Background: an optimization exercise with open tools, aiming at small area. Do not read the settings as production practice.
RTL that was checked went through simulation tests only; none was proved equivalent to the original.
Not every run is shown, and edits may drop behaviour that the tests do not exercise.
The RTL of runs 7 and 12 was laid out without a check of its function.
Power is estimated from default activity; no workload was simulated.

Fig. 1: run 1, track usage over the die
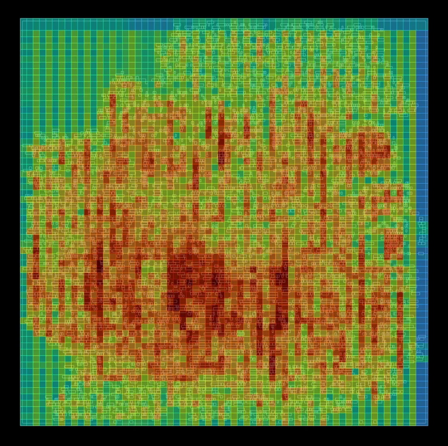
Fig. 2: run 1, signal wires by layer
Scale: 1 px per µm. Only two layers are drawn.
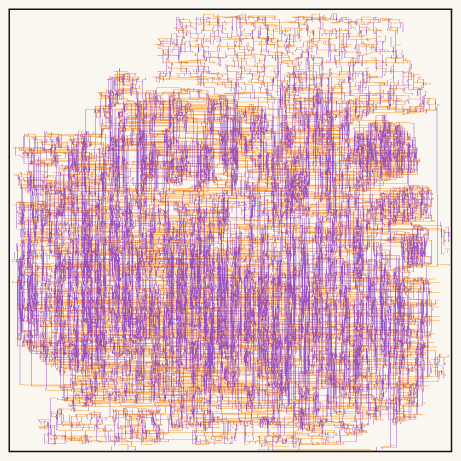
Fig. 3: run 1, routed clock nets over the placement
Scale: 1 px per µm.
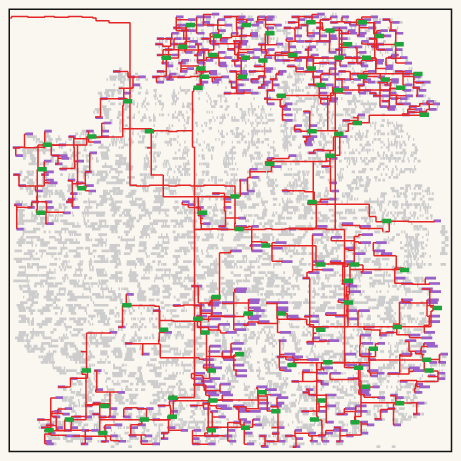
Fig. 4: run 1, I/O nets highlighted
Scale: 1 px per µm.
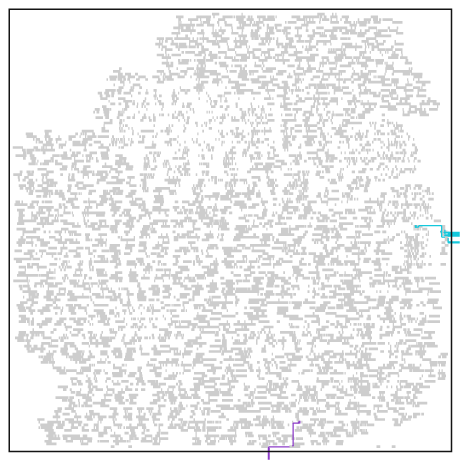
## run.sh

```bash
#!/bin/bash
# synth_recipe.tcl (not shown) runs the flow's synth.tcl, then flattens the netlist and writes it again
# the make line also repeats each setting of config.mk as NAME=value (left out here)
make -C /OpenROAD-flow-scripts/flow DESIGN_CONFIG=/design/flow/config.mk WORK_HOME=/design/flow/orfs CLKGATE_MAP_FILE= SYNTH_SCRIPT=/design/flow/synth_recipe.tcl finish
```

## config.mk

```make
export PLATFORM = sky130hd
export DESIGN_NAME = vga_test
export DESIGN_NICKNAME = vga_test
export VERILOG_FILES = /design/flow/design.v
export SDC_FILE = /design/flow/constraint.sdc
export NUM_CORES = 4
export LEC_CHECK = 0
export ABC_AREA = 1
export CAP_MARGIN = 20
export CORE_MARGIN = 2
export CORE_UTILIZATION = 30
export PLACE_DENSITY = 0.4
export SLEW_MARGIN = 20
export SYNTH_MEMORY_MAX_BITS = 32768
```

## constraint.sdc

```tcl
create_clock -name core_clock -period 12.5 [get_ports {clk}]
set_input_delay 2.5000 -clock core_clock [delete_from_list [all_inputs] [get_ports {clk}]]
set_output_delay 2.5000 -clock core_clock [all_outputs]
set_load 0.01 [all_outputs]
```

## design.v

```verilog
`timescale 1ns / 1ps
module vga_test(
    input clk,
    input rst,
    input btn_right, btn_left, btn_up, btn_down,
    input btn_fire,
    input buzz_sw,
    output [3:0] vga_r, vga_g, vga_b,
    output hsync, vsync,
    output buzz
);
  function [15:0] addc;             
    input [15:0] a, b; input cin;
    integer i; reg c;
    begin
      c = cin;
      for (i = 0; i < 16; i = i + 1) begin
        addc[i] = a[i] ^ b[i] ^ c;
        c = (a[i] & b[i]) | (a[i] & c) | (b[i] & c);
      end
    end
  endfunction
  function [15:0] sub16; input [15:0] a, b; sub16 = addc(a, ~b, 1'b1); endfunction
  function [15:0] inc16; input [15:0] a; inc16 = addc(a, 16'd0, 1'b1); endfunction
  function [15:0] dec16; input [15:0] a; dec16 = addc(a, 16'hffff, 1'b0); endfunction
  function ge16;                    
    input [15:0] a, b;
    integer i; reg c;
    begin
      c = 1'b1;
      for (i = 0; i < 16; i = i + 1) c = (a[i] & ~b[i]) | (a[i] & c) | (~b[i] & c);
      ge16 = c;
    end
  endfunction
  function [8:0] inc9; input [8:0] a; reg [15:0] t; begin t = inc16({7'd0, a}); inc9 = t[8:0]; end endfunction
  function [2:0] rom_user;
    input [4:0] r;
    input [4:0] c;
    begin
      case ({r, c})
        10'd133: rom_user = 3'd7;
        10'd134: rom_user = 3'd7;
        10'd135: rom_user = 3'd7;
        10'd167: rom_user = 3'd7;
        10'd168: rom_user = 3'd7;
        10'd169: rom_user = 3'd7;
        10'd202: rom_user = 3'd7;
        10'd203: rom_user = 3'd7;
        10'd228: rom_user = 3'd7;
        10'd229: rom_user = 3'd7;
        10'd230: rom_user = 3'd7;
        10'd231: rom_user = 3'd7;
        10'd234: rom_user = 3'd7;
        10'd235: rom_user = 3'd7;
        10'd260: rom_user = 3'd7;
        10'd261: rom_user = 3'd7;
        10'd262: rom_user = 3'd7;
        10'd263: rom_user = 3'd7;
        10'd266: rom_user = 3'd7;
        10'd267: rom_user = 3'd7;
        10'd298: rom_user = 3'd7;
        10'd299: rom_user = 3'd7;
        10'd304: rom_user = 3'd7;
        10'd327: rom_user = 3'd7;
        10'd328: rom_user = 3'd7;
        10'd329: rom_user = 3'd7;
        10'd334: rom_user = 3'd7;
        10'd335: rom_user = 3'd7;
        10'd336: rom_user = 3'd7;
        10'd337: rom_user = 3'd7;
        10'd357: rom_user = 3'd7;
        10'd358: rom_user = 3'd7;
        10'd359: rom_user = 3'd7;
        10'd365: rom_user = 3'd7;
        10'd366: rom_user = 3'd7;
        10'd367: rom_user = 3'd7;
        10'd368: rom_user = 3'd7;
        10'd369: rom_user = 3'd7;
        10'd370: rom_user = 3'd7;
        10'd396: rom_user = 3'd7;
        10'd397: rom_user = 3'd5;
        10'd398: rom_user = 3'd7;
        10'd399: rom_user = 3'd3;
        10'd400: rom_user = 3'd7;
        10'd401: rom_user = 3'd7;
        10'd402: rom_user = 3'd7;
        10'd403: rom_user = 3'd7;
        10'd429: rom_user = 3'd7;
        10'd430: rom_user = 3'd7;
        10'd431: rom_user = 3'd7;
        10'd432: rom_user = 3'd3;
        10'd433: rom_user = 3'd7;
        10'd434: rom_user = 3'd3;
        10'd435: rom_user = 3'd3;
        10'd461: rom_user = 3'd7;
        10'd462: rom_user = 3'd7;
        10'd463: rom_user = 3'd7;
        10'd464: rom_user = 3'd3;
        10'd465: rom_user = 3'd7;
        10'd466: rom_user = 3'd3;
        10'd467: rom_user = 3'd3;
        10'd493: rom_user = 3'd7;
        10'd494: rom_user = 3'd7;
        10'd495: rom_user = 3'd7;
        10'd496: rom_user = 3'd3;
        10'd497: rom_user = 3'd7;
        10'd498: rom_user = 3'd3;
        10'd499: rom_user = 3'd3;
        10'd525: rom_user = 3'd7;
        10'd526: rom_user = 3'd7;
        10'd527: rom_user = 3'd7;
        10'd528: rom_user = 3'd3;
        10'd529: rom_user = 3'd7;
        10'd530: rom_user = 3'd3;
        10'd531: rom_user = 3'd3;
        10'd557: rom_user = 3'd7;
        10'd558: rom_user = 3'd7;
        10'd559: rom_user = 3'd7;
        10'd560: rom_user = 3'd3;
        10'd561: rom_user = 3'd7;
        10'd562: rom_user = 3'd3;
        10'd563: rom_user = 3'd3;
        10'd589: rom_user = 3'd7;
        10'd590: rom_user = 3'd7;
        10'd591: rom_user = 3'd7;
        10'd592: rom_user = 3'd3;
        10'd593: rom_user = 3'd7;
        10'd594: rom_user = 3'd3;
        10'd595: rom_user = 3'd3;
        10'd621: rom_user = 3'd7;
        10'd622: rom_user = 3'd7;
        10'd623: rom_user = 3'd7;
        10'd624: rom_user = 3'd3;
        10'd625: rom_user = 3'd7;
        10'd626: rom_user = 3'd3;
        10'd627: rom_user = 3'd3;
        10'd653: rom_user = 3'd7;
        10'd654: rom_user = 3'd7;
        10'd655: rom_user = 3'd7;
        10'd656: rom_user = 3'd3;
        10'd657: rom_user = 3'd7;
        10'd658: rom_user = 3'd3;
        10'd659: rom_user = 3'd3;
        10'd685: rom_user = 3'd7;
        10'd686: rom_user = 3'd7;
        10'd687: rom_user = 3'd7;
        10'd688: rom_user = 3'd3;
        10'd689: rom_user = 3'd7;
        10'd690: rom_user = 3'd3;
        10'd691: rom_user = 3'd3;
        10'd717: rom_user = 3'd7;
        10'd718: rom_user = 3'd7;
        10'd719: rom_user = 3'd7;
        10'd720: rom_user = 3'd3;
        10'd721: rom_user = 3'd7;
        10'd722: rom_user = 3'd3;
        10'd723: rom_user = 3'd3;
        10'd749: rom_user = 3'd7;
        10'd750: rom_user = 3'd7;
        10'd751: rom_user = 3'd7;
        10'd752: rom_user = 3'd3;
        10'd753: rom_user = 3'd7;
        10'd754: rom_user = 3'd3;
        10'd755: rom_user = 3'd3;
        10'd781: rom_user = 3'd7;
        10'd782: rom_user = 3'd7;
        10'd783: rom_user = 3'd7;
        10'd784: rom_user = 3'd3;
        10'd785: rom_user = 3'd7;
        10'd786: rom_user = 3'd3;
        10'd787: rom_user = 3'd3;
        10'd813: rom_user = 3'd7;
        10'd814: rom_user = 3'd7;
        10'd815: rom_user = 3'd7;
        10'd816: rom_user = 3'd3;
        10'd817: rom_user = 3'd7;
        10'd818: rom_user = 3'd3;
        10'd819: rom_user = 3'd3;
        10'd845: rom_user = 3'd7;
        10'd846: rom_user = 3'd7;
        10'd847: rom_user = 3'd7;
        10'd848: rom_user = 3'd7;
        10'd849: rom_user = 3'd7;
        10'd850: rom_user = 3'd7;
        10'd851: rom_user = 3'd3;
        default: rom_user = 3'd0;
      endcase
    end
  endfunction
  function [2:0] rom_fly;
    input [4:0] r;
    input [4:0] c;
    begin
      case ({r, c})
        10'd334: rom_fly = 3'd4;
        10'd335: rom_fly = 3'd4;
        10'd336: rom_fly = 3'd4;
        10'd337: rom_fly = 3'd4;
        10'd338: rom_fly = 3'd4;
        10'd365: rom_fly = 3'd4;
        10'd366: rom_fly = 3'd4;
        10'd367: rom_fly = 3'd4;
        10'd369: rom_fly = 3'd4;
        10'd370: rom_fly = 3'd4;
        10'd371: rom_fly = 3'd4;
        10'd398: rom_fly = 3'd4;
        10'd399: rom_fly = 3'd4;
        10'd400: rom_fly = 3'd4;
        10'd401: rom_fly = 3'd4;
        10'd402: rom_fly = 3'd4;
        10'd429: rom_fly = 3'd1;
        10'd430: rom_fly = 3'd1;
        10'd431: rom_fly = 3'd1;
        10'd432: rom_fly = 3'd1;
        10'd433: rom_fly = 3'd1;
        10'd434: rom_fly = 3'd2;
        10'd462: rom_fly = 3'd1;
        10'd463: rom_fly = 3'd1;
        10'd464: rom_fly = 3'd1;
        10'd465: rom_fly = 3'd1;
        10'd492: rom_fly = 3'd7;
        10'd493: rom_fly = 3'd7;
        10'd494: rom_fly = 3'd2;
        10'd495: rom_fly = 3'd2;
        10'd496: rom_fly = 3'd2;
        10'd497: rom_fly = 3'd2;
        10'd498: rom_fly = 3'd2;
        10'd499: rom_fly = 3'd7;
        10'd500: rom_fly = 3'd7;
        10'd523: rom_fly = 3'd7;
        10'd524: rom_fly = 3'd7;
        10'd525: rom_fly = 3'd7;
        10'd526: rom_fly = 3'd7;
        10'd527: rom_fly = 3'd2;
        10'd528: rom_fly = 3'd2;
        10'd529: rom_fly = 3'd2;
        10'd530: rom_fly = 3'd7;
        10'd531: rom_fly = 3'd7;
        10'd532: rom_fly = 3'd7;
        10'd533: rom_fly = 3'd7;
        10'd553: rom_fly = 3'd7;
        10'd554: rom_fly = 3'd7;
        10'd555: rom_fly = 3'd7;
        10'd556: rom_fly = 3'd7;
        10'd557: rom_fly = 3'd7;
        10'd558: rom_fly = 3'd7;
        10'd559: rom_fly = 3'd2;
        10'd560: rom_fly = 3'd2;
        10'd561: rom_fly = 3'd2;
        10'd562: rom_fly = 3'd7;
        10'd563: rom_fly = 3'd7;
        10'd564: rom_fly = 3'd7;
        10'd565: rom_fly = 3'd7;
        10'd566: rom_fly = 3'd1;
        10'd586: rom_fly = 3'd7;
        10'd587: rom_fly = 3'd7;
        10'd588: rom_fly = 3'd7;
        10'd589: rom_fly = 3'd7;
        10'd590: rom_fly = 3'd2;
        10'd591: rom_fly = 3'd2;
        10'd592: rom_fly = 3'd2;
        10'd593: rom_fly = 3'd2;
        10'd594: rom_fly = 3'd2;
        10'd595: rom_fly = 3'd7;
        10'd596: rom_fly = 3'd7;
        10'd597: rom_fly = 3'd7;
        10'd598: rom_fly = 3'd7;
        10'd599: rom_fly = 3'd7;
        10'd616: rom_fly = 3'd7;
        10'd617: rom_fly = 3'd7;
        10'd618: rom_fly = 3'd7;
        10'd619: rom_fly = 3'd7;
        10'd620: rom_fly = 3'd7;
        10'd621: rom_fly = 3'd7;
        10'd622: rom_fly = 3'd2;
        10'd623: rom_fly = 3'd2;
        10'd624: rom_fly = 3'd2;
        10'd625: rom_fly = 3'd2;
        10'd626: rom_fly = 3'd2;
        10'd627: rom_fly = 3'd7;
        10'd628: rom_fly = 3'd7;
        10'd629: rom_fly = 3'd7;
        10'd630: rom_fly = 3'd7;
        10'd631: rom_fly = 3'd7;
        10'd632: rom_fly = 3'd7;
        10'd647: rom_fly = 3'd7;
        10'd648: rom_fly = 3'd7;
        10'd649: rom_fly = 3'd7;
        10'd650: rom_fly = 3'd7;
        10'd651: rom_fly = 3'd7;
        10'd652: rom_fly = 3'd7;
        10'd653: rom_fly = 3'd2;
        10'd654: rom_fly = 3'd2;
        10'd655: rom_fly = 3'd2;
        10'd656: rom_fly = 3'd2;
        10'd657: rom_fly = 3'd2;
        10'd658: rom_fly = 3'd2;
        10'd659: rom_fly = 3'd2;
        10'd660: rom_fly = 3'd7;
        10'd661: rom_fly = 3'd7;
        10'd662: rom_fly = 3'd7;
        10'd663: rom_fly = 3'd7;
        10'd664: rom_fly = 3'd7;
        10'd665: rom_fly = 3'd7;
        10'd679: rom_fly = 3'd7;
        10'd680: rom_fly = 3'd7;
        10'd681: rom_fly = 3'd7;
        10'd682: rom_fly = 3'd7;
        10'd683: rom_fly = 3'd7;
        10'd684: rom_fly = 3'd7;
        10'd685: rom_fly = 3'd2;
        10'd686: rom_fly = 3'd2;
        10'd687: rom_fly = 3'd2;
        10'd688: rom_fly = 3'd2;
        10'd689: rom_fly = 3'd2;
        10'd690: rom_fly = 3'd2;
        10'd691: rom_fly = 3'd2;
        10'd692: rom_fly = 3'd7;
        10'd693: rom_fly = 3'd7;
        10'd694: rom_fly = 3'd7;
        10'd695: rom_fly = 3'd7;
        10'd696: rom_fly = 3'd7;
        10'd697: rom_fly = 3'd7;
        10'd711: rom_fly = 3'd7;
        10'd712: rom_fly = 3'd7;
        10'd713: rom_fly = 3'd7;
        10'd714: rom_fly = 3'd7;
        10'd715: rom_fly = 3'd7;
        10'd716: rom_fly = 3'd7;
        10'd717: rom_fly = 3'd2;
        10'd718: rom_fly = 3'd2;
        10'd719: rom_fly = 3'd2;
        10'd720: rom_fly = 3'd2;
        10'd721: rom_fly = 3'd2;
        10'd722: rom_fly = 3'd2;
        10'd723: rom_fly = 3'd2;
        10'd724: rom_fly = 3'd7;
        10'd725: rom_fly = 3'd7;
        10'd726: rom_fly = 3'd7;
        10'd727: rom_fly = 3'd7;
        10'd728: rom_fly = 3'd7;
        10'd729: rom_fly = 3'd7;
        10'd743: rom_fly = 3'd7;
        10'd744: rom_fly = 3'd7;
        10'd746: rom_fly = 3'd7;
        10'd747: rom_fly = 3'd7;
        10'd750: rom_fly = 3'd2;
        10'd751: rom_fly = 3'd2;
        10'd752: rom_fly = 3'd2;
        10'd753: rom_fly = 3'd2;
        10'd754: rom_fly = 3'd2;
        10'd757: rom_fly = 3'd7;
        10'd758: rom_fly = 3'd7;
        10'd759: rom_fly = 3'd7;
        10'd760: rom_fly = 3'd7;
        10'd761: rom_fly = 3'd7;
        10'd776: rom_fly = 3'd7;
        10'd778: rom_fly = 3'd7;
        10'd783: rom_fly = 3'd2;
        10'd784: rom_fly = 3'd2;
        10'd785: rom_fly = 3'd2;
        10'd790: rom_fly = 3'd7;
        10'd791: rom_fly = 3'd7;
        10'd792: rom_fly = 3'd7;
        10'd793: rom_fly = 3'd7;
        default: rom_fly = 3'd0;
      endcase
    end
  endfunction
  function [95:0] row_mosq;
    input [4:0] r;
    begin
      case (r)
        5'd5: row_mosq = 96'hff8e00000000000000;
        5'd6: row_mosq = 96'hfc0000000000000000;
        5'd7: row_mosq = 96'h4fff9e0000000000000;
        5'd8: row_mosq = 96'h3fe00000000000000;
        5'd9: row_mosq = 96'h3f1c0e00000000000;
        5'd11: row_mosq = 96'he07924000000000;
        5'd12: row_mosq = 96'h140010db6000000000;
        5'd13: row_mosq = 96'h120101b6da0000000;
        5'd14: row_mosq = 96'h24920001f6020000000;
        5'd15: row_mosq = 96'h4b80001f0e3f000000;
        5'd16: row_mosq = 96'h38000000;
        5'd17: row_mosq = 96'h71c00000000281c0000;
        5'd18: row_mosq = 96'h20000000;
        5'd19: row_mosq = 96'hfc0000000000038000000;
        5'd20: row_mosq = 96'h38000000;
        default: row_mosq = 96'h0;
      endcase
    end
  endfunction
  function [2:0] rom_spider;
    input [5:0] r;
    input [5:0] c;
    begin
      case ({r, c})
        12'd31: rom_spider = 3'd3;
        12'd32: rom_spider = 3'd4;
        12'd95: rom_spider = 3'd3;
        12'd96: rom_spider = 3'd4;
        12'd159: rom_spider = 3'd3;
        12'd160: rom_spider = 3'd4;
        12'd223: rom_spider = 3'd3;
        12'd224: rom_spider = 3'd4;
        12'd287: rom_spider = 3'd3;
        12'd288: rom_spider = 3'd4;
        12'd351: rom_spider = 3'd3;
        12'd352: rom_spider = 3'd4;
        12'd415: rom_spider = 3'd3;
        12'd416: rom_spider = 3'd4;
        12'd479: rom_spider = 3'd3;
        12'd480: rom_spider = 3'd4;
        12'd543: rom_spider = 3'd3;
        12'd544: rom_spider = 3'd4;
        12'd607: rom_spider = 3'd3;
        12'd608: rom_spider = 3'd4;
        12'd671: rom_spider = 3'd3;
        12'd672: rom_spider = 3'd4;
        12'd735: rom_spider = 3'd3;
        12'd736: rom_spider = 3'd4;
        12'd799: rom_spider = 3'd3;
        12'd800: rom_spider = 3'd4;
        12'd863: rom_spider = 3'd3;
        12'd864: rom_spider = 3'd4;
        12'd919: rom_spider = 3'd4;
        12'd920: rom_spider = 3'd4;
        12'd927: rom_spider = 3'd3;
        12'd928: rom_spider = 3'd4;
        12'd935: rom_spider = 3'd4;
        12'd936: rom_spider = 3'd4;
        12'd982: rom_spider = 3'd4;
        12'd985: rom_spider = 3'd4;
        12'd991: rom_spider = 3'd3;
        12'd992: rom_spider = 3'd4;
        12'd998: rom_spider = 3'd4;
        12'd1001: rom_spider = 3'd4;
        12'd1046: rom_spider = 3'd4;
        12'd1049: rom_spider = 3'd4;
        12'd1055: rom_spider = 3'd3;
        12'd1056: rom_spider = 3'd4;
        12'd1062: rom_spider = 3'd4;
        12'd1065: rom_spider = 3'd4;
        12'd1110: rom_spider = 3'd4;
        12'd1113: rom_spider = 3'd4;
        12'd1119: rom_spider = 3'd3;
        12'd1120: rom_spider = 3'd4;
        12'd1126: rom_spider = 3'd4;
        12'd1129: rom_spider = 3'd4;
        12'd1174: rom_spider = 3'd4;
        12'd1177: rom_spider = 3'd4;
        12'd1183: rom_spider = 3'd3;
        12'd1184: rom_spider = 3'd4;
        12'd1190: rom_spider = 3'd4;
        12'd1193: rom_spider = 3'd4;
        12'd1235: rom_spider = 3'd4;
        12'd1238: rom_spider = 3'd4;
        12'd1241: rom_spider = 3'd4;
        12'd1247: rom_spider = 3'd3;
        12'd1248: rom_spider = 3'd4;
        12'd1254: rom_spider = 3'd4;
        12'd1257: rom_spider = 3'd4;
        12'd1260: rom_spider = 3'd4;
        12'd1261: rom_spider = 3'd4;
        12'd1297: rom_spider = 3'd4;
        12'd1300: rom_spider = 3'd4;
        12'd1301: rom_spider = 3'd4;
        12'd1302: rom_spider = 3'd4;
        12'd1305: rom_spider = 3'd4;
        12'd1311: rom_spider = 3'd3;
        12'd1312: rom_spider = 3'd4;
        12'd1318: rom_spider = 3'd4;
        12'd1321: rom_spider = 3'd4;
        12'd1322: rom_spider = 3'd4;
        12'd1323: rom_spider = 3'd4;
        12'd1326: rom_spider = 3'd4;
        12'd1364: rom_spider = 3'd4;
        12'd1365: rom_spider = 3'd4;
        12'd1375: rom_spider = 3'd3;
        12'd1376: rom_spider = 3'd4;
        12'd1386: rom_spider = 3'd4;
        12'd1387: rom_spider = 3'd4;
        12'd1425: rom_spider = 3'd4;
        12'd1428: rom_spider = 3'd4;
        12'd1429: rom_spider = 3'd4;
        12'd1430: rom_spider = 3'd4;
        12'd1431: rom_spider = 3'd4;
        12'd1432: rom_spider = 3'd4;
        12'd1435: rom_spider = 3'd4;
        12'd1438: rom_spider = 3'd4;
        12'd1439: rom_spider = 3'd3;
        12'd1440: rom_spider = 3'd4;
        12'd1441: rom_spider = 3'd4;
        12'd1444: rom_spider = 3'd4;
        12'd1445: rom_spider = 3'd4;
        12'd1447: rom_spider = 3'd4;
        12'd1448: rom_spider = 3'd4;
        12'd1449: rom_spider = 3'd4;
        12'd1450: rom_spider = 3'd4;
        12'd1451: rom_spider = 3'd4;
        12'd1454: rom_spider = 3'd4;
        12'd1491: rom_spider = 3'd4;
        12'd1494: rom_spider = 3'd4;
        12'd1495: rom_spider = 3'd4;
        12'd1496: rom_spider = 3'd4;
        12'd1499: rom_spider = 3'd4;
        12'd1500: rom_spider = 3'd4;
        12'd1501: rom_spider = 3'd4;
        12'd1503: rom_spider = 3'd4;
        12'd1504: rom_spider = 3'd4;
        12'd1506: rom_spider = 3'd4;
        12'd1507: rom_spider = 3'd4;
        12'd1508: rom_spider = 3'd4;
        12'd1509: rom_spider = 3'd4;
        12'd1511: rom_spider = 3'd4;
        12'd1512: rom_spider = 3'd4;
        12'd1513: rom_spider = 3'd4;
        12'd1516: rom_spider = 3'd4;
        12'd1517: rom_spider = 3'd4;
        12'd1555: rom_spider = 3'd4;
        12'd1558: rom_spider = 3'd4;
        12'd1559: rom_spider = 3'd4;
        12'd1560: rom_spider = 3'd4;
        12'd1563: rom_spider = 3'd4;
        12'd1565: rom_spider = 3'd4;
        12'd1567: rom_spider = 3'd4;
        12'd1568: rom_spider = 3'd4;
        12'd1570: rom_spider = 3'd4;
        12'd1572: rom_spider = 3'd4;
        12'd1573: rom_spider = 3'd4;
        12'd1575: rom_spider = 3'd4;
        12'd1576: rom_spider = 3'd4;
        12'd1577: rom_spider = 3'd4;
        12'd1580: rom_spider = 3'd4;
        12'd1581: rom_spider = 3'd4;
        12'd1619: rom_spider = 3'd4;
        12'd1622: rom_spider = 3'd4;
        12'd1623: rom_spider = 3'd4;
        12'd1624: rom_spider = 3'd4;
        12'd1627: rom_spider = 3'd4;
        12'd1628: rom_spider = 3'd7;
        12'd1629: rom_spider = 3'd4;
        12'd1631: rom_spider = 3'd4;
        12'd1632: rom_spider = 3'd4;
        12'd1634: rom_spider = 3'd4;
        12'd1635: rom_spider = 3'd4;
        12'd1636: rom_spider = 3'd4;
        12'd1637: rom_spider = 3'd4;
        12'd1639: rom_spider = 3'd4;
        12'd1640: rom_spider = 3'd4;
        12'd1641: rom_spider = 3'd4;
        12'd1644: rom_spider = 3'd4;
        12'd1645: rom_spider = 3'd4;
        12'd1683: rom_spider = 3'd4;
        12'd1686: rom_spider = 3'd4;
        12'd1687: rom_spider = 3'd4;
        12'd1688: rom_spider = 3'd4;
        12'd1691: rom_spider = 3'd4;
        12'd1692: rom_spider = 3'd4;
        12'd1693: rom_spider = 3'd4;
        12'd1695: rom_spider = 3'd4;
        12'd1696: rom_spider = 3'd4;
        12'd1698: rom_spider = 3'd4;
        12'd1699: rom_spider = 3'd4;
        12'd1700: rom_spider = 3'd4;
        12'd1701: rom_spider = 3'd4;
        12'd1703: rom_spider = 3'd4;
        12'd1704: rom_spider = 3'd4;
        12'd1705: rom_spider = 3'd4;
        12'd1708: rom_spider = 3'd4;
        12'd1709: rom_spider = 3'd4;
        12'd1747: rom_spider = 3'd4;
        12'd1750: rom_spider = 3'd4;
        12'd1751: rom_spider = 3'd4;
        12'd1752: rom_spider = 3'd4;
        12'd1753: rom_spider = 3'd4;
        12'd1756: rom_spider = 3'd4;
        12'd1757: rom_spider = 3'd4;
        12'd1762: rom_spider = 3'd4;
        12'd1763: rom_spider = 3'd4;
        12'd1766: rom_spider = 3'd4;
        12'd1767: rom_spider = 3'd4;
        12'd1768: rom_spider = 3'd4;
        12'd1769: rom_spider = 3'd4;
        12'd1772: rom_spider = 3'd4;
        12'd1773: rom_spider = 3'd4;
        12'd1812: rom_spider = 3'd4;
        12'd1813: rom_spider = 3'd4;
        12'd1815: rom_spider = 3'd4;
        12'd1816: rom_spider = 3'd4;
        12'd1817: rom_spider = 3'd4;
        12'd1819: rom_spider = 3'd4;
        12'd1828: rom_spider = 3'd4;
        12'd1829: rom_spider = 3'd4;
        12'd1830: rom_spider = 3'd4;
        12'd1831: rom_spider = 3'd4;
        12'd1832: rom_spider = 3'd4;
        12'd1834: rom_spider = 3'd4;
        12'd1835: rom_spider = 3'd4;
        12'd1876: rom_spider = 3'd4;
        12'd1877: rom_spider = 3'd4;
        12'd1879: rom_spider = 3'd4;
        12'd1880: rom_spider = 3'd4;
        12'd1883: rom_spider = 3'd4;
        12'd1892: rom_spider = 3'd4;
        12'd1893: rom_spider = 3'd4;
        12'd1895: rom_spider = 3'd4;
        12'd1896: rom_spider = 3'd4;
        12'd1898: rom_spider = 3'd4;
        12'd1899: rom_spider = 3'd4;
        12'd1942: rom_spider = 3'd4;
        12'd1961: rom_spider = 3'd4;
        12'd2007: rom_spider = 3'd4;
        12'd2008: rom_spider = 3'd4;
        12'd2009: rom_spider = 3'd4;
        12'd2011: rom_spider = 3'd4;
        12'd2020: rom_spider = 3'd4;
        12'd2021: rom_spider = 3'd4;
        12'd2022: rom_spider = 3'd4;
        12'd2023: rom_spider = 3'd4;
        12'd2024: rom_spider = 3'd4;
        12'd2071: rom_spider = 3'd4;
        12'd2072: rom_spider = 3'd4;
        12'd2073: rom_spider = 3'd4;
        12'd2075: rom_spider = 3'd4;
        12'd2085: rom_spider = 3'd4;
        12'd2086: rom_spider = 3'd4;
        12'd2087: rom_spider = 3'd4;
        12'd2088: rom_spider = 3'd4;
        12'd2134: rom_spider = 3'd4;
        12'd2140: rom_spider = 3'd4;
        12'd2141: rom_spider = 3'd4;
        12'd2146: rom_spider = 3'd4;
        12'd2147: rom_spider = 3'd4;
        12'd2153: rom_spider = 3'd4;
        12'd2260: rom_spider = 3'd4;
        12'd2261: rom_spider = 3'd4;
        12'd2263: rom_spider = 3'd4;
        12'd2264: rom_spider = 3'd4;
        12'd2265: rom_spider = 3'd4;
        12'd2267: rom_spider = 3'd4;
        12'd2276: rom_spider = 3'd4;
        12'd2277: rom_spider = 3'd4;
        12'd2278: rom_spider = 3'd4;
        12'd2279: rom_spider = 3'd4;
        12'd2280: rom_spider = 3'd4;
        12'd2282: rom_spider = 3'd4;
        12'd2283: rom_spider = 3'd4;
        12'd2326: rom_spider = 3'd4;
        12'd2327: rom_spider = 3'd4;
        12'd2328: rom_spider = 3'd4;
        12'd2329: rom_spider = 3'd7;
        12'd2342: rom_spider = 3'd7;
        12'd2343: rom_spider = 3'd4;
        12'd2344: rom_spider = 3'd4;
        12'd2345: rom_spider = 3'd4;
        12'd2348: rom_spider = 3'd7;
        12'd2349: rom_spider = 3'd4;
        12'd2387: rom_spider = 3'd4;
        12'd2391: rom_spider = 3'd4;
        12'd2392: rom_spider = 3'd4;
        12'd2393: rom_spider = 3'd4;
        12'd2406: rom_spider = 3'd4;
        12'd2407: rom_spider = 3'd4;
        12'd2408: rom_spider = 3'd4;
        12'd2409: rom_spider = 3'd4;
        12'd2412: rom_spider = 3'd4;
        12'd2413: rom_spider = 3'd4;
        12'd2451: rom_spider = 3'd4;
        12'd2454: rom_spider = 3'd4;
        12'd2455: rom_spider = 3'd4;
        12'd2456: rom_spider = 3'd4;
        12'd2459: rom_spider = 3'd4;
        12'd2468: rom_spider = 3'd4;
        12'd2469: rom_spider = 3'd4;
        12'd2471: rom_spider = 3'd4;
        12'd2472: rom_spider = 3'd4;
        12'd2473: rom_spider = 3'd4;
        12'd2476: rom_spider = 3'd4;
        12'd2477: rom_spider = 3'd4;
        12'd2513: rom_spider = 3'd4;
        12'd2516: rom_spider = 3'd4;
        12'd2517: rom_spider = 3'd4;
        12'd2518: rom_spider = 3'd4;
        12'd2521: rom_spider = 3'd4;
        12'd2526: rom_spider = 3'd4;
        12'd2527: rom_spider = 3'd4;
        12'd2528: rom_spider = 3'd4;
        12'd2529: rom_spider = 3'd4;
        12'd2534: rom_spider = 3'd4;
        12'd2537: rom_spider = 3'd4;
        12'd2538: rom_spider = 3'd4;
        12'd2539: rom_spider = 3'd4;
        12'd2542: rom_spider = 3'd4;
        12'd2580: rom_spider = 3'd4;
        12'd2581: rom_spider = 3'd4;
        12'd2582: rom_spider = 3'd4;
        12'd2590: rom_spider = 3'd4;
        12'd2591: rom_spider = 3'd4;
        12'd2592: rom_spider = 3'd4;
        12'd2593: rom_spider = 3'd4;
        12'd2601: rom_spider = 3'd4;
        12'd2602: rom_spider = 3'd4;
        12'd2603: rom_spider = 3'd4;
        12'd2641: rom_spider = 3'd4;
        12'd2644: rom_spider = 3'd4;
        12'd2645: rom_spider = 3'd4;
        12'd2646: rom_spider = 3'd4;
        12'd2649: rom_spider = 3'd4;
        12'd2655: rom_spider = 3'd4;
        12'd2656: rom_spider = 3'd4;
        12'd2662: rom_spider = 3'd4;
        12'd2665: rom_spider = 3'd4;
        12'd2666: rom_spider = 3'd4;
        12'd2667: rom_spider = 3'd4;
        12'd2670: rom_spider = 3'd4;
        12'd2769: rom_spider = 3'd4;
        12'd2772: rom_spider = 3'd4;
        12'd2773: rom_spider = 3'd4;
        12'd2774: rom_spider = 3'd4;
        12'd2777: rom_spider = 3'd4;
        12'd2783: rom_spider = 3'd4;
        12'd2784: rom_spider = 3'd4;
        12'd2790: rom_spider = 3'd4;
        12'd2793: rom_spider = 3'd4;
        12'd2794: rom_spider = 3'd4;
        12'd2795: rom_spider = 3'd4;
        12'd2798: rom_spider = 3'd4;
        12'd2835: rom_spider = 3'd4;
        12'd2836: rom_spider = 3'd4;
        12'd2837: rom_spider = 3'd4;
        12'd2838: rom_spider = 3'd4;
        12'd2841: rom_spider = 3'd4;
        12'd2846: rom_spider = 3'd4;
        12'd2847: rom_spider = 3'd4;
        12'd2848: rom_spider = 3'd4;
        12'd2849: rom_spider = 3'd4;
        12'd2854: rom_spider = 3'd4;
        12'd2857: rom_spider = 3'd4;
        12'd2858: rom_spider = 3'd4;
        12'd2859: rom_spider = 3'd4;
        12'd2860: rom_spider = 3'd4;
        12'd2861: rom_spider = 3'd4;
        12'd2899: rom_spider = 3'd4;
        12'd2900: rom_spider = 3'd4;
        12'd2901: rom_spider = 3'd4;
        12'd2902: rom_spider = 3'd4;
        12'd2905: rom_spider = 3'd4;
        12'd2910: rom_spider = 3'd4;
        12'd2911: rom_spider = 3'd4;
        12'd2912: rom_spider = 3'd4;
        12'd2913: rom_spider = 3'd4;
        12'd2918: rom_spider = 3'd4;
        12'd2921: rom_spider = 3'd4;
        12'd2922: rom_spider = 3'd4;
        12'd2923: rom_spider = 3'd4;
        12'd2924: rom_spider = 3'd4;
        12'd2925: rom_spider = 3'd4;
        12'd2964: rom_spider = 3'd4;
        12'd2965: rom_spider = 3'd4;
        12'd2967: rom_spider = 3'd4;
        12'd2968: rom_spider = 3'd4;
        12'd2971: rom_spider = 3'd4;
        12'd2980: rom_spider = 3'd4;
        12'd2981: rom_spider = 3'd4;
        12'd2983: rom_spider = 3'd4;
        12'd2984: rom_spider = 3'd4;
        12'd2986: rom_spider = 3'd4;
        12'd2987: rom_spider = 3'd4;
        12'd3028: rom_spider = 3'd4;
        12'd3029: rom_spider = 3'd4;
        12'd3031: rom_spider = 3'd4;
        12'd3032: rom_spider = 3'd4;
        12'd3036: rom_spider = 3'd4;
        12'd3037: rom_spider = 3'd4;
        12'd3042: rom_spider = 3'd4;
        12'd3043: rom_spider = 3'd4;
        12'd3047: rom_spider = 3'd4;
        12'd3048: rom_spider = 3'd4;
        12'd3050: rom_spider = 3'd4;
        12'd3051: rom_spider = 3'd4;
        12'd3092: rom_spider = 3'd4;
        12'd3093: rom_spider = 3'd4;
        12'd3095: rom_spider = 3'd4;
        12'd3096: rom_spider = 3'd4;
        12'd3100: rom_spider = 3'd4;
        12'd3101: rom_spider = 3'd4;
        12'd3106: rom_spider = 3'd4;
        12'd3107: rom_spider = 3'd4;
        12'd3111: rom_spider = 3'd4;
        12'd3112: rom_spider = 3'd4;
        12'd3114: rom_spider = 3'd4;
        12'd3115: rom_spider = 3'd4;
        12'd3156: rom_spider = 3'd4;
        12'd3157: rom_spider = 3'd4;
        12'd3159: rom_spider = 3'd4;
        12'd3160: rom_spider = 3'd4;
        12'd3166: rom_spider = 3'd4;
        12'd3169: rom_spider = 3'd4;
        12'd3175: rom_spider = 3'd4;
        12'd3176: rom_spider = 3'd4;
        12'd3178: rom_spider = 3'd4;
        12'd3179: rom_spider = 3'd4;
        12'd3220: rom_spider = 3'd4;
        12'd3221: rom_spider = 3'd4;
        12'd3223: rom_spider = 3'd4;
        12'd3224: rom_spider = 3'd4;
        12'd3231: rom_spider = 3'd4;
        12'd3232: rom_spider = 3'd4;
        12'd3239: rom_spider = 3'd4;
        12'd3240: rom_spider = 3'd4;
        12'd3242: rom_spider = 3'd4;
        12'd3243: rom_spider = 3'd4;
        12'd3285: rom_spider = 3'd4;
        12'd3287: rom_spider = 3'd4;
        12'd3288: rom_spider = 3'd4;
        12'd3295: rom_spider = 3'd4;
        12'd3296: rom_spider = 3'd4;
        12'd3303: rom_spider = 3'd4;
        12'd3304: rom_spider = 3'd4;
        12'd3306: rom_spider = 3'd4;
        12'd3350: rom_spider = 3'd4;
        12'd3369: rom_spider = 3'd4;
        12'd3414: rom_spider = 3'd4;
        12'd3433: rom_spider = 3'd4;
        default: rom_spider = 3'd0;
      endcase
    end
  endfunction
  localparam [1:0] S_INIT = 2'd0, S_NORMAL = 2'd1, S_BOSS = 2'd2, S_CLEAR = 2'd3;
  reg [9:0] h, v;
  reg hs, vs;
  wire [9:0] x = h, y = v;
  wire [15:0] h_inc = inc16({6'd0, h});
  wire [15:0] v_inc = inc16({6'd0, v});
  always @(posedge clk) begin
    if (rst) begin
      h <= 10'd0; v <= 10'd0;
    end else if (h == 10'd799) begin
      h <= 10'd0;
      v <= (v == 10'd524) ? 10'd0 : v_inc[9:0];
    end else
      h <= h_inc[9:0];
  end
  always @(posedge clk) begin
    if (rst) begin
      hs <= 1'b1; vs <= 1'b1;
    end else begin
      hs <= ~(ge16({6'd0, h}, 16'd656) & ~ge16({6'd0, h}, 16'd752));
      vs <= ~(v[9:1] == 9'd245);
    end
  end
  assign hsync = hs;
  assign vsync = vs;
  wire video_on = ~ge16({6'd0, h}, 16'd640) & ~ge16({6'd0, v}, 16'd480);
  reg [5:0] t33;
  wire tk33 = t33[5];
  wire [15:0] t33_inc = inc16({10'd0, t33});
  always @(posedge clk)
    if (rst || tk33) t33 <= 6'd0; else t33 <= t33_inc[5:0];
  reg [9:0] px;
  reg [8:0] py;
  wire [15:0] px_inc = inc16({6'd0, px}), px_dec = dec16({6'd0, px});
  wire [15:0] py_inc = inc16({7'd0, py}), py_dec = dec16({7'd0, py});
  always @(posedge clk) begin
    if (rst) begin
      px <= 10'd280; py <= 9'd400;
    end else if (tk33) begin
      if (btn_left && px != 10'd0) px <= px_dec[9:0];
      else if (btn_right && !ge16({6'd0, px}, 16'd608)) px <= px_inc[9:0];
      if (btn_up && py != 9'd0) py <= py_dec[8:0];
      else if (btn_down && !ge16({7'd0, py}, 16'd448)) py <= py_inc[8:0];
    end
  end
  reg [1:0] st;
  reg started, rall;
  reg [15:0] kc;                   
  reg [8:0] mc;                    
  reg sp_alive;
  reg [3:0] hp;
  reg [3:0] fa;
  reg [7:0] ma;
  wire enemy_rst = rst | rall;
  wire ftick = kc[9];
  wire mtick = (mc & 9'd500) == 9'd500;
  wire [15:0] kc_inc = inc16(kc);
  wire [15:0] mc_inc = inc16({7'd0, mc});
  always @(posedge clk) begin
    if (rst) begin
      st <= S_INIT; started <= 1'b0; rall <= 1'b0;
    end else case (st)
      S_INIT: begin st <= S_NORMAL; started <= 1'b0; rall <= 1'b0; end
      S_NORMAL: if (fa == 4'd0 && ma == 8'd0) st <= S_BOSS;
      S_BOSS: if (!started) started <= 1'b1; else if (!sp_alive) st <= S_CLEAR;
      S_CLEAR: if ((kc & 16'd50000) == 16'd50000) begin st <= S_INIT; rall <= 1'b1; end
    endcase
  end
  always @(posedge clk) begin
    if (rst || st == S_BOSS || (st == S_INIT && rall) || (st != S_CLEAR && ftick)) kc <= 16'd0;
    else kc <= kc_inc;
    if (enemy_rst || st == S_CLEAR || (st == S_BOSS && !sp_alive) || mtick) mc <= 9'd0;
    else mc <= mc_inc[8:0];
  end
  reg [7:0] act;
  reg [9:0] bs [0:7];              
  reg [8:0] by [0:7];
  reg [7:0] hit;                   
  reg prev_fire;
  wire fire = btn_fire & ~prev_fire;
  wire [15:0] px20 = addc({6'd0, px}, 16'd20, 1'b0);
  wire [7:0] fire_j;
  genvar j;
  generate for (j = 0; j < 8; j = j + 1) begin : bl
    if (j == 0) assign fire_j[j] = fire & ~act[0];
    else assign fire_j[j] = fire & ~act[j] & (&act[j-1:0]);
    wire [15:0] by_dec = dec16({7'd0, by[j]});
    wire by_zero = (by[j] == 9'd0);
    always @(posedge clk) begin
      if (rst) act[j] <= 1'b0;
      else if (hit[j]) act[j] <= 1'b0;
      else if (fire_j[j]) act[j] <= 1'b1;
      else if (tk33 && act[j] && by_zero) act[j] <= 1'b0;
      if (!act[j]) begin
        bs[j] <= px20[9:0];
        by[j] <= py;
      end else if (tk33 && !by_zero)
        by[j] <= by_dec[8:0];
    end
  end endgenerate
  always @(posedge clk)
    if (rst) prev_fire <= 1'b0; else prev_fire <= btn_fire;
  reg [7:0] fy;                    
  wire [15:0] fy_inc = inc16({8'd0, fy});
  wire [3:0] fcol [0:7];
  wire [7:0] fyin;
  wire [7:0] fly_bhit;
  wire [3:0] fly_kill_m [0:7];
  generate for (j = 0; j < 8; j = j + 1) begin : fb
    wire [15:0] d = sub16({8'd0, by[j][8:1]}, {8'd0, fy});
    assign fyin[j] = (d[7:4] == 4'd0);
    genvar i;
    for (i = 0; i < 4; i = i + 1) begin : fc
      assign fcol[j][i] = ge16({6'd0, bs[j]}, 208 + 50*i) & ~ge16({6'd0, bs[j]}, 240 + 50*i);
    end
    assign fly_kill_m[j] = (act[j] & fyin[j]) ? fcol[j] : 4'd0;
    assign fly_bhit[j] = act[j] & fyin[j] & ((fcol[j] & fa) != 4'd0);
  end endgenerate
  wire [3:0] fly_kill = fly_kill_m[0] | fly_kill_m[1] | fly_kill_m[2] | fly_kill_m[3] |
                        fly_kill_m[4] | fly_kill_m[5] | fly_kill_m[6] | fly_kill_m[7];
  always @(posedge clk) begin
    if (enemy_rst) begin
      fy <= 8'd0; fa <= 4'b1111;
    end else if (ftick) begin
      fy <= ge16({8'd0, fy}, 16'd224) ? 8'd0 : fy_inc[7:0];
      fa <= fa & ~fly_kill;
    end
  end
  reg [8:0] mq [0:7];              
  reg [7:0] mdir;
  wire [7:0] xm [0:7];             
  wire [7:0] mqy, spy;
  generate for (j = 0; j < 8; j = j + 1) begin : my
    assign mqy[j] = ge16({7'd0, by[j]}, 16'd92) & ~ge16({7'd0, by[j]}, 16'd132);
    assign spy[j] = ~ge16({7'd0, by[j]}, 16'd32);
  end endgenerate
  wire [7:0] mq_kill;
  wire [7:0] mq_bhit_m [0:7];
  genvar i;
  generate for (i = 0; i < 8; i = i + 1) begin : mo
    for (j = 0; j < 8; j = j + 1) begin : pr
      wire [15:0] d = sub16({7'd0, bs[j][9:1]}, {7'd0, mq[i]});
      assign xm[i][j] = (d[8:5] == 4'd0) & ~(d[4] & (d[3] | d[2]));
    end
    wire [7:0] hv = xm[i] & act & mqy;
    assign mq_kill[i] = ma[i] & (hv != 8'd0);
    assign mq_bhit_m[i] = ma[i] ? hv : 8'd0;
    wire [15:0] m_inc = inc16({7'd0, mq[i]}), m_dec = dec16({7'd0, mq[i]});
    always @(posedge clk) begin
      if (enemy_rst) begin
        mq[i] <= 30 + 60*i; mdir[i] <= 1'b1; ma[i] <= 1'b1;
      end else if (i == 0 && st == S_BOSS && !sp_alive) begin
        mq[i] <= 9'd160; mdir[i] <= 1'b1;
      end else if (mtick) begin
        mq[i] <= mdir[i] ? m_inc[8:0] : m_dec[8:0];
        if (!ge16({7'd0, mq[i]}, 16'd6)) mdir[i] <= 1'b1;
        else if (ge16({7'd0, mq[i]}, 16'd299)) mdir[i] <= 1'b0;
        if (mq_kill[i]) ma[i] <= 1'b0;
      end
    end
  end endgenerate
  wire [7:0] mq_bhit = mq_bhit_m[0] | mq_bhit_m[1] | mq_bhit_m[2] | mq_bhit_m[3] |
                       mq_bhit_m[4] | mq_bhit_m[5] | mq_bhit_m[6] | mq_bhit_m[7];
  wire sp_on = (st == S_BOSS) & sp_alive;
  wire [7:0] sp_bhit = sp_on ? (xm[0] & act & spy) : 8'd0;
  always @(posedge clk) begin
    if (rst || st != S_BOSS) begin
      sp_alive <= 1'b0; hp <= 4'd0;
    end else if (!sp_alive) begin
      sp_alive <= 1'b1; hp <= 4'd10;
    end else if (sp_bhit != 8'd0) begin
      if (hp[3:1] != 3'd0) hp <= dec16({12'd0, hp});
      else begin hp <= 4'd0; sp_alive <= 1'b0; end
    end
  end
  always @(posedge clk)
    hit <= (enemy_rst ? 8'd0 : ((ftick ? fly_bhit : 8'd0) | (mtick ? mq_bhit : 8'd0))) |
           (rst ? 8'd0 : sp_bhit);
  reg [11:0] fc;                   
  wire [15:0] fc_inc = inc16({4'd0, fc});
  always @(posedge clk) if (rst) fc <= 12'hfff; else fc <= fc_inc[11:0];
  wire swin = (fc != 12'd0) & ~ge16({4'd0, fc}, 16'd33) ;    
  reg [8:0] ring [0:31];
  wire star_on;
  wire [8:0] ring_init [0:31];
  assign ring_init[0] = 9'd5;   
  assign ring_init[1] = 9'd4;   
  assign ring_init[2] = 9'd48;   
  assign ring_init[3] = 9'd12;   
  assign ring_init[4] = 9'd3;   
  assign ring_init[5] = 9'd28;   
  assign ring_init[6] = 9'd29;   
  assign ring_init[7] = 9'd10;   
  assign ring_init[8] = 9'd19;   
  assign ring_init[9] = 9'd20;   
  assign ring_init[10] = 9'd60;   
  assign ring_init[11] = 9'd50;   
  assign ring_init[12] = 9'd25;   
  assign ring_init[13] = 9'd23;   
  assign ring_init[14] = 9'd45;   
  assign ring_init[15] = 9'd75;   
  assign ring_init[16] = 9'd37;   
  assign ring_init[17] = 9'd7;   
  assign ring_init[18] = 9'd61;   
  assign ring_init[19] = 9'd21;   
  assign ring_init[20] = 9'd6;   
  assign ring_init[21] = 9'd13;   
  assign ring_init[22] = 9'd56;   
  assign ring_init[23] = 9'd33;   
  assign ring_init[24] = 9'd1;   
  assign ring_init[25] = 9'd18;   
  assign ring_init[26] = 9'd11;   
  assign ring_init[27] = 9'd40;   
  assign ring_init[28] = 9'd8;   
  assign ring_init[29] = 9'd16;   
  assign ring_init[30] = 9'd32;   
  assign ring_init[31] = 9'd9;   
  wire own0 = OWN0[h[4:0]];
  localparam [31:0] OWN0 = 32'h04555154;
  wire vis0 = (h == 10'd50) | (h == 10'd100) | (h == 10'd150) | (h == 10'd200) | (h == 10'd250) | (h == 10'd300) | (h == 10'd400) | (h == 10'd450) | (h == 10'd500) | (h == 10'd550) | (h == 10'd590);
  reg [8:0] tinit0;
  always @* begin
    case (h[4:0])
      5'd2: tinit0 = 9'd48;
      5'd4: tinit0 = 9'd3;
      5'd6: tinit0 = 9'd29;
      5'd8: tinit0 = 9'd19;
      5'd12: tinit0 = 9'd25;
      5'd14: tinit0 = 9'd45;
      5'd16: tinit0 = 9'd37;
      5'd18: tinit0 = 9'd61;
      5'd20: tinit0 = 9'd6;
      5'd22: tinit0 = 9'd56;
      5'd26: tinit0 = 9'd11;
      default: tinit0 = 9'bx;
    endcase
  end
  wire [8:0] tq0 = ring[0];
  wire [8:0] tu0 = (swin & own0) ? ((tq0 == 9'd479) ? tinit0 : inc9(tq0)) : tq0;
  wire ton0 = vis0 & (y == {1'b0, tu0});
  wire own1 = OWN1[h[4:0]];
  localparam [31:0] OWN1 = 32'h55555555;
  wire vis1 = (h == 10'd110) | (h == 10'd170) | (h == 10'd200) | (h == 10'd230) | (h == 10'd260) | (h == 10'd290) | (h == 10'd320) | (h == 10'd350) | (h == 10'd380) | (h == 10'd410) | (h == 10'd440) | (h == 10'd470) | (h == 10'd500) | (h == 10'd530) | (h == 10'd560) | (h == 10'd620);
  reg [8:0] tinit1;
  always @* begin
    case (h[4:0])
      5'd0: tinit1 = 9'd4;
      5'd2: tinit1 = 9'd12;
      5'd4: tinit1 = 9'd28;
      5'd6: tinit1 = 9'd10;
      5'd8: tinit1 = 9'd20;
      5'd10: tinit1 = 9'd50;
      5'd12: tinit1 = 9'd23;
      5'd14: tinit1 = 9'd75;
      5'd16: tinit1 = 9'd7;
      5'd18: tinit1 = 9'd21;
      5'd20: tinit1 = 9'd13;
      5'd22: tinit1 = 9'd33;
      5'd24: tinit1 = 9'd18;
      5'd26: tinit1 = 9'd40;
      5'd28: tinit1 = 9'd16;
      5'd30: tinit1 = 9'd9;
      default: tinit1 = 9'bx;
    endcase
  end
  wire [8:0] tq1 = ring[1];
  wire [8:0] tu1 = (swin & own1) ? ((tq1 == 9'd479) ? tinit1 : inc9(tq1)) : tq1;
  wire ton1 = vis1 & (y == {1'b0, tu1});
  wire own2 = OWN2[h[4:0]];
  localparam [31:0] OWN2 = 32'h40151000;
  wire vis2 = (h == 10'd20) | (h == 10'd50) | (h == 10'd80) | (h == 10'd140) | (h == 10'd350);
  reg [8:0] tinit2;
  always @* begin
    case (h[4:0])
      5'd12: tinit2 = 9'd1;
      5'd16: tinit2 = 9'd8;
      5'd18: tinit2 = 9'd32;
      5'd20: tinit2 = 9'd5;
      5'd30: tinit2 = 9'd60;
      default: tinit2 = 9'bx;
    endcase
  end
  wire [8:0] tq2 = ring[12];
  wire [8:0] tu2 = (swin & own2) ? ((tq2 == 9'd479) ? tinit2 : inc9(tq2)) : tq2;
  wire ton2 = vis2 & (y == {1'b0, tu2});
  assign star_on = ton0 | ton1 | ton2;
  integer k;
  always @(posedge clk) begin
    for (k = 0; k < 32; k = k + 1) begin
      if (rst) ring[k] <= ring_init[k];
      else ring[k] <= ring[(k + 1) % 32];
    end
    if (!rst) ring[31] <= tu0;
    if (!rst) ring[0] <= tu1;
    if (!rst) ring[11] <= tu2;
  end
  reg [10:0] csol, cla;
  reg tsol, tla, playing, note;
  reg [16:0] dur;
  wire srst = rst | buzz_sw;
  wire [15:0] csol_inc = inc16({5'd0, csol}), cla_inc = inc16({5'd0, cla}), dur_inc = inc16(dur[15:0]);
  always @(posedge clk) begin
    if (srst) begin
      csol <= 11'd0; tsol <= 1'b0; cla <= 11'd0; tla <= 1'b0;
    end else begin
      if (ge16({5'd0, csol}, 16'd1596)) begin csol <= 11'd0; tsol <= ~tsol; end else csol <= csol_inc[10:0];
      if (ge16({5'd0, cla}, 16'd1420)) begin cla <= 11'd0; tla <= ~tla; end else cla <= cla_inc[10:0];
    end
  end
  wire dur_end = (dur & 17'd125000) == 17'd125000;
  always @(posedge clk) begin
    if (srst) begin
      playing <= 1'b0; note <= 1'b0; dur <= 17'd0;
    end else begin
      if (btn_fire && !playing) begin
        playing <= 1'b1; note <= 1'b0; dur <= 17'd0;
      end
      if (playing) begin
        if (dur_end) begin
          dur <= 17'd0;
          if (note) playing <= 1'b0; else note <= 1'b1;
        end else
          dur <= {dur[16] ^ (&dur[15:0]), dur_inc[15:0]};
      end
    end
  end
  assign buzz = playing & (note ? tla : tsol);
  wire [15:0] ux = sub16({6'd0, x}, {6'd0, px});
  wire [15:0] uy = sub16({6'd0, y}, {7'd0, py});
  wire [2:0] ucol = (ux[9:5] == 5'd0 && uy[9:5] == 5'd0) ? rom_user(uy[4:0], ux[4:0]) : 3'd0;
  wire [7:0] bv;
  generate for (j = 0; j < 8; j = j + 1) begin : bd
    wire [15:0] dx = sub16({6'd0, bs[j]}, {6'd0, x});
    wire [15:0] dy = sub16({6'd0, y}, {7'd0, by[j]});
    assign bv[j] = act[j] & (dx[9:3] == 7'd0) & (dx[2:0] >= 3'd3) & (dx[2:0] <= 3'd6) & (dy[9:3] == 7'd0);
  end endgenerate
  wire bval = (bv != 8'd0);
  wire [15:0] sx = sub16({7'd0, x[9:1]}, {7'd0, mq[0]});
  wire [2:0] scol = (sp_alive && y[9:6] == 4'd0 && sx[8:5] == 4'd0) ? rom_spider(y[5:0], {sx[4:0], x[0]}) : 3'd0;
  wire [15:0] qy = sub16({6'd0, y}, 16'd100);
  wire [95:0] qrow = (qy[9:5] == 5'd0) ? row_mosq(qy[4:0]) : 96'd0;
  wire [2:0] qpair [0:15];
  generate for (j = 0; j < 16; j = j + 1) begin : qp
    assign qpair[j] = x[0] ? qrow[6*j+5:6*j+3] : qrow[6*j+2:6*j];
  end endgenerate
  wire [2:0] qcol [0:7];
  generate for (i = 0; i < 8; i = i + 1) begin : qd
    wire [15:0] dx = sub16({7'd0, x[9:1]}, {7'd0, mq[i]});
    assign qcol[i] = (ma[i] && dx[8:4] == 5'd0) ? qpair[dx[3:0]] : 3'd0;
  end endgenerate
  wire [2:0] mcol = (qcol[0] != 0) ? qcol[0] : (qcol[1] != 0) ? qcol[1] : (qcol[2] != 0) ? qcol[2] :
                    (qcol[3] != 0) ? qcol[3] : (qcol[4] != 0) ? qcol[4] : (qcol[5] != 0) ? qcol[5] :
                    (qcol[6] != 0) ? qcol[6] : qcol[7];
  wire [15:0] fdy = sub16({6'd0, y}, {7'd0, fy, 1'b0});
  wire [3:0] fin;
  generate for (i = 0; i < 4; i = i + 1) begin : fd
    assign fin[i] = fa[i] & ge16({6'd0, x}, 200 + 50*i) & ~ge16({6'd0, x}, 232 + 50*i);
  end endgenerate
  wire [4:0] flx = fin[0] ? x[4:0] - 5'd8 : fin[1] ? x[4:0] - 5'd26 : fin[2] ? x[4:0] - 5'd12 : x[4:0] - 5'd30;
  wire [2:0] fcolr = (fin != 4'd0 && fdy[9:5] == 5'd0) ? rom_fly(fdy[4:0], flx) : 3'd0;
  wire [2:0] rgb = (ucol != 0) ? ucol : bval ? 3'd7 : (scol != 0) ? scol : (mcol != 0) ? mcol :
                   (fcolr != 0) ? fcolr : star_on ? 3'd7 : 3'd0;
  assign vga_r = {4{video_on & rgb[2]}};
  assign vga_g = {4{video_on & rgb[1]}};
  assign vga_b = {4{video_on & rgb[0]}};
endmodule
```

==> impl_metrics.ini, run 1 <==
[status]
status = complete, no violations

[route]
antenna_left = 0
vias_per_cell = 5.19
first_iter_violations = 4812

[critical_path]
cp_common_cell = nand2_1
startpoint = v[3]
cp-endpoint = vga_r[3]
critPathKind = register to output pin
cp_max_fo = 19
timing.rr.start = bs[7][2]
r2r_slack_ps = 5860
r2r_cells = 20
critPathSlowestCell = dfxtp_1
cp_slowest_stage_delay_ps = 760

[synth]
syn-instance-count = 6882
synth_cell_types = 80
synth_edf_count = 152
syn_avg_cell_area_um2 = 8.32
ys_warn_count = 5
synth.cell_area_um2 = 57200
synth_top_area_share_pct = 21.0
ys_top_cells_by_area = fa_1 (21%), dfxtp_1 (19%), ha_1 (8.1%)

[timing]
worstMarginPinSlew_ps = 1280
finalCritPeriodShare_pct = 88.8
final_max_slew_viol_count = 0
relSlewSlack_pct = 14.7
setup_tns_ps = 0
rsz0062_at_grt = false
finClkSkew_ps = 70.8
setup_viol = 0
fin_hold_ws_ps = 366
fmax_mhz = 90.1

[clock_tree]
htreeDepth = 3
clk_pin_slew_worst_paths_ps = 60
cts_hold_buffers = 0
cts_tree = built
root_buffer = clkbuf_16
cts.path.max_buffers = 3
post_cts_buffers = 0
clock-sinks = 706
post_cts_resized = 0

[place]
dp_cells = 9392
gp_congestion = 0.976

[floorplanning]
rows = 160
initial_utilization_pct = 30.2
die_w_um = 441
coreArea_um2 = 190000
die_h_um = 441
die_area_um2 = 194000

[pwr]
peakVddDrop_mv = 0.105
p_leak_nw = 27.4
switching_share_pct = 29.7
p_seq_share_pct = 41.7
switchingPower_w = 0.00174

[layout]
post-route-util_pct = 33.9
final_layout_size_suffix_gt1_share_pct = 7.32
finalNonFillerCells = 9561
area_growth_pct = 12.3

[global_routing]
grt_pass1_vias = 48261
grt_max_degree = 108
globalRouteOverflowTotal = 0

[run]
drv_cap = 0
Back to the opening pictures, Fig. 1:
met2 Use GR: 38.8%
global route hottest layer: met2
GRT Resource Usage Total: 25.5%
met1 usage: 35.3%
DR WL/cell: 25.9 µm

Back to the opening pictures, Fig. 2:
Key: met1 = orange [wire length 112 mm]; met2 = purple [wire length 107 mm]
total number of vias: 49638
drt total wl: 248000 µm

Back to the opening pictures, Fig. 3:
Key: cells driving clock nets = green [count 90]; clock wires = red [length 12400 µm]; flip-flops = purple [count 706]
Position of the flops: spread over the die.
Clk Latency, worst-skew pair: 770 ps
clock power share: 45.1%

Back to the opening pictures, Fig. 4:
Key: vga_b = cyan [direction output, edge right, end cells 1, buffers 4, wire 73.0 µm]; btn_right = purple [direction input, edge bottom, end cells 1, buffers 1, wire 54.5 µm]
I/O pin cnt: 23
input/output buffers: 22

[run 1: flip-flops by register name, indices dropped and copies added, names as in the netlist, 12 cells and up]
register,cells
mq,72
ring,288
bs,80
dur,17
fc,12
kc,16
by,72
[run 1: cell usage after synthesis, types with 11 or more instances]
| cell type | count |
|---|---|
| o21ai_0 | 484 |
| a2111oi_0 | 46 |
| fa_1 | 599 |
| o221ai_1 | 16 |
| a22oi_1 | 31 |
| o21ai_1 | 22 |
| clkinv_1 | 20 |
| nand4_1 | 131 |
| xor2_1 | 40 |
| inv_1 | 1103 |
| o211ai_1 | 98 |
| o211a_1 | 11 |
| o311ai_0 | 13 |
| nand3_1 | 197 |
| nor4_1 | 64 |
| o22ai_1 | 59 |
| ha_1 | 369 |
| a21oi_1 | 255 |
| o2111ai_1 | 55 |
| buf_1 | 19 |
| a31oi_1 | 20 |
| a221oi_1 | 19 |
| nand2_1 | 864 |
| or2_2 | 92 |
| buf_4 | 13 |
| dfxtp_1 | 554 |
| clkbuf_1 | 184 |
| a211oi_1 | 63 |
| edfxtp_1 | 152 |
| mux2i_1 | 11 |
| nor3_1 | 93 |
| xnor2_1 | 129 |
| nor2_1 | 898 |
| inv_2 | 12 |
| buf_2 | 15 |
[run 1: logic make-up (layout without fill, tap and decap cells)]
kind of cell             Yosys count  after routing  share of synthesized area (%)
AO/OA/AOI/OAI                   1264           1264                           13.6
XOR/XNOR                         169            169                           2.59
adder cells (fa/ha/maj)          968            968                           29.0
buffers and inverters           1371           1528                           9.15
flip-flops                       706            706                           27.4
multiplexers                      16             16                          0.291
other                              0             11                              0
AND/OR/NAND/NOR                 2388           2388                           18.0
[run 1: cell usage in the layout (no fill, tap or decap), types with 98 or more instances in the layout]
master | synthesis | final
xnor2_1 | 129 | 129
ha_1 | 369 | 369
o21ai_0 | 484 | 483
nand4_1 | 131 | 131
inv_1 | 1103 | 1102
nor2_1 | 898 | 896
nand2_1 | 864 | 864
dfxtp_1 | 554 | 551
a21oi_1 | 255 | 254
fa_1 | 599 | 599
buf_4 | 13 | 209
nand3_1 | 197 | 197
edfxtp_1 | 152 | 152
o211ai_1 | 98 | 98
[run 1: layer usage]
metal	up-vias	wire length [µm]	track usage, %
li1	22834	-	-
met1	24543	112000	35.3
met2	1874	107000	38.8
met3	387	18800	5.45
met4	0	9890	9.42
met5	-	0	0
[run 1: power groups by stage]
stage | sequential, W | combinational, W | clock [W]
after global placement | 0.00249 | 0.000759 | 0
after detailed placement | 0.00249 | 0.000761 | 0
after global routing | 0.00245 | 0.000866 | 0.00282
final | 0.00245 | 0.000775 | 0.00265
after CTS | 0.00245 | 0.000766 | 0.00273
after floorplan | 0.00249 | 0.000475 | 0
[run 1: stage by stage]
| step | worst slack (ps) | instance area (µm²) |
|---|---|---|
| finish | 1400 | 64300 |
| global route | 711 | 64300 |
| CTS | 1320 | 64200 |
| detailed placement | 2210 | 61300 |
| global placement | 2320 | 61300 |
| floorplan | 4280 | 57200 |
[run 1: worst min-delay path by stage]
stage / startpoint / endpoint / slack [ps] / cells past startpoint
final: ring[10][0] / ring[9][0] / 370 / 2
after global routing: ring[15][8] / ring[14][8] / 390 / 2
after CTS: ring[10][0] / ring[9][0] / 370 / 2
after detailed placement: hit[5] / act[5] / 380 / 1
after global placement: hit[3] / act[3] / 390 / 1
after floorplan: hit[5] / act[5] / 370 / 1
[run 1: critical path, delay by kind of cell, from the launching register on]
kind / cells / cell delay, ps
AND/OR/NAND/NOR: 32 / 4000
AO/OA/AOI/OAI: 1 / 290
adder cells (fa/ha/maj): 6 / 1390
buffers and inverters: 5 / 1400
flip-flops: 1 / 760
[run 1: cell type report]
type | instances | area (µm²)
Fill cell | 19993 | 125000
Tap cell | 2511 | 3140
Clock buffer | 117 | 2470
Sequential cell | 706 | 15700
Timing Repair Buffer | 232 | 1810
Clock inverter | 41 | 502
Multi-Input combinational cell | 4805 | 36400
Antenna cell | 11 | 27.5
Inverter | 1138 | 4280
==> run 1 -> run 2 <==
--- a/design.v
+++ b/design.v
@@ -910,5 +910,5 @@
   wire [15:0] px20 = addc({6'd0, px}, 16'd20, 1'b0);
   wire [7:0] fire_j;
-  genvar j;
+  genvar j, i;
   generate for (j = 0; j < 8; j = j + 1) begin : bl
     if (j == 0) assign fire_j[j] = fire & ~act[0];
@@ -939,5 +939,4 @@
     wire [15:0] d = sub16({8'd0, by[j][8:1]}, {8'd0, fy});
     assign fyin[j] = (d[7:4] == 4'd0);
-    genvar i;
     for (i = 0; i < 4; i = i + 1) begin : fc
       assign fcol[j][i] = ge16({6'd0, bs[j]}, 208 + 50*i) & ~ge16({6'd0, bs[j]}, 240 + 50*i);
@@ -964,12 +963,35 @@
     assign spy[j] = ~ge16({7'd0, by[j]}, 16'd32);
   end endgenerate
+  function xov;
+    input [8:0] a, m;
+    reg [15:0] d;
+    begin
+      d = sub16({7'd0, a}, {7'd0, m});
+      xov = (d[8:5] == 4'd0) & ~(d[4] & (d[3] | d[2]));
+    end
+  endfunction
+  generate for (j = 0; j < 8; j = j + 1) begin : x0
+    assign xm[0][j] = xov(bs[j][9:1], mq[0]);
+  end endgenerate
+  reg [2:0] rc;                    
+  reg [7:1] mask [0:7];
+  wire [9:0] eng_s = fire ? px20[9:0] : bs[rc];
+  wire [7:1] eng_x;
+  generate for (i = 1; i < 8; i = i + 1) begin : en
+    assign eng_x[i] = xov(eng_s[9:1], mq[i]);
+  end endgenerate
+  wire [15:0] rc_inc = inc16({13'd0, rc});
+  always @(posedge clk)
+    if (rst) rc <= 3'd0; else if (!fire) rc <= rc_inc[2:0];
+  generate for (j = 0; j < 8; j = j + 1) begin : mk
+    always @(posedge clk)
+      if (fire ? fire_j[j] : (rc == j)) mask[j] <= eng_x;
+    for (i = 1; i < 8; i = i + 1) begin : mb
+      assign xm[i][j] = mask[j][i];
+    end
+  end endgenerate
   wire [7:0] mq_kill;
   wire [7:0] mq_bhit_m [0:7];
-  genvar i;
   generate for (i = 0; i < 8; i = i + 1) begin : mo
-    for (j = 0; j < 8; j = j + 1) begin : pr
-      wire [15:0] d = sub16({7'd0, bs[j][9:1]}, {7'd0, mq[i]});
-      assign xm[i][j] = (d[8:5] == 4'd0) & ~(d[4] & (d[3] | d[2]));
-    end
     wire [7:0] hv = xm[i] & act & mqy;
     assign mq_kill[i] = ma[i] & (hv != 8'd0);
@@ -1012,37 +1034,4 @@
   reg [8:0] ring [0:31];
   wire star_on;
-  wire [8:0] ring_init [0:31];
-  assign ring_init[0] = 9'd5;   
-  assign ring_init[1] = 9'd4;   
-  assign ring_init[2] = 9'd48;   
-  assign ring_init[3] = 9'd12;   
-  assign ring_init[4] = 9'd3;   
-  assign ring_init[5] = 9'd28;   
-  assign ring_init[6] = 9'd29;   
-  assign ring_init[7] = 9'd10;   
-  assign ring_init[8] = 9'd19;   
-  assign ring_init[9] = 9'd20;   
-  assign ring_init[10] = 9'd60;   
-  assign ring_init[11] = 9'd50;   
-  assign ring_init[12] = 9'd25;   
-  assign ring_init[13] = 9'd23;   
-  assign ring_init[14] = 9'd45;   
-  assign ring_init[15] = 9'd75;   
-  assign ring_init[16] = 9'd37;   
-  assign ring_init[17] = 9'd7;   
-  assign ring_init[18] = 9'd61;   
-  assign ring_init[19] = 9'd21;   
-  assign ring_init[20] = 9'd6;   
-  assign ring_init[21] = 9'd13;   
-  assign ring_init[22] = 9'd56;   
-  assign ring_init[23] = 9'd33;   
-  assign ring_init[24] = 9'd1;   
-  assign ring_init[25] = 9'd18;   
-  assign ring_init[26] = 9'd11;   
-  assign ring_init[27] = 9'd40;   
-  assign ring_init[28] = 9'd8;   
-  assign ring_init[29] = 9'd16;   
-  assign ring_init[30] = 9'd32;   
-  assign ring_init[31] = 9'd9;   
   wire own0 = OWN0[h[4:0]];
   localparam [31:0] OWN0 = 32'h04555154;
@@ -1113,14 +1102,51 @@
   wire [8:0] tu2 = (swin & own2) ? ((tq2 == 9'd479) ? tinit2 : inc9(tq2)) : tq2;
   wire ton2 = vis2 & (y == {1'b0, tu2});
-  assign star_on = ton0 | ton1 | ton2;
+  reg initing;
+  always @(posedge clk) if (rst) initing <= 1'b1; else if (h == 10'd799) initing <= 1'b0;
+  reg [8:0] ins;
+  always @* begin
+    case (h[4:0])
+      5'd0: ins = 9'd33;
+      5'd1: ins = 9'd10;
+      5'd2: ins = 9'd6;
+      5'd3: ins = 9'd5;
+      5'd4: ins = 9'd49;
+      5'd5: ins = 9'd13;
+      5'd6: ins = 9'd4;
+      5'd7: ins = 9'd29;
+      5'd8: ins = 9'd30;
+      5'd9: ins = 9'd11;
+      5'd10: ins = 9'd20;
+      5'd11: ins = 9'd21;
+      5'd12: ins = 9'd61;
+      5'd13: ins = 9'd51;
+      5'd14: ins = 9'd26;
+      5'd15: ins = 9'd24;
+      5'd16: ins = 9'd46;
+      5'd17: ins = 9'd76;
+      5'd18: ins = 9'd38;
+      5'd19: ins = 9'd8;
+      5'd20: ins = 9'd62;
+      5'd21: ins = 9'd22;
+      5'd22: ins = 9'd7;
+      5'd23: ins = 9'd14;
+      5'd24: ins = 9'd57;
+      5'd25: ins = 9'd34;
+      5'd26: ins = 9'd2;
+      5'd27: ins = 9'd19;
+      5'd28: ins = 9'd12;
+      5'd29: ins = 9'd41;
+      5'd30: ins = 9'd9;
+      5'd31: ins = 9'd17;
+    endcase
+  end
+  assign star_on = (ton0 | ton1 | ton2) & ~initing;
   integer k;
   always @(posedge clk) begin
-    for (k = 0; k < 32; k = k + 1) begin
-      if (rst) ring[k] <= ring_init[k];
-      else ring[k] <= ring[(k + 1) % 32];
-    end
-    if (!rst) ring[31] <= tu0;
-    if (!rst) ring[0] <= tu1;
-    if (!rst) ring[11] <= tu2;
+    for (k = 0; k < 32; k = k + 1) ring[k] <= ring[(k + 1) % 32];
+    ring[31] <= tu0;
+    ring[0] <= tu1;
+    ring[11] <= tu2;
+    ring[29] <= initing ? ins : ring[30];
   end
   reg [10:0] csol, cla;
@@ -1173,12 +1199,18 @@
     assign qpair[j] = x[0] ? qrow[6*j+5:6*j+3] : qrow[6*j+2:6*j];
   end endgenerate
-  wire [2:0] qcol [0:7];
+  wire [15:0] qnz;
+  generate for (j = 0; j < 16; j = j + 1) begin : qn
+    assign qnz[j] = (qpair[j] != 3'd0);
+  end endgenerate
+  wire [7:0] qc;
+  wire [3:0] qlx [0:7];
   generate for (i = 0; i < 8; i = i + 1) begin : qd
     wire [15:0] dx = sub16({7'd0, x[9:1]}, {7'd0, mq[i]});
-    assign qcol[i] = (ma[i] && dx[8:4] == 5'd0) ? qpair[dx[3:0]] : 3'd0;
+    assign qlx[i] = dx[3:0];
+    assign qc[i] = ma[i] & (dx[8:4] == 5'd0) & qnz[dx[3:0]];
   end endgenerate
-  wire [2:0] mcol = (qcol[0] != 0) ? qcol[0] : (qcol[1] != 0) ? qcol[1] : (qcol[2] != 0) ? qcol[2] :
-                    (qcol[3] != 0) ? qcol[3] : (qcol[4] != 0) ? qcol[4] : (qcol[5] != 0) ? qcol[5] :
-                    (qcol[6] != 0) ? qcol[6] : qcol[7];
+  wire [3:0] qwin = qc[0] ? qlx[0] : qc[1] ? qlx[1] : qc[2] ? qlx[2] : qc[3] ? qlx[3] :
+                    qc[4] ? qlx[4] : qc[5] ? qlx[5] : qc[6] ? qlx[6] : qlx[7];
+  wire [2:0] mcol = (qc != 8'd0) ? qpair[qwin] : 3'd0;
   wire [15:0] fdy = sub16({6'd0, y}, {7'd0, fy, 1'b0});
   wire [3:0] fin;
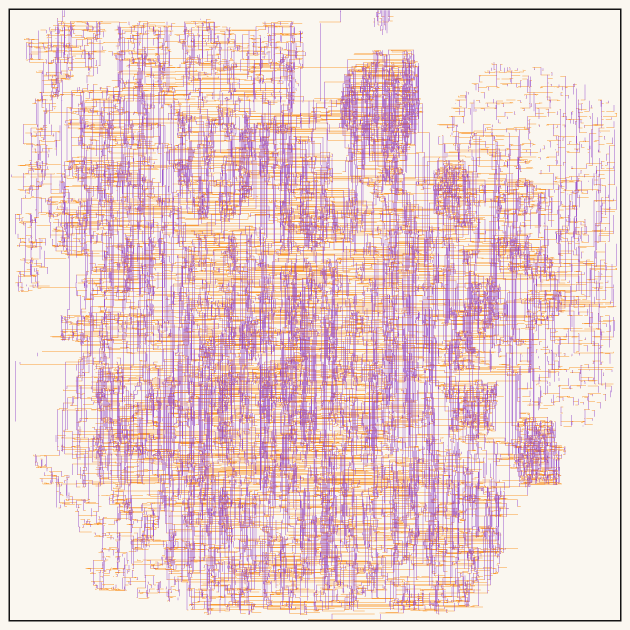
Fig. 5. Signal wires by layer (run 2).
Scale: 1.5 px per µm. Only two layers are drawn.
Key: met2 = purple [wire length 84.2 mm]; met1 = orange [wire length 83.5 mm]
GRT Resource Usage Total: 22.1%
DR WL/cell: 23.2 µm
total number of vias: 40366
drt total wl: 183000 µm

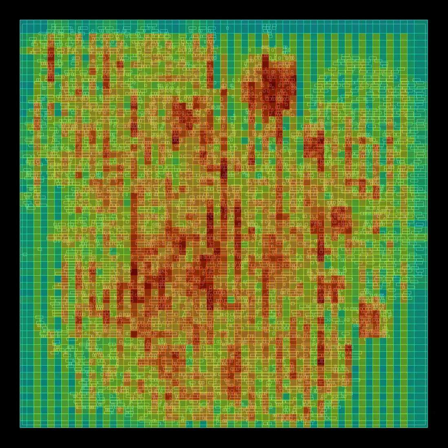
Fig. 6. Track usage over the die (run 2).
met1 usage: 30.1%
met3 Use GR: 2.96%

==> impl_metrics.ini, run 2 <==
[status]
status = complete, no violations

[layout]
final_cell_mix = nand2_1 (821), inv_1 (741), dfxtp_1 (561)
finalNonFillerCells = 7910
n_fill_cell = 16859
final_layout_size_suffix_gt1_share_pct = 7.90
seqCellArea_um2 = 17600
top_regs = ring (288), bs (80)
largest_register = ring
post-route-util_pct = 34.3
area_growth_pct = 13.5
multiInputGateArea_um2 = 27500

[hold_path]
hold_depth = 0
min-delay-start = ring[7][8]
min_to = ring[6][8]

[timing]
relSlewSlack_pct = 16.7
setup_ws_ps = 1290
fmax_mhz = 89.2
setup_tns_ps = 0
rsz0062_at_grt = false
setup_viol = 0
final_max_slew_viol_count = 0
finClkSkew_ps = 51.7

[clock_tree]
clk_pin_slew_worst_paths_ps = 60
cts_hold_buffers = 0
root_buffer = clkbuf_16
post_cts_buffers = 0
post_cts_resized = 0
clock-sinks = 773
cts_tree = built
clkLatencyLatePin_ps = 760
cts.path.max_buffers = 3

[critical_path]
timing.rr.start = mq[0][1]
critPathKind = register to output pin
r2r_cells = 22
cp_common_cell = fa_1
critPathSlowestCell = a2111oi_1
cp_max_fo = 11
r2r_slack_ps = 6210

[place]
gp_congestion = 0.985
numPortBuffers = 22

[route]
vias_per_cell = 5.10
antenna_left = 0

[synth]
ys_warn_count = 6
synth_top_area_share_pct = 23.3
yosys.area_share.simple_pct = 17.4
syn-instance-count = 5583
yosysMostFrequentCell = nand2_1
synth_xor_area_share_pct = 1.91
synth_adder_area_share_pct = 22.5
synth_cell_types = 80
syn_avg_cell_area_um2 = 8.71
synthMuxAreaShare_pct = 0.111
synth.cell_area_um2 = 48600
synth_top_family_by_area = adder cells
synth_edf_count = 208

[pwr]
peakVddDrop_mv = 0.139
switching_share_pct = 28.7
switchingPower_w = 0.00192
p_clk_share_pct = 44.0

[floorplanning]
die_area_um2 = 165000
pin_count = 23
rows = 147
die_h_um = 407
coreArea_um2 = 161000

[global_routing]
grt_pass1_vias = 39470
grt_max_degree = 93
[run 2: changes by cell type after synthesis, sizes merged, moves of 56 or more]
cell | previous run | this run
xnor2 | 129 | 68
inv | 1118 | 774
clkbuf | 184 | 109
fa | 599 | 305
or2 | 93 | 27
o21ai | 510 | 413
nor2 | 909 | 552
edfxtp | 152 | 208
[run 2: how the worst max path moves through the flow]
stage,from,end,slack [ps],cells past startpoint
final,h[1],vga_r[0],1290,22
after global routing,h[1],vga_r[0],1010,22
after CTS,h[1],vga_r[0],1190,22
after detailed placement,h[1],vga_r[0],2000,22
after global placement,h[1],vga_g[0],1800,20
after floorplan,h[2],vga_g[1],4120,31
[run 2: cell type report]
type	instances	area share (%)
Multi-Input combinational cell	3860	49.8
Sequential cell	773	31.8
Inverter	801	5.46
Tap cell	2160	4.90
Clock buffer	128	4.78
Timing Repair Buffer	136	1.95
Clock inverter	50	1.30
Antenna cell	2	0.00907
[run 2: per-stage QoR]
stage	cell area [µm²]	hold slack, ps
after floorplan	48600	310
after global placement	51800	310
after detailed placement	51800	312
after CTS	55200	289
after global routing	55200	309
final	55200	298
[run 2: power groups by stage]
stage               clock [W]  combinational (W)  sequential, W
CTS                   0.00304           0.000951        0.00280
detailed placement          0           0.000945        0.00285
floorplan                   0           0.000581        0.00284
finish                0.00295           0.000950        0.00280
global route          0.00313            0.00107        0.00281
global placement            0           0.000951        0.00285
[run 2: cell families after synthesis]
kind of cell	after synthesis
AOI/OAI and AO/OA	1148
buffers and inverters	950
DFF	773
muxes	5
adders and majority gates	694
and+or+nand+nor	1907
xor gates and xnor gates	106
[run 2: layer usage]
metal	global-route usage [%]	up-vias	wire (µm)
met4	7.18	4	6070
met3	2.96	274	9370
met5	0	-	27
met2	36.1	1183	84200
met1	30.1	19779	83500
li1	-	19126	-
[run 2: worst max-delay path: cells and delay by family, from the launching register on]
kind	cells	cell delay (ps)
compound gates	4	1970
fa+ha+maj	8	3000
buf+inv	4	1930
flops	1	410
simple gates	6	680
Fig. 7: run 2, I/O nets highlighted
Scale: 1 px per µm.
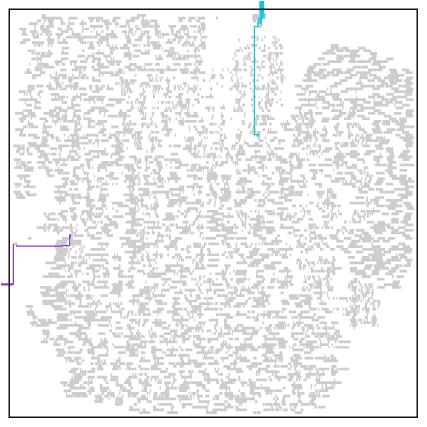

==> run 2 -> run 3 <==
--- a/design.v
+++ b/design.v
@@ -33,4 +33,15 @@
     end
   endfunction
+  function [8:0] updn9;             
+    input [8:0] a; input up;
+    integer i; reg c;
+    begin
+      c = 1'b1;
+      for (i = 0; i < 9; i = i + 1) begin
+        updn9[i] = a[i] ^ c;
+        c = c & ~(a[i] ^ up);
+      end
+    end
+  endfunction
   function [8:0] inc9; input [8:0] a; reg [15:0] t; begin t = inc16({7'd0, a}); inc9 = t[8:0]; end endfunction
   function [2:0] rom_user;
@@ -933,10 +944,10 @@
   wire [15:0] fy_inc = inc16({8'd0, fy});
   wire [3:0] fcol [0:7];
+  wire [15:0] fy16 = addc({8'd0, fy}, 16'd16, 1'b0);
   wire [7:0] fyin;
   wire [7:0] fly_bhit;
   wire [3:0] fly_kill_m [0:7];
   generate for (j = 0; j < 8; j = j + 1) begin : fb
-    wire [15:0] d = sub16({8'd0, by[j][8:1]}, {8'd0, fy});
-    assign fyin[j] = (d[7:4] == 4'd0);
+    assign fyin[j] = ge16({8'd0, by[j][8:1]}, {8'd0, fy}) & ~ge16({8'd0, by[j][8:1]}, fy16);
     for (i = 0; i < 4; i = i + 1) begin : fc
       assign fcol[j][i] = ge16({6'd0, bs[j]}, 208 + 50*i) & ~ge16({6'd0, bs[j]}, 240 + 50*i);
@@ -963,14 +974,7 @@
     assign spy[j] = ~ge16({7'd0, by[j]}, 16'd32);
   end endgenerate
-  function xov;
-    input [8:0] a, m;
-    reg [15:0] d;
-    begin
-      d = sub16({7'd0, a}, {7'd0, m});
-      xov = (d[8:5] == 4'd0) & ~(d[4] & (d[3] | d[2]));
-    end
-  endfunction
+  wire [15:0] m0p20 = addc({7'd0, mq[0]}, 16'd20, 1'b0);
   generate for (j = 0; j < 8; j = j + 1) begin : x0
-    assign xm[0][j] = xov(bs[j][9:1], mq[0]);
+    assign xm[0][j] = ge16({7'd0, bs[j][9:1]}, {7'd0, mq[0]}) & ~ge16({7'd0, bs[j][9:1]}, {6'd0, m0p20[9:0]});
   end endgenerate
   reg [2:0] rc;                    
@@ -978,6 +982,8 @@
   wire [9:0] eng_s = fire ? px20[9:0] : bs[rc];
   wire [7:1] eng_x;
+  wire [15:0] eng_a19 = sub16({7'd0, eng_s[9:1]}, 16'd19);
+  wire eng_lo = ~ge16({7'd0, eng_s[9:1]}, 16'd19);
   generate for (i = 1; i < 8; i = i + 1) begin : en
-    assign eng_x[i] = xov(eng_s[9:1], mq[i]);
+    assign eng_x[i] = ge16({7'd0, eng_s[9:1]}, {7'd0, mq[i]}) & (eng_lo | ge16({7'd0, mq[i]}, {7'd0, eng_a19[8:0]}));
   end endgenerate
   wire [15:0] rc_inc = inc16({13'd0, rc});
@@ -997,5 +1003,4 @@
     assign mq_kill[i] = ma[i] & (hv != 8'd0);
     assign mq_bhit_m[i] = ma[i] ? hv : 8'd0;
-    wire [15:0] m_inc = inc16({7'd0, mq[i]}), m_dec = dec16({7'd0, mq[i]});
     always @(posedge clk) begin
       if (enemy_rst) begin
@@ -1004,5 +1009,5 @@
         mq[i] <= 9'd160; mdir[i] <= 1'b1;
       end else if (mtick) begin
-        mq[i] <= mdir[i] ? m_inc[8:0] : m_dec[8:0];
+        mq[i] <= updn9(mq[i], mdir[i]);
         if (!ge16({7'd0, mq[i]}, 16'd6)) mdir[i] <= 1'b1;
         else if (ge16({7'd0, mq[i]}, 16'd299)) mdir[i] <= 1'b0;
@@ -1031,122 +1036,63 @@
   wire [15:0] fc_inc = inc16({4'd0, fc});
   always @(posedge clk) if (rst) fc <= 12'hfff; else fc <= fc_inc[11:0];
-  wire swin = (fc != 12'd0) & ~ge16({4'd0, fc}, 16'd33) ;    
   reg [8:0] ring [0:31];
   wire star_on;
-  wire own0 = OWN0[h[4:0]];
-  localparam [31:0] OWN0 = 32'h04555154;
-  wire vis0 = (h == 10'd50) | (h == 10'd100) | (h == 10'd150) | (h == 10'd200) | (h == 10'd250) | (h == 10'd300) | (h == 10'd400) | (h == 10'd450) | (h == 10'd500) | (h == 10'd550) | (h == 10'd590);
-  reg [8:0] tinit0;
+  wire [8:0] head_in = ring[12];
+  reg [8:0] head_init;
+  reg [1:0] head_tap;
   always @* begin
     case (h[4:0])
-      5'd2: tinit0 = 9'd48;
-      5'd4: tinit0 = 9'd3;
-      5'd6: tinit0 = 9'd29;
-      5'd8: tinit0 = 9'd19;
-      5'd12: tinit0 = 9'd25;
-      5'd14: tinit0 = 9'd45;
-      5'd16: tinit0 = 9'd37;
-      5'd18: tinit0 = 9'd61;
-      5'd20: tinit0 = 9'd6;
-      5'd22: tinit0 = 9'd56;
-      5'd26: tinit0 = 9'd11;
-      default: tinit0 = 9'bx;
+      5'd0: begin head_init = 9'd25; head_tap = 2'd0; end
+      5'd1: begin head_init = 9'd23; head_tap = 2'd1; end
+      5'd2: begin head_init = 9'd45; head_tap = 2'd0; end
+      5'd3: begin head_init = 9'd75; head_tap = 2'd1; end
+      5'd4: begin head_init = 9'd37; head_tap = 2'd0; end
+      5'd5: begin head_init = 9'd7; head_tap = 2'd1; end
+      5'd6: begin head_init = 9'd61; head_tap = 2'd0; end
+      5'd7: begin head_init = 9'd21; head_tap = 2'd1; end
+      5'd8: begin head_init = 9'd6; head_tap = 2'd0; end
+      5'd9: begin head_init = 9'd13; head_tap = 2'd1; end
+      5'd10: begin head_init = 9'd56; head_tap = 2'd0; end
+      5'd11: begin head_init = 9'd33; head_tap = 2'd1; end
+      5'd12: begin head_init = 9'd1; head_tap = 2'd2; end
+      5'd13: begin head_init = 9'd18; head_tap = 2'd1; end
+      5'd14: begin head_init = 9'd11; head_tap = 2'd0; end
+      5'd15: begin head_init = 9'd40; head_tap = 2'd1; end
+      5'd16: begin head_init = 9'd8; head_tap = 2'd2; end
+      5'd17: begin head_init = 9'd16; head_tap = 2'd1; end
+      5'd18: begin head_init = 9'd32; head_tap = 2'd2; end
+      5'd19: begin head_init = 9'd9; head_tap = 2'd1; end
+      5'd20: begin head_init = 9'd5; head_tap = 2'd2; end
+      5'd21: begin head_init = 9'd4; head_tap = 2'd1; end
+      5'd22: begin head_init = 9'd48; head_tap = 2'd0; end
+      5'd23: begin head_init = 9'd12; head_tap = 2'd1; end
+      5'd24: begin head_init = 9'd3; head_tap = 2'd0; end
+      5'd25: begin head_init = 9'd28; head_tap = 2'd1; end
+      5'd26: begin head_init = 9'd29; head_tap = 2'd0; end
+      5'd27: begin head_init = 9'd10; head_tap = 2'd1; end
+      5'd28: begin head_init = 9'd19; head_tap = 2'd0; end
+      5'd29: begin head_init = 9'd20; head_tap = 2'd1; end
+      5'd30: begin head_init = 9'd60; head_tap = 2'd2; end
+      5'd31: begin head_init = 9'd50; head_tap = 2'd1; end
     endcase
   end
-  wire [8:0] tq0 = ring[0];
-  wire [8:0] tu0 = (swin & own0) ? ((tq0 == 9'd479) ? tinit0 : inc9(tq0)) : tq0;
-  wire ton0 = vis0 & (y == {1'b0, tu0});
-  wire own1 = OWN1[h[4:0]];
-  localparam [31:0] OWN1 = 32'h55555555;
+  wire head_en = (head_tap == 2'd0 & (ge16({4'd0, fc}, 16'd4085) | ~ge16({4'd0, fc}, 16'd21))) |
+                 (head_tap == 2'd1 & (ge16({4'd0, fc}, 16'd4086) | ~ge16({4'd0, fc}, 16'd22))) |
+                 (head_tap == 2'd2 & (ge16({4'd0, fc}, 16'd1) & ~ge16({4'd0, fc}, 16'd33)));
+  wire [8:0] head_base = initing ? head_init : head_in;
+  wire [8:0] head_out = (initing | head_en) ? ((head_base == 9'd479) ? head_init : inc9(head_base)) : head_base;
+  wire vis0 = (h == 10'd50) | (h == 10'd100) | (h == 10'd150) | (h == 10'd200) | (h == 10'd250) | (h == 10'd300) | (h == 10'd400) | (h == 10'd450) | (h == 10'd500) | (h == 10'd550) | (h == 10'd590);
+  wire ton0 = vis0 & (y == {1'b0, ring[0]});
   wire vis1 = (h == 10'd110) | (h == 10'd170) | (h == 10'd200) | (h == 10'd230) | (h == 10'd260) | (h == 10'd290) | (h == 10'd320) | (h == 10'd350) | (h == 10'd380) | (h == 10'd410) | (h == 10'd440) | (h == 10'd470) | (h == 10'd500) | (h == 10'd530) | (h == 10'd560) | (h == 10'd620);
-  reg [8:0] tinit1;
-  always @* begin
-    case (h[4:0])
-      5'd0: tinit1 = 9'd4;
-      5'd2: tinit1 = 9'd12;
-      5'd4: tinit1 = 9'd28;
-      5'd6: tinit1 = 9'd10;
-      5'd8: tinit1 = 9'd20;
-      5'd10: tinit1 = 9'd50;
-      5'd12: tinit1 = 9'd23;
-      5'd14: tinit1 = 9'd75;
-      5'd16: tinit1 = 9'd7;
-      5'd18: tinit1 = 9'd21;
-      5'd20: tinit1 = 9'd13;
-      5'd22: tinit1 = 9'd33;
-      5'd24: tinit1 = 9'd18;
-      5'd26: tinit1 = 9'd40;
-      5'd28: tinit1 = 9'd16;
-      5'd30: tinit1 = 9'd9;
-      default: tinit1 = 9'bx;
-    endcase
-  end
-  wire [8:0] tq1 = ring[1];
-  wire [8:0] tu1 = (swin & own1) ? ((tq1 == 9'd479) ? tinit1 : inc9(tq1)) : tq1;
-  wire ton1 = vis1 & (y == {1'b0, tu1});
-  wire own2 = OWN2[h[4:0]];
-  localparam [31:0] OWN2 = 32'h40151000;
+  wire ton1 = vis1 & (y == {1'b0, ring[1]});
   wire vis2 = (h == 10'd20) | (h == 10'd50) | (h == 10'd80) | (h == 10'd140) | (h == 10'd350);
-  reg [8:0] tinit2;
-  always @* begin
-    case (h[4:0])
-      5'd12: tinit2 = 9'd1;
-      5'd16: tinit2 = 9'd8;
-      5'd18: tinit2 = 9'd32;
-      5'd20: tinit2 = 9'd5;
-      5'd30: tinit2 = 9'd60;
-      default: tinit2 = 9'bx;
-    endcase
-  end
-  wire [8:0] tq2 = ring[12];
-  wire [8:0] tu2 = (swin & own2) ? ((tq2 == 9'd479) ? tinit2 : inc9(tq2)) : tq2;
-  wire ton2 = vis2 & (y == {1'b0, tu2});
+  wire ton2 = vis2 & (y == {1'b0, head_out});
   reg initing;
   always @(posedge clk) if (rst) initing <= 1'b1; else if (h == 10'd799) initing <= 1'b0;
-  reg [8:0] ins;
-  always @* begin
-    case (h[4:0])
-      5'd0: ins = 9'd33;
-      5'd1: ins = 9'd10;
-      5'd2: ins = 9'd6;
-      5'd3: ins = 9'd5;
-      5'd4: ins = 9'd49;
-      5'd5: ins = 9'd13;
-      5'd6: ins = 9'd4;
-      5'd7: ins = 9'd29;
-      5'd8: ins = 9'd30;
-      5'd9: ins = 9'd11;
-      5'd10: ins = 9'd20;
-      5'd11: ins = 9'd21;
-      5'd12: ins = 9'd61;
-      5'd13: ins = 9'd51;
-      5'd14: ins = 9'd26;
-      5'd15: ins = 9'd24;
-      5'd16: ins = 9'd46;
-      5'd17: ins = 9'd76;
-      5'd18: ins = 9'd38;
-      5'd19: ins = 9'd8;
-      5'd20: ins = 9'd62;
-      5'd21: ins = 9'd22;
-      5'd22: ins = 9'd7;
-      5'd23: ins = 9'd14;
-      5'd24: ins = 9'd57;
-      5'd25: ins = 9'd34;
-      5'd26: ins = 9'd2;
-      5'd27: ins = 9'd19;
-      5'd28: ins = 9'd12;
-      5'd29: ins = 9'd41;
-      5'd30: ins = 9'd9;
-      5'd31: ins = 9'd17;
-    endcase
-  end
   assign star_on = (ton0 | ton1 | ton2) & ~initing;
   integer k;
   always @(posedge clk) begin
     for (k = 0; k < 32; k = k + 1) ring[k] <= ring[(k + 1) % 32];
-    ring[31] <= tu0;
-    ring[0] <= tu1;
-    ring[11] <= tu2;
-    ring[29] <= initing ? ins : ring[30];
+    ring[11] <= head_out;
   end
   reg [10:0] csol, cla;
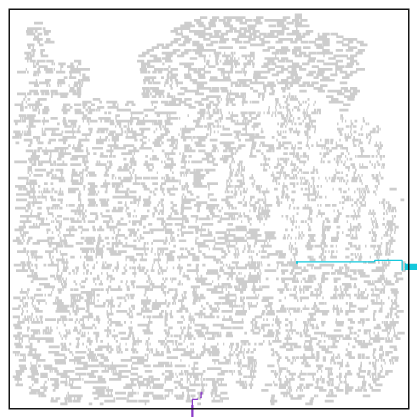
Fig. 8. I/O nets highlighted (run 3).
Scale: 1 px per µm.
Key: vga_b = cyan [direction output, edge right, end cells 1, buffers 4, wire 130 µm]; btn_right = purple [direction input, edge bottom, end cells 1, buffers 1, wire 18.9 µm]

==> impl_metrics.ini, run 3 <==
[route]
wirelength_um = 189000
num_vias = 42101
vias_per_cell = 5.39
antenna_left = 0
first_iter_violations = 4264

[timing]
worstMarginPinSlew_ps = 1150
final_max_slew_viol_count = 0
setup_viol = 0
setup_tns_ps = 0
relSlewSlack_pct = 23.2
finClkSkew_ps = 39.2
rsz0062_at_grt = false
fmax_mhz = 89.5

[hold_path]
min-delay-start = ring[7][1]
hold_depth = 0
min_to = ring[6][1]

[critical_path]
r2r_cells = 23
critPathRequiredTime_ps = 10000
timing.rr.start = rc[0]
critPathKind = register to output pin
r2r_slack_ps = 5670
cp_max_fo = 21

[floorplanning]
coreArea_um2 = 154000
rows = 144
pin_count = 23
die_h_um = 398
die_area_um2 = 158000

[clock_tree]
cts_tree = built
root_buffer = clkbuf_16
post_cts_resized = 0
post_cts_buffers = 0
clk_pin_slew_worst_paths_ps = 60
clock-sinks = 762
cts_hold_buffers = 0
cts.path.max_buffers = 3
clkLatencyLatePin_ps = 710

[synth]
syn_avg_cell_area_um2 = 8.22
synth_top_area_share_pct = 23.8
synth_edf_count = 208
synth_cell_types = 83
syn-instance-count = 5666
synth.cell_area_um2 = 46600
ys_warn_count = 6
yosysMostFrequentCell = nand2_1

[global_routing]
grt_pass1_vias = 41060
grt_max_degree = 49

[layout]
largest_reg_flops = 288
final_layout_size_suffix_gt1_share_pct = 6.53
area_growth_pct = 12.7
largest_register = ring
insertedDiodeCount = 0
final_cell_mix = nand2_1 (939), inv_1 (712), dfxtp_1 (550)
top_regs = ring (288), bs (80)
nets = 6172

[place]
numPortBuffers = 22
gp_congestion = 0.985

[status]
status = complete, no violations

[pwr]
peakVddDrop_mv = 0.103
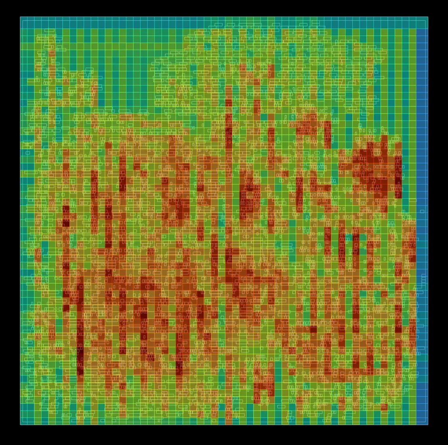
Fig. 9. Track usage over the die (run 3).
met2 Use GR: 37.5%
met1 usage: 32.4%
GRT Resource Usage Total: 23.5%
DR WL/cell: 24.2 µm

-- run 3: cell types whose count changed after synthesis, moves of 40 or more --
cell,before,now
nand3_1,188,256
ha_1,382,280
o221ai_1,27,162
o22ai_1,82,128
fa_1,305,191
o21ai_0,383,424
clkbuf_1,109,149
nand2_1,821,939
nor2_1,530,468
-- run 3: cells by family after synthesis --
family / after synthesis / synth area share (%)
flip-flops: 762 / 37.2
buffers and inverters: 954 / 7.85
XOR/XNOR: 79 / 1.49
AO/OA/AOI/OAI: 1391 / 18.9
adder cells (fa/ha/maj): 471 / 15.7
multiplexers: 3 / 0.0645
AND/OR/NAND/NOR: 2006 / 18.7
-- run 3: final cells by class --
cell class                      count  area, µm²
Tap cell                         2044       2560
Timing Repair Buffer              117        928
Multi-Input combinational cell   3950      25600
Clock inverter                     44        529
Fill cell                       16249     102000
Inverter                          770       2900
Clock buffer                      126       2640
Sequential cell                   762      17300
-- run 3: through the flow --
stage	hold WS, ps	utilization, %	setup WS [ps]	std cells	area (µm²)
2_1_floorplan	310	-	4200	5666	46600
3_3_place_gp	310	32.0	2170	7642	49300
3_5_place_dp	312	32.0	2130	7642	49300
4_1_cts	321	34.1	1340	7812	52500
5_1_grt	328	34.1	937	7813	52500
6_report	318	34.1	1330	7813	52500
-- run 3: where the power goes --
part	switching (W)	internal, W	total (W)	leakage (nW)
Sequential	0.0000937	0.00274	0.00283	6.67
Combinational	0.000760	0.000318	0.00108	13.3
Clock	0.00115	0.00166	0.00280	1.55
Total	0.00200	0.00471	0.00671	21.5
-- run 3: worst max-delay path, cell delays in order, from the launching register on --
cell             delay [ps]
dfxtp_1                1000
clkinv_1               1200
o221ai_1                510
o21ai_0                 220
fa_1                    420
fa_1                    400
fa_1                    400
fa_1                    400
fa_1                    410
fa_1                    490
o211ai_1                 80
a2111oi_0               530
o2111ai_1               230
nand4_1                 110
or2_2                   230
nor2_1                   80
nand2_1                  80
nor2_1                   50
a21oi_1                 460
clkdlybuf4s50_1         640
-- run 3: layer usage --
metal	share of wire [%]	wire (µm)	vias up	track usage, %
met4	3.6	6830	4	8.10
met1	45	85800	20635	32.4
li1	-	-	19761	-
met3	5.9	11100	286	3.34
met2	45	84900	1415	37.5
met5	0.011	21	-	0
-- run 3: worst max path at each step --
stage	startpoint	endpoint	cells past startpoint
after floorplan	h[2]	vga_b[1]	29
after global routing	v[1]	vga_b[0]	19
after CTS	v[1]	vga_b[1]	19
final	v[1]	vga_b[1]	19
after global placement	v[1]	vga_b[0]	19
after detailed placement	v[1]	vga_b[1]	19
Fig. 10: run 3, signal wires by layer
Scale: 1.5 px per µm. Only two layers are drawn.
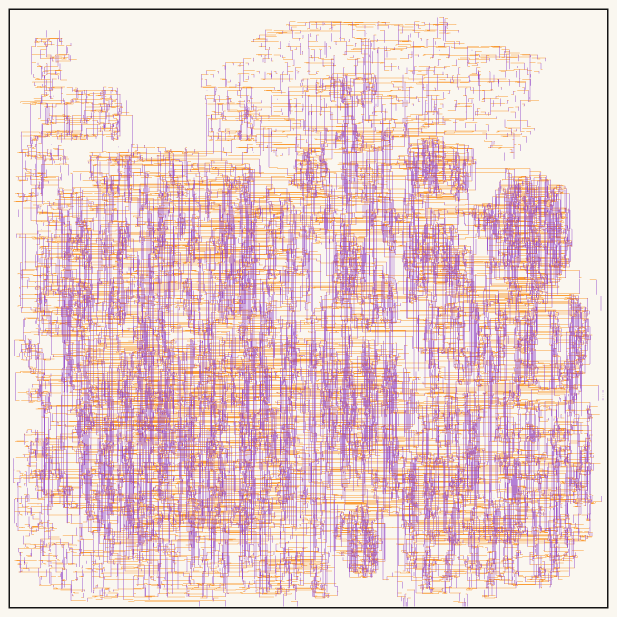

==> run 3 -> run 4 <==
--- a/config.mk
+++ b/config.mk
@@ -9,6 +9,8 @@
 export CAP_MARGIN = 20
 export CORE_MARGIN = 2
-export CORE_UTILIZATION = 30
-export PLACE_DENSITY = 0.4
+export CORE_UTILIZATION = 55
+export CTS_BUF_LIST = sky130_fd_sc_hd__clkbuf_4
+export GPL_TIMING_DRIVEN = 0
+export PLACE_DENSITY = 0.65
 export SLEW_MARGIN = 20
 export SYNTH_MEMORY_MAX_BITS = 32768
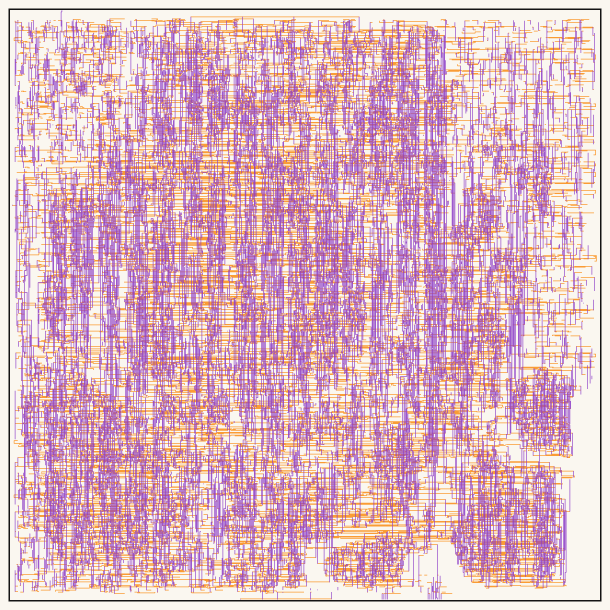
Fig. 11. Signal wires by layer (run 4).
Scale: 2 px per µm. Only two layers are drawn.
Key: met2 = purple [wire length 73.7 mm]; met1 = orange [wire length 66.9 mm]
DR WL/cell: 24.0 µm
drt total wl: 173000 µm
GRT Resource Usage Total: 39.4%
total number of vias: 44780

==> impl_metrics.ini, run 4 <==
[status]
status = complete, no violations

[layout]
nets = 6377
largest_reg_flops = 288
largest_register = ring
final_layout_size_suffix_gt1_share_pct = 8.28
top_regs = ring (288), bs (80)
final_cell_mix = nand2_1 (939), inv_1 (707), dfxtp_1 (547)
area_growth_pct = 9.70

[critical_path]
cp_max_fo = 19
r2r_slack_ps = 5370
critPathSlowestCell = a2111oi_1
r2r_cells = 26
cp_slowest_stage_delay_ps = 1070
cp_common_cell = fa_1
critPathRequiredTime_ps = 10000
timing.rr.start = rc[0]
crit_chain = inv_2, fa_1, inv_1, fa_1, fa_1, fa_1, fa_1, fa_1, fa_1, fa_1, nand4_1, a2111oi_1, o2111ai_1, nand4_1, or2_2, nor2_1, nand2_1, nor2_1, a21oi_1, buf_4, clkdlybuf4s50_1
r2r_end = mask[6][4]
cp-endpoint = vga_b[2]
startpoint = h[1]
critPathKind = register to output pin

[timing]
relSlewSlack_pct = 15.1
setup_ws_ps = 881
setup_tns_ps = 0
setup_viol = 0
finClkSkew_ps = 118
worstMarginPinSlew_ps = 1270
rsz0062_at_grt = false
final_max_slew_viol_count = 0
fmax_mhz = 86.1

[floorplanning]
die_area_um2 = 87000
die_w_um = 295
pin_count = 23
coreArea_um2 = 83700
rows = 106
die_h_um = 295

[run]
drv_cap = 0

[pwr]
switching_share_pct = 32.1
intPower_w = 0.00418
switchingPower_w = 0.00198
p_seq_share_pct = 46.1
finalPower_w = 0.00616
p_comb_share_pct = 17.0
peakVddDrop_mv = 0.115
p_clk_share_pct = 36.9

[global_routing]
globalRouteOverflowTotal = 0
grt_pass1_wl_um = 257000
grt_pass1_vias = 42503
grt_max_degree = 22

[clock_tree]
clkLatencyLatePin_ps = 1220
clock-sinks = 762
cts.path.max_buffers = 3
root_buffer = clkbuf_4
cts_tree = built
post_cts_resized = 0
clk_pin_slew_worst_paths_ps = 70
cts_hold_buffers = 0
post_cts_buffers = 0

[synth]
synth_top_area_share_pct = 23.8
syn_avg_cell_area_um2 = 8.22
yosysMostFrequentCell = nand2_1
ys_warn_count = 6
synth_cell_types = 83
synth_edf_count = 208
syn-instance-count = 5666
synth.cell_area_um2 = 46600

[route]
first_iter_violations = 5762
vias_per_cell = 6.22
drc = 0
antenna_left = 0

[place]
gp_congestion = 1.05
numPortBuffers = 22
place_ws_ps = 2230
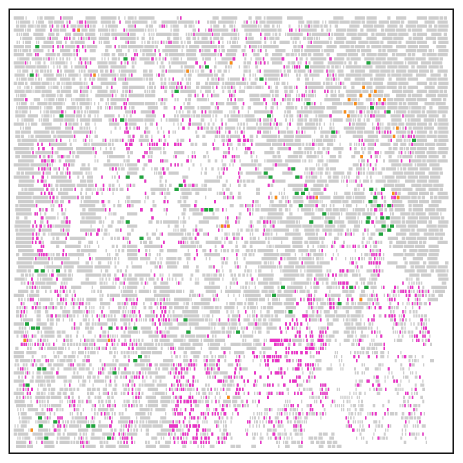
Fig. 12. Logic cells by family (run 4).
Scale: 1.5 px per µm.
Key: AND and OR gates = orange [cells 28, where spread over the die]; XOR/XNOR gates = green [cells 79, where spread over the die]; NAND gates = magenta [cells 1329, where spread over the die]
most common cell after layout, fill and taps aside: nand2_1
final non-filler cell total: 7203

==> run 4: kinds of logic (layout without fill, tap and decap cells) <==
logic type,count (synthesis),in the layout,share of synthesized area (%)
AND/OR/NAND/NOR,2006,2006,18.7
AO/OA/AOI/OAI,1391,1391,18.9
other,0,7,0
adder cells (fa/ha/maj),471,471,15.7
XOR/XNOR,79,79,1.49
flip-flops,762,762,37.2
buffers and inverters,954,1350,7.85
multiplexers,3,3,0.0645
==> run 4: area by class of cell <==
type / count / area (µm²)
flip-flops and latches: 762 / 17300
well taps: 1134 / 1420
repair buffers: 33 / 362
diodes: 7 / 17.5
inverters: 770 / 2900
fillers: 7433 / 32600
clock inverters: 69 / 480
multi-input cells: 3950 / 25600
plain buffers: 184 / 772
clock buffers: 294 / 2210
==> run 4: worst max-delay path, delay by kind of cell, from the launching register on <==
family,cells,cell delay (ps)
compound gates,3,1800
fa+ha+maj,8,3210
buf+inv,4,1380
flops,1,520
simple gates,6,1050
==> run 4: layer usage <==
layer | vias to the layer above | GRT usage (%) | part of all wire [%]
met5 | - | 0 | 0.0093
met4 | 2 | 23.8 | 6.8
met3 | 598 | 11.3 | 12
met2 | 2772 | 59.2 | 43
met1 | 21069 | 50.4 | 39
li1 | 20339 | - | -
==> run 4: worst min path at each step <==
| stage | slack, ps | depth (start not counted) | start | to |
|---|---|---|---|---|
| floorplan | 310 | 0 | ring[11][0] | ring[10][0] |
| global placement | 310 | 0 | ring[23][1] | ring[22][1] |
| detailed placement | 310 | 0 | ring[26][5] | ring[25][5] |
| CTS | 320 | 0 | ring[14][6] | ring[13][6] |
| global route | 320 | 0 | ring[31][6] | ring[30][6] |
| finish | 290 | 0 | ring[5][2] | ring[4][2] |
==> run 4: power groups by stage <==
stage | clock, W | combinational, W | sequential (W)
final | 0.00227 | 0.00105 | 0.00284
after global routing | 0.00243 | 0.00113 | 0.00285
after CTS | 0.00231 | 0.00101 | 0.00284
after detailed placement | 0 | 0.000998 | 0.00289
after global placement | 0 | 0.000988 | 0.00289
after floorplan | 0 | 0.000658 | 0.00284
==> run 4: metrics by stage <==
stage          cells  hold WS, ps  utilization (%)  cell area (µm²)
2_1_floorplan   5666          310                -            46600
3_3_place_gp    6822          310             57.6            48200
3_5_place_dp    6830          312             57.8            48400
4_1_cts         7193          316             61.0            51000
5_1_grt         7201          316             61.0            51100
6_report        7203          286             61.1            51100
Fig. 13: run 4, routed clock nets over the placement
Scale: 2 px per µm.
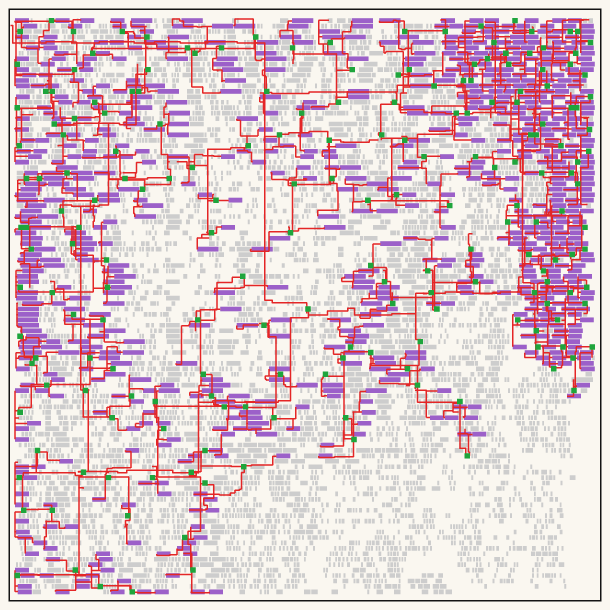

==> run 4 -> run 5 <==
--- a/config.mk
+++ b/config.mk
@@ -10,5 +10,7 @@
 export CORE_MARGIN = 2
 export CORE_UTILIZATION = 55
-export CTS_BUF_LIST = sky130_fd_sc_hd__clkbuf_4
+export CTS_BUF_LIST = sky130_fd_sc_hd__clkbuf_8
+export CTS_CLUSTER_DIAMETER = 120
+export CTS_CLUSTER_SIZE = 12
 export GPL_TIMING_DRIVEN = 0
 export PLACE_DENSITY = 0.65
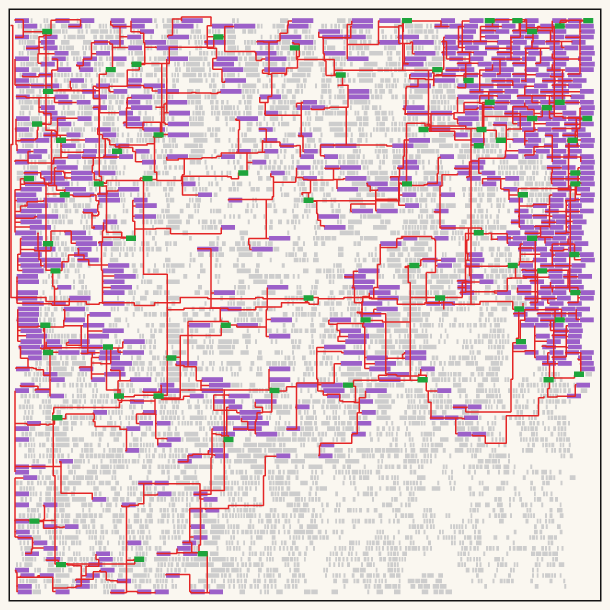
Fig. 14. Routed clock nets over the placement (run 5).
Scale: 2 px per µm.
Key: clock wires = red [length 9660 µm]; flip-flops = purple [count 762]; cells driving clock nets = green [count 73]
There are 74 routed clock nets.
Clock net power: 0.00146 W
clock power share: 27.4%

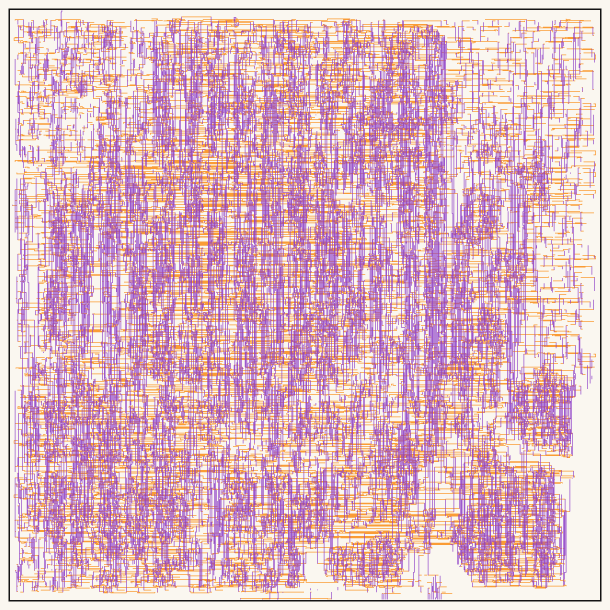
Fig. 15. Signal wires by layer (run 5).
Scale: 2 px per µm. Only two layers are drawn.
Key: met1 = orange [wire length 66.4 mm]; met2 = purple [wire length 72.7 mm]

==> impl_metrics.ini, run 5 <==
[status]
status = complete, no violations

[global_routing]
track_usage_pct = 38.9
grt_max_degree = 20
globalRouteOverflowTotal = 0
grt_pass1_wl_um = 254000
antenna_found_initial = 4
grt_pass1_vias = 41330

[pwr]
switching_share_pct = 32.7
peakVddDrop_mv = 0.119
p_comb_share_pct = 19.6
switchingPower_w = 0.00175
power_per_cell_area_nw_per_um2 = 108
p_seq_share_pct = 53.0
intPower_w = 0.00360
p_leak_nw = 20.6

[critical_path]
crit_path_start_kind = register
critPathKind = register to output pin
critPathSlowestCell = a2111oi_1
cp_slowest_stage_delay_ps = 1090
critPathRequiredTime_ps = 10000
cp_data_arrival_time_ps = 8660
path_depth = 21
cp_max_fo = 19
r2r_cells = 25
crit_chain = inv_2, fa_1, inv_1, fa_1, fa_1, fa_1, fa_1, fa_1, fa_1, fa_1, nand4_1, a2111oi_1, o2111ai_1, nand4_1, or2_2, nor2_1, nand2_1, nor2_1, a21oi_1, buf_4, clkdlybuf4s50_1
cp-end-kind = output pin
cp_common_cell = fa_1
cp_num_buf_inv = 4
timing.rr.start = rc[0]
r2r_end = mask[6][4]
critical-path-top-delay-family = adder cells
r2r_slack_ps = 5400

[hold_path]
min_to = ring[29][1]
hold_class = register to register
min-delay-start = ring[30][1]
hold_depth = 0

[synth]
yosysMostFrequentCell = nand2_1
synth_top_area_share_pct = 23.8
ys_top_cells_by_area = dfxtp_1 (24%), edfxtp_1 (13%), fa_1 (8.2%)
synth_seq_area_share_pct = 37.2
synth-seq-cells = 762
ys_warn_count = 6
synth_common_cells = nand2_1 (939), inv_1 (713), dfxtp_1 (554)
syn-instance-count = 5666
synth_cell_types = 83
synth.cell_area_um2 = 46600
syn_avg_cell_area_um2 = 8.22
synth_ff_type = dfxtp_1
async_flop_share_pct = 0
synth_top_area_cell = dfxtp_1
synth_edf_count = 208

[floorplanning]
initial_utilization_pct = 55.7
die_w_um = 295
die_area_um2 = 87000
coreArea_um2 = 83700
die_h_um = 295
pin_count = 23
rows = 106

[route]
first_iter_violations = 5666
num_vias = 44049
wirelength_um = 171000
drt_first_pass_iters = 7
wl_per_cell_um = 24.6
antenna_left = 0
vias_per_cell = 6.34
drc = 0

[clock_tree]
clk_pin_slew_worst_paths_ps = 90
post_cts_buffers = 0
cts_made_buffers = 73
clkLatencyLatePin_ps = 760
cts_hold_buffers = 0
post_cts_resized = 0
htreeDepth = 3
root_buffer = clkbuf_8
clock-sinks = 762
cts_tree = built
cts.path.max_buffers = 3

[timing]
setup_tns_ps = 0
fin_hold_ws_ps = 277
finClkSkew_ps = 67.5
finalCritPeriodShare_pct = 89.3
fmax_mhz = 89.6
rsz0062_at_grt = false
relSlewSlack_pct = 17.8
final_max_slew_viol_count = 0
worstMarginPinSlew_ps = 1230
setup_viol = 0
hold_violations = 0
fin_crit_ps = 11160

[layout]
final_layout_size_suffix_gt1_share_pct = 4.48
layout_commonest_cell = nand2_1
largest_register = ring
nets = 6254
finalNonFillerCells = 6945
final_cell_mix = nand2_1 (939), inv_1 (736), dfxtp_1 (547)
largest_reg_flops = 288
top_regs = ring (288), bs (80)
area_growth_pct = 6.57

[place]
dp_cells = 6830
dp_hpwl_um = 131000
gp_congestion = 1.05
numPortBuffers = 22

[run]
drv_cap = 0
==> run 5: cell counts after synthesis <==
No cell type changed its count.
==> run 5: per-layer routing <==
metal	global-route usage (%)	share of wire, %
met1	50.9	39
met2	58.5	43
met3	9.84	12
met4	22.6	6.8
met5	0	0.0088
==> run 5: kinds of logic (layout without fill, tap and decap cells) <==
family          after synthesis  in the layout  share of synthesized area, %
other cells                   0              2                             0
mux                           3              3                        0.0645
fa+ha+maj                   471            471                          15.7
compound gates             1391           1391                          18.9
buf+inv                     954           1097                          7.85
xor+xnor                     79             79                          1.49
simple gates               2006           2006                          18.7
flops                       762            762                          37.2
==> run 5: power groups by stage <==
stage / Sequential (W) / Clock (W) / Combinational (W)
detailed placement: 0.00289 / 0 / 0.000998
global placement: 0.00289 / 0 / 0.000988
global route: 0.00285 / 0.00157 / 0.00113
CTS: 0.00284 / 0.00148 / 0.00100
finish: 0.00283 / 0.00146 / 0.00105
floorplan: 0.00284 / 0 / 0.000658
==> run 5: worst max path at each step <==
stage          from       end  slack, ps
4_1_cts        h[1]  vga_b[3]       1440
3_3_place_gp   h[1]  vga_b[3]       1560
2_1_floorplan  h[2]  vga_b[1]       4200
3_5_place_dp   h[1]  vga_b[3]       2230
6_report       h[1]  vga_b[2]       1340
5_1_grt        h[1]  vga_g[1]       1090
==> run 5: final cells by class <==
cell class	instances	area, µm²
diodes	2	5.00
plain buffers	184	772
clock buffers	73	1000
clock inverters	36	218
fillers	7554	34100
inverters	770	2900
multi-input cells	3950	25600
flip-flops and latches	762	17300
well taps	1134	1420
repair buffers	34	384
==> run 5: per-stage QoR <==
step	instance area [µm²]	util, %	setup slack, ps	power (W)
after floorplan	46600	-	4200	0.00350
after global placement	48200	57.6	1560	0.00387
after detailed placement	48400	57.8	2230	0.00389
after CTS	49600	59.2	1440	0.00532
after global routing	49600	59.3	1090	0.00555
final	49600	59.3	1340	0.00534
Fig. 16: run 5, I/O nets highlighted
Scale: 1.5 px per µm.
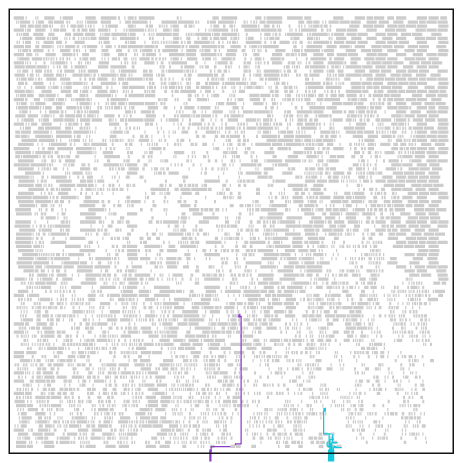

==> run 6: a larger rewrite; changed files in full <==
==> design.v <==
`timescale 1ns / 1ps
module vga_test(
    input clk,
    input rst,
    input btn_right, btn_left, btn_up, btn_down,
    input btn_fire,
    input buzz_sw,
    output [3:0] vga_r, vga_g, vga_b,
    output hsync, vsync,
    output buzz
);
  function [15:0] addc;             
    input [15:0] a, b; input cin;
    integer i; reg c;
    begin
      c = cin;
      for (i = 0; i < 16; i = i + 1) begin
        addc[i] = a[i] ^ b[i] ^ c;
        c = (a[i] & b[i]) | (a[i] & c) | (b[i] & c);
      end
    end
  endfunction
  function [15:0] sub16; input [15:0] a, b; sub16 = addc(a, ~b, 1'b1); endfunction
  function [15:0] inc16; input [15:0] a; inc16 = addc(a, 16'd0, 1'b1); endfunction
  function [15:0] dec16; input [15:0] a; dec16 = addc(a, 16'hffff, 1'b0); endfunction
  function ge16;                    
    input [15:0] a, b;
    integer i; reg c;
    begin
      c = 1'b1;
      for (i = 0; i < 16; i = i + 1) c = (a[i] & ~b[i]) | (a[i] & c) | (~b[i] & c);
      ge16 = c;
    end
  endfunction
  function [8:0] updn9;             
    input [8:0] a; input up;
    integer i; reg c;
    begin
      c = 1'b1;
      for (i = 0; i < 9; i = i + 1) begin
        updn9[i] = a[i] ^ c;
        c = c & ~(a[i] ^ up);
      end
    end
  endfunction
  function [8:0] inc9; input [8:0] a; reg [15:0] t; begin t = inc16({7'd0, a}); inc9 = t[8:0]; end endfunction
  function [2:0] rom_user;
    input [4:0] r;
    input [4:0] c;
    begin
      case ({r, c})
        10'd133: rom_user = 3'd7;
        10'd134: rom_user = 3'd7;
        10'd135: rom_user = 3'd7;
        10'd167: rom_user = 3'd7;
        10'd168: rom_user = 3'd7;
        10'd169: rom_user = 3'd7;
        10'd202: rom_user = 3'd7;
        10'd203: rom_user = 3'd7;
        10'd228: rom_user = 3'd7;
        10'd229: rom_user = 3'd7;
        10'd230: rom_user = 3'd7;
        10'd231: rom_user = 3'd7;
        10'd234: rom_user = 3'd7;
        10'd235: rom_user = 3'd7;
        10'd260: rom_user = 3'd7;
        10'd261: rom_user = 3'd7;
        10'd262: rom_user = 3'd7;
        10'd263: rom_user = 3'd7;
        10'd266: rom_user = 3'd7;
        10'd267: rom_user = 3'd7;
        10'd298: rom_user = 3'd7;
        10'd299: rom_user = 3'd7;
        10'd304: rom_user = 3'd7;
        10'd327: rom_user = 3'd7;
        10'd328: rom_user = 3'd7;
        10'd329: rom_user = 3'd7;
        10'd334: rom_user = 3'd7;
        10'd335: rom_user = 3'd7;
        10'd336: rom_user = 3'd7;
        10'd337: rom_user = 3'd7;
        10'd357: rom_user = 3'd7;
        10'd358: rom_user = 3'd7;
        10'd359: rom_user = 3'd7;
        10'd365: rom_user = 3'd7;
        10'd366: rom_user = 3'd7;
        10'd367: rom_user = 3'd7;
        10'd368: rom_user = 3'd7;
        10'd369: rom_user = 3'd7;
        10'd370: rom_user = 3'd7;
        10'd396: rom_user = 3'd7;
        10'd397: rom_user = 3'd5;
        10'd398: rom_user = 3'd7;
        10'd399: rom_user = 3'd3;
        10'd400: rom_user = 3'd7;
        10'd401: rom_user = 3'd7;
        10'd402: rom_user = 3'd7;
        10'd403: rom_user = 3'd7;
        10'd429: rom_user = 3'd7;
        10'd430: rom_user = 3'd7;
        10'd431: rom_user = 3'd7;
        10'd432: rom_user = 3'd3;
        10'd433: rom_user = 3'd7;
        10'd434: rom_user = 3'd3;
        10'd435: rom_user = 3'd3;
        10'd461: rom_user = 3'd7;
        10'd462: rom_user = 3'd7;
        10'd463: rom_user = 3'd7;
        10'd464: rom_user = 3'd3;
        10'd465: rom_user = 3'd7;
        10'd466: rom_user = 3'd3;
        10'd467: rom_user = 3'd3;
        10'd493: rom_user = 3'd7;
        10'd494: rom_user = 3'd7;
        10'd495: rom_user = 3'd7;
        10'd496: rom_user = 3'd3;
        10'd497: rom_user = 3'd7;
        10'd498: rom_user = 3'd3;
        10'd499: rom_user = 3'd3;
        10'd525: rom_user = 3'd7;
        10'd526: rom_user = 3'd7;
        10'd527: rom_user = 3'd7;
        10'd528: rom_user = 3'd3;
        10'd529: rom_user = 3'd7;
        10'd530: rom_user = 3'd3;
        10'd531: rom_user = 3'd3;
        10'd557: rom_user = 3'd7;
        10'd558: rom_user = 3'd7;
        10'd559: rom_user = 3'd7;
        10'd560: rom_user = 3'd3;
        10'd561: rom_user = 3'd7;
        10'd562: rom_user = 3'd3;
        10'd563: rom_user = 3'd3;
        10'd589: rom_user = 3'd7;
        10'd590: rom_user = 3'd7;
        10'd591: rom_user = 3'd7;
        10'd592: rom_user = 3'd3;
        10'd593: rom_user = 3'd7;
        10'd594: rom_user = 3'd3;
        10'd595: rom_user = 3'd3;
        10'd621: rom_user = 3'd7;
        10'd622: rom_user = 3'd7;
        10'd623: rom_user = 3'd7;
        10'd624: rom_user = 3'd3;
        10'd625: rom_user = 3'd7;
        10'd626: rom_user = 3'd3;
        10'd627: rom_user = 3'd3;
        10'd653: rom_user = 3'd7;
        10'd654: rom_user = 3'd7;
        10'd655: rom_user = 3'd7;
        10'd656: rom_user = 3'd3;
        10'd657: rom_user = 3'd7;
        10'd658: rom_user = 3'd3;
        10'd659: rom_user = 3'd3;
        10'd685: rom_user = 3'd7;
        10'd686: rom_user = 3'd7;
        10'd687: rom_user = 3'd7;
        10'd688: rom_user = 3'd3;
        10'd689: rom_user = 3'd7;
        10'd690: rom_user = 3'd3;
        10'd691: rom_user = 3'd3;
        10'd717: rom_user = 3'd7;
        10'd718: rom_user = 3'd7;
        10'd719: rom_user = 3'd7;
        10'd720: rom_user = 3'd3;
        10'd721: rom_user = 3'd7;
        10'd722: rom_user = 3'd3;
        10'd723: rom_user = 3'd3;
        10'd749: rom_user = 3'd7;
        10'd750: rom_user = 3'd7;
        10'd751: rom_user = 3'd7;
        10'd752: rom_user = 3'd3;
        10'd753: rom_user = 3'd7;
        10'd754: rom_user = 3'd3;
        10'd755: rom_user = 3'd3;
        10'd781: rom_user = 3'd7;
        10'd782: rom_user = 3'd7;
        10'd783: rom_user = 3'd7;
        10'd784: rom_user = 3'd3;
        10'd785: rom_user = 3'd7;
        10'd786: rom_user = 3'd3;
        10'd787: rom_user = 3'd3;
        10'd813: rom_user = 3'd7;
        10'd814: rom_user = 3'd7;
        10'd815: rom_user = 3'd7;
        10'd816: rom_user = 3'd3;
        10'd817: rom_user = 3'd7;
        10'd818: rom_user = 3'd3;
        10'd819: rom_user = 3'd3;
        10'd845: rom_user = 3'd7;
        10'd846: rom_user = 3'd7;
        10'd847: rom_user = 3'd7;
        10'd848: rom_user = 3'd7;
        10'd849: rom_user = 3'd7;
        10'd850: rom_user = 3'd7;
        10'd851: rom_user = 3'd3;
        default: rom_user = 3'd0;
      endcase
    end
  endfunction
  function [2:0] rom_fly;
    input [4:0] r;
    input [4:0] c;
    begin
      case ({r, c})
        10'd334: rom_fly = 3'd4;
        10'd335: rom_fly = 3'd4;
        10'd336: rom_fly = 3'd4;
        10'd337: rom_fly = 3'd4;
        10'd338: rom_fly = 3'd4;
        10'd365: rom_fly = 3'd4;
        10'd366: rom_fly = 3'd4;
        10'd367: rom_fly = 3'd4;
        10'd369: rom_fly = 3'd4;
        10'd370: rom_fly = 3'd4;
        10'd371: rom_fly = 3'd4;
        10'd398: rom_fly = 3'd4;
        10'd399: rom_fly = 3'd4;
        10'd400: rom_fly = 3'd4;
        10'd401: rom_fly = 3'd4;
        10'd402: rom_fly = 3'd4;
        10'd429: rom_fly = 3'd1;
        10'd430: rom_fly = 3'd1;
        10'd431: rom_fly = 3'd1;
        10'd432: rom_fly = 3'd1;
        10'd433: rom_fly = 3'd1;
        10'd434: rom_fly = 3'd2;
        10'd462: rom_fly = 3'd1;
        10'd463: rom_fly = 3'd1;
        10'd464: rom_fly = 3'd1;
        10'd465: rom_fly = 3'd1;
        10'd492: rom_fly = 3'd7;
        10'd493: rom_fly = 3'd7;
        10'd494: rom_fly = 3'd2;
        10'd495: rom_fly = 3'd2;
        10'd496: rom_fly = 3'd2;
        10'd497: rom_fly = 3'd2;
        10'd498: rom_fly = 3'd2;
        10'd499: rom_fly = 3'd7;
        10'd500: rom_fly = 3'd7;
        10'd523: rom_fly = 3'd7;
        10'd524: rom_fly = 3'd7;
        10'd525: rom_fly = 3'd7;
        10'd526: rom_fly = 3'd7;
        10'd527: rom_fly = 3'd2;
        10'd528: rom_fly = 3'd2;
        10'd529: rom_fly = 3'd2;
        10'd530: rom_fly = 3'd7;
        10'd531: rom_fly = 3'd7;
        10'd532: rom_fly = 3'd7;
        10'd533: rom_fly = 3'd7;
        10'd553: rom_fly = 3'd7;
        10'd554: rom_fly = 3'd7;
        10'd555: rom_fly = 3'd7;
        10'd556: rom_fly = 3'd7;
        10'd557: rom_fly = 3'd7;
        10'd558: rom_fly = 3'd7;
        10'd559: rom_fly = 3'd2;
        10'd560: rom_fly = 3'd2;
        10'd561: rom_fly = 3'd2;
        10'd562: rom_fly = 3'd7;
        10'd563: rom_fly = 3'd7;
        10'd564: rom_fly = 3'd7;
        10'd565: rom_fly = 3'd7;
        10'd566: rom_fly = 3'd1;
        10'd586: rom_fly = 3'd7;
        10'd587: rom_fly = 3'd7;
        10'd588: rom_fly = 3'd7;
        10'd589: rom_fly = 3'd7;
        10'd590: rom_fly = 3'd2;
        10'd591: rom_fly = 3'd2;
        10'd592: rom_fly = 3'd2;
        10'd593: rom_fly = 3'd2;
        10'd594: rom_fly = 3'd2;
        10'd595: rom_fly = 3'd7;
        10'd596: rom_fly = 3'd7;
        10'd597: rom_fly = 3'd7;
        10'd598: rom_fly = 3'd7;
        10'd599: rom_fly = 3'd7;
        10'd616: rom_fly = 3'd7;
        10'd617: rom_fly = 3'd7;
        10'd618: rom_fly = 3'd7;
        10'd619: rom_fly = 3'd7;
        10'd620: rom_fly = 3'd7;
        10'd621: rom_fly = 3'd7;
        10'd622: rom_fly = 3'd2;
        10'd623: rom_fly = 3'd2;
        10'd624: rom_fly = 3'd2;
        10'd625: rom_fly = 3'd2;
        10'd626: rom_fly = 3'd2;
        10'd627: rom_fly = 3'd7;
        10'd628: rom_fly = 3'd7;
        10'd629: rom_fly = 3'd7;
        10'd630: rom_fly = 3'd7;
        10'd631: rom_fly = 3'd7;
        10'd632: rom_fly = 3'd7;
        10'd647: rom_fly = 3'd7;
        10'd648: rom_fly = 3'd7;
        10'd649: rom_fly = 3'd7;
        10'd650: rom_fly = 3'd7;
        10'd651: rom_fly = 3'd7;
        10'd652: rom_fly = 3'd7;
        10'd653: rom_fly = 3'd2;
        10'd654: rom_fly = 3'd2;
        10'd655: rom_fly = 3'd2;
        10'd656: rom_fly = 3'd2;
        10'd657: rom_fly = 3'd2;
        10'd658: rom_fly = 3'd2;
        10'd659: rom_fly = 3'd2;
        10'd660: rom_fly = 3'd7;
        10'd661: rom_fly = 3'd7;
        10'd662: rom_fly = 3'd7;
        10'd663: rom_fly = 3'd7;
        10'd664: rom_fly = 3'd7;
        10'd665: rom_fly = 3'd7;
        10'd679: rom_fly = 3'd7;
        10'd680: rom_fly = 3'd7;
        10'd681: rom_fly = 3'd7;
        10'd682: rom_fly = 3'd7;
        10'd683: rom_fly = 3'd7;
        10'd684: rom_fly = 3'd7;
        10'd685: rom_fly = 3'd2;
        10'd686: rom_fly = 3'd2;
        10'd687: rom_fly = 3'd2;
        10'd688: rom_fly = 3'd2;
        10'd689: rom_fly = 3'd2;
        10'd690: rom_fly = 3'd2;
        10'd691: rom_fly = 3'd2;
        10'd692: rom_fly = 3'd7;
        10'd693: rom_fly = 3'd7;
        10'd694: rom_fly = 3'd7;
        10'd695: rom_fly = 3'd7;
        10'd696: rom_fly = 3'd7;
        10'd697: rom_fly = 3'd7;
        10'd711: rom_fly = 3'd7;
        10'd712: rom_fly = 3'd7;
        10'd713: rom_fly = 3'd7;
        10'd714: rom_fly = 3'd7;
        10'd715: rom_fly = 3'd7;
        10'd716: rom_fly = 3'd7;
        10'd717: rom_fly = 3'd2;
        10'd718: rom_fly = 3'd2;
        10'd719: rom_fly = 3'd2;
        10'd720: rom_fly = 3'd2;
        10'd721: rom_fly = 3'd2;
        10'd722: rom_fly = 3'd2;
        10'd723: rom_fly = 3'd2;
        10'd724: rom_fly = 3'd7;
        10'd725: rom_fly = 3'd7;
        10'd726: rom_fly = 3'd7;
        10'd727: rom_fly = 3'd7;
        10'd728: rom_fly = 3'd7;
        10'd729: rom_fly = 3'd7;
        10'd743: rom_fly = 3'd7;
        10'd744: rom_fly = 3'd7;
        10'd746: rom_fly = 3'd7;
        10'd747: rom_fly = 3'd7;
        10'd750: rom_fly = 3'd2;
        10'd751: rom_fly = 3'd2;
        10'd752: rom_fly = 3'd2;
        10'd753: rom_fly = 3'd2;
        10'd754: rom_fly = 3'd2;
        10'd757: rom_fly = 3'd7;
        10'd758: rom_fly = 3'd7;
        10'd759: rom_fly = 3'd7;
        10'd760: rom_fly = 3'd7;
        10'd761: rom_fly = 3'd7;
        10'd776: rom_fly = 3'd7;
        10'd778: rom_fly = 3'd7;
        10'd783: rom_fly = 3'd2;
        10'd784: rom_fly = 3'd2;
        10'd785: rom_fly = 3'd2;
        10'd790: rom_fly = 3'd7;
        10'd791: rom_fly = 3'd7;
        10'd792: rom_fly = 3'd7;
        10'd793: rom_fly = 3'd7;
        default: rom_fly = 3'd0;
      endcase
    end
  endfunction
  function [95:0] row_mosq;
    input [4:0] r;
    begin
      case (r)
        5'd5: row_mosq = 96'hff8e00000000000000;
        5'd6: row_mosq = 96'hfc0000000000000000;
        5'd7: row_mosq = 96'h4fff9e0000000000000;
        5'd8: row_mosq = 96'h3fe00000000000000;
        5'd9: row_mosq = 96'h3f1c0e00000000000;
        5'd11: row_mosq = 96'he07924000000000;
        5'd12: row_mosq = 96'h140010db6000000000;
        5'd13: row_mosq = 96'h120101b6da0000000;
        5'd14: row_mosq = 96'h24920001f6020000000;
        5'd15: row_mosq = 96'h4b80001f0e3f000000;
        5'd16: row_mosq = 96'h38000000;
        5'd17: row_mosq = 96'h71c00000000281c0000;
        5'd18: row_mosq = 96'h20000000;
        5'd19: row_mosq = 96'hfc0000000000038000000;
        5'd20: row_mosq = 96'h38000000;
        default: row_mosq = 96'h0;
      endcase
    end
  endfunction
  function [2:0] rom_spider;
    input [5:0] r;
    input [5:0] c;
    reg [4:0] f;
    reg [2:0] lft, rgt; reg ex;
    begin
      f = c[5] ? ~c[4:0] : c[4:0];
      case ({r, f})
        11'd31: lft = 3'd3;
        11'd63: lft = 3'd3;
        11'd95: lft = 3'd3;
        11'd127: lft = 3'd3;
        11'd159: lft = 3'd3;
        11'd191: lft = 3'd3;
        11'd223: lft = 3'd3;
        11'd255: lft = 3'd3;
        11'd287: lft = 3'd3;
        11'd319: lft = 3'd3;
        11'd351: lft = 3'd3;
        11'd383: lft = 3'd3;
        11'd415: lft = 3'd3;
        11'd447: lft = 3'd3;
        11'd471: lft = 3'd4;
        11'd472: lft = 3'd4;
        11'd479: lft = 3'd3;
        11'd502: lft = 3'd4;
        11'd505: lft = 3'd4;
        11'd511: lft = 3'd3;
        11'd534: lft = 3'd4;
        11'd537: lft = 3'd4;
        11'd543: lft = 3'd3;
        11'd566: lft = 3'd4;
        11'd569: lft = 3'd4;
        11'd575: lft = 3'd3;
        11'd598: lft = 3'd4;
        11'd601: lft = 3'd4;
        11'd607: lft = 3'd3;
        11'd627: lft = 3'd4;
        11'd630: lft = 3'd4;
        11'd633: lft = 3'd4;
        11'd639: lft = 3'd3;
        11'd657: lft = 3'd4;
        11'd660: lft = 3'd4;
        11'd661: lft = 3'd4;
        11'd662: lft = 3'd4;
        11'd665: lft = 3'd4;
        11'd671: lft = 3'd3;
        11'd692: lft = 3'd4;
        11'd693: lft = 3'd4;
        11'd703: lft = 3'd3;
        11'd721: lft = 3'd4;
        11'd724: lft = 3'd4;
        11'd725: lft = 3'd4;
        11'd726: lft = 3'd4;
        11'd727: lft = 3'd4;
        11'd728: lft = 3'd4;
        11'd731: lft = 3'd4;
        11'd734: lft = 3'd4;
        11'd735: lft = 3'd3;
        11'd755: lft = 3'd4;
        11'd758: lft = 3'd4;
        11'd759: lft = 3'd4;
        11'd760: lft = 3'd4;
        11'd763: lft = 3'd4;
        11'd764: lft = 3'd4;
        11'd765: lft = 3'd4;
        11'd767: lft = 3'd4;
        11'd787: lft = 3'd4;
        11'd790: lft = 3'd4;
        11'd791: lft = 3'd4;
        11'd792: lft = 3'd4;
        11'd795: lft = 3'd4;
        11'd797: lft = 3'd4;
        11'd799: lft = 3'd4;
        11'd819: lft = 3'd4;
        11'd822: lft = 3'd4;
        11'd823: lft = 3'd4;
        11'd824: lft = 3'd4;
        11'd827: lft = 3'd4;
        11'd828: lft = 3'd7;
        11'd829: lft = 3'd4;
        11'd831: lft = 3'd4;
        11'd851: lft = 3'd4;
        11'd854: lft = 3'd4;
        11'd855: lft = 3'd4;
        11'd856: lft = 3'd4;
        11'd859: lft = 3'd4;
        11'd860: lft = 3'd4;
        11'd861: lft = 3'd4;
        11'd863: lft = 3'd4;
        11'd883: lft = 3'd4;
        11'd886: lft = 3'd4;
        11'd887: lft = 3'd4;
        11'd888: lft = 3'd4;
        11'd889: lft = 3'd4;
        11'd892: lft = 3'd4;
        11'd893: lft = 3'd4;
        11'd916: lft = 3'd4;
        11'd917: lft = 3'd4;
        11'd919: lft = 3'd4;
        11'd920: lft = 3'd4;
        11'd921: lft = 3'd4;
        11'd923: lft = 3'd4;
        11'd948: lft = 3'd4;
        11'd949: lft = 3'd4;
        11'd951: lft = 3'd4;
        11'd952: lft = 3'd4;
        11'd955: lft = 3'd4;
        11'd982: lft = 3'd4;
        11'd1015: lft = 3'd4;
        11'd1016: lft = 3'd4;
        11'd1017: lft = 3'd4;
        11'd1019: lft = 3'd4;
        11'd1047: lft = 3'd4;
        11'd1048: lft = 3'd4;
        11'd1049: lft = 3'd4;
        11'd1051: lft = 3'd4;
        11'd1078: lft = 3'd4;
        11'd1084: lft = 3'd4;
        11'd1085: lft = 3'd4;
        11'd1140: lft = 3'd4;
        11'd1141: lft = 3'd4;
        11'd1143: lft = 3'd4;
        11'd1144: lft = 3'd4;
        11'd1145: lft = 3'd4;
        11'd1147: lft = 3'd4;
        11'd1174: lft = 3'd4;
        11'd1175: lft = 3'd4;
        11'd1176: lft = 3'd4;
        11'd1177: lft = 3'd7;
        11'd1203: lft = 3'd4;
        11'd1207: lft = 3'd4;
        11'd1208: lft = 3'd4;
        11'd1209: lft = 3'd4;
        11'd1235: lft = 3'd4;
        11'd1238: lft = 3'd4;
        11'd1239: lft = 3'd4;
        11'd1240: lft = 3'd4;
        11'd1243: lft = 3'd4;
        11'd1265: lft = 3'd4;
        11'd1268: lft = 3'd4;
        11'd1269: lft = 3'd4;
        11'd1270: lft = 3'd4;
        11'd1273: lft = 3'd4;
        11'd1278: lft = 3'd4;
        11'd1279: lft = 3'd4;
        11'd1300: lft = 3'd4;
        11'd1301: lft = 3'd4;
        11'd1302: lft = 3'd4;
        11'd1310: lft = 3'd4;
        11'd1311: lft = 3'd4;
        11'd1329: lft = 3'd4;
        11'd1332: lft = 3'd4;
        11'd1333: lft = 3'd4;
        11'd1334: lft = 3'd4;
        11'd1337: lft = 3'd4;
        11'd1343: lft = 3'd4;
        11'd1393: lft = 3'd4;
        11'd1396: lft = 3'd4;
        11'd1397: lft = 3'd4;
        11'd1398: lft = 3'd4;
        11'd1401: lft = 3'd4;
        11'd1407: lft = 3'd4;
        11'd1427: lft = 3'd4;
        11'd1428: lft = 3'd4;
        11'd1429: lft = 3'd4;
        11'd1430: lft = 3'd4;
        11'd1433: lft = 3'd4;
        11'd1438: lft = 3'd4;
        11'd1439: lft = 3'd4;
        11'd1459: lft = 3'd4;
        11'd1460: lft = 3'd4;
        11'd1461: lft = 3'd4;
        11'd1462: lft = 3'd4;
        11'd1465: lft = 3'd4;
        11'd1470: lft = 3'd4;
        11'd1471: lft = 3'd4;
        11'd1492: lft = 3'd4;
        11'd1493: lft = 3'd4;
        11'd1495: lft = 3'd4;
        11'd1496: lft = 3'd4;
        11'd1499: lft = 3'd4;
        11'd1524: lft = 3'd4;
        11'd1525: lft = 3'd4;
        11'd1527: lft = 3'd4;
        11'd1528: lft = 3'd4;
        11'd1532: lft = 3'd4;
        11'd1533: lft = 3'd4;
        11'd1556: lft = 3'd4;
        11'd1557: lft = 3'd4;
        11'd1559: lft = 3'd4;
        11'd1560: lft = 3'd4;
        11'd1564: lft = 3'd4;
        11'd1565: lft = 3'd4;
        11'd1588: lft = 3'd4;
        11'd1589: lft = 3'd4;
        11'd1591: lft = 3'd4;
        11'd1592: lft = 3'd4;
        11'd1598: lft = 3'd4;
        11'd1620: lft = 3'd4;
        11'd1621: lft = 3'd4;
        11'd1623: lft = 3'd4;
        11'd1624: lft = 3'd4;
        11'd1631: lft = 3'd4;
        11'd1653: lft = 3'd4;
        11'd1655: lft = 3'd4;
        11'd1656: lft = 3'd4;
        11'd1663: lft = 3'd4;
        11'd1686: lft = 3'd4;
        11'd1718: lft = 3'd4;
        default: lft = 3'd0;
      endcase
      ex = 1'b0; rgt = 3'd0;
      case ({r, f})
        11'd31: begin ex = 1'b1; rgt = 3'd4; end
        11'd63: begin ex = 1'b1; rgt = 3'd4; end
        11'd95: begin ex = 1'b1; rgt = 3'd4; end
        11'd127: begin ex = 1'b1; rgt = 3'd4; end
        11'd159: begin ex = 1'b1; rgt = 3'd4; end
        11'd191: begin ex = 1'b1; rgt = 3'd4; end
        11'd223: begin ex = 1'b1; rgt = 3'd4; end
        11'd255: begin ex = 1'b1; rgt = 3'd4; end
        11'd287: begin ex = 1'b1; rgt = 3'd4; end
        11'd319: begin ex = 1'b1; rgt = 3'd4; end
        11'd351: begin ex = 1'b1; rgt = 3'd4; end
        11'd383: begin ex = 1'b1; rgt = 3'd4; end
        11'd415: begin ex = 1'b1; rgt = 3'd4; end
        11'd447: begin ex = 1'b1; rgt = 3'd4; end
        11'd479: begin ex = 1'b1; rgt = 3'd4; end
        11'd511: begin ex = 1'b1; rgt = 3'd4; end
        11'd543: begin ex = 1'b1; rgt = 3'd4; end
        11'd575: begin ex = 1'b1; rgt = 3'd4; end
        11'd607: begin ex = 1'b1; rgt = 3'd4; end
        11'd626: begin ex = 1'b1; rgt = 3'd4; end
        11'd639: begin ex = 1'b1; rgt = 3'd4; end
        11'd671: begin ex = 1'b1; rgt = 3'd4; end
        11'd703: begin ex = 1'b1; rgt = 3'd4; end
        11'd730: begin ex = 1'b1; rgt = 3'd4; end
        11'd735: begin ex = 1'b1; rgt = 3'd4; end
        11'd754: begin ex = 1'b1; rgt = 3'd4; end
        11'd762: begin ex = 1'b1; rgt = 3'd4; end
        11'd786: begin ex = 1'b1; rgt = 3'd4; end
        11'd794: begin ex = 1'b1; rgt = 3'd4; end
        11'd818: begin ex = 1'b1; rgt = 3'd4; end
        11'd826: begin ex = 1'b1; rgt = 3'd4; end
        11'd828: begin ex = 1'b1; rgt = 3'd4; end
        11'd850: begin ex = 1'b1; rgt = 3'd4; end
        11'd858: begin ex = 1'b1; rgt = 3'd4; end
        11'd882: begin ex = 1'b1; rgt = 3'd4; end
        11'd922: begin ex = 1'b1; rgt = 3'd4; end
        11'd954: begin ex = 1'b1; rgt = 3'd4; end
        11'd1018: begin ex = 1'b1; rgt = 3'd4; end
        11'd1050: begin ex = 1'b1; rgt = 3'd4; end
        11'd1051: begin ex = 1'b1; rgt = 3'd0; end
        11'd1146: begin ex = 1'b1; rgt = 3'd4; end
        11'd1170: begin ex = 1'b1; rgt = 3'd4; end
        11'd1171: begin ex = 1'b1; rgt = 3'd7; end
        11'd1202: begin ex = 1'b1; rgt = 3'd4; end
        11'd1206: begin ex = 1'b1; rgt = 3'd4; end
        11'd1234: begin ex = 1'b1; rgt = 3'd4; end
        11'd1242: begin ex = 1'b1; rgt = 3'd4; end
        11'd1426: begin ex = 1'b1; rgt = 3'd4; end
        11'd1458: begin ex = 1'b1; rgt = 3'd4; end
        11'd1498: begin ex = 1'b1; rgt = 3'd4; end
        default: begin ex = 1'b0; rgt = 3'd0; end
      endcase
      rom_spider = (c[5] & ex) ? rgt : lft;
    end
  endfunction
  localparam [1:0] S_INIT = 2'd0, S_NORMAL = 2'd1, S_BOSS = 2'd2, S_CLEAR = 2'd3;
  reg [9:0] h, v;
  reg hs, vs;
  wire [9:0] x = h, y = v;
  wire [15:0] h_inc = inc16({6'd0, h});
  wire [15:0] v_inc = inc16({6'd0, v});
  always @(posedge clk) begin
    if (rst) begin
      h <= 10'd0; v <= 10'd0;
    end else if ((h & 10'd799) == 10'd799) begin
      h <= 10'd0;
      v <= ((v & 10'd524) == 10'd524) ? 10'd0 : v_inc[9:0];
    end else
      h <= h_inc[9:0];
  end
  wire hline0 = (h == 10'd0);
  always @* begin
    hs = ~(ge16({6'd0, h}, 16'd657) & ~ge16({6'd0, h}, 16'd753));
    vs = ~(hline0 ? (v == 10'd491 || v == 10'd492) : (v[9:1] == 9'd245));
  end
  assign hsync = hs;
  assign vsync = vs;
  wire video_on = ~ge16({6'd0, h}, 16'd640) & ~ge16({6'd0, v}, 16'd480);
  reg [5:0] t33;
  wire tk33 = t33[5];
  wire [15:0] t33_inc = inc16({10'd0, t33});
  always @(posedge clk)
    if (rst || tk33) t33 <= 6'd0; else t33 <= t33_inc[5:0];
  reg [9:0] px;
  reg [8:0] py;
  wire [15:0] px_inc = inc16({6'd0, px}), px_dec = dec16({6'd0, px});
  wire [15:0] py_inc = inc16({7'd0, py}), py_dec = dec16({7'd0, py});
  always @(posedge clk) begin
    if (rst) begin
      px <= 10'd280; py <= 9'd400;
    end else if (tk33) begin
      if (btn_left && px != 10'd0) px <= px_dec[9:0];
      else if (btn_right && !((px & 10'd608) == 10'd608)) px <= px_inc[9:0];
      if (btn_up && py != 9'd0) py <= py_dec[8:0];
      else if (btn_down && !((py & 9'd448) == 9'd448)) py <= py_inc[8:0];
    end
  end
  reg [1:0] st;
  reg started, rall;
  reg [15:0] kc;                   
  reg [8:0] mc;                    
  reg sp_alive;
  reg [3:0] hp;
  reg [3:0] fa;
  reg [7:0] ma;
  wire enemy_rst = rst | rall;
  wire ftick = kc[9];
  wire mtick = (mc & 9'd500) == 9'd500;
  wire [15:0] kc_inc = inc16(kc);
  wire [15:0] mc_inc = inc16({7'd0, mc});
  always @(posedge clk) begin
    if (rst) begin
      st <= S_INIT; started <= 1'b0; rall <= 1'b0;
    end else case (st)
      S_INIT: begin st <= S_NORMAL; started <= 1'b0; rall <= 1'b0; end
      S_NORMAL: if (fa == 4'd0 && ma == 8'd0) st <= S_BOSS;
      S_BOSS: if (!started) started <= 1'b1; else if (!sp_alive) st <= S_CLEAR;
      S_CLEAR: if ((kc & 16'd50000) == 16'd50000) begin st <= S_INIT; rall <= 1'b1; end
    endcase
  end
  always @(posedge clk) begin
    if (rst || st == S_BOSS || (st == S_INIT && rall) || (st != S_CLEAR && ftick)) kc <= 16'd0;
    else kc <= kc_inc;
    if (enemy_rst || st == S_CLEAR || (st == S_BOSS && !sp_alive) || mtick) mc <= 9'd0;
    else mc <= mc_inc[8:0];
  end
  reg [7:0] act;
  reg [9:0] bs [0:7];              
  reg [8:0] by [0:7];
  reg [7:0] hit;                   
  reg prev_fire;
  wire fire = btn_fire & ~prev_fire;
  wire [15:0] px20 = addc({6'd0, px}, 16'd20, 1'b0);
  wire [7:0] fire_j;
  genvar j, i;
  generate for (j = 0; j < 8; j = j + 1) begin : bl
    if (j == 0) assign fire_j[j] = fire & ~act[0];
    else assign fire_j[j] = fire & ~act[j] & (&act[j-1:0]);
    wire [15:0] by_dec = dec16({7'd0, by[j]});
    wire by_zero = (by[j] == 9'd0);
    always @(posedge clk) begin
      if (rst) act[j] <= 1'b0;
      else if (hit[j]) act[j] <= 1'b0;
      else if (fire_j[j]) act[j] <= 1'b1;
      else if (tk33 && act[j] && by_zero) act[j] <= 1'b0;
      if (!act[j]) begin
        bs[j] <= px20[9:0];
        by[j] <= py;
      end else if (tk33 && !by_zero)
        by[j] <= by_dec[8:0];
    end
  end endgenerate
  always @(posedge clk)
    if (rst) prev_fire <= 1'b0; else prev_fire <= btn_fire;
  reg [7:0] fy;                    
  wire [15:0] fy_inc = inc16({8'd0, fy});
  wire [3:0] fcol [0:7];
  wire [15:0] fy16 = addc({8'd0, fy}, 16'd16, 1'b0);
  wire [7:0] fyin;
  wire [7:0] fly_bhit;
  wire [3:0] fly_kill_m [0:7];
  generate for (j = 0; j < 8; j = j + 1) begin : fb
    assign fyin[j] = ge16({8'd0, by[j][8:1]}, {8'd0, fy}) & ~ge16({8'd0, by[j][8:1]}, fy16);
    for (i = 0; i < 4; i = i + 1) begin : fc
      assign fcol[j][i] = ge16({6'd0, bs[j]}, 208 + 50*i) & ~ge16({6'd0, bs[j]}, 240 + 50*i);
    end
    assign fly_kill_m[j] = (act[j] & fyin[j]) ? fcol[j] : 4'd0;
    assign fly_bhit[j] = act[j] & fyin[j] & ((fcol[j] & fa) != 4'd0);
  end endgenerate
  wire [3:0] fly_kill = fly_kill_m[0] | fly_kill_m[1] | fly_kill_m[2] | fly_kill_m[3] |
                        fly_kill_m[4] | fly_kill_m[5] | fly_kill_m[6] | fly_kill_m[7];
  always @(posedge clk) begin
    if (enemy_rst) begin
      fy <= 8'd0; fa <= 4'b1111;
    end else if (ftick) begin
      fy <= ((fy & 8'd224) == 8'd224) ? 8'd0 : fy_inc[7:0];
      fa <= fa & ~fly_kill;
    end
  end
  reg [8:0] mq [0:7];              
  reg [7:0] mdir;
  wire [7:0] xm [0:7];             
  wire [7:0] mqy, spy;
  generate for (j = 0; j < 8; j = j + 1) begin : my
    assign mqy[j] = ge16({7'd0, by[j]}, 16'd92) & ~ge16({7'd0, by[j]}, 16'd132);
    assign spy[j] = ~ge16({7'd0, by[j]}, 16'd32);
  end endgenerate
  wire [15:0] m0p20 = addc({7'd0, mq[0]}, 16'd20, 1'b0);
  generate for (j = 0; j < 8; j = j + 1) begin : x0
    assign xm[0][j] = ge16({7'd0, bs[j][9:1]}, {7'd0, mq[0]}) & ~ge16({7'd0, bs[j][9:1]}, {6'd0, m0p20[9:0]});
  end endgenerate
  reg [2:0] rc;                    
  reg [7:1] mask [0:7];
  wire [9:0] eng_s = fire ? px20[9:0] : bs[rc];
  wire [7:1] eng_x;
  wire [15:0] eng_a19 = sub16({7'd0, eng_s[9:1]}, 16'd19);
  wire eng_lo = ~ge16({7'd0, eng_s[9:1]}, 16'd19);
  generate for (i = 1; i < 8; i = i + 1) begin : en
    assign eng_x[i] = ge16({7'd0, eng_s[9:1]}, {7'd0, mq[i]}) & (eng_lo | ge16({7'd0, mq[i]}, {7'd0, eng_a19[8:0]}));
  end endgenerate
  wire [15:0] rc_inc = inc16({13'd0, rc});
  always @(posedge clk)
    if (rst) rc <= 3'd0; else if (!fire) rc <= rc_inc[2:0];
  generate for (j = 0; j < 8; j = j + 1) begin : mk
    always @(posedge clk)
      if (fire ? fire_j[j] : (rc == j)) mask[j] <= eng_x;
    for (i = 1; i < 8; i = i + 1) begin : mb
      assign xm[i][j] = mask[j][i];
    end
  end endgenerate
  wire [7:0] mq_kill;
  wire [7:0] mq_bhit_m [0:7];
  generate for (i = 0; i < 8; i = i + 1) begin : mo
    wire [7:0] hv = xm[i] & act & mqy;
    assign mq_kill[i] = ma[i] & (hv != 8'd0);
    assign mq_bhit_m[i] = ma[i] ? hv : 8'd0;
    always @(posedge clk) begin
      if (enemy_rst) begin
        mq[i] <= 30 + 60*i; mdir[i] <= 1'b1; ma[i] <= 1'b1;
      end else if (i == 0 && st == S_BOSS && !sp_alive) begin
        mq[i] <= 9'd160; mdir[i] <= 1'b1;
      end else if (mtick) begin
        mq[i] <= updn9(mq[i], mdir[i]);
        if (!ge16({7'd0, mq[i]}, 16'd6)) mdir[i] <= 1'b1;
        else if (ge16({7'd0, mq[i]}, 16'd299)) mdir[i] <= 1'b0;
        if (mq_kill[i]) ma[i] <= 1'b0;
      end
    end
  end endgenerate
  wire [7:0] mq_bhit = mq_bhit_m[0] | mq_bhit_m[1] | mq_bhit_m[2] | mq_bhit_m[3] |
                       mq_bhit_m[4] | mq_bhit_m[5] | mq_bhit_m[6] | mq_bhit_m[7];
  wire sp_on = (st == S_BOSS) & sp_alive;
  wire [7:0] sp_bhit = sp_on ? (xm[0] & act & spy) : 8'd0;
  always @(posedge clk) begin
    if (rst || st != S_BOSS) begin
      sp_alive <= 1'b0; hp <= 4'd0;
    end else if (!sp_alive) begin
      sp_alive <= 1'b1; hp <= 4'd10;
    end else if (sp_bhit != 8'd0) begin
      if (hp[3:1] != 3'd0) hp <= dec16({12'd0, hp});
      else begin hp <= 4'd0; sp_alive <= 1'b0; end
    end
  end
  always @(posedge clk)
    hit <= (enemy_rst ? 8'd0 : ((ftick ? fly_bhit : 8'd0) | (mtick ? mq_bhit : 8'd0))) |
           (rst ? 8'd0 : sp_bhit);
  reg [11:0] fc;                   
  wire [15:0] fc_inc = inc16({4'd0, fc});
  always @(posedge clk) if (rst) fc <= 12'hfff; else fc <= fc_inc[11:0];
  reg [8:0] ring [0:31];
  wire star_on;
  wire [8:0] head_in = ring[12];
  reg [8:0] head_init;
  reg [1:0] head_tap;
  always @* begin
    case (h[4:0])
      5'd0: begin head_init = 9'd25; head_tap = 2'd0; end
      5'd1: begin head_init = 9'd23; head_tap = 2'd1; end
      5'd2: begin head_init = 9'd45; head_tap = 2'd0; end
      5'd3: begin head_init = 9'd75; head_tap = 2'd1; end
      5'd4: begin head_init = 9'd37; head_tap = 2'd0; end
      5'd5: begin head_init = 9'd7; head_tap = 2'd1; end
      5'd6: begin head_init = 9'd61; head_tap = 2'd0; end
      5'd7: begin head_init = 9'd21; head_tap = 2'd1; end
      5'd8: begin head_init = 9'd6; head_tap = 2'd0; end
      5'd9: begin head_init = 9'd13; head_tap = 2'd1; end
      5'd10: begin head_init = 9'd56; head_tap = 2'd0; end
      5'd11: begin head_init = 9'd33; head_tap = 2'd1; end
      5'd12: begin head_init = 9'd1; head_tap = 2'd2; end
      5'd13: begin head_init = 9'd18; head_tap = 2'd1; end
      5'd14: begin head_init = 9'd11; head_tap = 2'd0; end
      5'd15: begin head_init = 9'd40; head_tap = 2'd1; end
      5'd16: begin head_init = 9'd8; head_tap = 2'd2; end
      5'd17: begin head_init = 9'd16; head_tap = 2'd1; end
      5'd18: begin head_init = 9'd32; head_tap = 2'd2; end
      5'd19: begin head_init = 9'd9; head_tap = 2'd1; end
      5'd20: begin head_init = 9'd5; head_tap = 2'd2; end
      5'd21: begin head_init = 9'd4; head_tap = 2'd1; end
      5'd22: begin head_init = 9'd48; head_tap = 2'd0; end
      5'd23: begin head_init = 9'd12; head_tap = 2'd1; end
      5'd24: begin head_init = 9'd3; head_tap = 2'd0; end
      5'd25: begin head_init = 9'd28; head_tap = 2'd1; end
      5'd26: begin head_init = 9'd29; head_tap = 2'd0; end
      5'd27: begin head_init = 9'd10; head_tap = 2'd1; end
      5'd28: begin head_init = 9'd19; head_tap = 2'd0; end
      5'd29: begin head_init = 9'd20; head_tap = 2'd1; end
      5'd30: begin head_init = 9'd60; head_tap = 2'd2; end
      5'd31: begin head_init = 9'd50; head_tap = 2'd1; end
    endcase
  end
  wire head_en = (head_tap == 2'd0 & (ge16({4'd0, fc}, 16'd4085) | ~ge16({4'd0, fc}, 16'd21))) |
                 (head_tap == 2'd1 & (ge16({4'd0, fc}, 16'd4086) | ~ge16({4'd0, fc}, 16'd22))) |
                 (head_tap == 2'd2 & (ge16({4'd0, fc}, 16'd1) & ~ge16({4'd0, fc}, 16'd33)));
  wire [8:0] head_base = initing ? head_init : head_in;
  wire [8:0] head_out = (initing | head_en) ? (((head_base & 9'd479) == 9'd479) ? head_init : inc9(head_base)) : head_base;
  wire vis0 = (h == 10'd50) | (h == 10'd100) | (h == 10'd150) | (h == 10'd200) | (h == 10'd250) | (h == 10'd300) | (h == 10'd400) | (h == 10'd450) | (h == 10'd500) | (h == 10'd550) | (h == 10'd590);
  wire ton0 = vis0 & (y == {1'b0, ring[0]});
  wire vis1 = (h == 10'd110) | (h == 10'd170) | (h == 10'd200) | (h == 10'd230) | (h == 10'd260) | (h == 10'd290) | (h == 10'd320) | (h == 10'd350) | (h == 10'd380) | (h == 10'd410) | (h == 10'd440) | (h == 10'd470) | (h == 10'd500) | (h == 10'd530) | (h == 10'd560) | (h == 10'd620);
  wire ton1 = vis1 & (y == {1'b0, ring[1]});
  wire vis2 = (h == 10'd20) | (h == 10'd50) | (h == 10'd80) | (h == 10'd140) | (h == 10'd350);
  wire ton2 = vis2 & (y == {1'b0, head_out});
  reg initing;
  always @(posedge clk) if (rst) initing <= 1'b1; else if (h == 10'd799) initing <= 1'b0;
  assign star_on = (ton0 | ton1 | ton2) & ~initing;
  integer k;
  always @(posedge clk) begin
    for (k = 0; k < 32; k = k + 1) ring[k] <= ring[(k + 1) % 32];
    ring[11] <= head_out;
  end
  reg [10:0] csol, cla;
  reg tsol, tla, playing, note;
  reg [16:0] dur;
  wire srst = rst | buzz_sw;
  wire [15:0] csol_inc = inc16({5'd0, csol}), cla_inc = inc16({5'd0, cla}), dur_inc = inc16(dur[15:0]);
  always @(posedge clk) begin
    if (srst) begin
      csol <= 11'd0; tsol <= 1'b0; cla <= 11'd0; tla <= 1'b0;
    end else begin
      if ((csol & 11'd1596) == 11'd1596) begin csol <= 11'd0; tsol <= ~tsol; end else csol <= csol_inc[10:0];
      if ((cla & 11'd1420) == 11'd1420) begin cla <= 11'd0; tla <= ~tla; end else cla <= cla_inc[10:0];
    end
  end
  wire dur_end = (dur & 17'd125000) == 17'd125000;
  always @(posedge clk) begin
    if (srst) begin
      playing <= 1'b0; note <= 1'b0; dur <= 17'd0;
    end else begin
      if (btn_fire && !playing) begin
        playing <= 1'b1; note <= 1'b0; dur <= 17'd0;
      end
      if (playing) begin
        if (dur_end) begin
          dur <= 17'd0;
          if (note) playing <= 1'b0; else note <= 1'b1;
        end else
          dur <= {dur[16] ^ (&dur[15:0]), dur_inc[15:0]};
      end
    end
  end
  assign buzz = playing & (note ? tla : tsol);
  wire [15:0] ux = sub16({6'd0, x}, {6'd0, px});
  wire [15:0] uy = sub16({6'd0, y}, {7'd0, py});
  wire [2:0] ucol = (ux[9:5] == 5'd0 && uy[9:5] == 5'd0) ? rom_user(uy[4:0], ux[4:0]) : 3'd0;
  wire [7:0] bv;
  generate for (j = 0; j < 8; j = j + 1) begin : bd
    wire [15:0] dx = sub16({6'd0, bs[j]}, {6'd0, x});
    wire [15:0] dy = sub16({6'd0, y}, {7'd0, by[j]});
    assign bv[j] = act[j] & (dx[9:3] == 7'd0) & (dx[2:0] >= 3'd3) & (dx[2:0] <= 3'd6) & (dy[9:3] == 7'd0);
  end endgenerate
  wire bval = (bv != 8'd0);
  wire [15:0] sx = sub16({7'd0, x[9:1]}, {7'd0, mq[0]});
  wire [2:0] scol = (sp_alive && y[9:6] == 4'd0 && sx[8:5] == 4'd0) ? rom_spider(y[5:0], {sx[4:0], x[0]}) : 3'd0;
  wire [15:0] qy = sub16({6'd0, y}, 16'd100);
  wire [95:0] qrow = (qy[9:5] == 5'd0) ? row_mosq(qy[4:0]) : 96'd0;
  wire [2:0] qpair [0:15];
  generate for (j = 0; j < 16; j = j + 1) begin : qp
    assign qpair[j] = x[0] ? qrow[6*j+5:6*j+3] : qrow[6*j+2:6*j];
  end endgenerate
  wire [15:0] qnz;
  generate for (j = 0; j < 16; j = j + 1) begin : qn
    assign qnz[j] = (qpair[j] != 3'd0);
  end endgenerate
  wire [7:0] qc;
  wire [3:0] qlx [0:7];
  generate for (i = 0; i < 8; i = i + 1) begin : qd
    wire [15:0] dx = sub16({7'd0, x[9:1]}, {7'd0, mq[i]});
    assign qlx[i] = dx[3:0];
    assign qc[i] = ma[i] & (dx[8:4] == 5'd0) & qnz[dx[3:0]];
  end endgenerate
  wire [3:0] qwin = qc[0] ? qlx[0] : qc[1] ? qlx[1] : qc[2] ? qlx[2] : qc[3] ? qlx[3] :
                    qc[4] ? qlx[4] : qc[5] ? qlx[5] : qc[6] ? qlx[6] : qlx[7];
  wire [2:0] mcol = (qc != 8'd0) ? qpair[qwin] : 3'd0;
  wire [15:0] fdy = sub16({6'd0, y}, {7'd0, fy, 1'b0});
  wire [3:0] fin;
  generate for (i = 0; i < 4; i = i + 1) begin : fd
    assign fin[i] = fa[i] & ge16({6'd0, x}, 200 + 50*i) & ~ge16({6'd0, x}, 232 + 50*i);
  end endgenerate
  wire [4:0] flx = fin[0] ? x[4:0] - 5'd8 : fin[1] ? x[4:0] - 5'd26 : fin[2] ? x[4:0] - 5'd12 : x[4:0] - 5'd30;
  wire [2:0] fcolr = (fin != 4'd0 && fdy[9:5] == 5'd0) ? rom_fly(fdy[4:0], flx) : 3'd0;
  wire [2:0] rgb = (ucol != 0) ? ucol : bval ? 3'd7 : (scol != 0) ? scol : (mcol != 0) ? mcol :
                   (fcolr != 0) ? fcolr : star_on ? 3'd7 : 3'd0;
  assign vga_r = {4{video_on & rgb[2]}};
  assign vga_g = {4{video_on & rgb[1]}};
  assign vga_b = {4{video_on & rgb[0]}};
endmodule
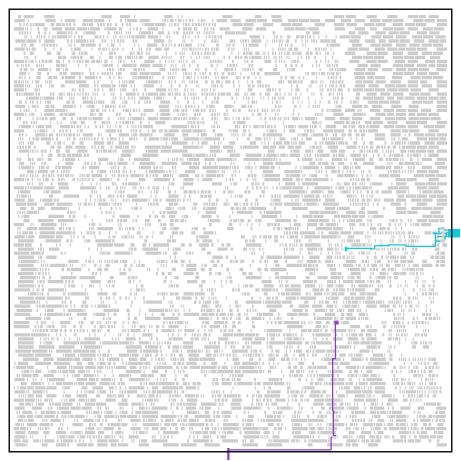
Fig. 17. I/O nets highlighted (run 6).
Scale: 1.5 px per µm.
Key: vga_b = cyan [direction output, edge right, end cells 1, buffers 7, wire 108 µm]; btn_right = purple [direction input, edge bottom, end cells 1, buffers 1, wire 160 µm]

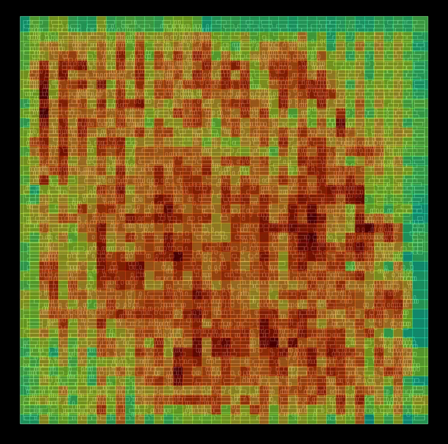
Fig. 18. Track usage over the die (run 6).
DR WL/cell: 24.3 µm
GRT Resource Usage Total: 38.0%

==> impl_metrics.ini, run 6 <==
[critical_path]
timing.rr.start = rc[2]
startpoint = v[2]
critPathRequiredTime_ps = 10000
r2r_cells = 27
critPathKind = register to output pin
r2r_end = mask[1][5]
crit_path_start_kind = register
cp_data_arrival_time_ps = 8840
cp-end-kind = output pin

[timing]
finalCritPeriodShare_pct = 90.8
fmax_mhz = 88.1
final_max_slew_viol_count = 0
worstMarginPinSlew_ps = 1310
fin_crit_ps = 11340
finClkSkew_ps = 77.3
setup_viol = 0
relSlewSlack_pct = 11.8
setup_tns_ps = 0

[synth]
synth_seq_area_share_pct = 37.4
ys_warn_count = 6
synth_top_area_cell = dfxtp_1
synth-seq-cells = 760
syn-instance-count = 5629
synth_cell_types = 78
synth_top_area_share_pct = 23.9
synth_common_cells = nand2_1 (933), inv_1 (745), dfxtp_1 (552)

[route]
vias_per_cell = 6.32
first_iter_violations = 5383
antenna_left = 0
wirelength_um = 167000

[floorplanning]
die_h_um = 294
initial_utilization_pct = 55.5
pin_count = 23
die_w_um = 294
coreArea_um2 = 83400

[layout]
finalNonFillerCells = 6859
nets = 6215
area_growth_pct = 6.60
final_layout_size_suffix_gt1_share_pct = 4.36
largest_register = ring
layout_commonest_cell = nand2_1
largest_reg_flops = 288

[hold_path]
hold_depth = 0
hold_class = register to register
min_to = ring[22][7]

[clock_tree]
cts.path.max_buffers = 3
cts_hold_buffers = 0
root_buffer = clkbuf_8
post_cts_buffers = 0
clk_pin_slew_worst_paths_ps = 120
post_cts_resized = 0
cts_made_buffers = 74
htreeDepth = 3

[place]
dp_cells = 6741
place_area_um2 = 48000

[pwr]
power_per_cell_area_nw_per_um2 = 109
p_leak_nw = 20.6
peakVddDrop_mv = 0.117

[global_routing]
globalRouteOverflowTotal = 0
grt_pass1_wl_um = 247000
antenna_found_initial = 6
grt_pass1_vias = 39707

[status]
status = complete, no violations
## run 6: cells by family after synthesis
| family | count (synthesis) | share of synthesized area [%] |
|---|---|---|
| compound gates | 1381 | 18.7 |
| xor+xnor | 85 | 1.61 |
| fa+ha+maj | 469 | 15.8 |
| buf+inv | 973 | 8.08 |
| flops | 760 | 37.4 |
| mux | 4 | 0.0919 |
| simple gates | 1957 | 18.3 |
## run 6: how the worst max path moves through the flow
stage / end / slack (ps) / depth (start not counted)
after global placement: vga_b[1] / 1700 / 30
after detailed placement: vga_b[2] / 2160 / 33
final: vga_b[3] / 1160 / 19
after floorplan: vga_b[1] / 4180 / 32
after CTS: vga_b[2] / 1300 / 33
after global routing: vga_g[2] / 730 / 37
## run 6: power breakdown
part           internal [W]  total (W)  switching [W]
Combinational      0.000324    0.00107       0.000744
Sequential          0.00273    0.00282      0.0000934
Clock              0.000587    0.00151       0.000922
## run 6: layout make-up
cell class | count | area, µm²
Tap cell | 1080 | 1350
Inverter | 788 | 2960
Antenna cell | 5 | 12.5
Clock inverter | 38 | 263
Multi-Input combinational cell | 3896 | 25300
Buffer | 185 | 792
Sequential cell | 760 | 17300
Clock buffer | 74 | 1020
Timing Repair Buffer | 33 | 353
Fill cell | 7693 | 34100
## run 6: worst max-delay path, cell delays in order, from the launching register on
cell             delay, ps
dfxtp_1                860
buf_4                  330
clkbuf_1               970
o21ai_0                320
fa_1                   470
fa_1                   390
fa_1                   390
fa_1                   390
fa_1                   400
fa_1                   500
o211ai_1                70
a2111oi_0              950
nand3_1                390
nand4_1                260
nor2_1                  50
nand2_1                 90
nor2_1                  60
a21oi_1                420
buf_4                  190
clkdlybuf4s50_1        520
## run 6: routing by layer
| metal | global-route usage (%) | part of all wire [%] |
|---|---|---|
| met1 | 51.3 | 40 |
| met2 | 56.4 | 42 |
| met3 | 9.59 | 12 |
| met4 | 19.1 | 5.5 |
| met5 | 0.227 | 0.042 |
## run 6: stage by stage
step | util (%) | hold slack (ps) | setup slack, ps | power (W)
floorplan | - | 310 | 4180 | 0.00354
finish | 59.1 | 307 | 1160 | 0.00540
CTS | 59.1 | 318 | 1300 | 0.00539
global placement | 57.3 | 310 | 1700 | 0.00389
global route | 59.1 | 324 | 732 | 0.00561
detailed placement | 57.6 | 312 | 2160 | 0.00390
Fig. 19: run 6, signal wires by layer
Scale: 2 px per µm. Only two layers are drawn.
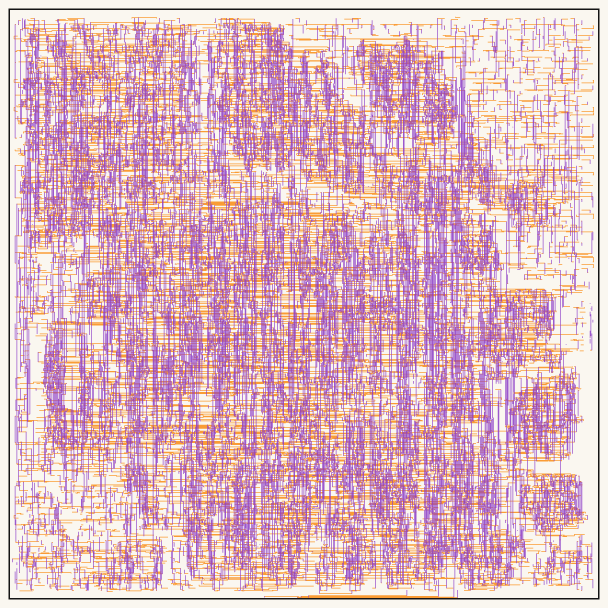

==> run 6 -> run 7 <==
--- a/design.v
+++ b/design.v
@@ -868,42 +868,57 @@
   wire star_on;
   wire [8:0] head_in = ring[12];
-  reg [8:0] head_init;
-  reg [1:0] head_tap;
-  always @* begin
-    case (h[4:0])
-      5'd0: begin head_init = 9'd25; head_tap = 2'd0; end
-      5'd1: begin head_init = 9'd23; head_tap = 2'd1; end
-      5'd2: begin head_init = 9'd45; head_tap = 2'd0; end
-      5'd3: begin head_init = 9'd75; head_tap = 2'd1; end
-      5'd4: begin head_init = 9'd37; head_tap = 2'd0; end
-      5'd5: begin head_init = 9'd7; head_tap = 2'd1; end
-      5'd6: begin head_init = 9'd61; head_tap = 2'd0; end
-      5'd7: begin head_init = 9'd21; head_tap = 2'd1; end
-      5'd8: begin head_init = 9'd6; head_tap = 2'd0; end
-      5'd9: begin head_init = 9'd13; head_tap = 2'd1; end
-      5'd10: begin head_init = 9'd56; head_tap = 2'd0; end
-      5'd11: begin head_init = 9'd33; head_tap = 2'd1; end
-      5'd12: begin head_init = 9'd1; head_tap = 2'd2; end
-      5'd13: begin head_init = 9'd18; head_tap = 2'd1; end
-      5'd14: begin head_init = 9'd11; head_tap = 2'd0; end
-      5'd15: begin head_init = 9'd40; head_tap = 2'd1; end
-      5'd16: begin head_init = 9'd8; head_tap = 2'd2; end
-      5'd17: begin head_init = 9'd16; head_tap = 2'd1; end
-      5'd18: begin head_init = 9'd32; head_tap = 2'd2; end
-      5'd19: begin head_init = 9'd9; head_tap = 2'd1; end
-      5'd20: begin head_init = 9'd5; head_tap = 2'd2; end
-      5'd21: begin head_init = 9'd4; head_tap = 2'd1; end
-      5'd22: begin head_init = 9'd48; head_tap = 2'd0; end
-      5'd23: begin head_init = 9'd12; head_tap = 2'd1; end
-      5'd24: begin head_init = 9'd3; head_tap = 2'd0; end
-      5'd25: begin head_init = 9'd28; head_tap = 2'd1; end
-      5'd26: begin head_init = 9'd29; head_tap = 2'd0; end
-      5'd27: begin head_init = 9'd10; head_tap = 2'd1; end
-      5'd28: begin head_init = 9'd19; head_tap = 2'd0; end
-      5'd29: begin head_init = 9'd20; head_tap = 2'd1; end
-      5'd30: begin head_init = 9'd60; head_tap = 2'd2; end
-      5'd31: begin head_init = 9'd50; head_tap = 2'd1; end
-    endcase
-  end
+  wire [8:0] head_init = ({9{h[4:0] == 5'd0}} & 9'd25) |
+    ({9{h[4:0] == 5'd1}} & 9'd23) |
+    ({9{h[4:0] == 5'd2}} & 9'd45) |
+    ({9{h[4:0] == 5'd3}} & 9'd75) |
+    ({9{h[4:0] == 5'd4}} & 9'd37) |
+    ({9{h[4:0] == 5'd5}} & 9'd7) |
+    ({9{h[4:0] == 5'd6}} & 9'd61) |
+    ({9{h[4:0] == 5'd7}} & 9'd21) |
+    ({9{h[4:0] == 5'd8}} & 9'd6) |
+    ({9{h[4:0] == 5'd9}} & 9'd13) |
+    ({9{h[4:0] == 5'd10}} & 9'd56) |
+    ({9{h[4:0] == 5'd11}} & 9'd33) |
+    ({9{h[4:0] == 5'd12}} & 9'd1) |
+    ({9{h[4:0] == 5'd13}} & 9'd18) |
+    ({9{h[4:0] == 5'd14}} & 9'd11) |
+    ({9{h[4:0] == 5'd15}} & 9'd40) |
+    ({9{h[4:0] == 5'd16}} & 9'd8) |
+    ({9{h[4:0] == 5'd17}} & 9'd16) |
+    ({9{h[4:0] == 5'd18}} & 9'd32) |
+    ({9{h[4:0] == 5'd19}} & 9'd9) |
+    ({9{h[4:0] == 5'd20}} & 9'd5) |
+    ({9{h[4:0] == 5'd21}} & 9'd4) |
+    ({9{h[4:0] == 5'd22}} & 9'd48) |
+    ({9{h[4:0] == 5'd23}} & 9'd12) |
+    ({9{h[4:0] == 5'd24}} & 9'd3) |
+    ({9{h[4:0] == 5'd25}} & 9'd28) |
+    ({9{h[4:0] == 5'd26}} & 9'd29) |
+    ({9{h[4:0] == 5'd27}} & 9'd10) |
+    ({9{h[4:0] == 5'd28}} & 9'd19) |
+    ({9{h[4:0] == 5'd29}} & 9'd20) |
+    ({9{h[4:0] == 5'd30}} & 9'd60) |
+    ({9{h[4:0] == 5'd31}} & 9'd50);
+  wire [1:0] head_tap = ({2{h[4:0] == 5'd1}} & 2'd1) |
+    ({2{h[4:0] == 5'd3}} & 2'd1) |
+    ({2{h[4:0] == 5'd5}} & 2'd1) |
+    ({2{h[4:0] == 5'd7}} & 2'd1) |
+    ({2{h[4:0] == 5'd9}} & 2'd1) |
+    ({2{h[4:0] == 5'd11}} & 2'd1) |
+    ({2{h[4:0] == 5'd12}} & 2'd2) |
+    ({2{h[4:0] == 5'd13}} & 2'd1) |
+    ({2{h[4:0] == 5'd15}} & 2'd1) |
+    ({2{h[4:0] == 5'd16}} & 2'd2) |
+    ({2{h[4:0] == 5'd17}} & 2'd1) |
+    ({2{h[4:0] == 5'd18}} & 2'd2) |
+    ({2{h[4:0] == 5'd19}} & 2'd1) |
+    ({2{h[4:0] == 5'd20}} & 2'd2) |
+    ({2{h[4:0] == 5'd21}} & 2'd1) |
+    ({2{h[4:0] == 5'd23}} & 2'd1) |
+    ({2{h[4:0] == 5'd25}} & 2'd1) |
+    ({2{h[4:0] == 5'd27}} & 2'd1) |
+    ({2{h[4:0] == 5'd29}} & 2'd1) |
+    ({2{h[4:0] == 5'd30}} & 2'd2) |
+    ({2{h[4:0] == 5'd31}} & 2'd1);
   wire head_en = (head_tap == 2'd0 & (ge16({4'd0, fc}, 16'd4085) | ~ge16({4'd0, fc}, 16'd21))) |
                  (head_tap == 2'd1 & (ge16({4'd0, fc}, 16'd4086) | ~ge16({4'd0, fc}, 16'd22))) |
--- a/config.mk
+++ b/config.mk
@@ -9,10 +9,10 @@
 export CAP_MARGIN = 20
 export CORE_MARGIN = 2
-export CORE_UTILIZATION = 55
+export CORE_UTILIZATION = 65
 export CTS_BUF_LIST = sky130_fd_sc_hd__clkbuf_8
 export CTS_CLUSTER_DIAMETER = 120
 export CTS_CLUSTER_SIZE = 12
 export GPL_TIMING_DRIVEN = 0
-export PLACE_DENSITY = 0.65
+export PLACE_DENSITY = 0.75
 export SLEW_MARGIN = 20
 export SYNTH_MEMORY_MAX_BITS = 32768
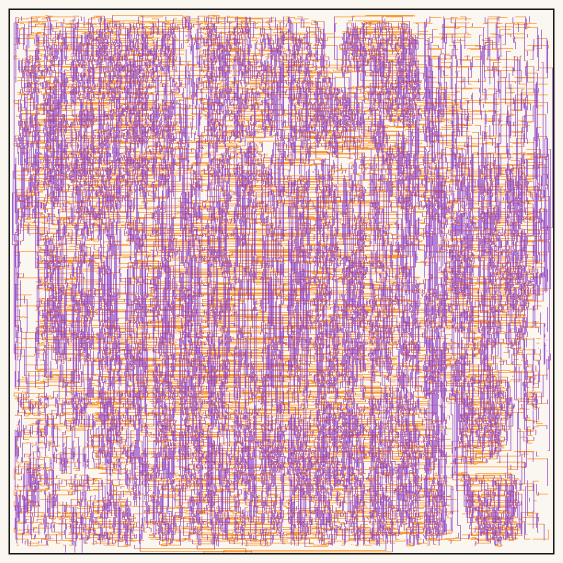
Fig. 20. Signal wires by layer (run 7).
Scale: 2 px per µm. Only two layers are drawn.
Key: met2 = purple [wire length 72.4 mm]; met1 = orange [wire length 61.0 mm]
DR WL/cell: 25.3 µm
GRT Resource Usage Total: 45.4%

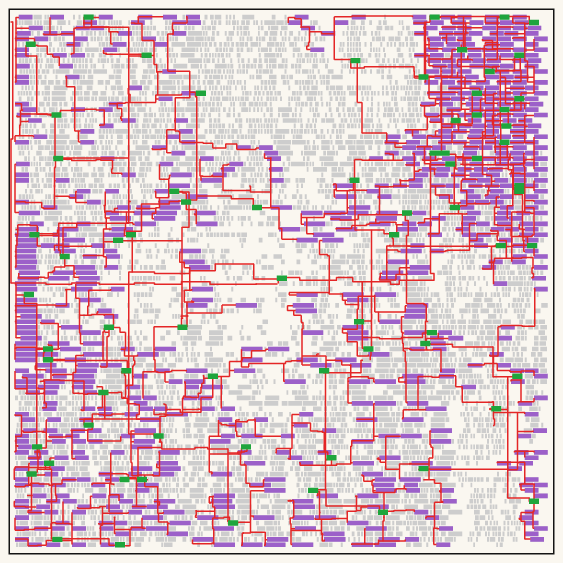
Fig. 21. Routed clock nets over the placement (run 7).
Scale: 2 px per µm.
Key: cells driving clock nets = green [count 72]; clock wires = red [length 9880 µm]; flip-flops = purple [count 751]
There are 73 routed clock nets. Position of the flops: spread over the die.

==> impl_metrics.ini, run 7 <==
[layout]
final_cell_area_um2 = 49300
largest_register = ring
finalNonFillerCells = 6765
post-route-util_pct = 69.3
final_cell_mix = nand2_1 (944), inv_1 (740), dfxtp_1 (536)
largest_reg_flops = 288
final_layout_size_suffix_gt1_share_pct = 5.14
nets = 6253
multiInputGateArea_um2 = 25600
seqCellArea_um2 = 17100
layout_commonest_cell = nand2_1
top_regs = ring (288), bs (80)
area_growth_pct = 6.02
n_fill_cell = 5739

[clock_tree]
cts_tree = built
post_cts_resized = 0
clk_pin_slew_worst_paths_ps = 100
root_buffer = clkbuf_8
htreeDepth = 3
clock-sinks = 751
clkLatencyLatePin_ps = 760
cts_made_buffers = 72
post_cts_buffers = 0
cts_hold_buffers = 0
cts.path.max_buffers = 3

[place]
dp_cells = 6653
gp_congestion = 1.10
numPortBuffers = 22
place_area_um2 = 48100

[critical_path]
critPathRequiredTime_ps = 10000
cp_data_arrival_time_ps = 8850
critPathSlowestCell = dfxtp_1
r2r_cells = 24
critPathKind = register to output pin
cp_common_cell = nand2_1
cp_slowest_stage_delay_ps = 830
crit_path_start_kind = register
cp_max_fo = 13
cp-end-kind = output pin

[synth]
yosys.area_share.simple_pct = 19.7
synth_cell_types = 76
synthMuxAreaShare_pct = 0.0430
synth_adder_area_share_pct = 15.6
ys_warn_count = 6
synth_xor_area_share_pct = 1.43
syn_avg_cell_area_um2 = 8.19
synth_seq_area_share_pct = 36.8
synth_top_area_cell = dfxtp_1
synth_ff_type = dfxtp_1
synth.cell_area_um2 = 46500
syn-instance-count = 5675
async_flop_share_pct = 0
synth_common_cells = nand2_1 (944), inv_1 (721), dfxtp_1 (543)
synth_top_family_by_area = simple AND/OR/NAND/NOR gates
synth_top_area_share_pct = 23.4
synth-seq-cells = 751
ys_top_cells_by_area = dfxtp_1 (23%), edfxtp_1 (13%), fa_1 (8.2%)
synth_compound_area_share_pct = 18.2
yosysMostFrequentCell = nand2_1

[pwr]
p_leak_nw = 20.9
peakVddDrop_mv = 0.126
power_per_cell_area_nw_per_um2 = 110

[global_routing]
globalRouteOverflowTotal = 0
antenna_found_initial = 4
grt_max_degree = 20
grt_pass1_vias = 42469
grt_pass1_wl_um = 254000

[floorplanning]
pin_count = 23
die_h_um = 271
rows = 98
die_area_um2 = 73700
die_w_um = 271
coreArea_um2 = 71100
initial_utilization_pct = 65.4

[route]
wirelength_um = 171000
vias_per_cell = 6.68
antenna_left = 0
drt_first_pass_iters = 14
first_iter_violations = 7083
num_vias = 45159
drc = 0

[hold_path]
hold_class = register to register
hold_depth = 0

[timing]
final_max_slew_viol_count = 0
relSlewSlack_pct = 12.4
fin_crit_ps = 11350
rsz0062_at_grt = false
hold_violations = 0
finClkSkew_ps = 65.1
finalCritPeriodShare_pct = 90.8
setup_viol = 0
setup_tns_ps = 0
fmax_mhz = 88.1
worstMarginPinSlew_ps = 1310

[run]
drv_cap = 0

[status]
status = complete, no violations
[run 7: cell count changes in the layout (fill, tap and decap cells not counted), sizes merged, moves of 11 or more]
| cell | before | now |
|---|---|---|
| o21ai | 463 | 410 |
| nor2 | 474 | 515 |
| nand3 | 251 | 291 |
| nand2 | 953 | 976 |
| nor3 | 101 | 82 |
| a21oi | 304 | 287 |
| o221ai | 170 | 187 |
| xnor2 | 54 | 40 |
| o2111ai | 28 | 39 |
| o211ai | 72 | 61 |
[run 7: critical path: cells and delay by family, from the launching register on]
family	cells	cell delay [ps]
buf+inv	10	1830
flops	1	830
compound gates	3	1410
simple gates	21	2730
fa+ha+maj	6	1310
[run 7: report_power, final]
part	leakage [nW]	total, W	internal, W	switching (W)
sequential	6.59	0.00285	0.00274	0.000115
clock	0.711	0.00147	0.000545	0.000924
combinational	13.6	0.00109	0.000322	0.000768
total	20.9	0.00541	0.00360	0.00181
[run 7: final timing paths]
path / from / slack (ps) / endpoint
worst max-delay path: v[2] / 1150 / vga_g[3]
worst min-delay path: ring[10][7] / 270 / ring[9][7]
worst max register to register: rc[0] / 5350 / mask[6][7]
worst min register to register: ring[10][7] / 270 / ring[9][7]
[run 7: kinds of logic (layout without fill, tap and decap cells)]
group,after synthesis,after routing
adders and majority gates,466,466
buffers and inverters,982,1120
AOI/OAI and AO/OA,1326,1326
muxes,2,2
xor gates and xnor gates,75,75
and+or+nand+nor,2073,2073
DFF,751,751
other,0,2
[run 7: through the flow]
step | hold slack, ps | setup WS [ps] | total power (W)
final | 275 | 1150 | 0.00541
after global routing | 282 | 1010 | 0.00557
after CTS | 269 | 1310 | 0.00535
after detailed placement | 312 | 2130 | 0.00394
after global placement | 310 | 1430 | 0.00389
after floorplan | 310 | 4150 | 0.00354
[run 7: layer usage]
layer / wire length [µm] / global-route usage [%] / vias up
met5: 0 / 0 / -
met4: 12900 / 28.2 / 0
met3: 24800 / 16.1 / 855
met2: 72400 / 68.2 / 3488
met1: 61000 / 55.8 / 20983
li1: - / - / 19833
[run 7: area by class of cell]
cell class | count | share of cell area [%]
flip-flops and latches | 751 | 34.7
clock buffers | 72 | 2.01
diodes | 2 | 0.0102
clock inverters | 36 | 0.429
multi-input cells | 3942 | 51.9
well taps | 950 | 2.41
inverters | 788 | 6.01
plain buffers | 194 | 1.77
repair buffers | 30 | 0.726
Fig. 22: run 7, logic cells by family
Scale: 1.5 px per µm.
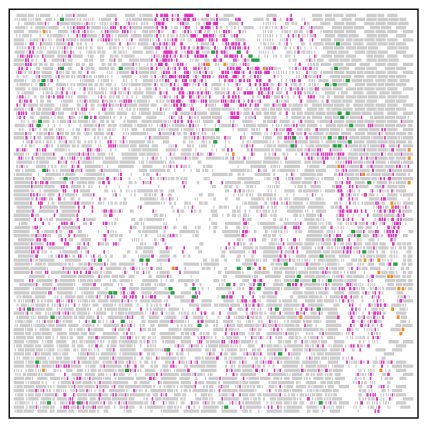

==> run 7 -> run 8 <==
--- a/design.v
+++ b/design.v
@@ -715,5 +715,6 @@
   reg [1:0] st;
   reg started, rall;
-  reg [15:0] kc;                   
+  reg [7:0] fy;                    
+  reg [9:0] kc;                    
   reg [8:0] mc;                    
   reg sp_alive;
@@ -724,5 +725,5 @@
   wire ftick = kc[9];
   wire mtick = (mc & 9'd500) == 9'd500;
-  wire [15:0] kc_inc = inc16(kc);
+  wire [15:0] kc_inc = inc16({6'd0, kc});
   wire [15:0] mc_inc = inc16({7'd0, mc});
   always @(posedge clk) begin
@@ -733,10 +734,10 @@
       S_NORMAL: if (fa == 4'd0 && ma == 8'd0) st <= S_BOSS;
       S_BOSS: if (!started) started <= 1'b1; else if (!sp_alive) st <= S_CLEAR;
-      S_CLEAR: if ((kc & 16'd50000) == 16'd50000) begin st <= S_INIT; rall <= 1'b1; end
+      S_CLEAR: if ((fy[5:0] & 6'd48) == 6'd48   && (kc & 10'd848) == 10'd848) begin st <= S_INIT; rall <= 1'b1; end
     endcase
   end
   always @(posedge clk) begin
-    if (rst || st == S_BOSS || (st == S_INIT && rall) || (st != S_CLEAR && ftick)) kc <= 16'd0;
-    else kc <= kc_inc;
+    if (rst || st == S_BOSS || (st == S_INIT && rall) || (st != S_CLEAR && ftick)) kc <= 10'd0;
+    else kc <= kc_inc[9:0];
     if (enemy_rst || st == S_CLEAR || (st == S_BOSS && !sp_alive) || mtick) mc <= 9'd0;
     else mc <= mc_inc[8:0];
@@ -770,5 +771,4 @@
   always @(posedge clk)
     if (rst) prev_fire <= 1'b0; else prev_fire <= btn_fire;
-  reg [7:0] fy;                    
   wire [15:0] fy_inc = inc16({8'd0, fy});
   wire [3:0] fcol [0:7];
@@ -790,4 +790,8 @@
     if (enemy_rst) begin
       fy <= 8'd0; fa <= 4'b1111;
+    end else if (st == S_BOSS) begin
+      fy <= 8'd0;                  
+    end else if (st == S_CLEAR) begin
+      if (kc == 10'd1023) fy <= fy_inc[7:0];    
     end else if (ftick) begin
       fy <= ((fy & 8'd224) == 8'd224) ? 8'd0 : fy_inc[7:0];
--- a/config.mk
+++ b/config.mk
@@ -9,10 +9,10 @@
 export CAP_MARGIN = 20
 export CORE_MARGIN = 2
-export CORE_UTILIZATION = 65
+export CORE_UTILIZATION = 55
 export CTS_BUF_LIST = sky130_fd_sc_hd__clkbuf_8
 export CTS_CLUSTER_DIAMETER = 120
 export CTS_CLUSTER_SIZE = 12
 export GPL_TIMING_DRIVEN = 0
-export PLACE_DENSITY = 0.75
+export PLACE_DENSITY = 0.65
 export SLEW_MARGIN = 20
 export SYNTH_MEMORY_MAX_BITS = 32768
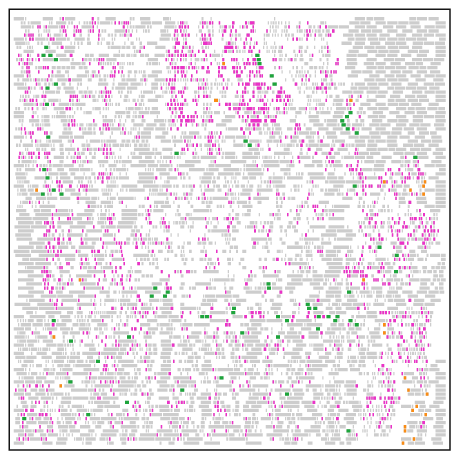
Fig. 23. Logic cells by family (run 8).
Scale: 1.5 px per µm.
Key: AND and OR gates = orange [cells 25, where spread over the die]; XOR/XNOR gates = green [cells 69, where spread over the die]; NAND gates = magenta [cells 1400, where spread over the die]

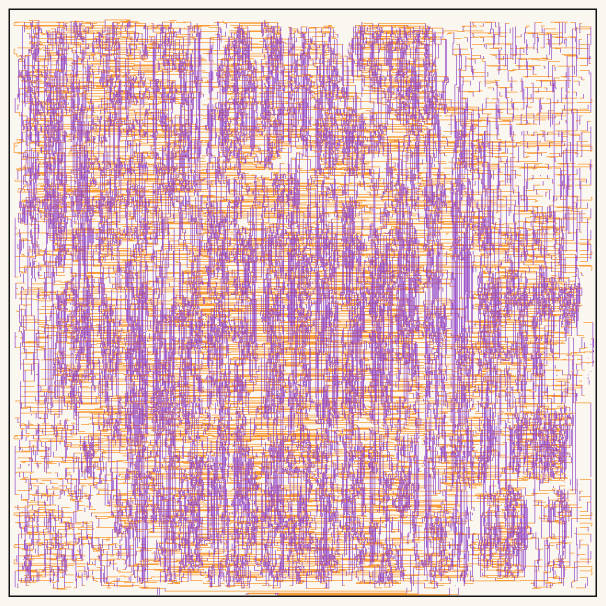
Fig. 24. Signal wires by layer (run 8).
Scale: 2 px per µm. Only two layers are drawn.
Key: met1 = orange [wire length 66.0 mm]; met2 = purple [wire length 70.3 mm]
drt total wl: 163000 µm
GRT Resource Usage Total: 37.6%
DR WL/cell: 23.8 µm
total number of vias: 42877

==> impl_metrics.ini, run 8 <==
[status]
status = complete, no violations

[route]
top_layer = met5
antenna_left = 0

[layout]
final_layout_size_suffix_gt1_share_pct = 4.36
top_regs = ring (288), bs (80)
finalNonFillerCells = 6834
final_cell_mix = nand2_1 (988), inv_1 (739), dfxtp_1 (531)
largest_register = ring
largest_reg_flops = 288
multiInputGateArea_um2 = 25200
nets = 6192

[synth]
ys_top_cells_by_area = dfxtp_1 (23%), edfxtp_1 (14%), fa_1 (8.3%)
synth_top_area_share_pct = 23.4
synth_common_cells = nand2_1 (988), inv_1 (717), dfxtp_1 (537)
syn_avg_cell_area_um2 = 8.16
syn-instance-count = 5623
synth_seq_area_share_pct = 37.1
synth_top_family_by_area = simple AND/OR/NAND/NOR gates
synth_ff_type = dfxtp_1

[floorplanning]
rows = 105
pin_count = 23
die_area_um2 = 85700

[global_routing]
antenna_found_initial = 3
globalRouteOverflowTotal = 0
grt_max_degree = 23

[clock_tree]
cts_tree = built
post_cts_buffers = 0
root_buffer = clkbuf_8
cts_hold_buffers = 0
htreeDepth = 3
clock-sinks = 745

[critical_path]
critPathSlowestCell = o21ai_0
cp-end-kind = output pin
cp-endpoint = vga_g[3]
r2r_slack_ps = 5530
cp_num_buf_inv = 7
critPathRequiredTime_ps = 10000
cp_data_arrival_time_ps = 8780

[pwr]
p_leak_nw = 20.7
peakVddDrop_mv = 0.105

[timing]
fin_hold_ws_ps = 288
hold_violations = 0
fmax_mhz = 88.6
relSlewSlack_pct = 16.3
finClkSkew_ps = 58.0
rsz0062_at_grt = false
setup_viol = 0

[place]
dp_cells = 6720

[hold_path]
hold_class = register to register
==> run 8: worst reg2reg max path: cells and delay by family (launching register included) <==
kind | cells | cell delay (ps)
adder cells (fa/ha/maj) | 10 | 1860
buffers and inverters | 7 | 1740
AND/OR/NAND/NOR | 5 | 1510
AO/OA/AOI/OAI | 3 | 1140
flip-flops | 1 | 400
==> run 8: kinds of logic after synthesis <==
family | Yosys count
simple gates | 2056
mux | 1
xor+xnor | 69
buf+inv | 945
fa+ha+maj | 460
compound gates | 1347
flops | 745
==> run 8: layer usage <==
| layer | GRT usage, % | vias up |
|---|---|---|
| li1 | - | 19691 |
| met1 | 50.2 | 20238 |
| met2 | 57.4 | 2491 |
| met3 | 8.04 | 455 |
| met4 | 19.7 | 2 |
| met5 | 0 | - |
==> run 8: worst min path at each step <==
| stage | from | end | slack (ps) | cells past startpoint |
|---|---|---|---|---|
| floorplan | ring[11][0] | ring[10][0] | 310 | 0 |
| global placement | ring[31][0] | ring[30][0] | 310 | 0 |
| detailed placement | ring[11][7] | ring[10][7] | 310 | 0 |
| CTS | ring[19][0] | ring[18][0] | 300 | 0 |
| global route | ring[19][0] | ring[18][0] | 310 | 0 |
| finish | ring[19][0] | ring[18][0] | 290 | 0 |
==> run 8: stage by stage <==
stage / power, W / worst slack (ps) / util (%) / instance area (µm²)
final: 0.00532 / 1220 / 59.2 / 48800
after floorplan: 0.00353 / 4090 / - / 45900
after CTS: 0.00532 / 1140 / 59.2 / 48700
after detailed placement: 0.00390 / 2010 / 57.7 / 47500
after global routing: 0.00555 / 881 / 59.2 / 48800
after global placement: 0.00388 / 1520 / 57.6 / 47400
==> run 8: area by class of cell <==
| cell class | count | area share [%] |
|---|---|---|
| Clock inverter | 36 | 0.423 |
| Timing Repair Buffer | 27 | 0.611 |
| Sequential cell | 745 | 34.9 |
| Clock buffer | 73 | 2.06 |
| Multi-Input combinational cell | 3933 | 51.7 |
| Tap cell | 1070 | 2.75 |
| Buffer | 168 | 1.54 |
| Antenna cell | 5 | 0.0257 |
| Inverter | 777 | 5.99 |
==> run 8: report_power, final <==
group | internal, W | switching (W)
combinational | 0.000320 | 0.000743
clock | 0.000552 | 0.000892
sequential | 0.00271 | 0.000101
total | 0.00359 | 0.00174
Fig. 25: run 8, I/O nets highlighted
Scale: 1.5 px per µm.
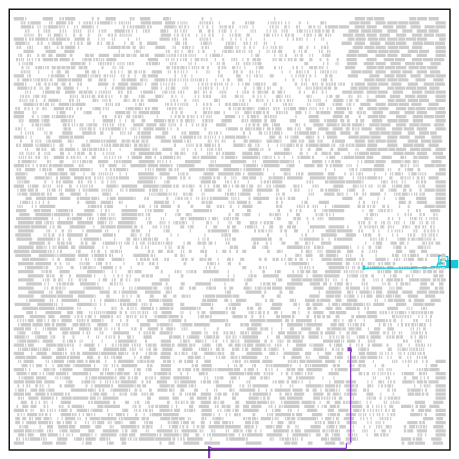

==> run 8 -> run 9 <==
--- a/design.v
+++ b/design.v
@@ -765,5 +765,5 @@
         bs[j] <= px20[9:0];
         by[j] <= py;
-      end else if (tk33 && !by_zero)
+      end else if (tk33)           
         by[j] <= by_dec[8:0];
     end
@@ -982,5 +982,5 @@
     wire [15:0] dx = sub16({6'd0, bs[j]}, {6'd0, x});
     wire [15:0] dy = sub16({6'd0, y}, {7'd0, by[j]});
-    assign bv[j] = act[j] & (dx[9:3] == 7'd0) & (dx[2:0] >= 3'd3) & (dx[2:0] <= 3'd6) & (dy[9:3] == 7'd0);
+    assign bv[j] = act[j] & (dx[9:3] == 7'd0) & (dx[2] ^ (dx[1] & dx[0])) & (dy[9:3] == 7'd0);
   end endgenerate
   wire bval = (bv != 8'd0);
@@ -989,11 +989,7 @@
   wire [15:0] qy = sub16({6'd0, y}, 16'd100);
   wire [95:0] qrow = (qy[9:5] == 5'd0) ? row_mosq(qy[4:0]) : 96'd0;
-  wire [2:0] qpair [0:15];
-  generate for (j = 0; j < 16; j = j + 1) begin : qp
-    assign qpair[j] = x[0] ? qrow[6*j+5:6*j+3] : qrow[6*j+2:6*j];
-  end endgenerate
-  wire [15:0] qnz;
+  wire [15:0] qnz;                 
   generate for (j = 0; j < 16; j = j + 1) begin : qn
-    assign qnz[j] = (qpair[j] != 3'd0);
+    assign qnz[j] = x[0] ? (qrow[6*j+5:6*j+3] != 3'd0) : (qrow[6*j+2:6*j] != 3'd0);
   end endgenerate
   wire [7:0] qc;
@@ -1006,5 +1002,6 @@
   wire [3:0] qwin = qc[0] ? qlx[0] : qc[1] ? qlx[1] : qc[2] ? qlx[2] : qc[3] ? qlx[3] :
                     qc[4] ? qlx[4] : qc[5] ? qlx[5] : qc[6] ? qlx[6] : qlx[7];
-  wire [2:0] mcol = (qc != 8'd0) ? qpair[qwin] : 3'd0;
+  wire [4:0] qcx = {qwin, x[0]};
+  wire [2:0] mcol = (qc != 8'd0) ? qrow[qcx*3 +: 3] : 3'd0;
   wire [15:0] fdy = sub16({6'd0, y}, {7'd0, fy, 1'b0});
   wire [3:0] fin;
@@ -1012,5 +1009,7 @@
     assign fin[i] = fa[i] & ge16({6'd0, x}, 200 + 50*i) & ~ge16({6'd0, x}, 232 + 50*i);
   end endgenerate
-  wire [4:0] flx = fin[0] ? x[4:0] - 5'd8 : fin[1] ? x[4:0] - 5'd26 : fin[2] ? x[4:0] - 5'd12 : x[4:0] - 5'd30;
+  wire [4:0] foff = fin[0] ? 5'd24 : fin[1] ? 5'd6 : fin[2] ? 5'd20 : 5'd2;    
+  wire [15:0] flx16 = addc({11'd0, x[4:0]}, {11'd0, foff}, 1'b0);
+  wire [4:0] flx = flx16[4:0];
   wire [2:0] fcolr = (fin != 4'd0 && fdy[9:5] == 5'd0) ? rom_fly(fdy[4:0], flx) : 3'd0;
   wire [2:0] rgb = (ucol != 0) ? ucol : bval ? 3'd7 : (scol != 0) ? scol : (mcol != 0) ? mcol :
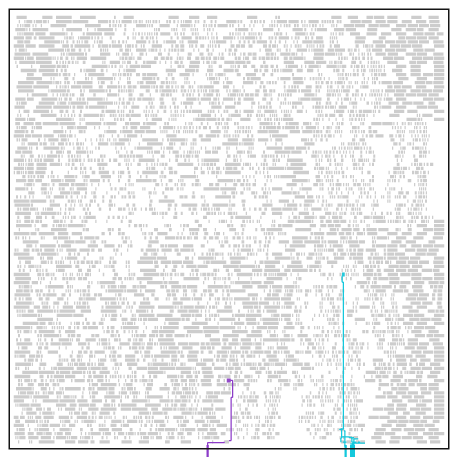
Fig. 26. I/O nets highlighted (run 9).
Scale: 1.5 px per µm.
Key: btn_right = purple [direction input, edge bottom, end cells 1, buffers 1, wire 58.4 µm]; vga_b = cyan [direction output, edge bottom, end cells 1, buffers 7, wire 167 µm]

==> impl_metrics.ini, run 9 <==
[timing]
rsz0062_at_grt = false
finalCritPeriodShare_pct = 94.3
setup_tns_ps = 0
setup_viol = 0
final_max_slew_viol_count = 0
hold_violations = 0
fmax_mhz = 84.9
worstMarginPinSlew_ps = 1260
finClkSkew_ps = 80.1
relSlewSlack_pct = 13.6
fin_hold_ws_ps = 258
fin_crit_ps = 11790

[place]
gp_congestion = 1.05

[hold_path]
hold_class = register to register
min-delay-start = ring[30][3]

[clock_tree]
post_cts_resized = 0
clock-sinks = 745
cts_tree = built
clkLatencyLatePin_ps = 810
root_buffer = clkbuf_8
htreeDepth = 3
clk_pin_slew_worst_paths_ps = 100
cts.path.max_buffers = 3
cts_hold_buffers = 0
post_cts_buffers = 0

[global_routing]
globalRouteOverflowTotal = 0
grt_pass1_wl_um = 245000
grt_max_degree = 20
track_usage_pct = 38.0
grt_pass1_vias = 40009
antenna_found_initial = 1

[critical_path]
cp-end-kind = output pin
cp_common_cell = fa_1
critPathRequiredTime_ps = 10000
cp_slowest_stage_delay_ps = 1010
cp_max_fo = 13
crit_chain = clkbuf_2, inv_1, clkbuf_2, o221ai_1, o21ai_0, fa_1, fa_1, fa_1, fa_1, fa_1, fa_1, o211ai_1, a2111oi_0, nand3_1, nand2_1, nor4_1, nand2_1, nor2_1, a21oi_1, buf_4, clkdlybuf4s50_1
critPathKind = register to output pin
critPathSlowestCell = a2111oi_0
cp_data_arrival_time_ps = 9290

[synth]
synth_common_cells = nand2_1 (934), inv_1 (719), dfxtp_1 (537)
syn-instance-count = 5570
syn_avg_cell_area_um2 = 8.19
synth_top_area_share_pct = 23.6
synth-seq-cells = 745
synth_cell_types = 74
ys_top_cells_by_area = dfxtp_1 (24%), edfxtp_1 (14%), fa_1 (8.5%)
synth_top_area_cell = dfxtp_1
synth_seq_area_share_pct = 37.3
async_flop_share_pct = 0
synth_ff_type = dfxtp_1
synth_edf_count = 208

[route]
wirelength_um = 164000
num_vias = 42749
wl_per_cell_um = 24.2
antenna_left = 0
first_iter_violations = 5037
drc = 0
vias_per_cell = 6.31

[layout]
final_cell_mix = nand2_1 (934), inv_1 (740), dfxtp_1 (533)
final_layout_size_suffix_gt1_share_pct = 4.21
largest_register = ring
nets = 6128
layout_commonest_cell = nand2_1
area_growth_pct = 6.42
largest_reg_flops = 288
top_regs = ring (288), bs (80)

[pwr]
finalPower_w = 0.00540
p_leak_nw = 20.3
power_per_cell_area_nw_per_um2 = 111
peakVddDrop_mv = 0.128

[floorplanning]
die_area_um2 = 85200
die_w_um = 292
initial_utilization_pct = 55.5
rows = 105
coreArea_um2 = 82100
pin_count = 23

[run]
drv_cap = 0

[status]
status = complete, no violations
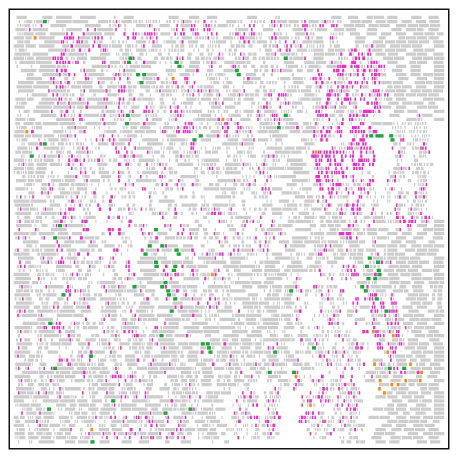
Fig. 27. Logic cells by family (run 9).
Scale: 1.5 px per µm.
Key: AND and OR gates = orange [cells 22, where spread over the die]; XOR/XNOR gates = green [cells 74, where spread over the die]; NAND gates = magenta [cells 1337, where spread over the die]

[run 9: stage by stage]
stage               utilization (%)  cell area [µm²]  worst slack (ps)  std cells
floorplan                         -            45600              4150       5570
global placement               57.4            47200              1330       6662
detailed placement             57.6            47300              1870       6667
CTS                            59.1            48500               984       6777
global route                   59.1            48500               405       6778
finish                         59.1            48500               715       6779
[run 9: cell type report]
cell class / count / area, µm² / share of cell area (%)
multi-input combinational: 3882 / 25000 / 51.5
sequential: 745 / 17000 / 35.0
inverter: 764 / 2870 / 5.91
tap: 1070 / 1340 / 2.76
clock buffer: 73 / 1000 / 2.07
buffer: 179 / 806 / 1.66
timing repair buffer: 27 / 282 / 0.580
clock inverter: 37 / 239 / 0.493
antenna: 2 / 5.00 / 0.0103
[run 9: metal layers]
metal / track usage, % / vias up / share of wire [%] / wire length [µm]
met2: 57.3 / 2540 / 43 / 70000
li1: - / 19535 / - / -
met4: 22.2 / 0 / 6.5 / 10700
met3: 9.91 / 557 / 11 / 18800
met5: 0 / - / 0 / 0
met1: 49.2 / 20117 / 39 / 64400
[run 9: worst paths after layout]
check        slack, ps           to  depth (start not counted)
min reg2reg        260  ring[29][3]                          0
max reg2reg       5050   mask[2][5]                         27
min                260  ring[29][3]                          0
max                710     vga_b[3]                         21
[run 9: worst max-delay path, delay by kind of cell (launching register included)]
kind | cells | cell delay (ps)
buffers and inverters | 5 | 2300
and+or+nand+nor | 5 | 700
adders and majority gates | 6 | 2590
AOI/OAI and AO/OA | 5 | 2100
DFF | 1 | 750
[run 9: report_power, final]
group	leakage (nW)	total [W]	switching [W]	internal, W
Sequential	6.54	0.00285	0.000119	0.00273
Clock	0.733	0.00146	0.000890	0.000573
Combinational	13.0	0.00108	0.000754	0.000326
Total	20.3	0.00540	0.00176	0.00363
[run 9: cells by family (layout without fill, tap and decap cells)]
group / Yosys count / after routing / synth area share (%)
compound gates: 1349 / 1349 / 18.7
simple gates: 2010 / 2010 / 19.0
fa+ha+maj: 449 / 449 / 15.5
buf+inv: 943 / 1080 / 8.02
xor+xnor: 74 / 74 / 1.44
flops: 745 / 745 / 37.3
other cells: 0 / 2 / 0
Fig. 28: run 9, track usage over the die
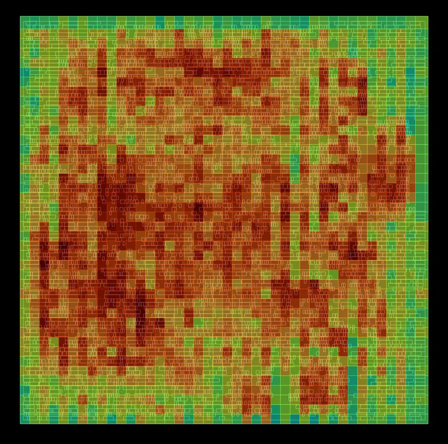

==> run 9 -> run 10 <==
--- a/config.mk
+++ b/config.mk
@@ -11,6 +11,6 @@
 export CORE_UTILIZATION = 55
 export CTS_BUF_LIST = sky130_fd_sc_hd__clkbuf_8
-export CTS_CLUSTER_DIAMETER = 120
-export CTS_CLUSTER_SIZE = 12
+export CTS_CLUSTER_DIAMETER = 100
+export CTS_CLUSTER_SIZE = 14
 export GPL_TIMING_DRIVEN = 0
 export PLACE_DENSITY = 0.65
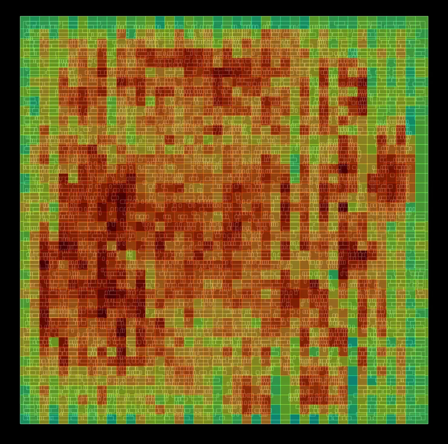
Fig. 29. Track usage over the die (run 10).
met2 Use GR: 57.6%
GRT Resource Usage Total: 37.7%
met3 Use GR: 9.00%
DR WL/cell: 24.2 µm
met1 usage: 49.4%

==> impl_metrics.ini, run 10 <==
[layout]
area_growth_pct = 5.98
final_cell_mix = nand2_1 (934), inv_1 (735), dfxtp_1 (533)
nets = 6117
top_regs = ring (288), bs (80)
layout_commonest_cell = nand2_1
final_layout_size_suffix_gt1_share_pct = 4.01
largest_register = ring

[global_routing]
antenna_found_initial = 3
grt_pass1_vias = 40042
grt_pass1_wl_um = 245000
grt_max_degree = 20

[synth]
synth_top_area_cell = dfxtp_1
syn-instance-count = 5570
synth_seq_area_share_pct = 37.3
synth-seq-cells = 745
ys_top_cells_by_area = dfxtp_1 (24%), edfxtp_1 (14%), fa_1 (8.5%)
synth_top_area_share_pct = 23.6
async_flop_share_pct = 0
synth_common_cells = nand2_1 (934), inv_1 (719), dfxtp_1 (537)
synth_cell_types = 74
syn_avg_cell_area_um2 = 8.19
synth_edf_count = 208

[timing]
fin_crit_ps = 11650
setup_tns_ps = 0
finalCritPeriodShare_pct = 93.2
rsz0062_at_grt = false
fmax_mhz = 85.8
setup_ws_ps = 846
hold_violations = 0
worstMarginPinSlew_ps = 1310
finClkSkew_ps = 52.6
setup_viol = 0

[floorplanning]
initial_utilization_pct = 55.5
rows = 105
coreArea_um2 = 82100
die_area_um2 = 85200
pin_count = 23

[route]
drc = 0
first_iter_violations = 5346
vias_per_cell = 6.33
wirelength_um = 164000
num_vias = 42837

[clock_tree]
root_buffer = clkbuf_8
post_cts_resized = 0
cts_hold_buffers = 0
cts_tree = built
post_cts_buffers = 0

[critical_path]
cp_max_fo = 13
cp-end-kind = output pin
cp_data_arrival_time_ps = 9150
critPathRequiredTime_ps = 10000
critical-path-top-delay-family = adder cells
crit_chain = clkbuf_2, inv_1, clkbuf_2, o221ai_1, o21ai_0, fa_1, fa_1, fa_1, fa_1, fa_1, fa_1, o211ai_1, a2111oi_0, nand3_1, nand2_1, nor4_1, nand2_1, nor2_1, a21oi_1, buf_4, clkdlybuf4s50_1
cp_num_buf_inv = 5
critPathSlowestCell = a2111oi_0
cp_slowest_stage_delay_ps = 920

[place]
place_ws_ps = 1870
gp_congestion = 1.05

[status]
status = complete, no violations

[run]
drv_cap = 0

[pwr]
switchingPower_w = 0.00172
p_comb_share_pct = 20.6
peakVddDrop_mv = 0.128

[hold_path]
hold_class = register to register
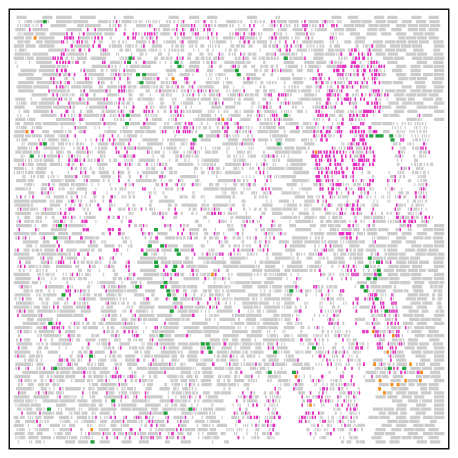
Fig. 30. Logic cells by family (run 10).
Scale: 1.5 px per µm.
Key: NAND gates = magenta [cells 1337, where spread over the die]; AND and OR gates = orange [cells 22, where spread over the die]; XOR/XNOR gates = green [cells 74, where spread over the die]
final non-filler cell total: 6762
multi-input logic portion of the cell area: 51.7%

==> run 10: kinds of logic after synthesis <==
kind of cell               share of synthesized area [%]
xor gates and xnor gates                            1.44
buffers and inverters                               8.02
adders and majority gates                           15.5
AOI/OAI and AO/OA                                   18.7
and+or+nand+nor                                     19.0
DFF                                                 37.3
==> run 10: metrics by stage <==
| step | std cells | hold slack [ps] | area, µm² | total power (W) | util, % |
|---|---|---|---|---|---|
| 4_1_cts | 6760 | 327 | 48300 | 0.00523 | 58.8 |
| 2_1_floorplan | 5570 | 310 | 45600 | 0.00356 | - |
| 6_report | 6762 | 323 | 48300 | 0.00526 | 58.9 |
| 3_3_place_gp | 6662 | 310 | 47200 | 0.00393 | 57.4 |
| 3_5_place_dp | 6667 | 312 | 47300 | 0.00393 | 57.6 |
| 5_1_grt | 6761 | 324 | 48300 | 0.00547 | 58.8 |
==> run 10: worst paths after layout <==
path                             startpoint          end  slack, ps  cells after the start
worst max-delay path                   v[1]     vga_b[3]        850                     21
worst min-delay path            ring[26][2]  ring[25][2]        320                      0
worst max register to register        rc[0]   mask[0][4]       4950                     27
worst min register to register  ring[26][2]  ring[25][2]        320                      0
==> run 10: power groups by stage <==
stage                     Combinational, W  Sequential [W]  Clock [W]
after floorplan                   0.000709         0.00285          0
after global placement             0.00102         0.00290          0
after detailed placement           0.00103         0.00291          0
after CTS                          0.00103         0.00286    0.00134
after global routing               0.00117         0.00288    0.00142
final                              0.00108         0.00285    0.00132
==> run 10: final cells by class <==
class / instances / area, µm²
repair buffers: 27 / 282
clock inverters: 30 / 178
diodes: 2 / 5.00
well taps: 1070 / 1340
flip-flops and latches: 745 / 17000
clock buffers: 63 / 867
plain buffers: 179 / 806
fillers: 7618 / 33800
multi-input cells: 3882 / 25000
inverters: 764 / 2870
==> run 10: worst reg2reg max path, cell delays in order (launching register included) <==
cell and delay (ps):
dfxtp_1 400, ha_1 190, ha_1 390, clkinv_1 510, nand4_1 660, inv_1 130, nand2_1 90, nand3_1 70
o21ai_1 420, clkbuf_1 600, inv_1 100, ha_1 200, inv_1 60, ha_1 150, ha_1 140, inv_1 40
ha_1 160, inv_1 60, ha_1 130, ha_1 150, ha_1 120, buf_1 480, inv_1 400, o221ai_1 280
o221ai_1 150, o211ai_1 120, o21ai_0 110, nor2_1 890
==> run 10: layer usage <==
metal  wire, µm  track usage (%)
met5         25                0
met4      10600             20.8
met3      18900             9.00
met2      70100             57.6
met1      64000             49.4
Fig. 31: run 10, I/O nets highlighted
Scale: 1.5 px per µm.
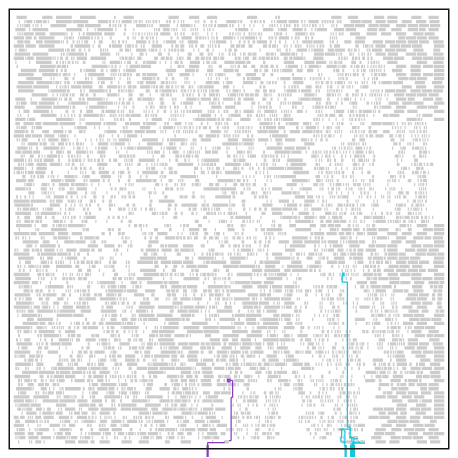

==> run 10 -> run 11 <==
--- a/config.mk
+++ b/config.mk
@@ -10,7 +10,7 @@
 export CORE_MARGIN = 2
 export CORE_UTILIZATION = 55
-export CTS_BUF_LIST = sky130_fd_sc_hd__clkbuf_8
-export CTS_CLUSTER_DIAMETER = 100
-export CTS_CLUSTER_SIZE = 14
+export CTS_BUF_LIST = sky130_fd_sc_hd__clkbuf_4 sky130_fd_sc_hd__clkbuf_8 sky130_fd_sc_hd__clkbuf_16
+export CTS_CLUSTER_DIAMETER = 120
+export CTS_CLUSTER_SIZE = 20
 export GPL_TIMING_DRIVEN = 0
 export PLACE_DENSITY = 0.65
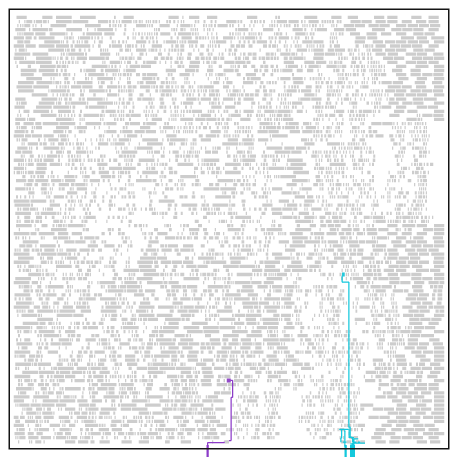
Fig. 32. I/O nets highlighted (run 11).
Scale: 1.5 px per µm.
Key: vga_b = cyan [direction output, edge bottom, end cells 1, buffers 7, wire 182 µm]; btn_right = purple [direction input, edge bottom, end cells 1, buffers 1, wire 58.4 µm]

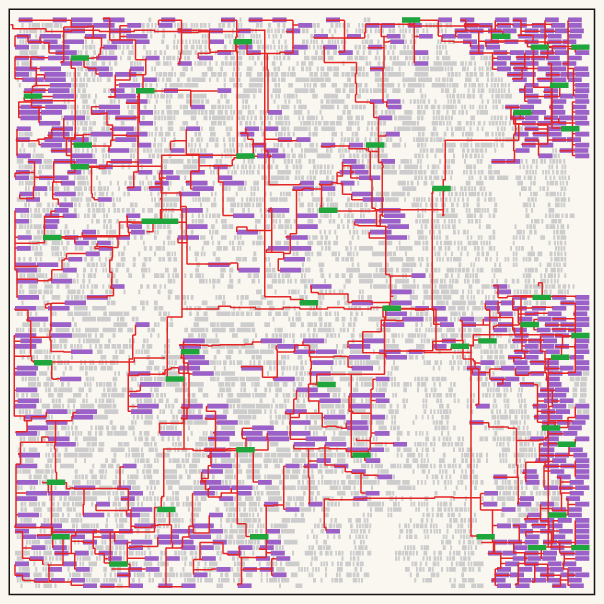
Fig. 33. Routed clock nets over the placement (run 11).
Scale: 2 px per µm.
Key: cells driving clock nets = green [count 45]; clock wires = red [length 8850 µm]; flip-flops = purple [count 745]
Position of the flops: spread over the die.

==> impl_metrics.ini, run 11 <==
[synth]
syn_avg_cell_area_um2 = 8.19
synth_ff_type = dfxtp_1
yosysMostFrequentCell = nand2_1
synth_seq_area_share_pct = 37.3
async_flop_share_pct = 0
synth_top_area_cell = dfxtp_1
synth-seq-cells = 745
ys_warn_count = 6
ys_top_cells_by_area = dfxtp_1 (24%), edfxtp_1 (14%), fa_1 (8.5%)
syn-instance-count = 5570
synth_edf_count = 208
synth_top_area_share_pct = 23.6
synth_cell_types = 74
synth.cell_area_um2 = 45600
synth_common_cells = nand2_1 (934), inv_1 (719), dfxtp_1 (537)

[critical_path]
crit_path_start_kind = register
cp_max_fo = 13
cp_data_arrival_time_ps = 9110
critPathRequiredTime_ps = 10000
critPathKind = register to output pin
cp-end-kind = output pin

[route]
drc = 0
wirelength_um = 163000
vias_per_cell = 6.33
first_iter_violations = 5536
wl_per_cell_um = 24.3
antenna_left = 0
num_vias = 42686
drt_first_pass_iters = 6

[pwr]
p_seq_share_pct = 51.5
power_per_cell_area_nw_per_um2 = 114
peakVddDrop_mv = 0.140
intPower_w = 0.00379
p_comb_share_pct = 19.6
switchingPower_w = 0.00174
p_leak_nw = 20.3
p_clk_share_pct = 28.9
switching_share_pct = 31.5

[hold_path]
hold_class = register to register

[clock_tree]
clk_pin_slew_worst_paths_ps = 100
cts.path.max_buffers = 3
cts_made_buffers = 45
clkLatencyLatePin_ps = 660
cts_tree = built
root_buffer = clkbuf_16
htreeDepth = 2
clock-sinks = 745
post_cts_buffers = 0
post_cts_resized = 0
cts_hold_buffers = 0

[timing]
final_max_slew_viol_count = 0
fin_crit_ps = 11610
finalCritPeriodShare_pct = 92.9
setup_viol = 0
setup_tns_ps = 0
fin_hold_ws_ps = 322
worstMarginPinSlew_ps = 1320
fmax_mhz = 86.2
finClkSkew_ps = 34.4
hold_violations = 0
relSlewSlack_pct = 11.9
rsz0062_at_grt = false

[floorplanning]
pin_count = 23
coreArea_um2 = 82100
die_area_um2 = 85200
die_w_um = 292
die_h_um = 292
initial_utilization_pct = 55.5
rows = 105

[layout]
final_layout_size_suffix_gt1_share_pct = 4.02
post-route-util_pct = 59.3
largest_register = ring
area_growth_pct = 6.80
top_regs = ring (288), bs (80)
final_cell_mix = nand2_1 (934), inv_1 (712), dfxtp_1 (533)
layout_commonest_cell = nand2_1
final_cell_area_um2 = 48700
nets = 6101

[place]
gp_congestion = 1.05
numPortBuffers = 22
place_area_um2 = 47300
dp_hpwl_um = 126000

[global_routing]
globalRouteOverflowTotal = 0
grt_pass1_wl_um = 245000
grt_max_degree = 22
antenna_found_initial = 0
track_usage_pct = 37.7
grt_pass1_vias = 39875

[status]
status = complete, no violations

[run]
drv_cap = 0
-- run 11: cell counts after synthesis --
Identical to the previous run, type by type.
-- run 11: cells by family after synthesis --
logic type	count (synthesis)	share of synthesized area, %
xor+xnor	74	1.44
flops	745	37.3
buf+inv	943	8.02
compound gates	1349	18.7
fa+ha+maj	449	15.5
simple gates	2010	19.0
-- run 11: worst paths after layout --
| kind | from | to | slack [ps] | cells past startpoint |
|---|---|---|---|---|
| worst max-delay path | v[1] | vga_b[3] | 890 | 21 |
| worst min-delay path | ring[16][5] | ring[15][5] | 320 | 0 |
| worst max register to register | rc[0] | mask[2][5] | 5000 | 27 |
| worst min register to register | ring[16][5] | ring[15][5] | 320 | 0 |
-- run 11: layer usage --
layer / GRT usage, % / vias to the layer above / share of wire (%)
li1: - / 19486 / -
met3: 8.36 / 504 / 11
met2: 57.4 / 2507 / 43
met1: 49.7 / 20189 / 40
met5: 0 / - / 0
met4: 21.0 / 0 / 6.5
-- run 11: final cells by class --
type | count | area, µm²
diodes | 2 | 5.00
clock buffers | 62 | 1270
clock inverters | 8 | 146
well taps | 1070 | 1340
inverters | 764 | 2870
fillers | 7537 | 33400
flip-flops and latches | 745 | 17000
plain buffers | 179 | 806
repair buffers | 27 | 282
multi-input cells | 3882 | 25000
-- run 11: through the flow --
stage	setup slack [ps]	total power, W	std cells
2_1_floorplan	4150	0.00356	5570
3_3_place_gp	1330	0.00393	6662
3_5_place_dp	1870	0.00393	6667
4_1_cts	1160	0.00551	6737
5_1_grt	582	0.00575	6737
6_report	893	0.00553	6739
-- run 11: worst max-delay path, cell delays in order (launching register included) --
cell             delay [ps]
dfxtp_1                 760
clkbuf_2                660
inv_1                   310
clkbuf_2                550
o221ai_1                320
o21ai_0                 160
fa_1                    460
fa_1                    400
fa_1                    400
fa_1                    400
fa_1                    420
fa_1                    500
o211ai_1                 70
a2111oi_0               960
nand3_1                 220
nand2_1                 130
nor4_1                  150
nand2_1                 140
nor2_1                   60
a21oi_1                 590
buf_4                   210
clkdlybuf4s50_1         530
-- run 11: power by group through the flow --
stage / Clock [W] / Sequential, W / Combinational [W]
global placement: 0 / 0.00290 / 0.00102
detailed placement: 0 / 0.00291 / 0.00103
floorplan: 0 / 0.00285 / 0.000709
CTS: 0.00162 / 0.00286 / 0.00103
finish: 0.00160 / 0.00285 / 0.00108
global route: 0.00170 / 0.00288 / 0.00117
Fig. 34: run 11, track usage over the die
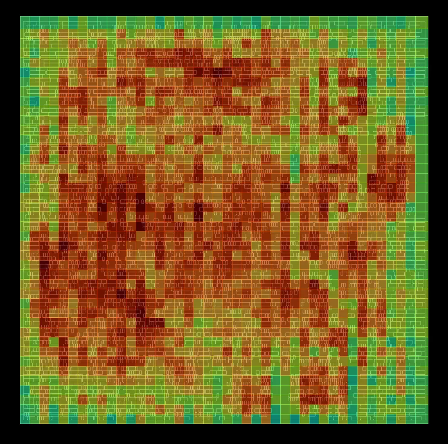

## Run 12: large edit since run 11, in outline
design.v: 1020 -> 975 lines; modules unchanged: 0
  vga_controller: new, 36 lines
  user_sprite_controller: new, 36 lines
  bullet_controller: new, 53 lines
  color_sprite_8: new, 28 lines
  color_sprite_32: new, 36 lines
  color_sprite_64: new, 28 lines
  fly_enemy_controller: new, 73 lines
  fly_sprite_drawer: new, 50 lines
  mosquito_enemy_controller: new, 74 lines
  mosquito_sprite_drawer: new, 50 lines
  spider_enemy_controller: new, 75 lines
  spider_sprite_drawer: new, 19 lines
  stage_controller: new, 53 lines
  star_controller: new, 54 lines
  clock_divider: new, 20 lines
  fire_sound: new, 55 lines
  vga_test: edited, 1019 -> 220 lines
==> module star_controller as of run 12 <==
module star_controller #(
    parameter STAR_COUNT = 32
)(
    input clk25,
    input rst,
    input [9:0] x, y,   
    output reg [2:0] star_rgb,
    output reg star_on
);
    localparam [320-1:0] STAR_X = {
        10'd550, 10'd500, 10'd450, 10'd400, 10'd350, 10'd300, 10'd250, 10'd200,
        10'd150, 10'd100, 10'd50,  10'd620, 10'd590, 10'd560, 10'd530, 10'd500,
        10'd470, 10'd440, 10'd410, 10'd380, 10'd350, 10'd320, 10'd290, 10'd260,
        10'd230, 10'd200, 10'd170, 10'd140, 10'd110, 10'd80,  10'd50,  10'd20 };
    localparam [320-1:0] STAR_Y_INIT = {
        10'd29, 10'd6,  10'd48, 10'd37, 10'd9,  10'd25, 10'd11, 10'd19,
        10'd56, 10'd3,  10'd61, 10'd23, 10'd45, 10'd7,  10'd21, 10'd13,
        10'd33, 10'd18, 10'd40, 10'd16, 10'd60, 10'd4,  10'd12, 10'd28,
        10'd10, 10'd20, 10'd50, 10'd1,  10'd75, 10'd8,  10'd32, 10'd5 };
    reg [9:0] star_y [0:STAR_COUNT-1];
    reg [11:0] frame_counter;
    reg initialized;
    integer i;
    always @(posedge clk25) begin
        if (rst) begin
            initialized <= 0;
            frame_counter <= 0;
            for (i = 0; i < STAR_COUNT; i = i + 1)
                star_y[i] <= STAR_Y_INIT[i*10 +: 10];
        end else if (!initialized) begin
            initialized <= 1;
        end else begin
            frame_counter <= frame_counter + 1;
            if (frame_counter == 0) begin
                for (i = 0; i < STAR_COUNT; i = i + 1) begin
                    if (star_y[i] < 479)
                        star_y[i] <= star_y[i] + 1;
                    else
                        star_y[i] <= STAR_Y_INIT[i*10 +: 10];
                end
            end
        end
    end
    always @(*) begin
        star_on = 0;
        star_rgb = 3'b000;
        for (i = 0; i < STAR_COUNT; i = i + 1) begin
            if (x == STAR_X[i*10 +: 10] && y == star_y[i]) begin
                star_on = 1;
                star_rgb = 3'b111;  
            end
        end
    end
endmodule
==> module vga_test as of run 12 <==
module vga_test(
    input clk,                          
    input rst,                          
    input btn_right, btn_left, btn_up, btn_down,  
    input btn_fire,  
    input buzz_sw,  
    output [3:0] vga_r, vga_g, vga_b,
    output hsync, vsync, 
    output buzz
);
    integer j, k;
    genvar b, i;
    wire [9:0] x, y;  
    wire video_on;  
    wire clk25 = clk;
    wire [9:0] user_x;
    wire [9:0] user_y;
    parameter BULLET_COUNT = 8;  
    wire [9:0] bullet_x[0:BULLET_COUNT-1];
    wire [9:0] bullet_y[0:BULLET_COUNT-1];
    wire bullet_active [0:BULLET_COUNT-1];
    wire [10*BULLET_COUNT-1:0] bullet_x_flat, bullet_y_flat;
    wire [BULLET_COUNT-1:0] bullet_active_flat;
    wire [BULLET_COUNT - 1:0] bullet_hit = bullet_hit_fly | bullet_hit_mosquito | bullet_hit_spider;
    wire [2:0] user_rgb;
    wire user_valid;
    wire [2:0] bullet_rgb [0:BULLET_COUNT - 1];
    wire bullet_valid [0:BULLET_COUNT - 1];
    reg [2:0] bullet_rgb_final;
    reg any_bullet_valid;
    wire [1:0] stage_state;
    wire enable_spider = (stage_state == 2'b10);  
    wire reset_all;
    parameter FLY_COUNT = 4;
    wire [10*FLY_COUNT-1:0] fly_x_flat, fly_y_flat;
    wire [FLY_COUNT-1:0] fly_alive;
    wire [2:0] fly_rgb_final;
    wire fly_any_valid;
    wire [FLY_COUNT-1:0] fly_hit;
    wire [BULLET_COUNT-1:0] bullet_hit_fly;
    parameter MOSQUITO_COUNT = 8;
    wire [10*MOSQUITO_COUNT-1:0] mosquito_x_flat, mosquito_y_flat;
    wire [MOSQUITO_COUNT-1:0] mosquito_alive;
    wire [2:0] mosquito_rgb_final;
    wire mosquito_any_valid;
    wire [BULLET_COUNT-1:0] bullet_hit_mosquito;
    wire [9:0] spider_x, spider_y;
    wire spider_alive;
    wire [2:0] spider_rgb;
    wire spider_valid;
    wire [BULLET_COUNT-1:0] bullet_hit_spider;
    wire fire_buzz;
    wire [2:0] star_rgb; 
    wire star_on;
    vga_controller vga_inst (
        .clk25(clk25),
        .rst(rst),
        .hsync(hsync),
        .vsync(vsync),
        .x(x),
        .y(y),
        .video_on(video_on)
    );
    user_sprite_controller user_ctl (
        .clk25(clk25),
        .rst(rst),
        .btn_left(btn_left),
        .btn_right(btn_right),
        .btn_up(btn_up),
        .btn_down(btn_down),
        .sprite_x(user_x),  
        .sprite_y(user_y)  
    );
   bullet_controller #(.BULLET_COUNT(BULLET_COUNT)) bullet_ctrl (
    .clk25(clk25),
    .rst(rst),
    .btn_fire(btn_fire),
    .player_x(user_x),
    .player_y(user_y),
    .bullet_hit(bullet_hit),
    .bullet_x_flat(bullet_x_flat),
    .bullet_y_flat(bullet_y_flat),
    .bullet_active_flat(bullet_active_flat)
    );
    generate
        for (b = 0; b < BULLET_COUNT; b = b + 1) begin : bullet_unpack
            assign bullet_x[b] = bullet_x_flat[b*10 +: 10];
            assign bullet_y[b] = bullet_y_flat[b*10 +: 10];
            assign bullet_active[b] = bullet_active_flat[b];
        end
    endgenerate
    color_sprite_32 #(.SPRITE_ID(0))
    user_sprite(
        .x(x), .y(y),
        .sprite_x(user_x), .sprite_y(user_y),
        .rgb(user_rgb), .valid(user_valid)
    );
    generate
        for (i = 0; i < BULLET_COUNT; i = i + 1) begin
            color_sprite_8
            bullet_inst (
                .x(x), .y(y),
                .sprite_x(bullet_x[i]), .sprite_y(bullet_y[i]),
                .rgb(bullet_rgb[i]),
                .valid(bullet_valid[i])
            );
        end
    endgenerate
    always @(*) begin
        bullet_rgb_final = 3'b000;
        any_bullet_valid = 0;
        for (k = 0; k < BULLET_COUNT; k = k + 1) begin
            if (bullet_valid[k] && bullet_active[k] && !any_bullet_valid) begin
                bullet_rgb_final = bullet_rgb[k];
                any_bullet_valid = 1;
            end
        end
    end
stage_controller #(
    .FLY_COUNT(FLY_COUNT),
    .MOSQUITO_COUNT(MOSQUITO_COUNT)
    ) stage_ctrl (
    .clk25(clk25),
    .rst(rst),
    .fly_alive(fly_alive[FLY_COUNT*1-1:0]),
    .mosquito_alive(mosquito_alive[MOSQUITO_COUNT*1-1:0]),
    .spider_alive(spider_alive),
    .stage_state(stage_state),
    .reset_all(reset_all)
);
fly_enemy_controller #(
    .FLY_COUNT(FLY_COUNT),
    .BULLET_COUNT(BULLET_COUNT)
    ) fly_ctrl (
    .clk25(clk25),
    .reset(reset_all | rst),
    .bullet_x_flat(bullet_x_flat),
    .bullet_y_flat(bullet_y_flat),
    .bullet_active_flat(bullet_active_flat),
    .fly_x_flat(fly_x_flat),
    .fly_y_flat(fly_y_flat),
    .fly_alive(fly_alive),
    .fly_hit(fly_hit),  
    .bullet_hit(bullet_hit_fly)
);
fly_sprite_drawer #(
    .FLY_COUNT(FLY_COUNT)
    ) fly_draw (
    .x(x), .y(y),
    .fly_x_flat(fly_x_flat),
    .fly_y_flat(fly_y_flat),
    .fly_alive(fly_alive),
    .fly_rgb_final(fly_rgb_final),
    .fly_any_valid(fly_any_valid)
);
mosquito_enemy_controller #(
    .MOSQUITO_COUNT(MOSQUITO_COUNT),
    .BULLET_COUNT(BULLET_COUNT)
    ) mosquito_ctrl (
    .clk25(clk25),
    .reset(reset_all | rst),
    .bullet_x_flat(bullet_x_flat),
    .bullet_y_flat(bullet_y_flat),
    .bullet_active_flat(bullet_active_flat),
    .mosquito_x_flat(mosquito_x_flat),
    .mosquito_y_flat(mosquito_y_flat),
    .mosquito_alive(mosquito_alive),
    .bullet_hit(bullet_hit_mosquito)
);
mosquito_sprite_drawer #(
    .MOSQUITO_COUNT(MOSQUITO_COUNT)
    ) mosquito_drawer (
    .x(x), .y(y),
    .mosquito_x_flat(mosquito_x_flat),
    .mosquito_y_flat(mosquito_y_flat),
    .mosquito_alive(mosquito_alive),
    .mosquito_rgb_final(mosquito_rgb_final),
    .mosquito_any_valid(mosquito_any_valid)
);
spider_enemy_controller spider_ctrl (
    .clk25(clk25),
    .rst(rst),
    .enable(enable_spider),
    .bullet_x_flat(bullet_x_flat),
    .bullet_y_flat(bullet_y_flat),
    .bullet_active_flat(bullet_active_flat),
    .spider_x(spider_x),
    .spider_y(spider_y),
    .spider_alive(spider_alive),
    .bullet_hit(bullet_hit_spider)
);
spider_sprite_drawer spider_draw (
    .x(x), .y(y),
    .spider_x(spider_x),
    .spider_y(spider_y),
    .spider_alive(spider_alive),
    .rgb(spider_rgb),
    .valid(spider_valid)
);
star_controller star_bg (
    .clk25(clk25),
    .rst(rst),
    .x(x),
    .y(y),
    .star_rgb(star_rgb),
    .star_on(star_on)
);
fire_sound #(.clk_100Mhz(2_500_000)) sound_inst1(.clk(clk), .reset(buzz_sw | rst), .fire(btn_fire), .buzz(fire_buzz));
assign buzz = fire_buzz;
    wire [2:0] final_rgb = user_valid ? user_rgb :  
                           any_bullet_valid ? bullet_rgb_final : 
                           spider_valid ? spider_rgb :
                           mosquito_any_valid ? mosquito_rgb_final :
                           fly_any_valid ? fly_rgb_final :
                           star_on ? star_rgb :
                           3'b000;
    assign vga_r = video_on ? {4{final_rgb[2]}} : 4'b0000;
    assign vga_g = video_on ? {4{final_rgb[1]}} : 4'b0000;
    assign vga_b = video_on ? {4{final_rgb[0]}} : 4'b0000;
endmodule
==> module spider_sprite_drawer as of run 12 <==
module spider_sprite_drawer (
    input [9:0] x, y,
    input [9:0] spider_x, spider_y,
    input spider_alive,
    output [2:0] rgb,
    output valid
);
    wire [2:0] sprite_rgb;
    wire sprite_valid;
    color_sprite_64 sprite (
        .x(x), .y(y),
        .sprite_x(spider_x),
        .sprite_y(spider_y),
        .rgb(sprite_rgb),
        .valid(sprite_valid)
    );
    assign rgb   = (spider_alive && sprite_valid) ? sprite_rgb : 3'b000;
    assign valid = (spider_alive && sprite_valid);
endmodule
==> module color_sprite_64 as of run 12 <==
module color_sprite_64 (
    input [9:0] x, y,                
    input [9:0] sprite_x, sprite_y,  
    output reg [2:0] rgb,            
    output reg valid                 
);
    reg [191:0] sprite_data [0:63];
    initial begin
        $readmemb("spider_sprite_data.mem", sprite_data);
    end
    wire [6:0] local_x = x - sprite_x;
    wire [6:0] local_y = y - sprite_y;
    wire in_bounds = (x >= sprite_x) && (x < sprite_x + 64) &&
                     (y >= sprite_y) && (y < sprite_y + 64);
    reg [2:0] color;
    always @(*) begin
        rgb = 3'b000;
        valid = 0;
        color = 3'b000;
        if (in_bounds) begin
            color = sprite_data[local_y][(191 - local_x * 3) -: 3];
            if (color != 3'b000) begin
                rgb = color;
                valid = 1;
            end
        end
    end
endmodule
==> module user_sprite_controller as of run 12 <==
module user_sprite_controller(
    input clk25,
    input rst,
    input btn_left,
    input btn_right,
    input btn_up,
    input btn_down,
    output reg [9:0] sprite_x,
    output reg [9:0] sprite_y
);
    reg [19:0] move_counter;
    localparam SPRITE_W = 32;
    localparam SPRITE_H = 32;
    localparam SCREEN_W = 640;
    localparam SCREEN_H = 480;
    always @(posedge clk25) begin
        if (rst) begin
            move_counter <= 0;
            sprite_x <= 280;
            sprite_y <= 400;
        end else begin
            move_counter <= move_counter + 1;
            if (move_counter[5]) begin
                move_counter <= 0;
                if (btn_left  && sprite_x > 0)
                    sprite_x <= sprite_x - 1;
                else if (btn_right && sprite_x < SCREEN_W - SPRITE_W)
                    sprite_x <= sprite_x + 1;
                if (btn_up && sprite_y > 0)
                    sprite_y <= sprite_y - 1;
                else if (btn_down && sprite_y < SCREEN_H - SPRITE_H)
                    sprite_y <= sprite_y + 1;
            end
        end
    end
endmodule
new, not shown: bullet_sprite_data.mem
new, not shown: fly_sprite_data.mem
new, not shown: mosquito_sprite_data.mem
new, not shown: spider_sprite_data.mem
new, not shown: user_sprite_data.mem
==> config.mk (replaced) <==
export PLATFORM = sky130hd
export DESIGN_NAME = vga_test
export DESIGN_NICKNAME = vga_test
export VERILOG_FILES = /design/flow/design.v
export SDC_FILE = /design/flow/constraint.sdc
export NUM_CORES = 4
export LEC_CHECK = 0
export CAP_MARGIN = 20
export CORE_MARGIN = 2
export CORE_UTILIZATION = 30
export PLACE_DENSITY = 0.4
export SLEW_MARGIN = 20
export SYNTH_MEMORY_MAX_BITS = 32768
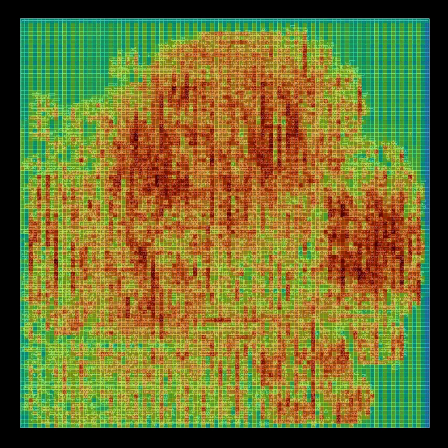
Fig. 35. Track usage over the die (run 12).
Util after Layout: 33.4%
GRT Resource Usage Total: 29.3%

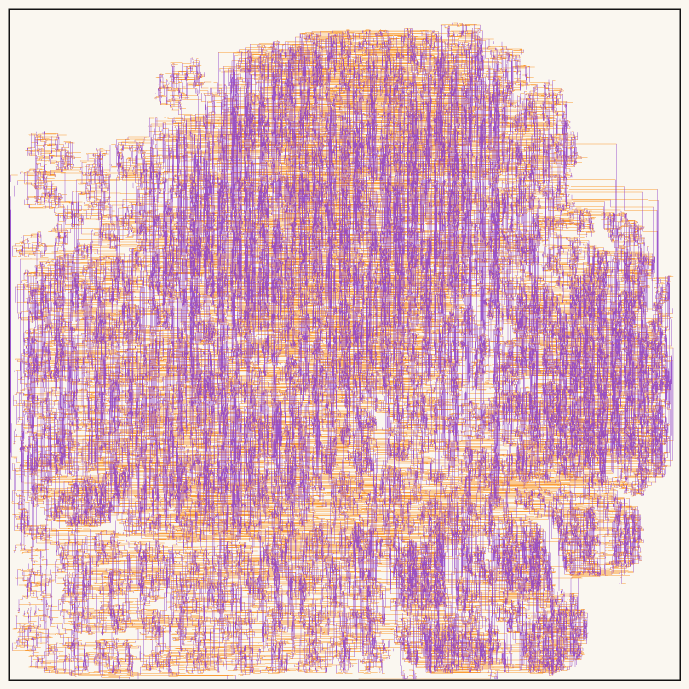
Fig. 36. Signal wires by layer (run 12).
Scale: 1 px per µm. Only two layers are drawn.
Key: met2 = purple [wire length 291 mm]; met1 = orange [wire length 311 mm]
drt total wl: 686000 µm
DR WL/cell: 30.2 µm
total number of vias: 133963

==> impl_metrics.ini, run 12 <==
[layout]
nets = 19437
final_layout_size_suffix_gt1_share_pct = 6.91
layout_commonest_cell = ha_1
area_growth_pct = 10.9
top_regs = star_bg.star_y (320), bullet_ctrl.bullet_x_flat (80), bullet_ctrl.bullet_y_flat (80)
largest_register = star_bg.star_y
final_cell_mix = ha_1 (2691), nor2_1 (1221), a21oi_1 (1219)

[synth]
synth_ff_type = dfxtp_1
synth-seq-cells = 911
syn-instance-count = 16626
ys_warn_count = 32
ys_top_cells_by_area = ha_1 (25%), dfxtp_1 (11%), xnor2_1 (4.7%)
async_flop_share_pct = 0
synth_edf_count = 186
synth_common_cells = ha_1 (2694), nor2_1 (1233), a21oi_1 (1221)
syn_avg_cell_area_um2 = 7.99
synth_top_area_cell = ha_1
synth_top_area_share_pct = 25.4
synth.cell_area_um2 = 133000
synth_seq_area_share_pct = 15.1
synth_cell_types = 145

[hold_path]
hold_class = register to register

[floorplanning]
die_area_um2 = 448000
die_w_um = 669
pin_count = 23
rows = 244
initial_utilization_pct = 30.1
die_h_um = 669
coreArea_um2 = 441000

[pwr]
switching_share_pct = 42.3
intPower_w = 0.00722
switchingPower_w = 0.00530
peakVddDrop_mv = 0.0981
p_leak_nw = 62.8
finalPower_w = 0.0125
p_clk_share_pct = 32.2
p_comb_share_pct = 41.9
power_per_cell_area_nw_per_um2 = 85.0
p_seq_share_pct = 25.9

[timing]
fmax_mhz = 85.1
setup_tns_ps = 0
rsz0062_at_grt = false
relSlewSlack_pct = 16.4
finalCritPeriodShare_pct = 94.1
worstMarginPinSlew_ps = 1240
hold_violations = 0
finClkSkew_ps = 123
setup_viol = 0
final_max_slew_viol_count = 0
fin_crit_ps = 11760

[route]
drc = 0
drt_first_pass_iters = 7
first_iter_violations = 14199
antenna_left = 0
vias_per_cell = 5.90

[critical_path]
crit_path_start_kind = register
cp-end-kind = output pin
cp_data_arrival_time_ps = 9260
cp_max_fo = 12
critPathRequiredTime_ps = 10000
critPathKind = register to output pin

[global_routing]
grt.busiest_layer = met2
grt_pass1_vias = 125030
met2_usage_pct = 44.7
grt_pass1_wl_um = 966000
met3_usage_pct = 4.49
grt_max_degree = 138
antenna_found_initial = 73
met1_usage_pct = 40.8
globalRouteOverflowTotal = 0

[place]
gp_congestion = 0.979
dp_hpwl_um = 504000
numPortBuffers = 22

[clock_tree]
post_cts_resized = 0
clock-sinks = 911
cts_tree = built
htreeDepth = 4
clk_pin_slew_worst_paths_ps = 70
post_cts_buffers = 0
cts_made_buffers = 136
cts_hold_buffers = 0
cts.path.max_buffers = 4
clkLatencyLatePin_ps = 940
root_buffer = clkbuf_16

[status]
status = complete, no violations

[run]
drv_cap = 0
-- run 12: changes by cell type in the layout (fill, tap and decap cells not counted), sizes merged, moves of 303 or more --
cell   before   now
a21oi     279  1229
nand3     270   573
xor2       28   488
o21a        6   481
nor2      502  1239
xnor2      46   710
ha        256  2694
a21o        0   642
o21ai     437  1021
buf        46   565
-- run 12: area by class of cell --
cell class                      instances  area [µm²]
Timing Repair Buffer                  587        4550
Inverter                              684        2580
Clock buffer                          177        3790
Antenna cell                           11        27.5
Clock inverter                         58         642
Tap cell                             5904        7390
Multi-Input combinational cell      14359      108000
Sequential cell                       911       20200
Fill cell                           46799      294000
-- run 12: power groups by stage --
| stage | sequential [W] | clock (W) | combinational, W |
|---|---|---|---|
| 4_1_cts | 0.00323 | 0.00415 | 0.00513 |
| 2_1_floorplan | 0.00325 | 0 | 0.00364 |
| 3_5_place_dp | 0.00330 | 0 | 0.00511 |
| 5_1_grt | 0.00325 | 0.00425 | 0.00569 |
| 6_report | 0.00324 | 0.00403 | 0.00525 |
| 3_3_place_gp | 0.00330 | 0 | 0.00519 |
-- run 12: worst paths after layout --
path / from / end / slack [ps] / cells past startpoint
setup / recovery: vga_inst.h_count[1] / vga_r[0] / 740 / 26
hold / removal: spider_ctrl.bullet_hit[4] / bullet_ctrl.bullet_active_flat[4] / 430 / 2
setup reg to reg: mosquito_ctrl.mosquito_x[5][3] / mosquito_ctrl.bullet_hit[2] / 6540 / 16
hold reg to reg: spider_ctrl.bullet_hit[4] / bullet_ctrl.bullet_active_flat[4] / 430 / 2
-- run 12: layer usage --
metal	up-vias	part of all wire [%]
li1	62420	-
met1	64877	45
met2	5494	42
met3	1148	7.4
met4	24	4.9
met5	-	0.025
-- run 12: critical path, stage by stage (launching register included) --
cell and delay [ps]:
dfxtp_2 320, inv_1 330, buf_4 410, ha_1 220, inv_1 70, fa_1 400, a21o_1 170, a21oi_1 210
xor2_1 570, inv_1 180, ha_1 320, ha_1 380, and3b_1 200, a211oi_1 210, o311ai_1 260, a311oi_1 280
buf_4 230, nor4_1 90, a21oi_1 180, nor4_1 50, o21ai_0 940, a31oi_2 430, nor3b_1 440, a221o_1 340
a21o_1 150, o21a_1 400, clkdlybuf4s50_1 630
-- run 12: per-stage QoR --
step           util (%)  cell area [µm²]  setup slack (ps)  std cells  hold WS, ps
2_1_floorplan         -           133000              2510      16658          420
3_3_place_gp       32.3           143000              1660      22440          441
3_5_place_dp       32.4           143000              1710      22443          438
4_1_cts            33.4           147000               807      22678          443
5_1_grt            33.4           147000               346      22682          460
6_report           33.4           147000               743      22691          433
-- run 12: logic make-up (layout without fill, tap and decap cells) --
family,after synthesis,in the layout,synth area share (%)
compound gates,5153,5153,25.8
simple gates,5098,5098,19.4
fa+ha+maj,2752,2752,26.2
buf+inv,1388,1506,4.18
xor+xnor,1207,1207,8.10
flops,911,911,15.1
mux,115,115,1.18
other cells,2,45,0.00565

==> notes/layouts.md <==
Pictures saved along the way, in no particular order.

Routed clock nets over the placement.
Plate I
Scale: 1.5 px per µm.
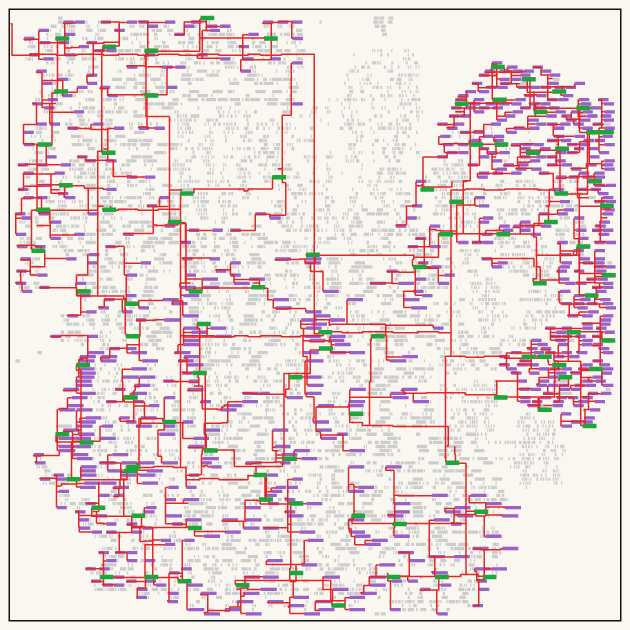
Plate II
Scale: 1 px per µm.
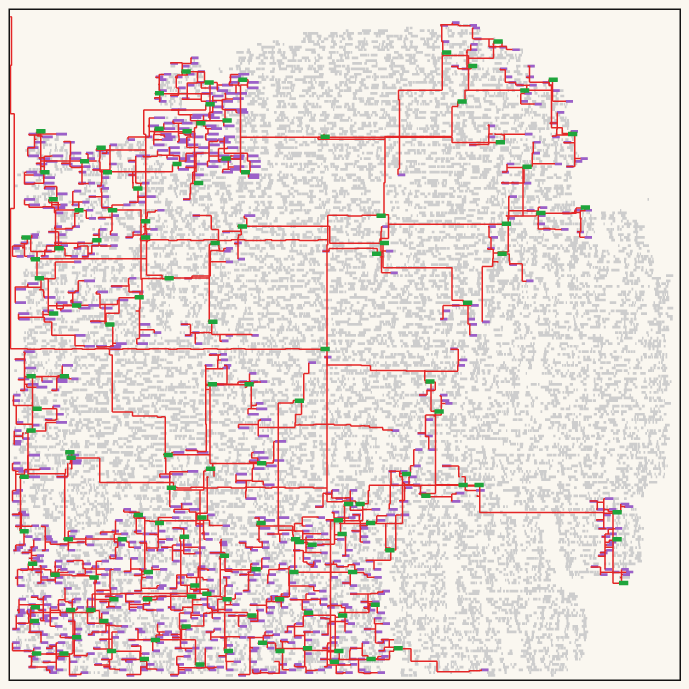
Plate III
Scale: 2 px per µm.
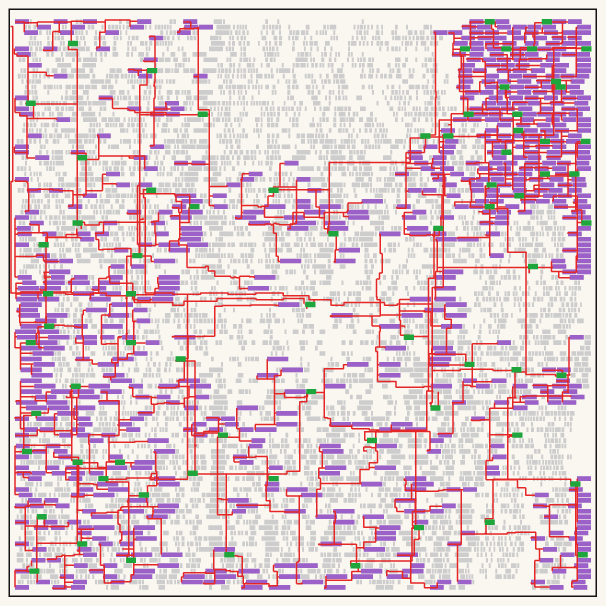
Plate IV
Scale: 2 px per µm.
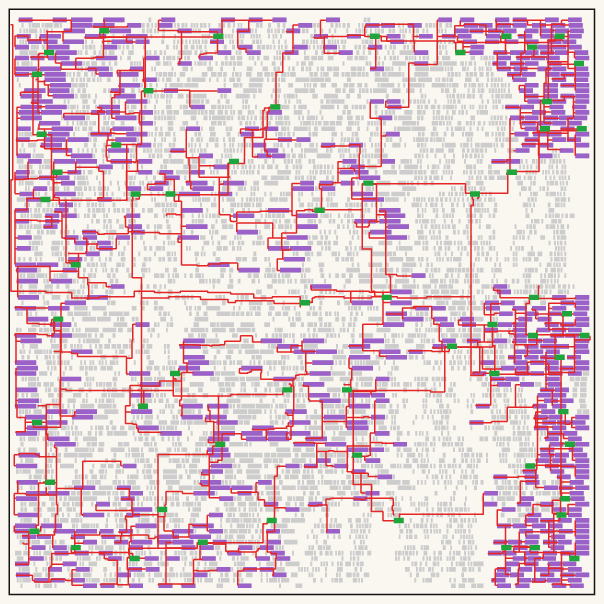
Plate V
Scale: 2 px per µm.
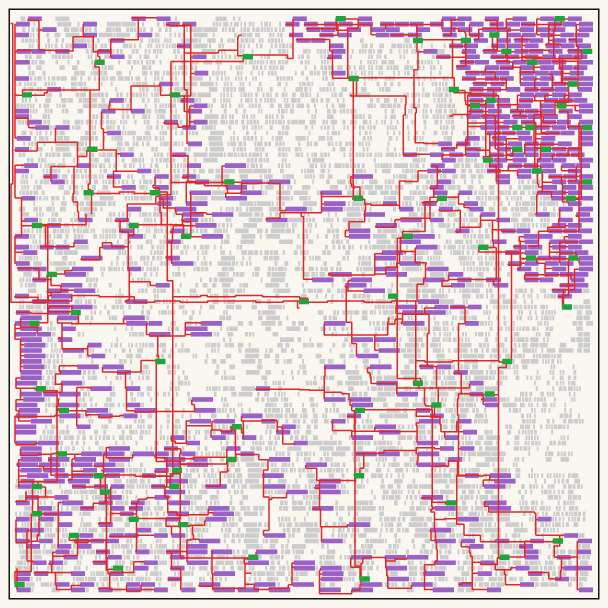
Plate VI
Scale: 1.5 px per µm.
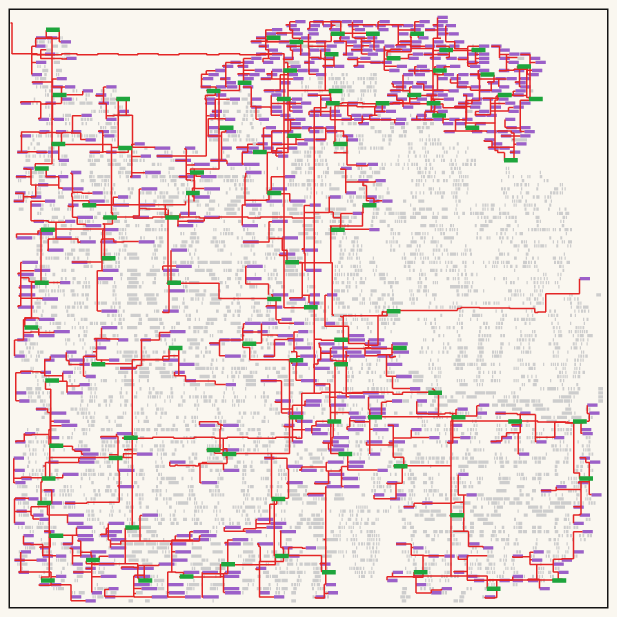
Plate IV -> run 10
Plate II -> run 12
Plate III -> run 8
Plate I -> run 2
Plate V -> run 6
Plate VI -> run 3
The one with the most sequential cells is Plate II.
The one with the largest die is Plate II.

==> afterwards: timing with drivers on the ports <==
How much do the figures lean on ideal ports? The routed layouts below were timed once more, with nothing changed but the port constraints. Step 1 (the two cells are an assumption about what drives the block):
set clk [get_ports {clk}]
set_driving_cell -lib_cell sky130_fd_sc_hd__clkbuf_16 $clk
set_driving_cell -lib_cell sky130_fd_sc_hd__buf_2 [delete_from_list [all_inputs] $clk]
Step 2 times the ports against the registers' clock, not the clock port: input delays grow and output delays shrink by t, the midpoint of the rising clock arrivals with the driver on. Three values: ideal ports, drivers, drivers and shift; two values: the first two.
| run | t (ns) | setup WS [ns] | clock arrival spread, ns | slew at the worst register clock pin (ns) | cell pins on the clock port's net |
|---|---|---|---|---|---|
| run 1 | 0.816 | 1.395 / 1.312 / 2.127 | 0.071 / 0.071 | 0.07 / 0.07 | 1 |
| run 2 | 0.813 | 1.290 / 1.204 / 2.017 | 0.065 / 0.064 | 0.07 / 0.07 | 1 |
| run 3 | 0.768 | 1.333 / 1.256 / 2.024 | 0.046 / 0.046 | 0.08 / 0.08 | 1 |
| run 4 | 1.234 | 0.881 / 0.807 / 2.041 | 0.130 / 0.129 | 0.08 / 0.08 | 1 |
| run 5 | 0.799 | 1.335 / 1.268 / 2.067 | 0.086 / 0.086 | 0.11 / 0.11 | 1 |
| run 6 | 0.830 | 1.155 / 1.089 / 1.918 | 0.091 / 0.091 | 0.12 / 0.12 | 1 |
| run 7 | 0.799 | 1.153 / 1.088 / 1.887 | 0.075 / 0.075 | 0.12 / 0.12 | 1 |
| run 8 | 0.829 | 1.218 / 1.149 / 1.978 | 0.070 / 0.069 | 0.12 / 0.12 | 1 |
| run 9 | 0.845 | 0.715 / 0.645 / 1.490 | 0.091 / 0.091 | 0.11 / 0.11 | 1 |
| run 10 | 0.842 | 0.846 / 0.777 / 1.619 | 0.083 / 0.084 | 0.12 / 0.12 | 1 |
| run 11 | 0.717 | 0.893 / 0.819 / 1.536 | 0.046 / 0.046 | 0.10 / 0.10 | 1 |
| run 12 | 0.996 | 0.743 / 0.623 / 1.619 | 0.131 / 0.131 | 0.08 / 0.08 | 1 |
After both steps every run listed still meets setup and hold.
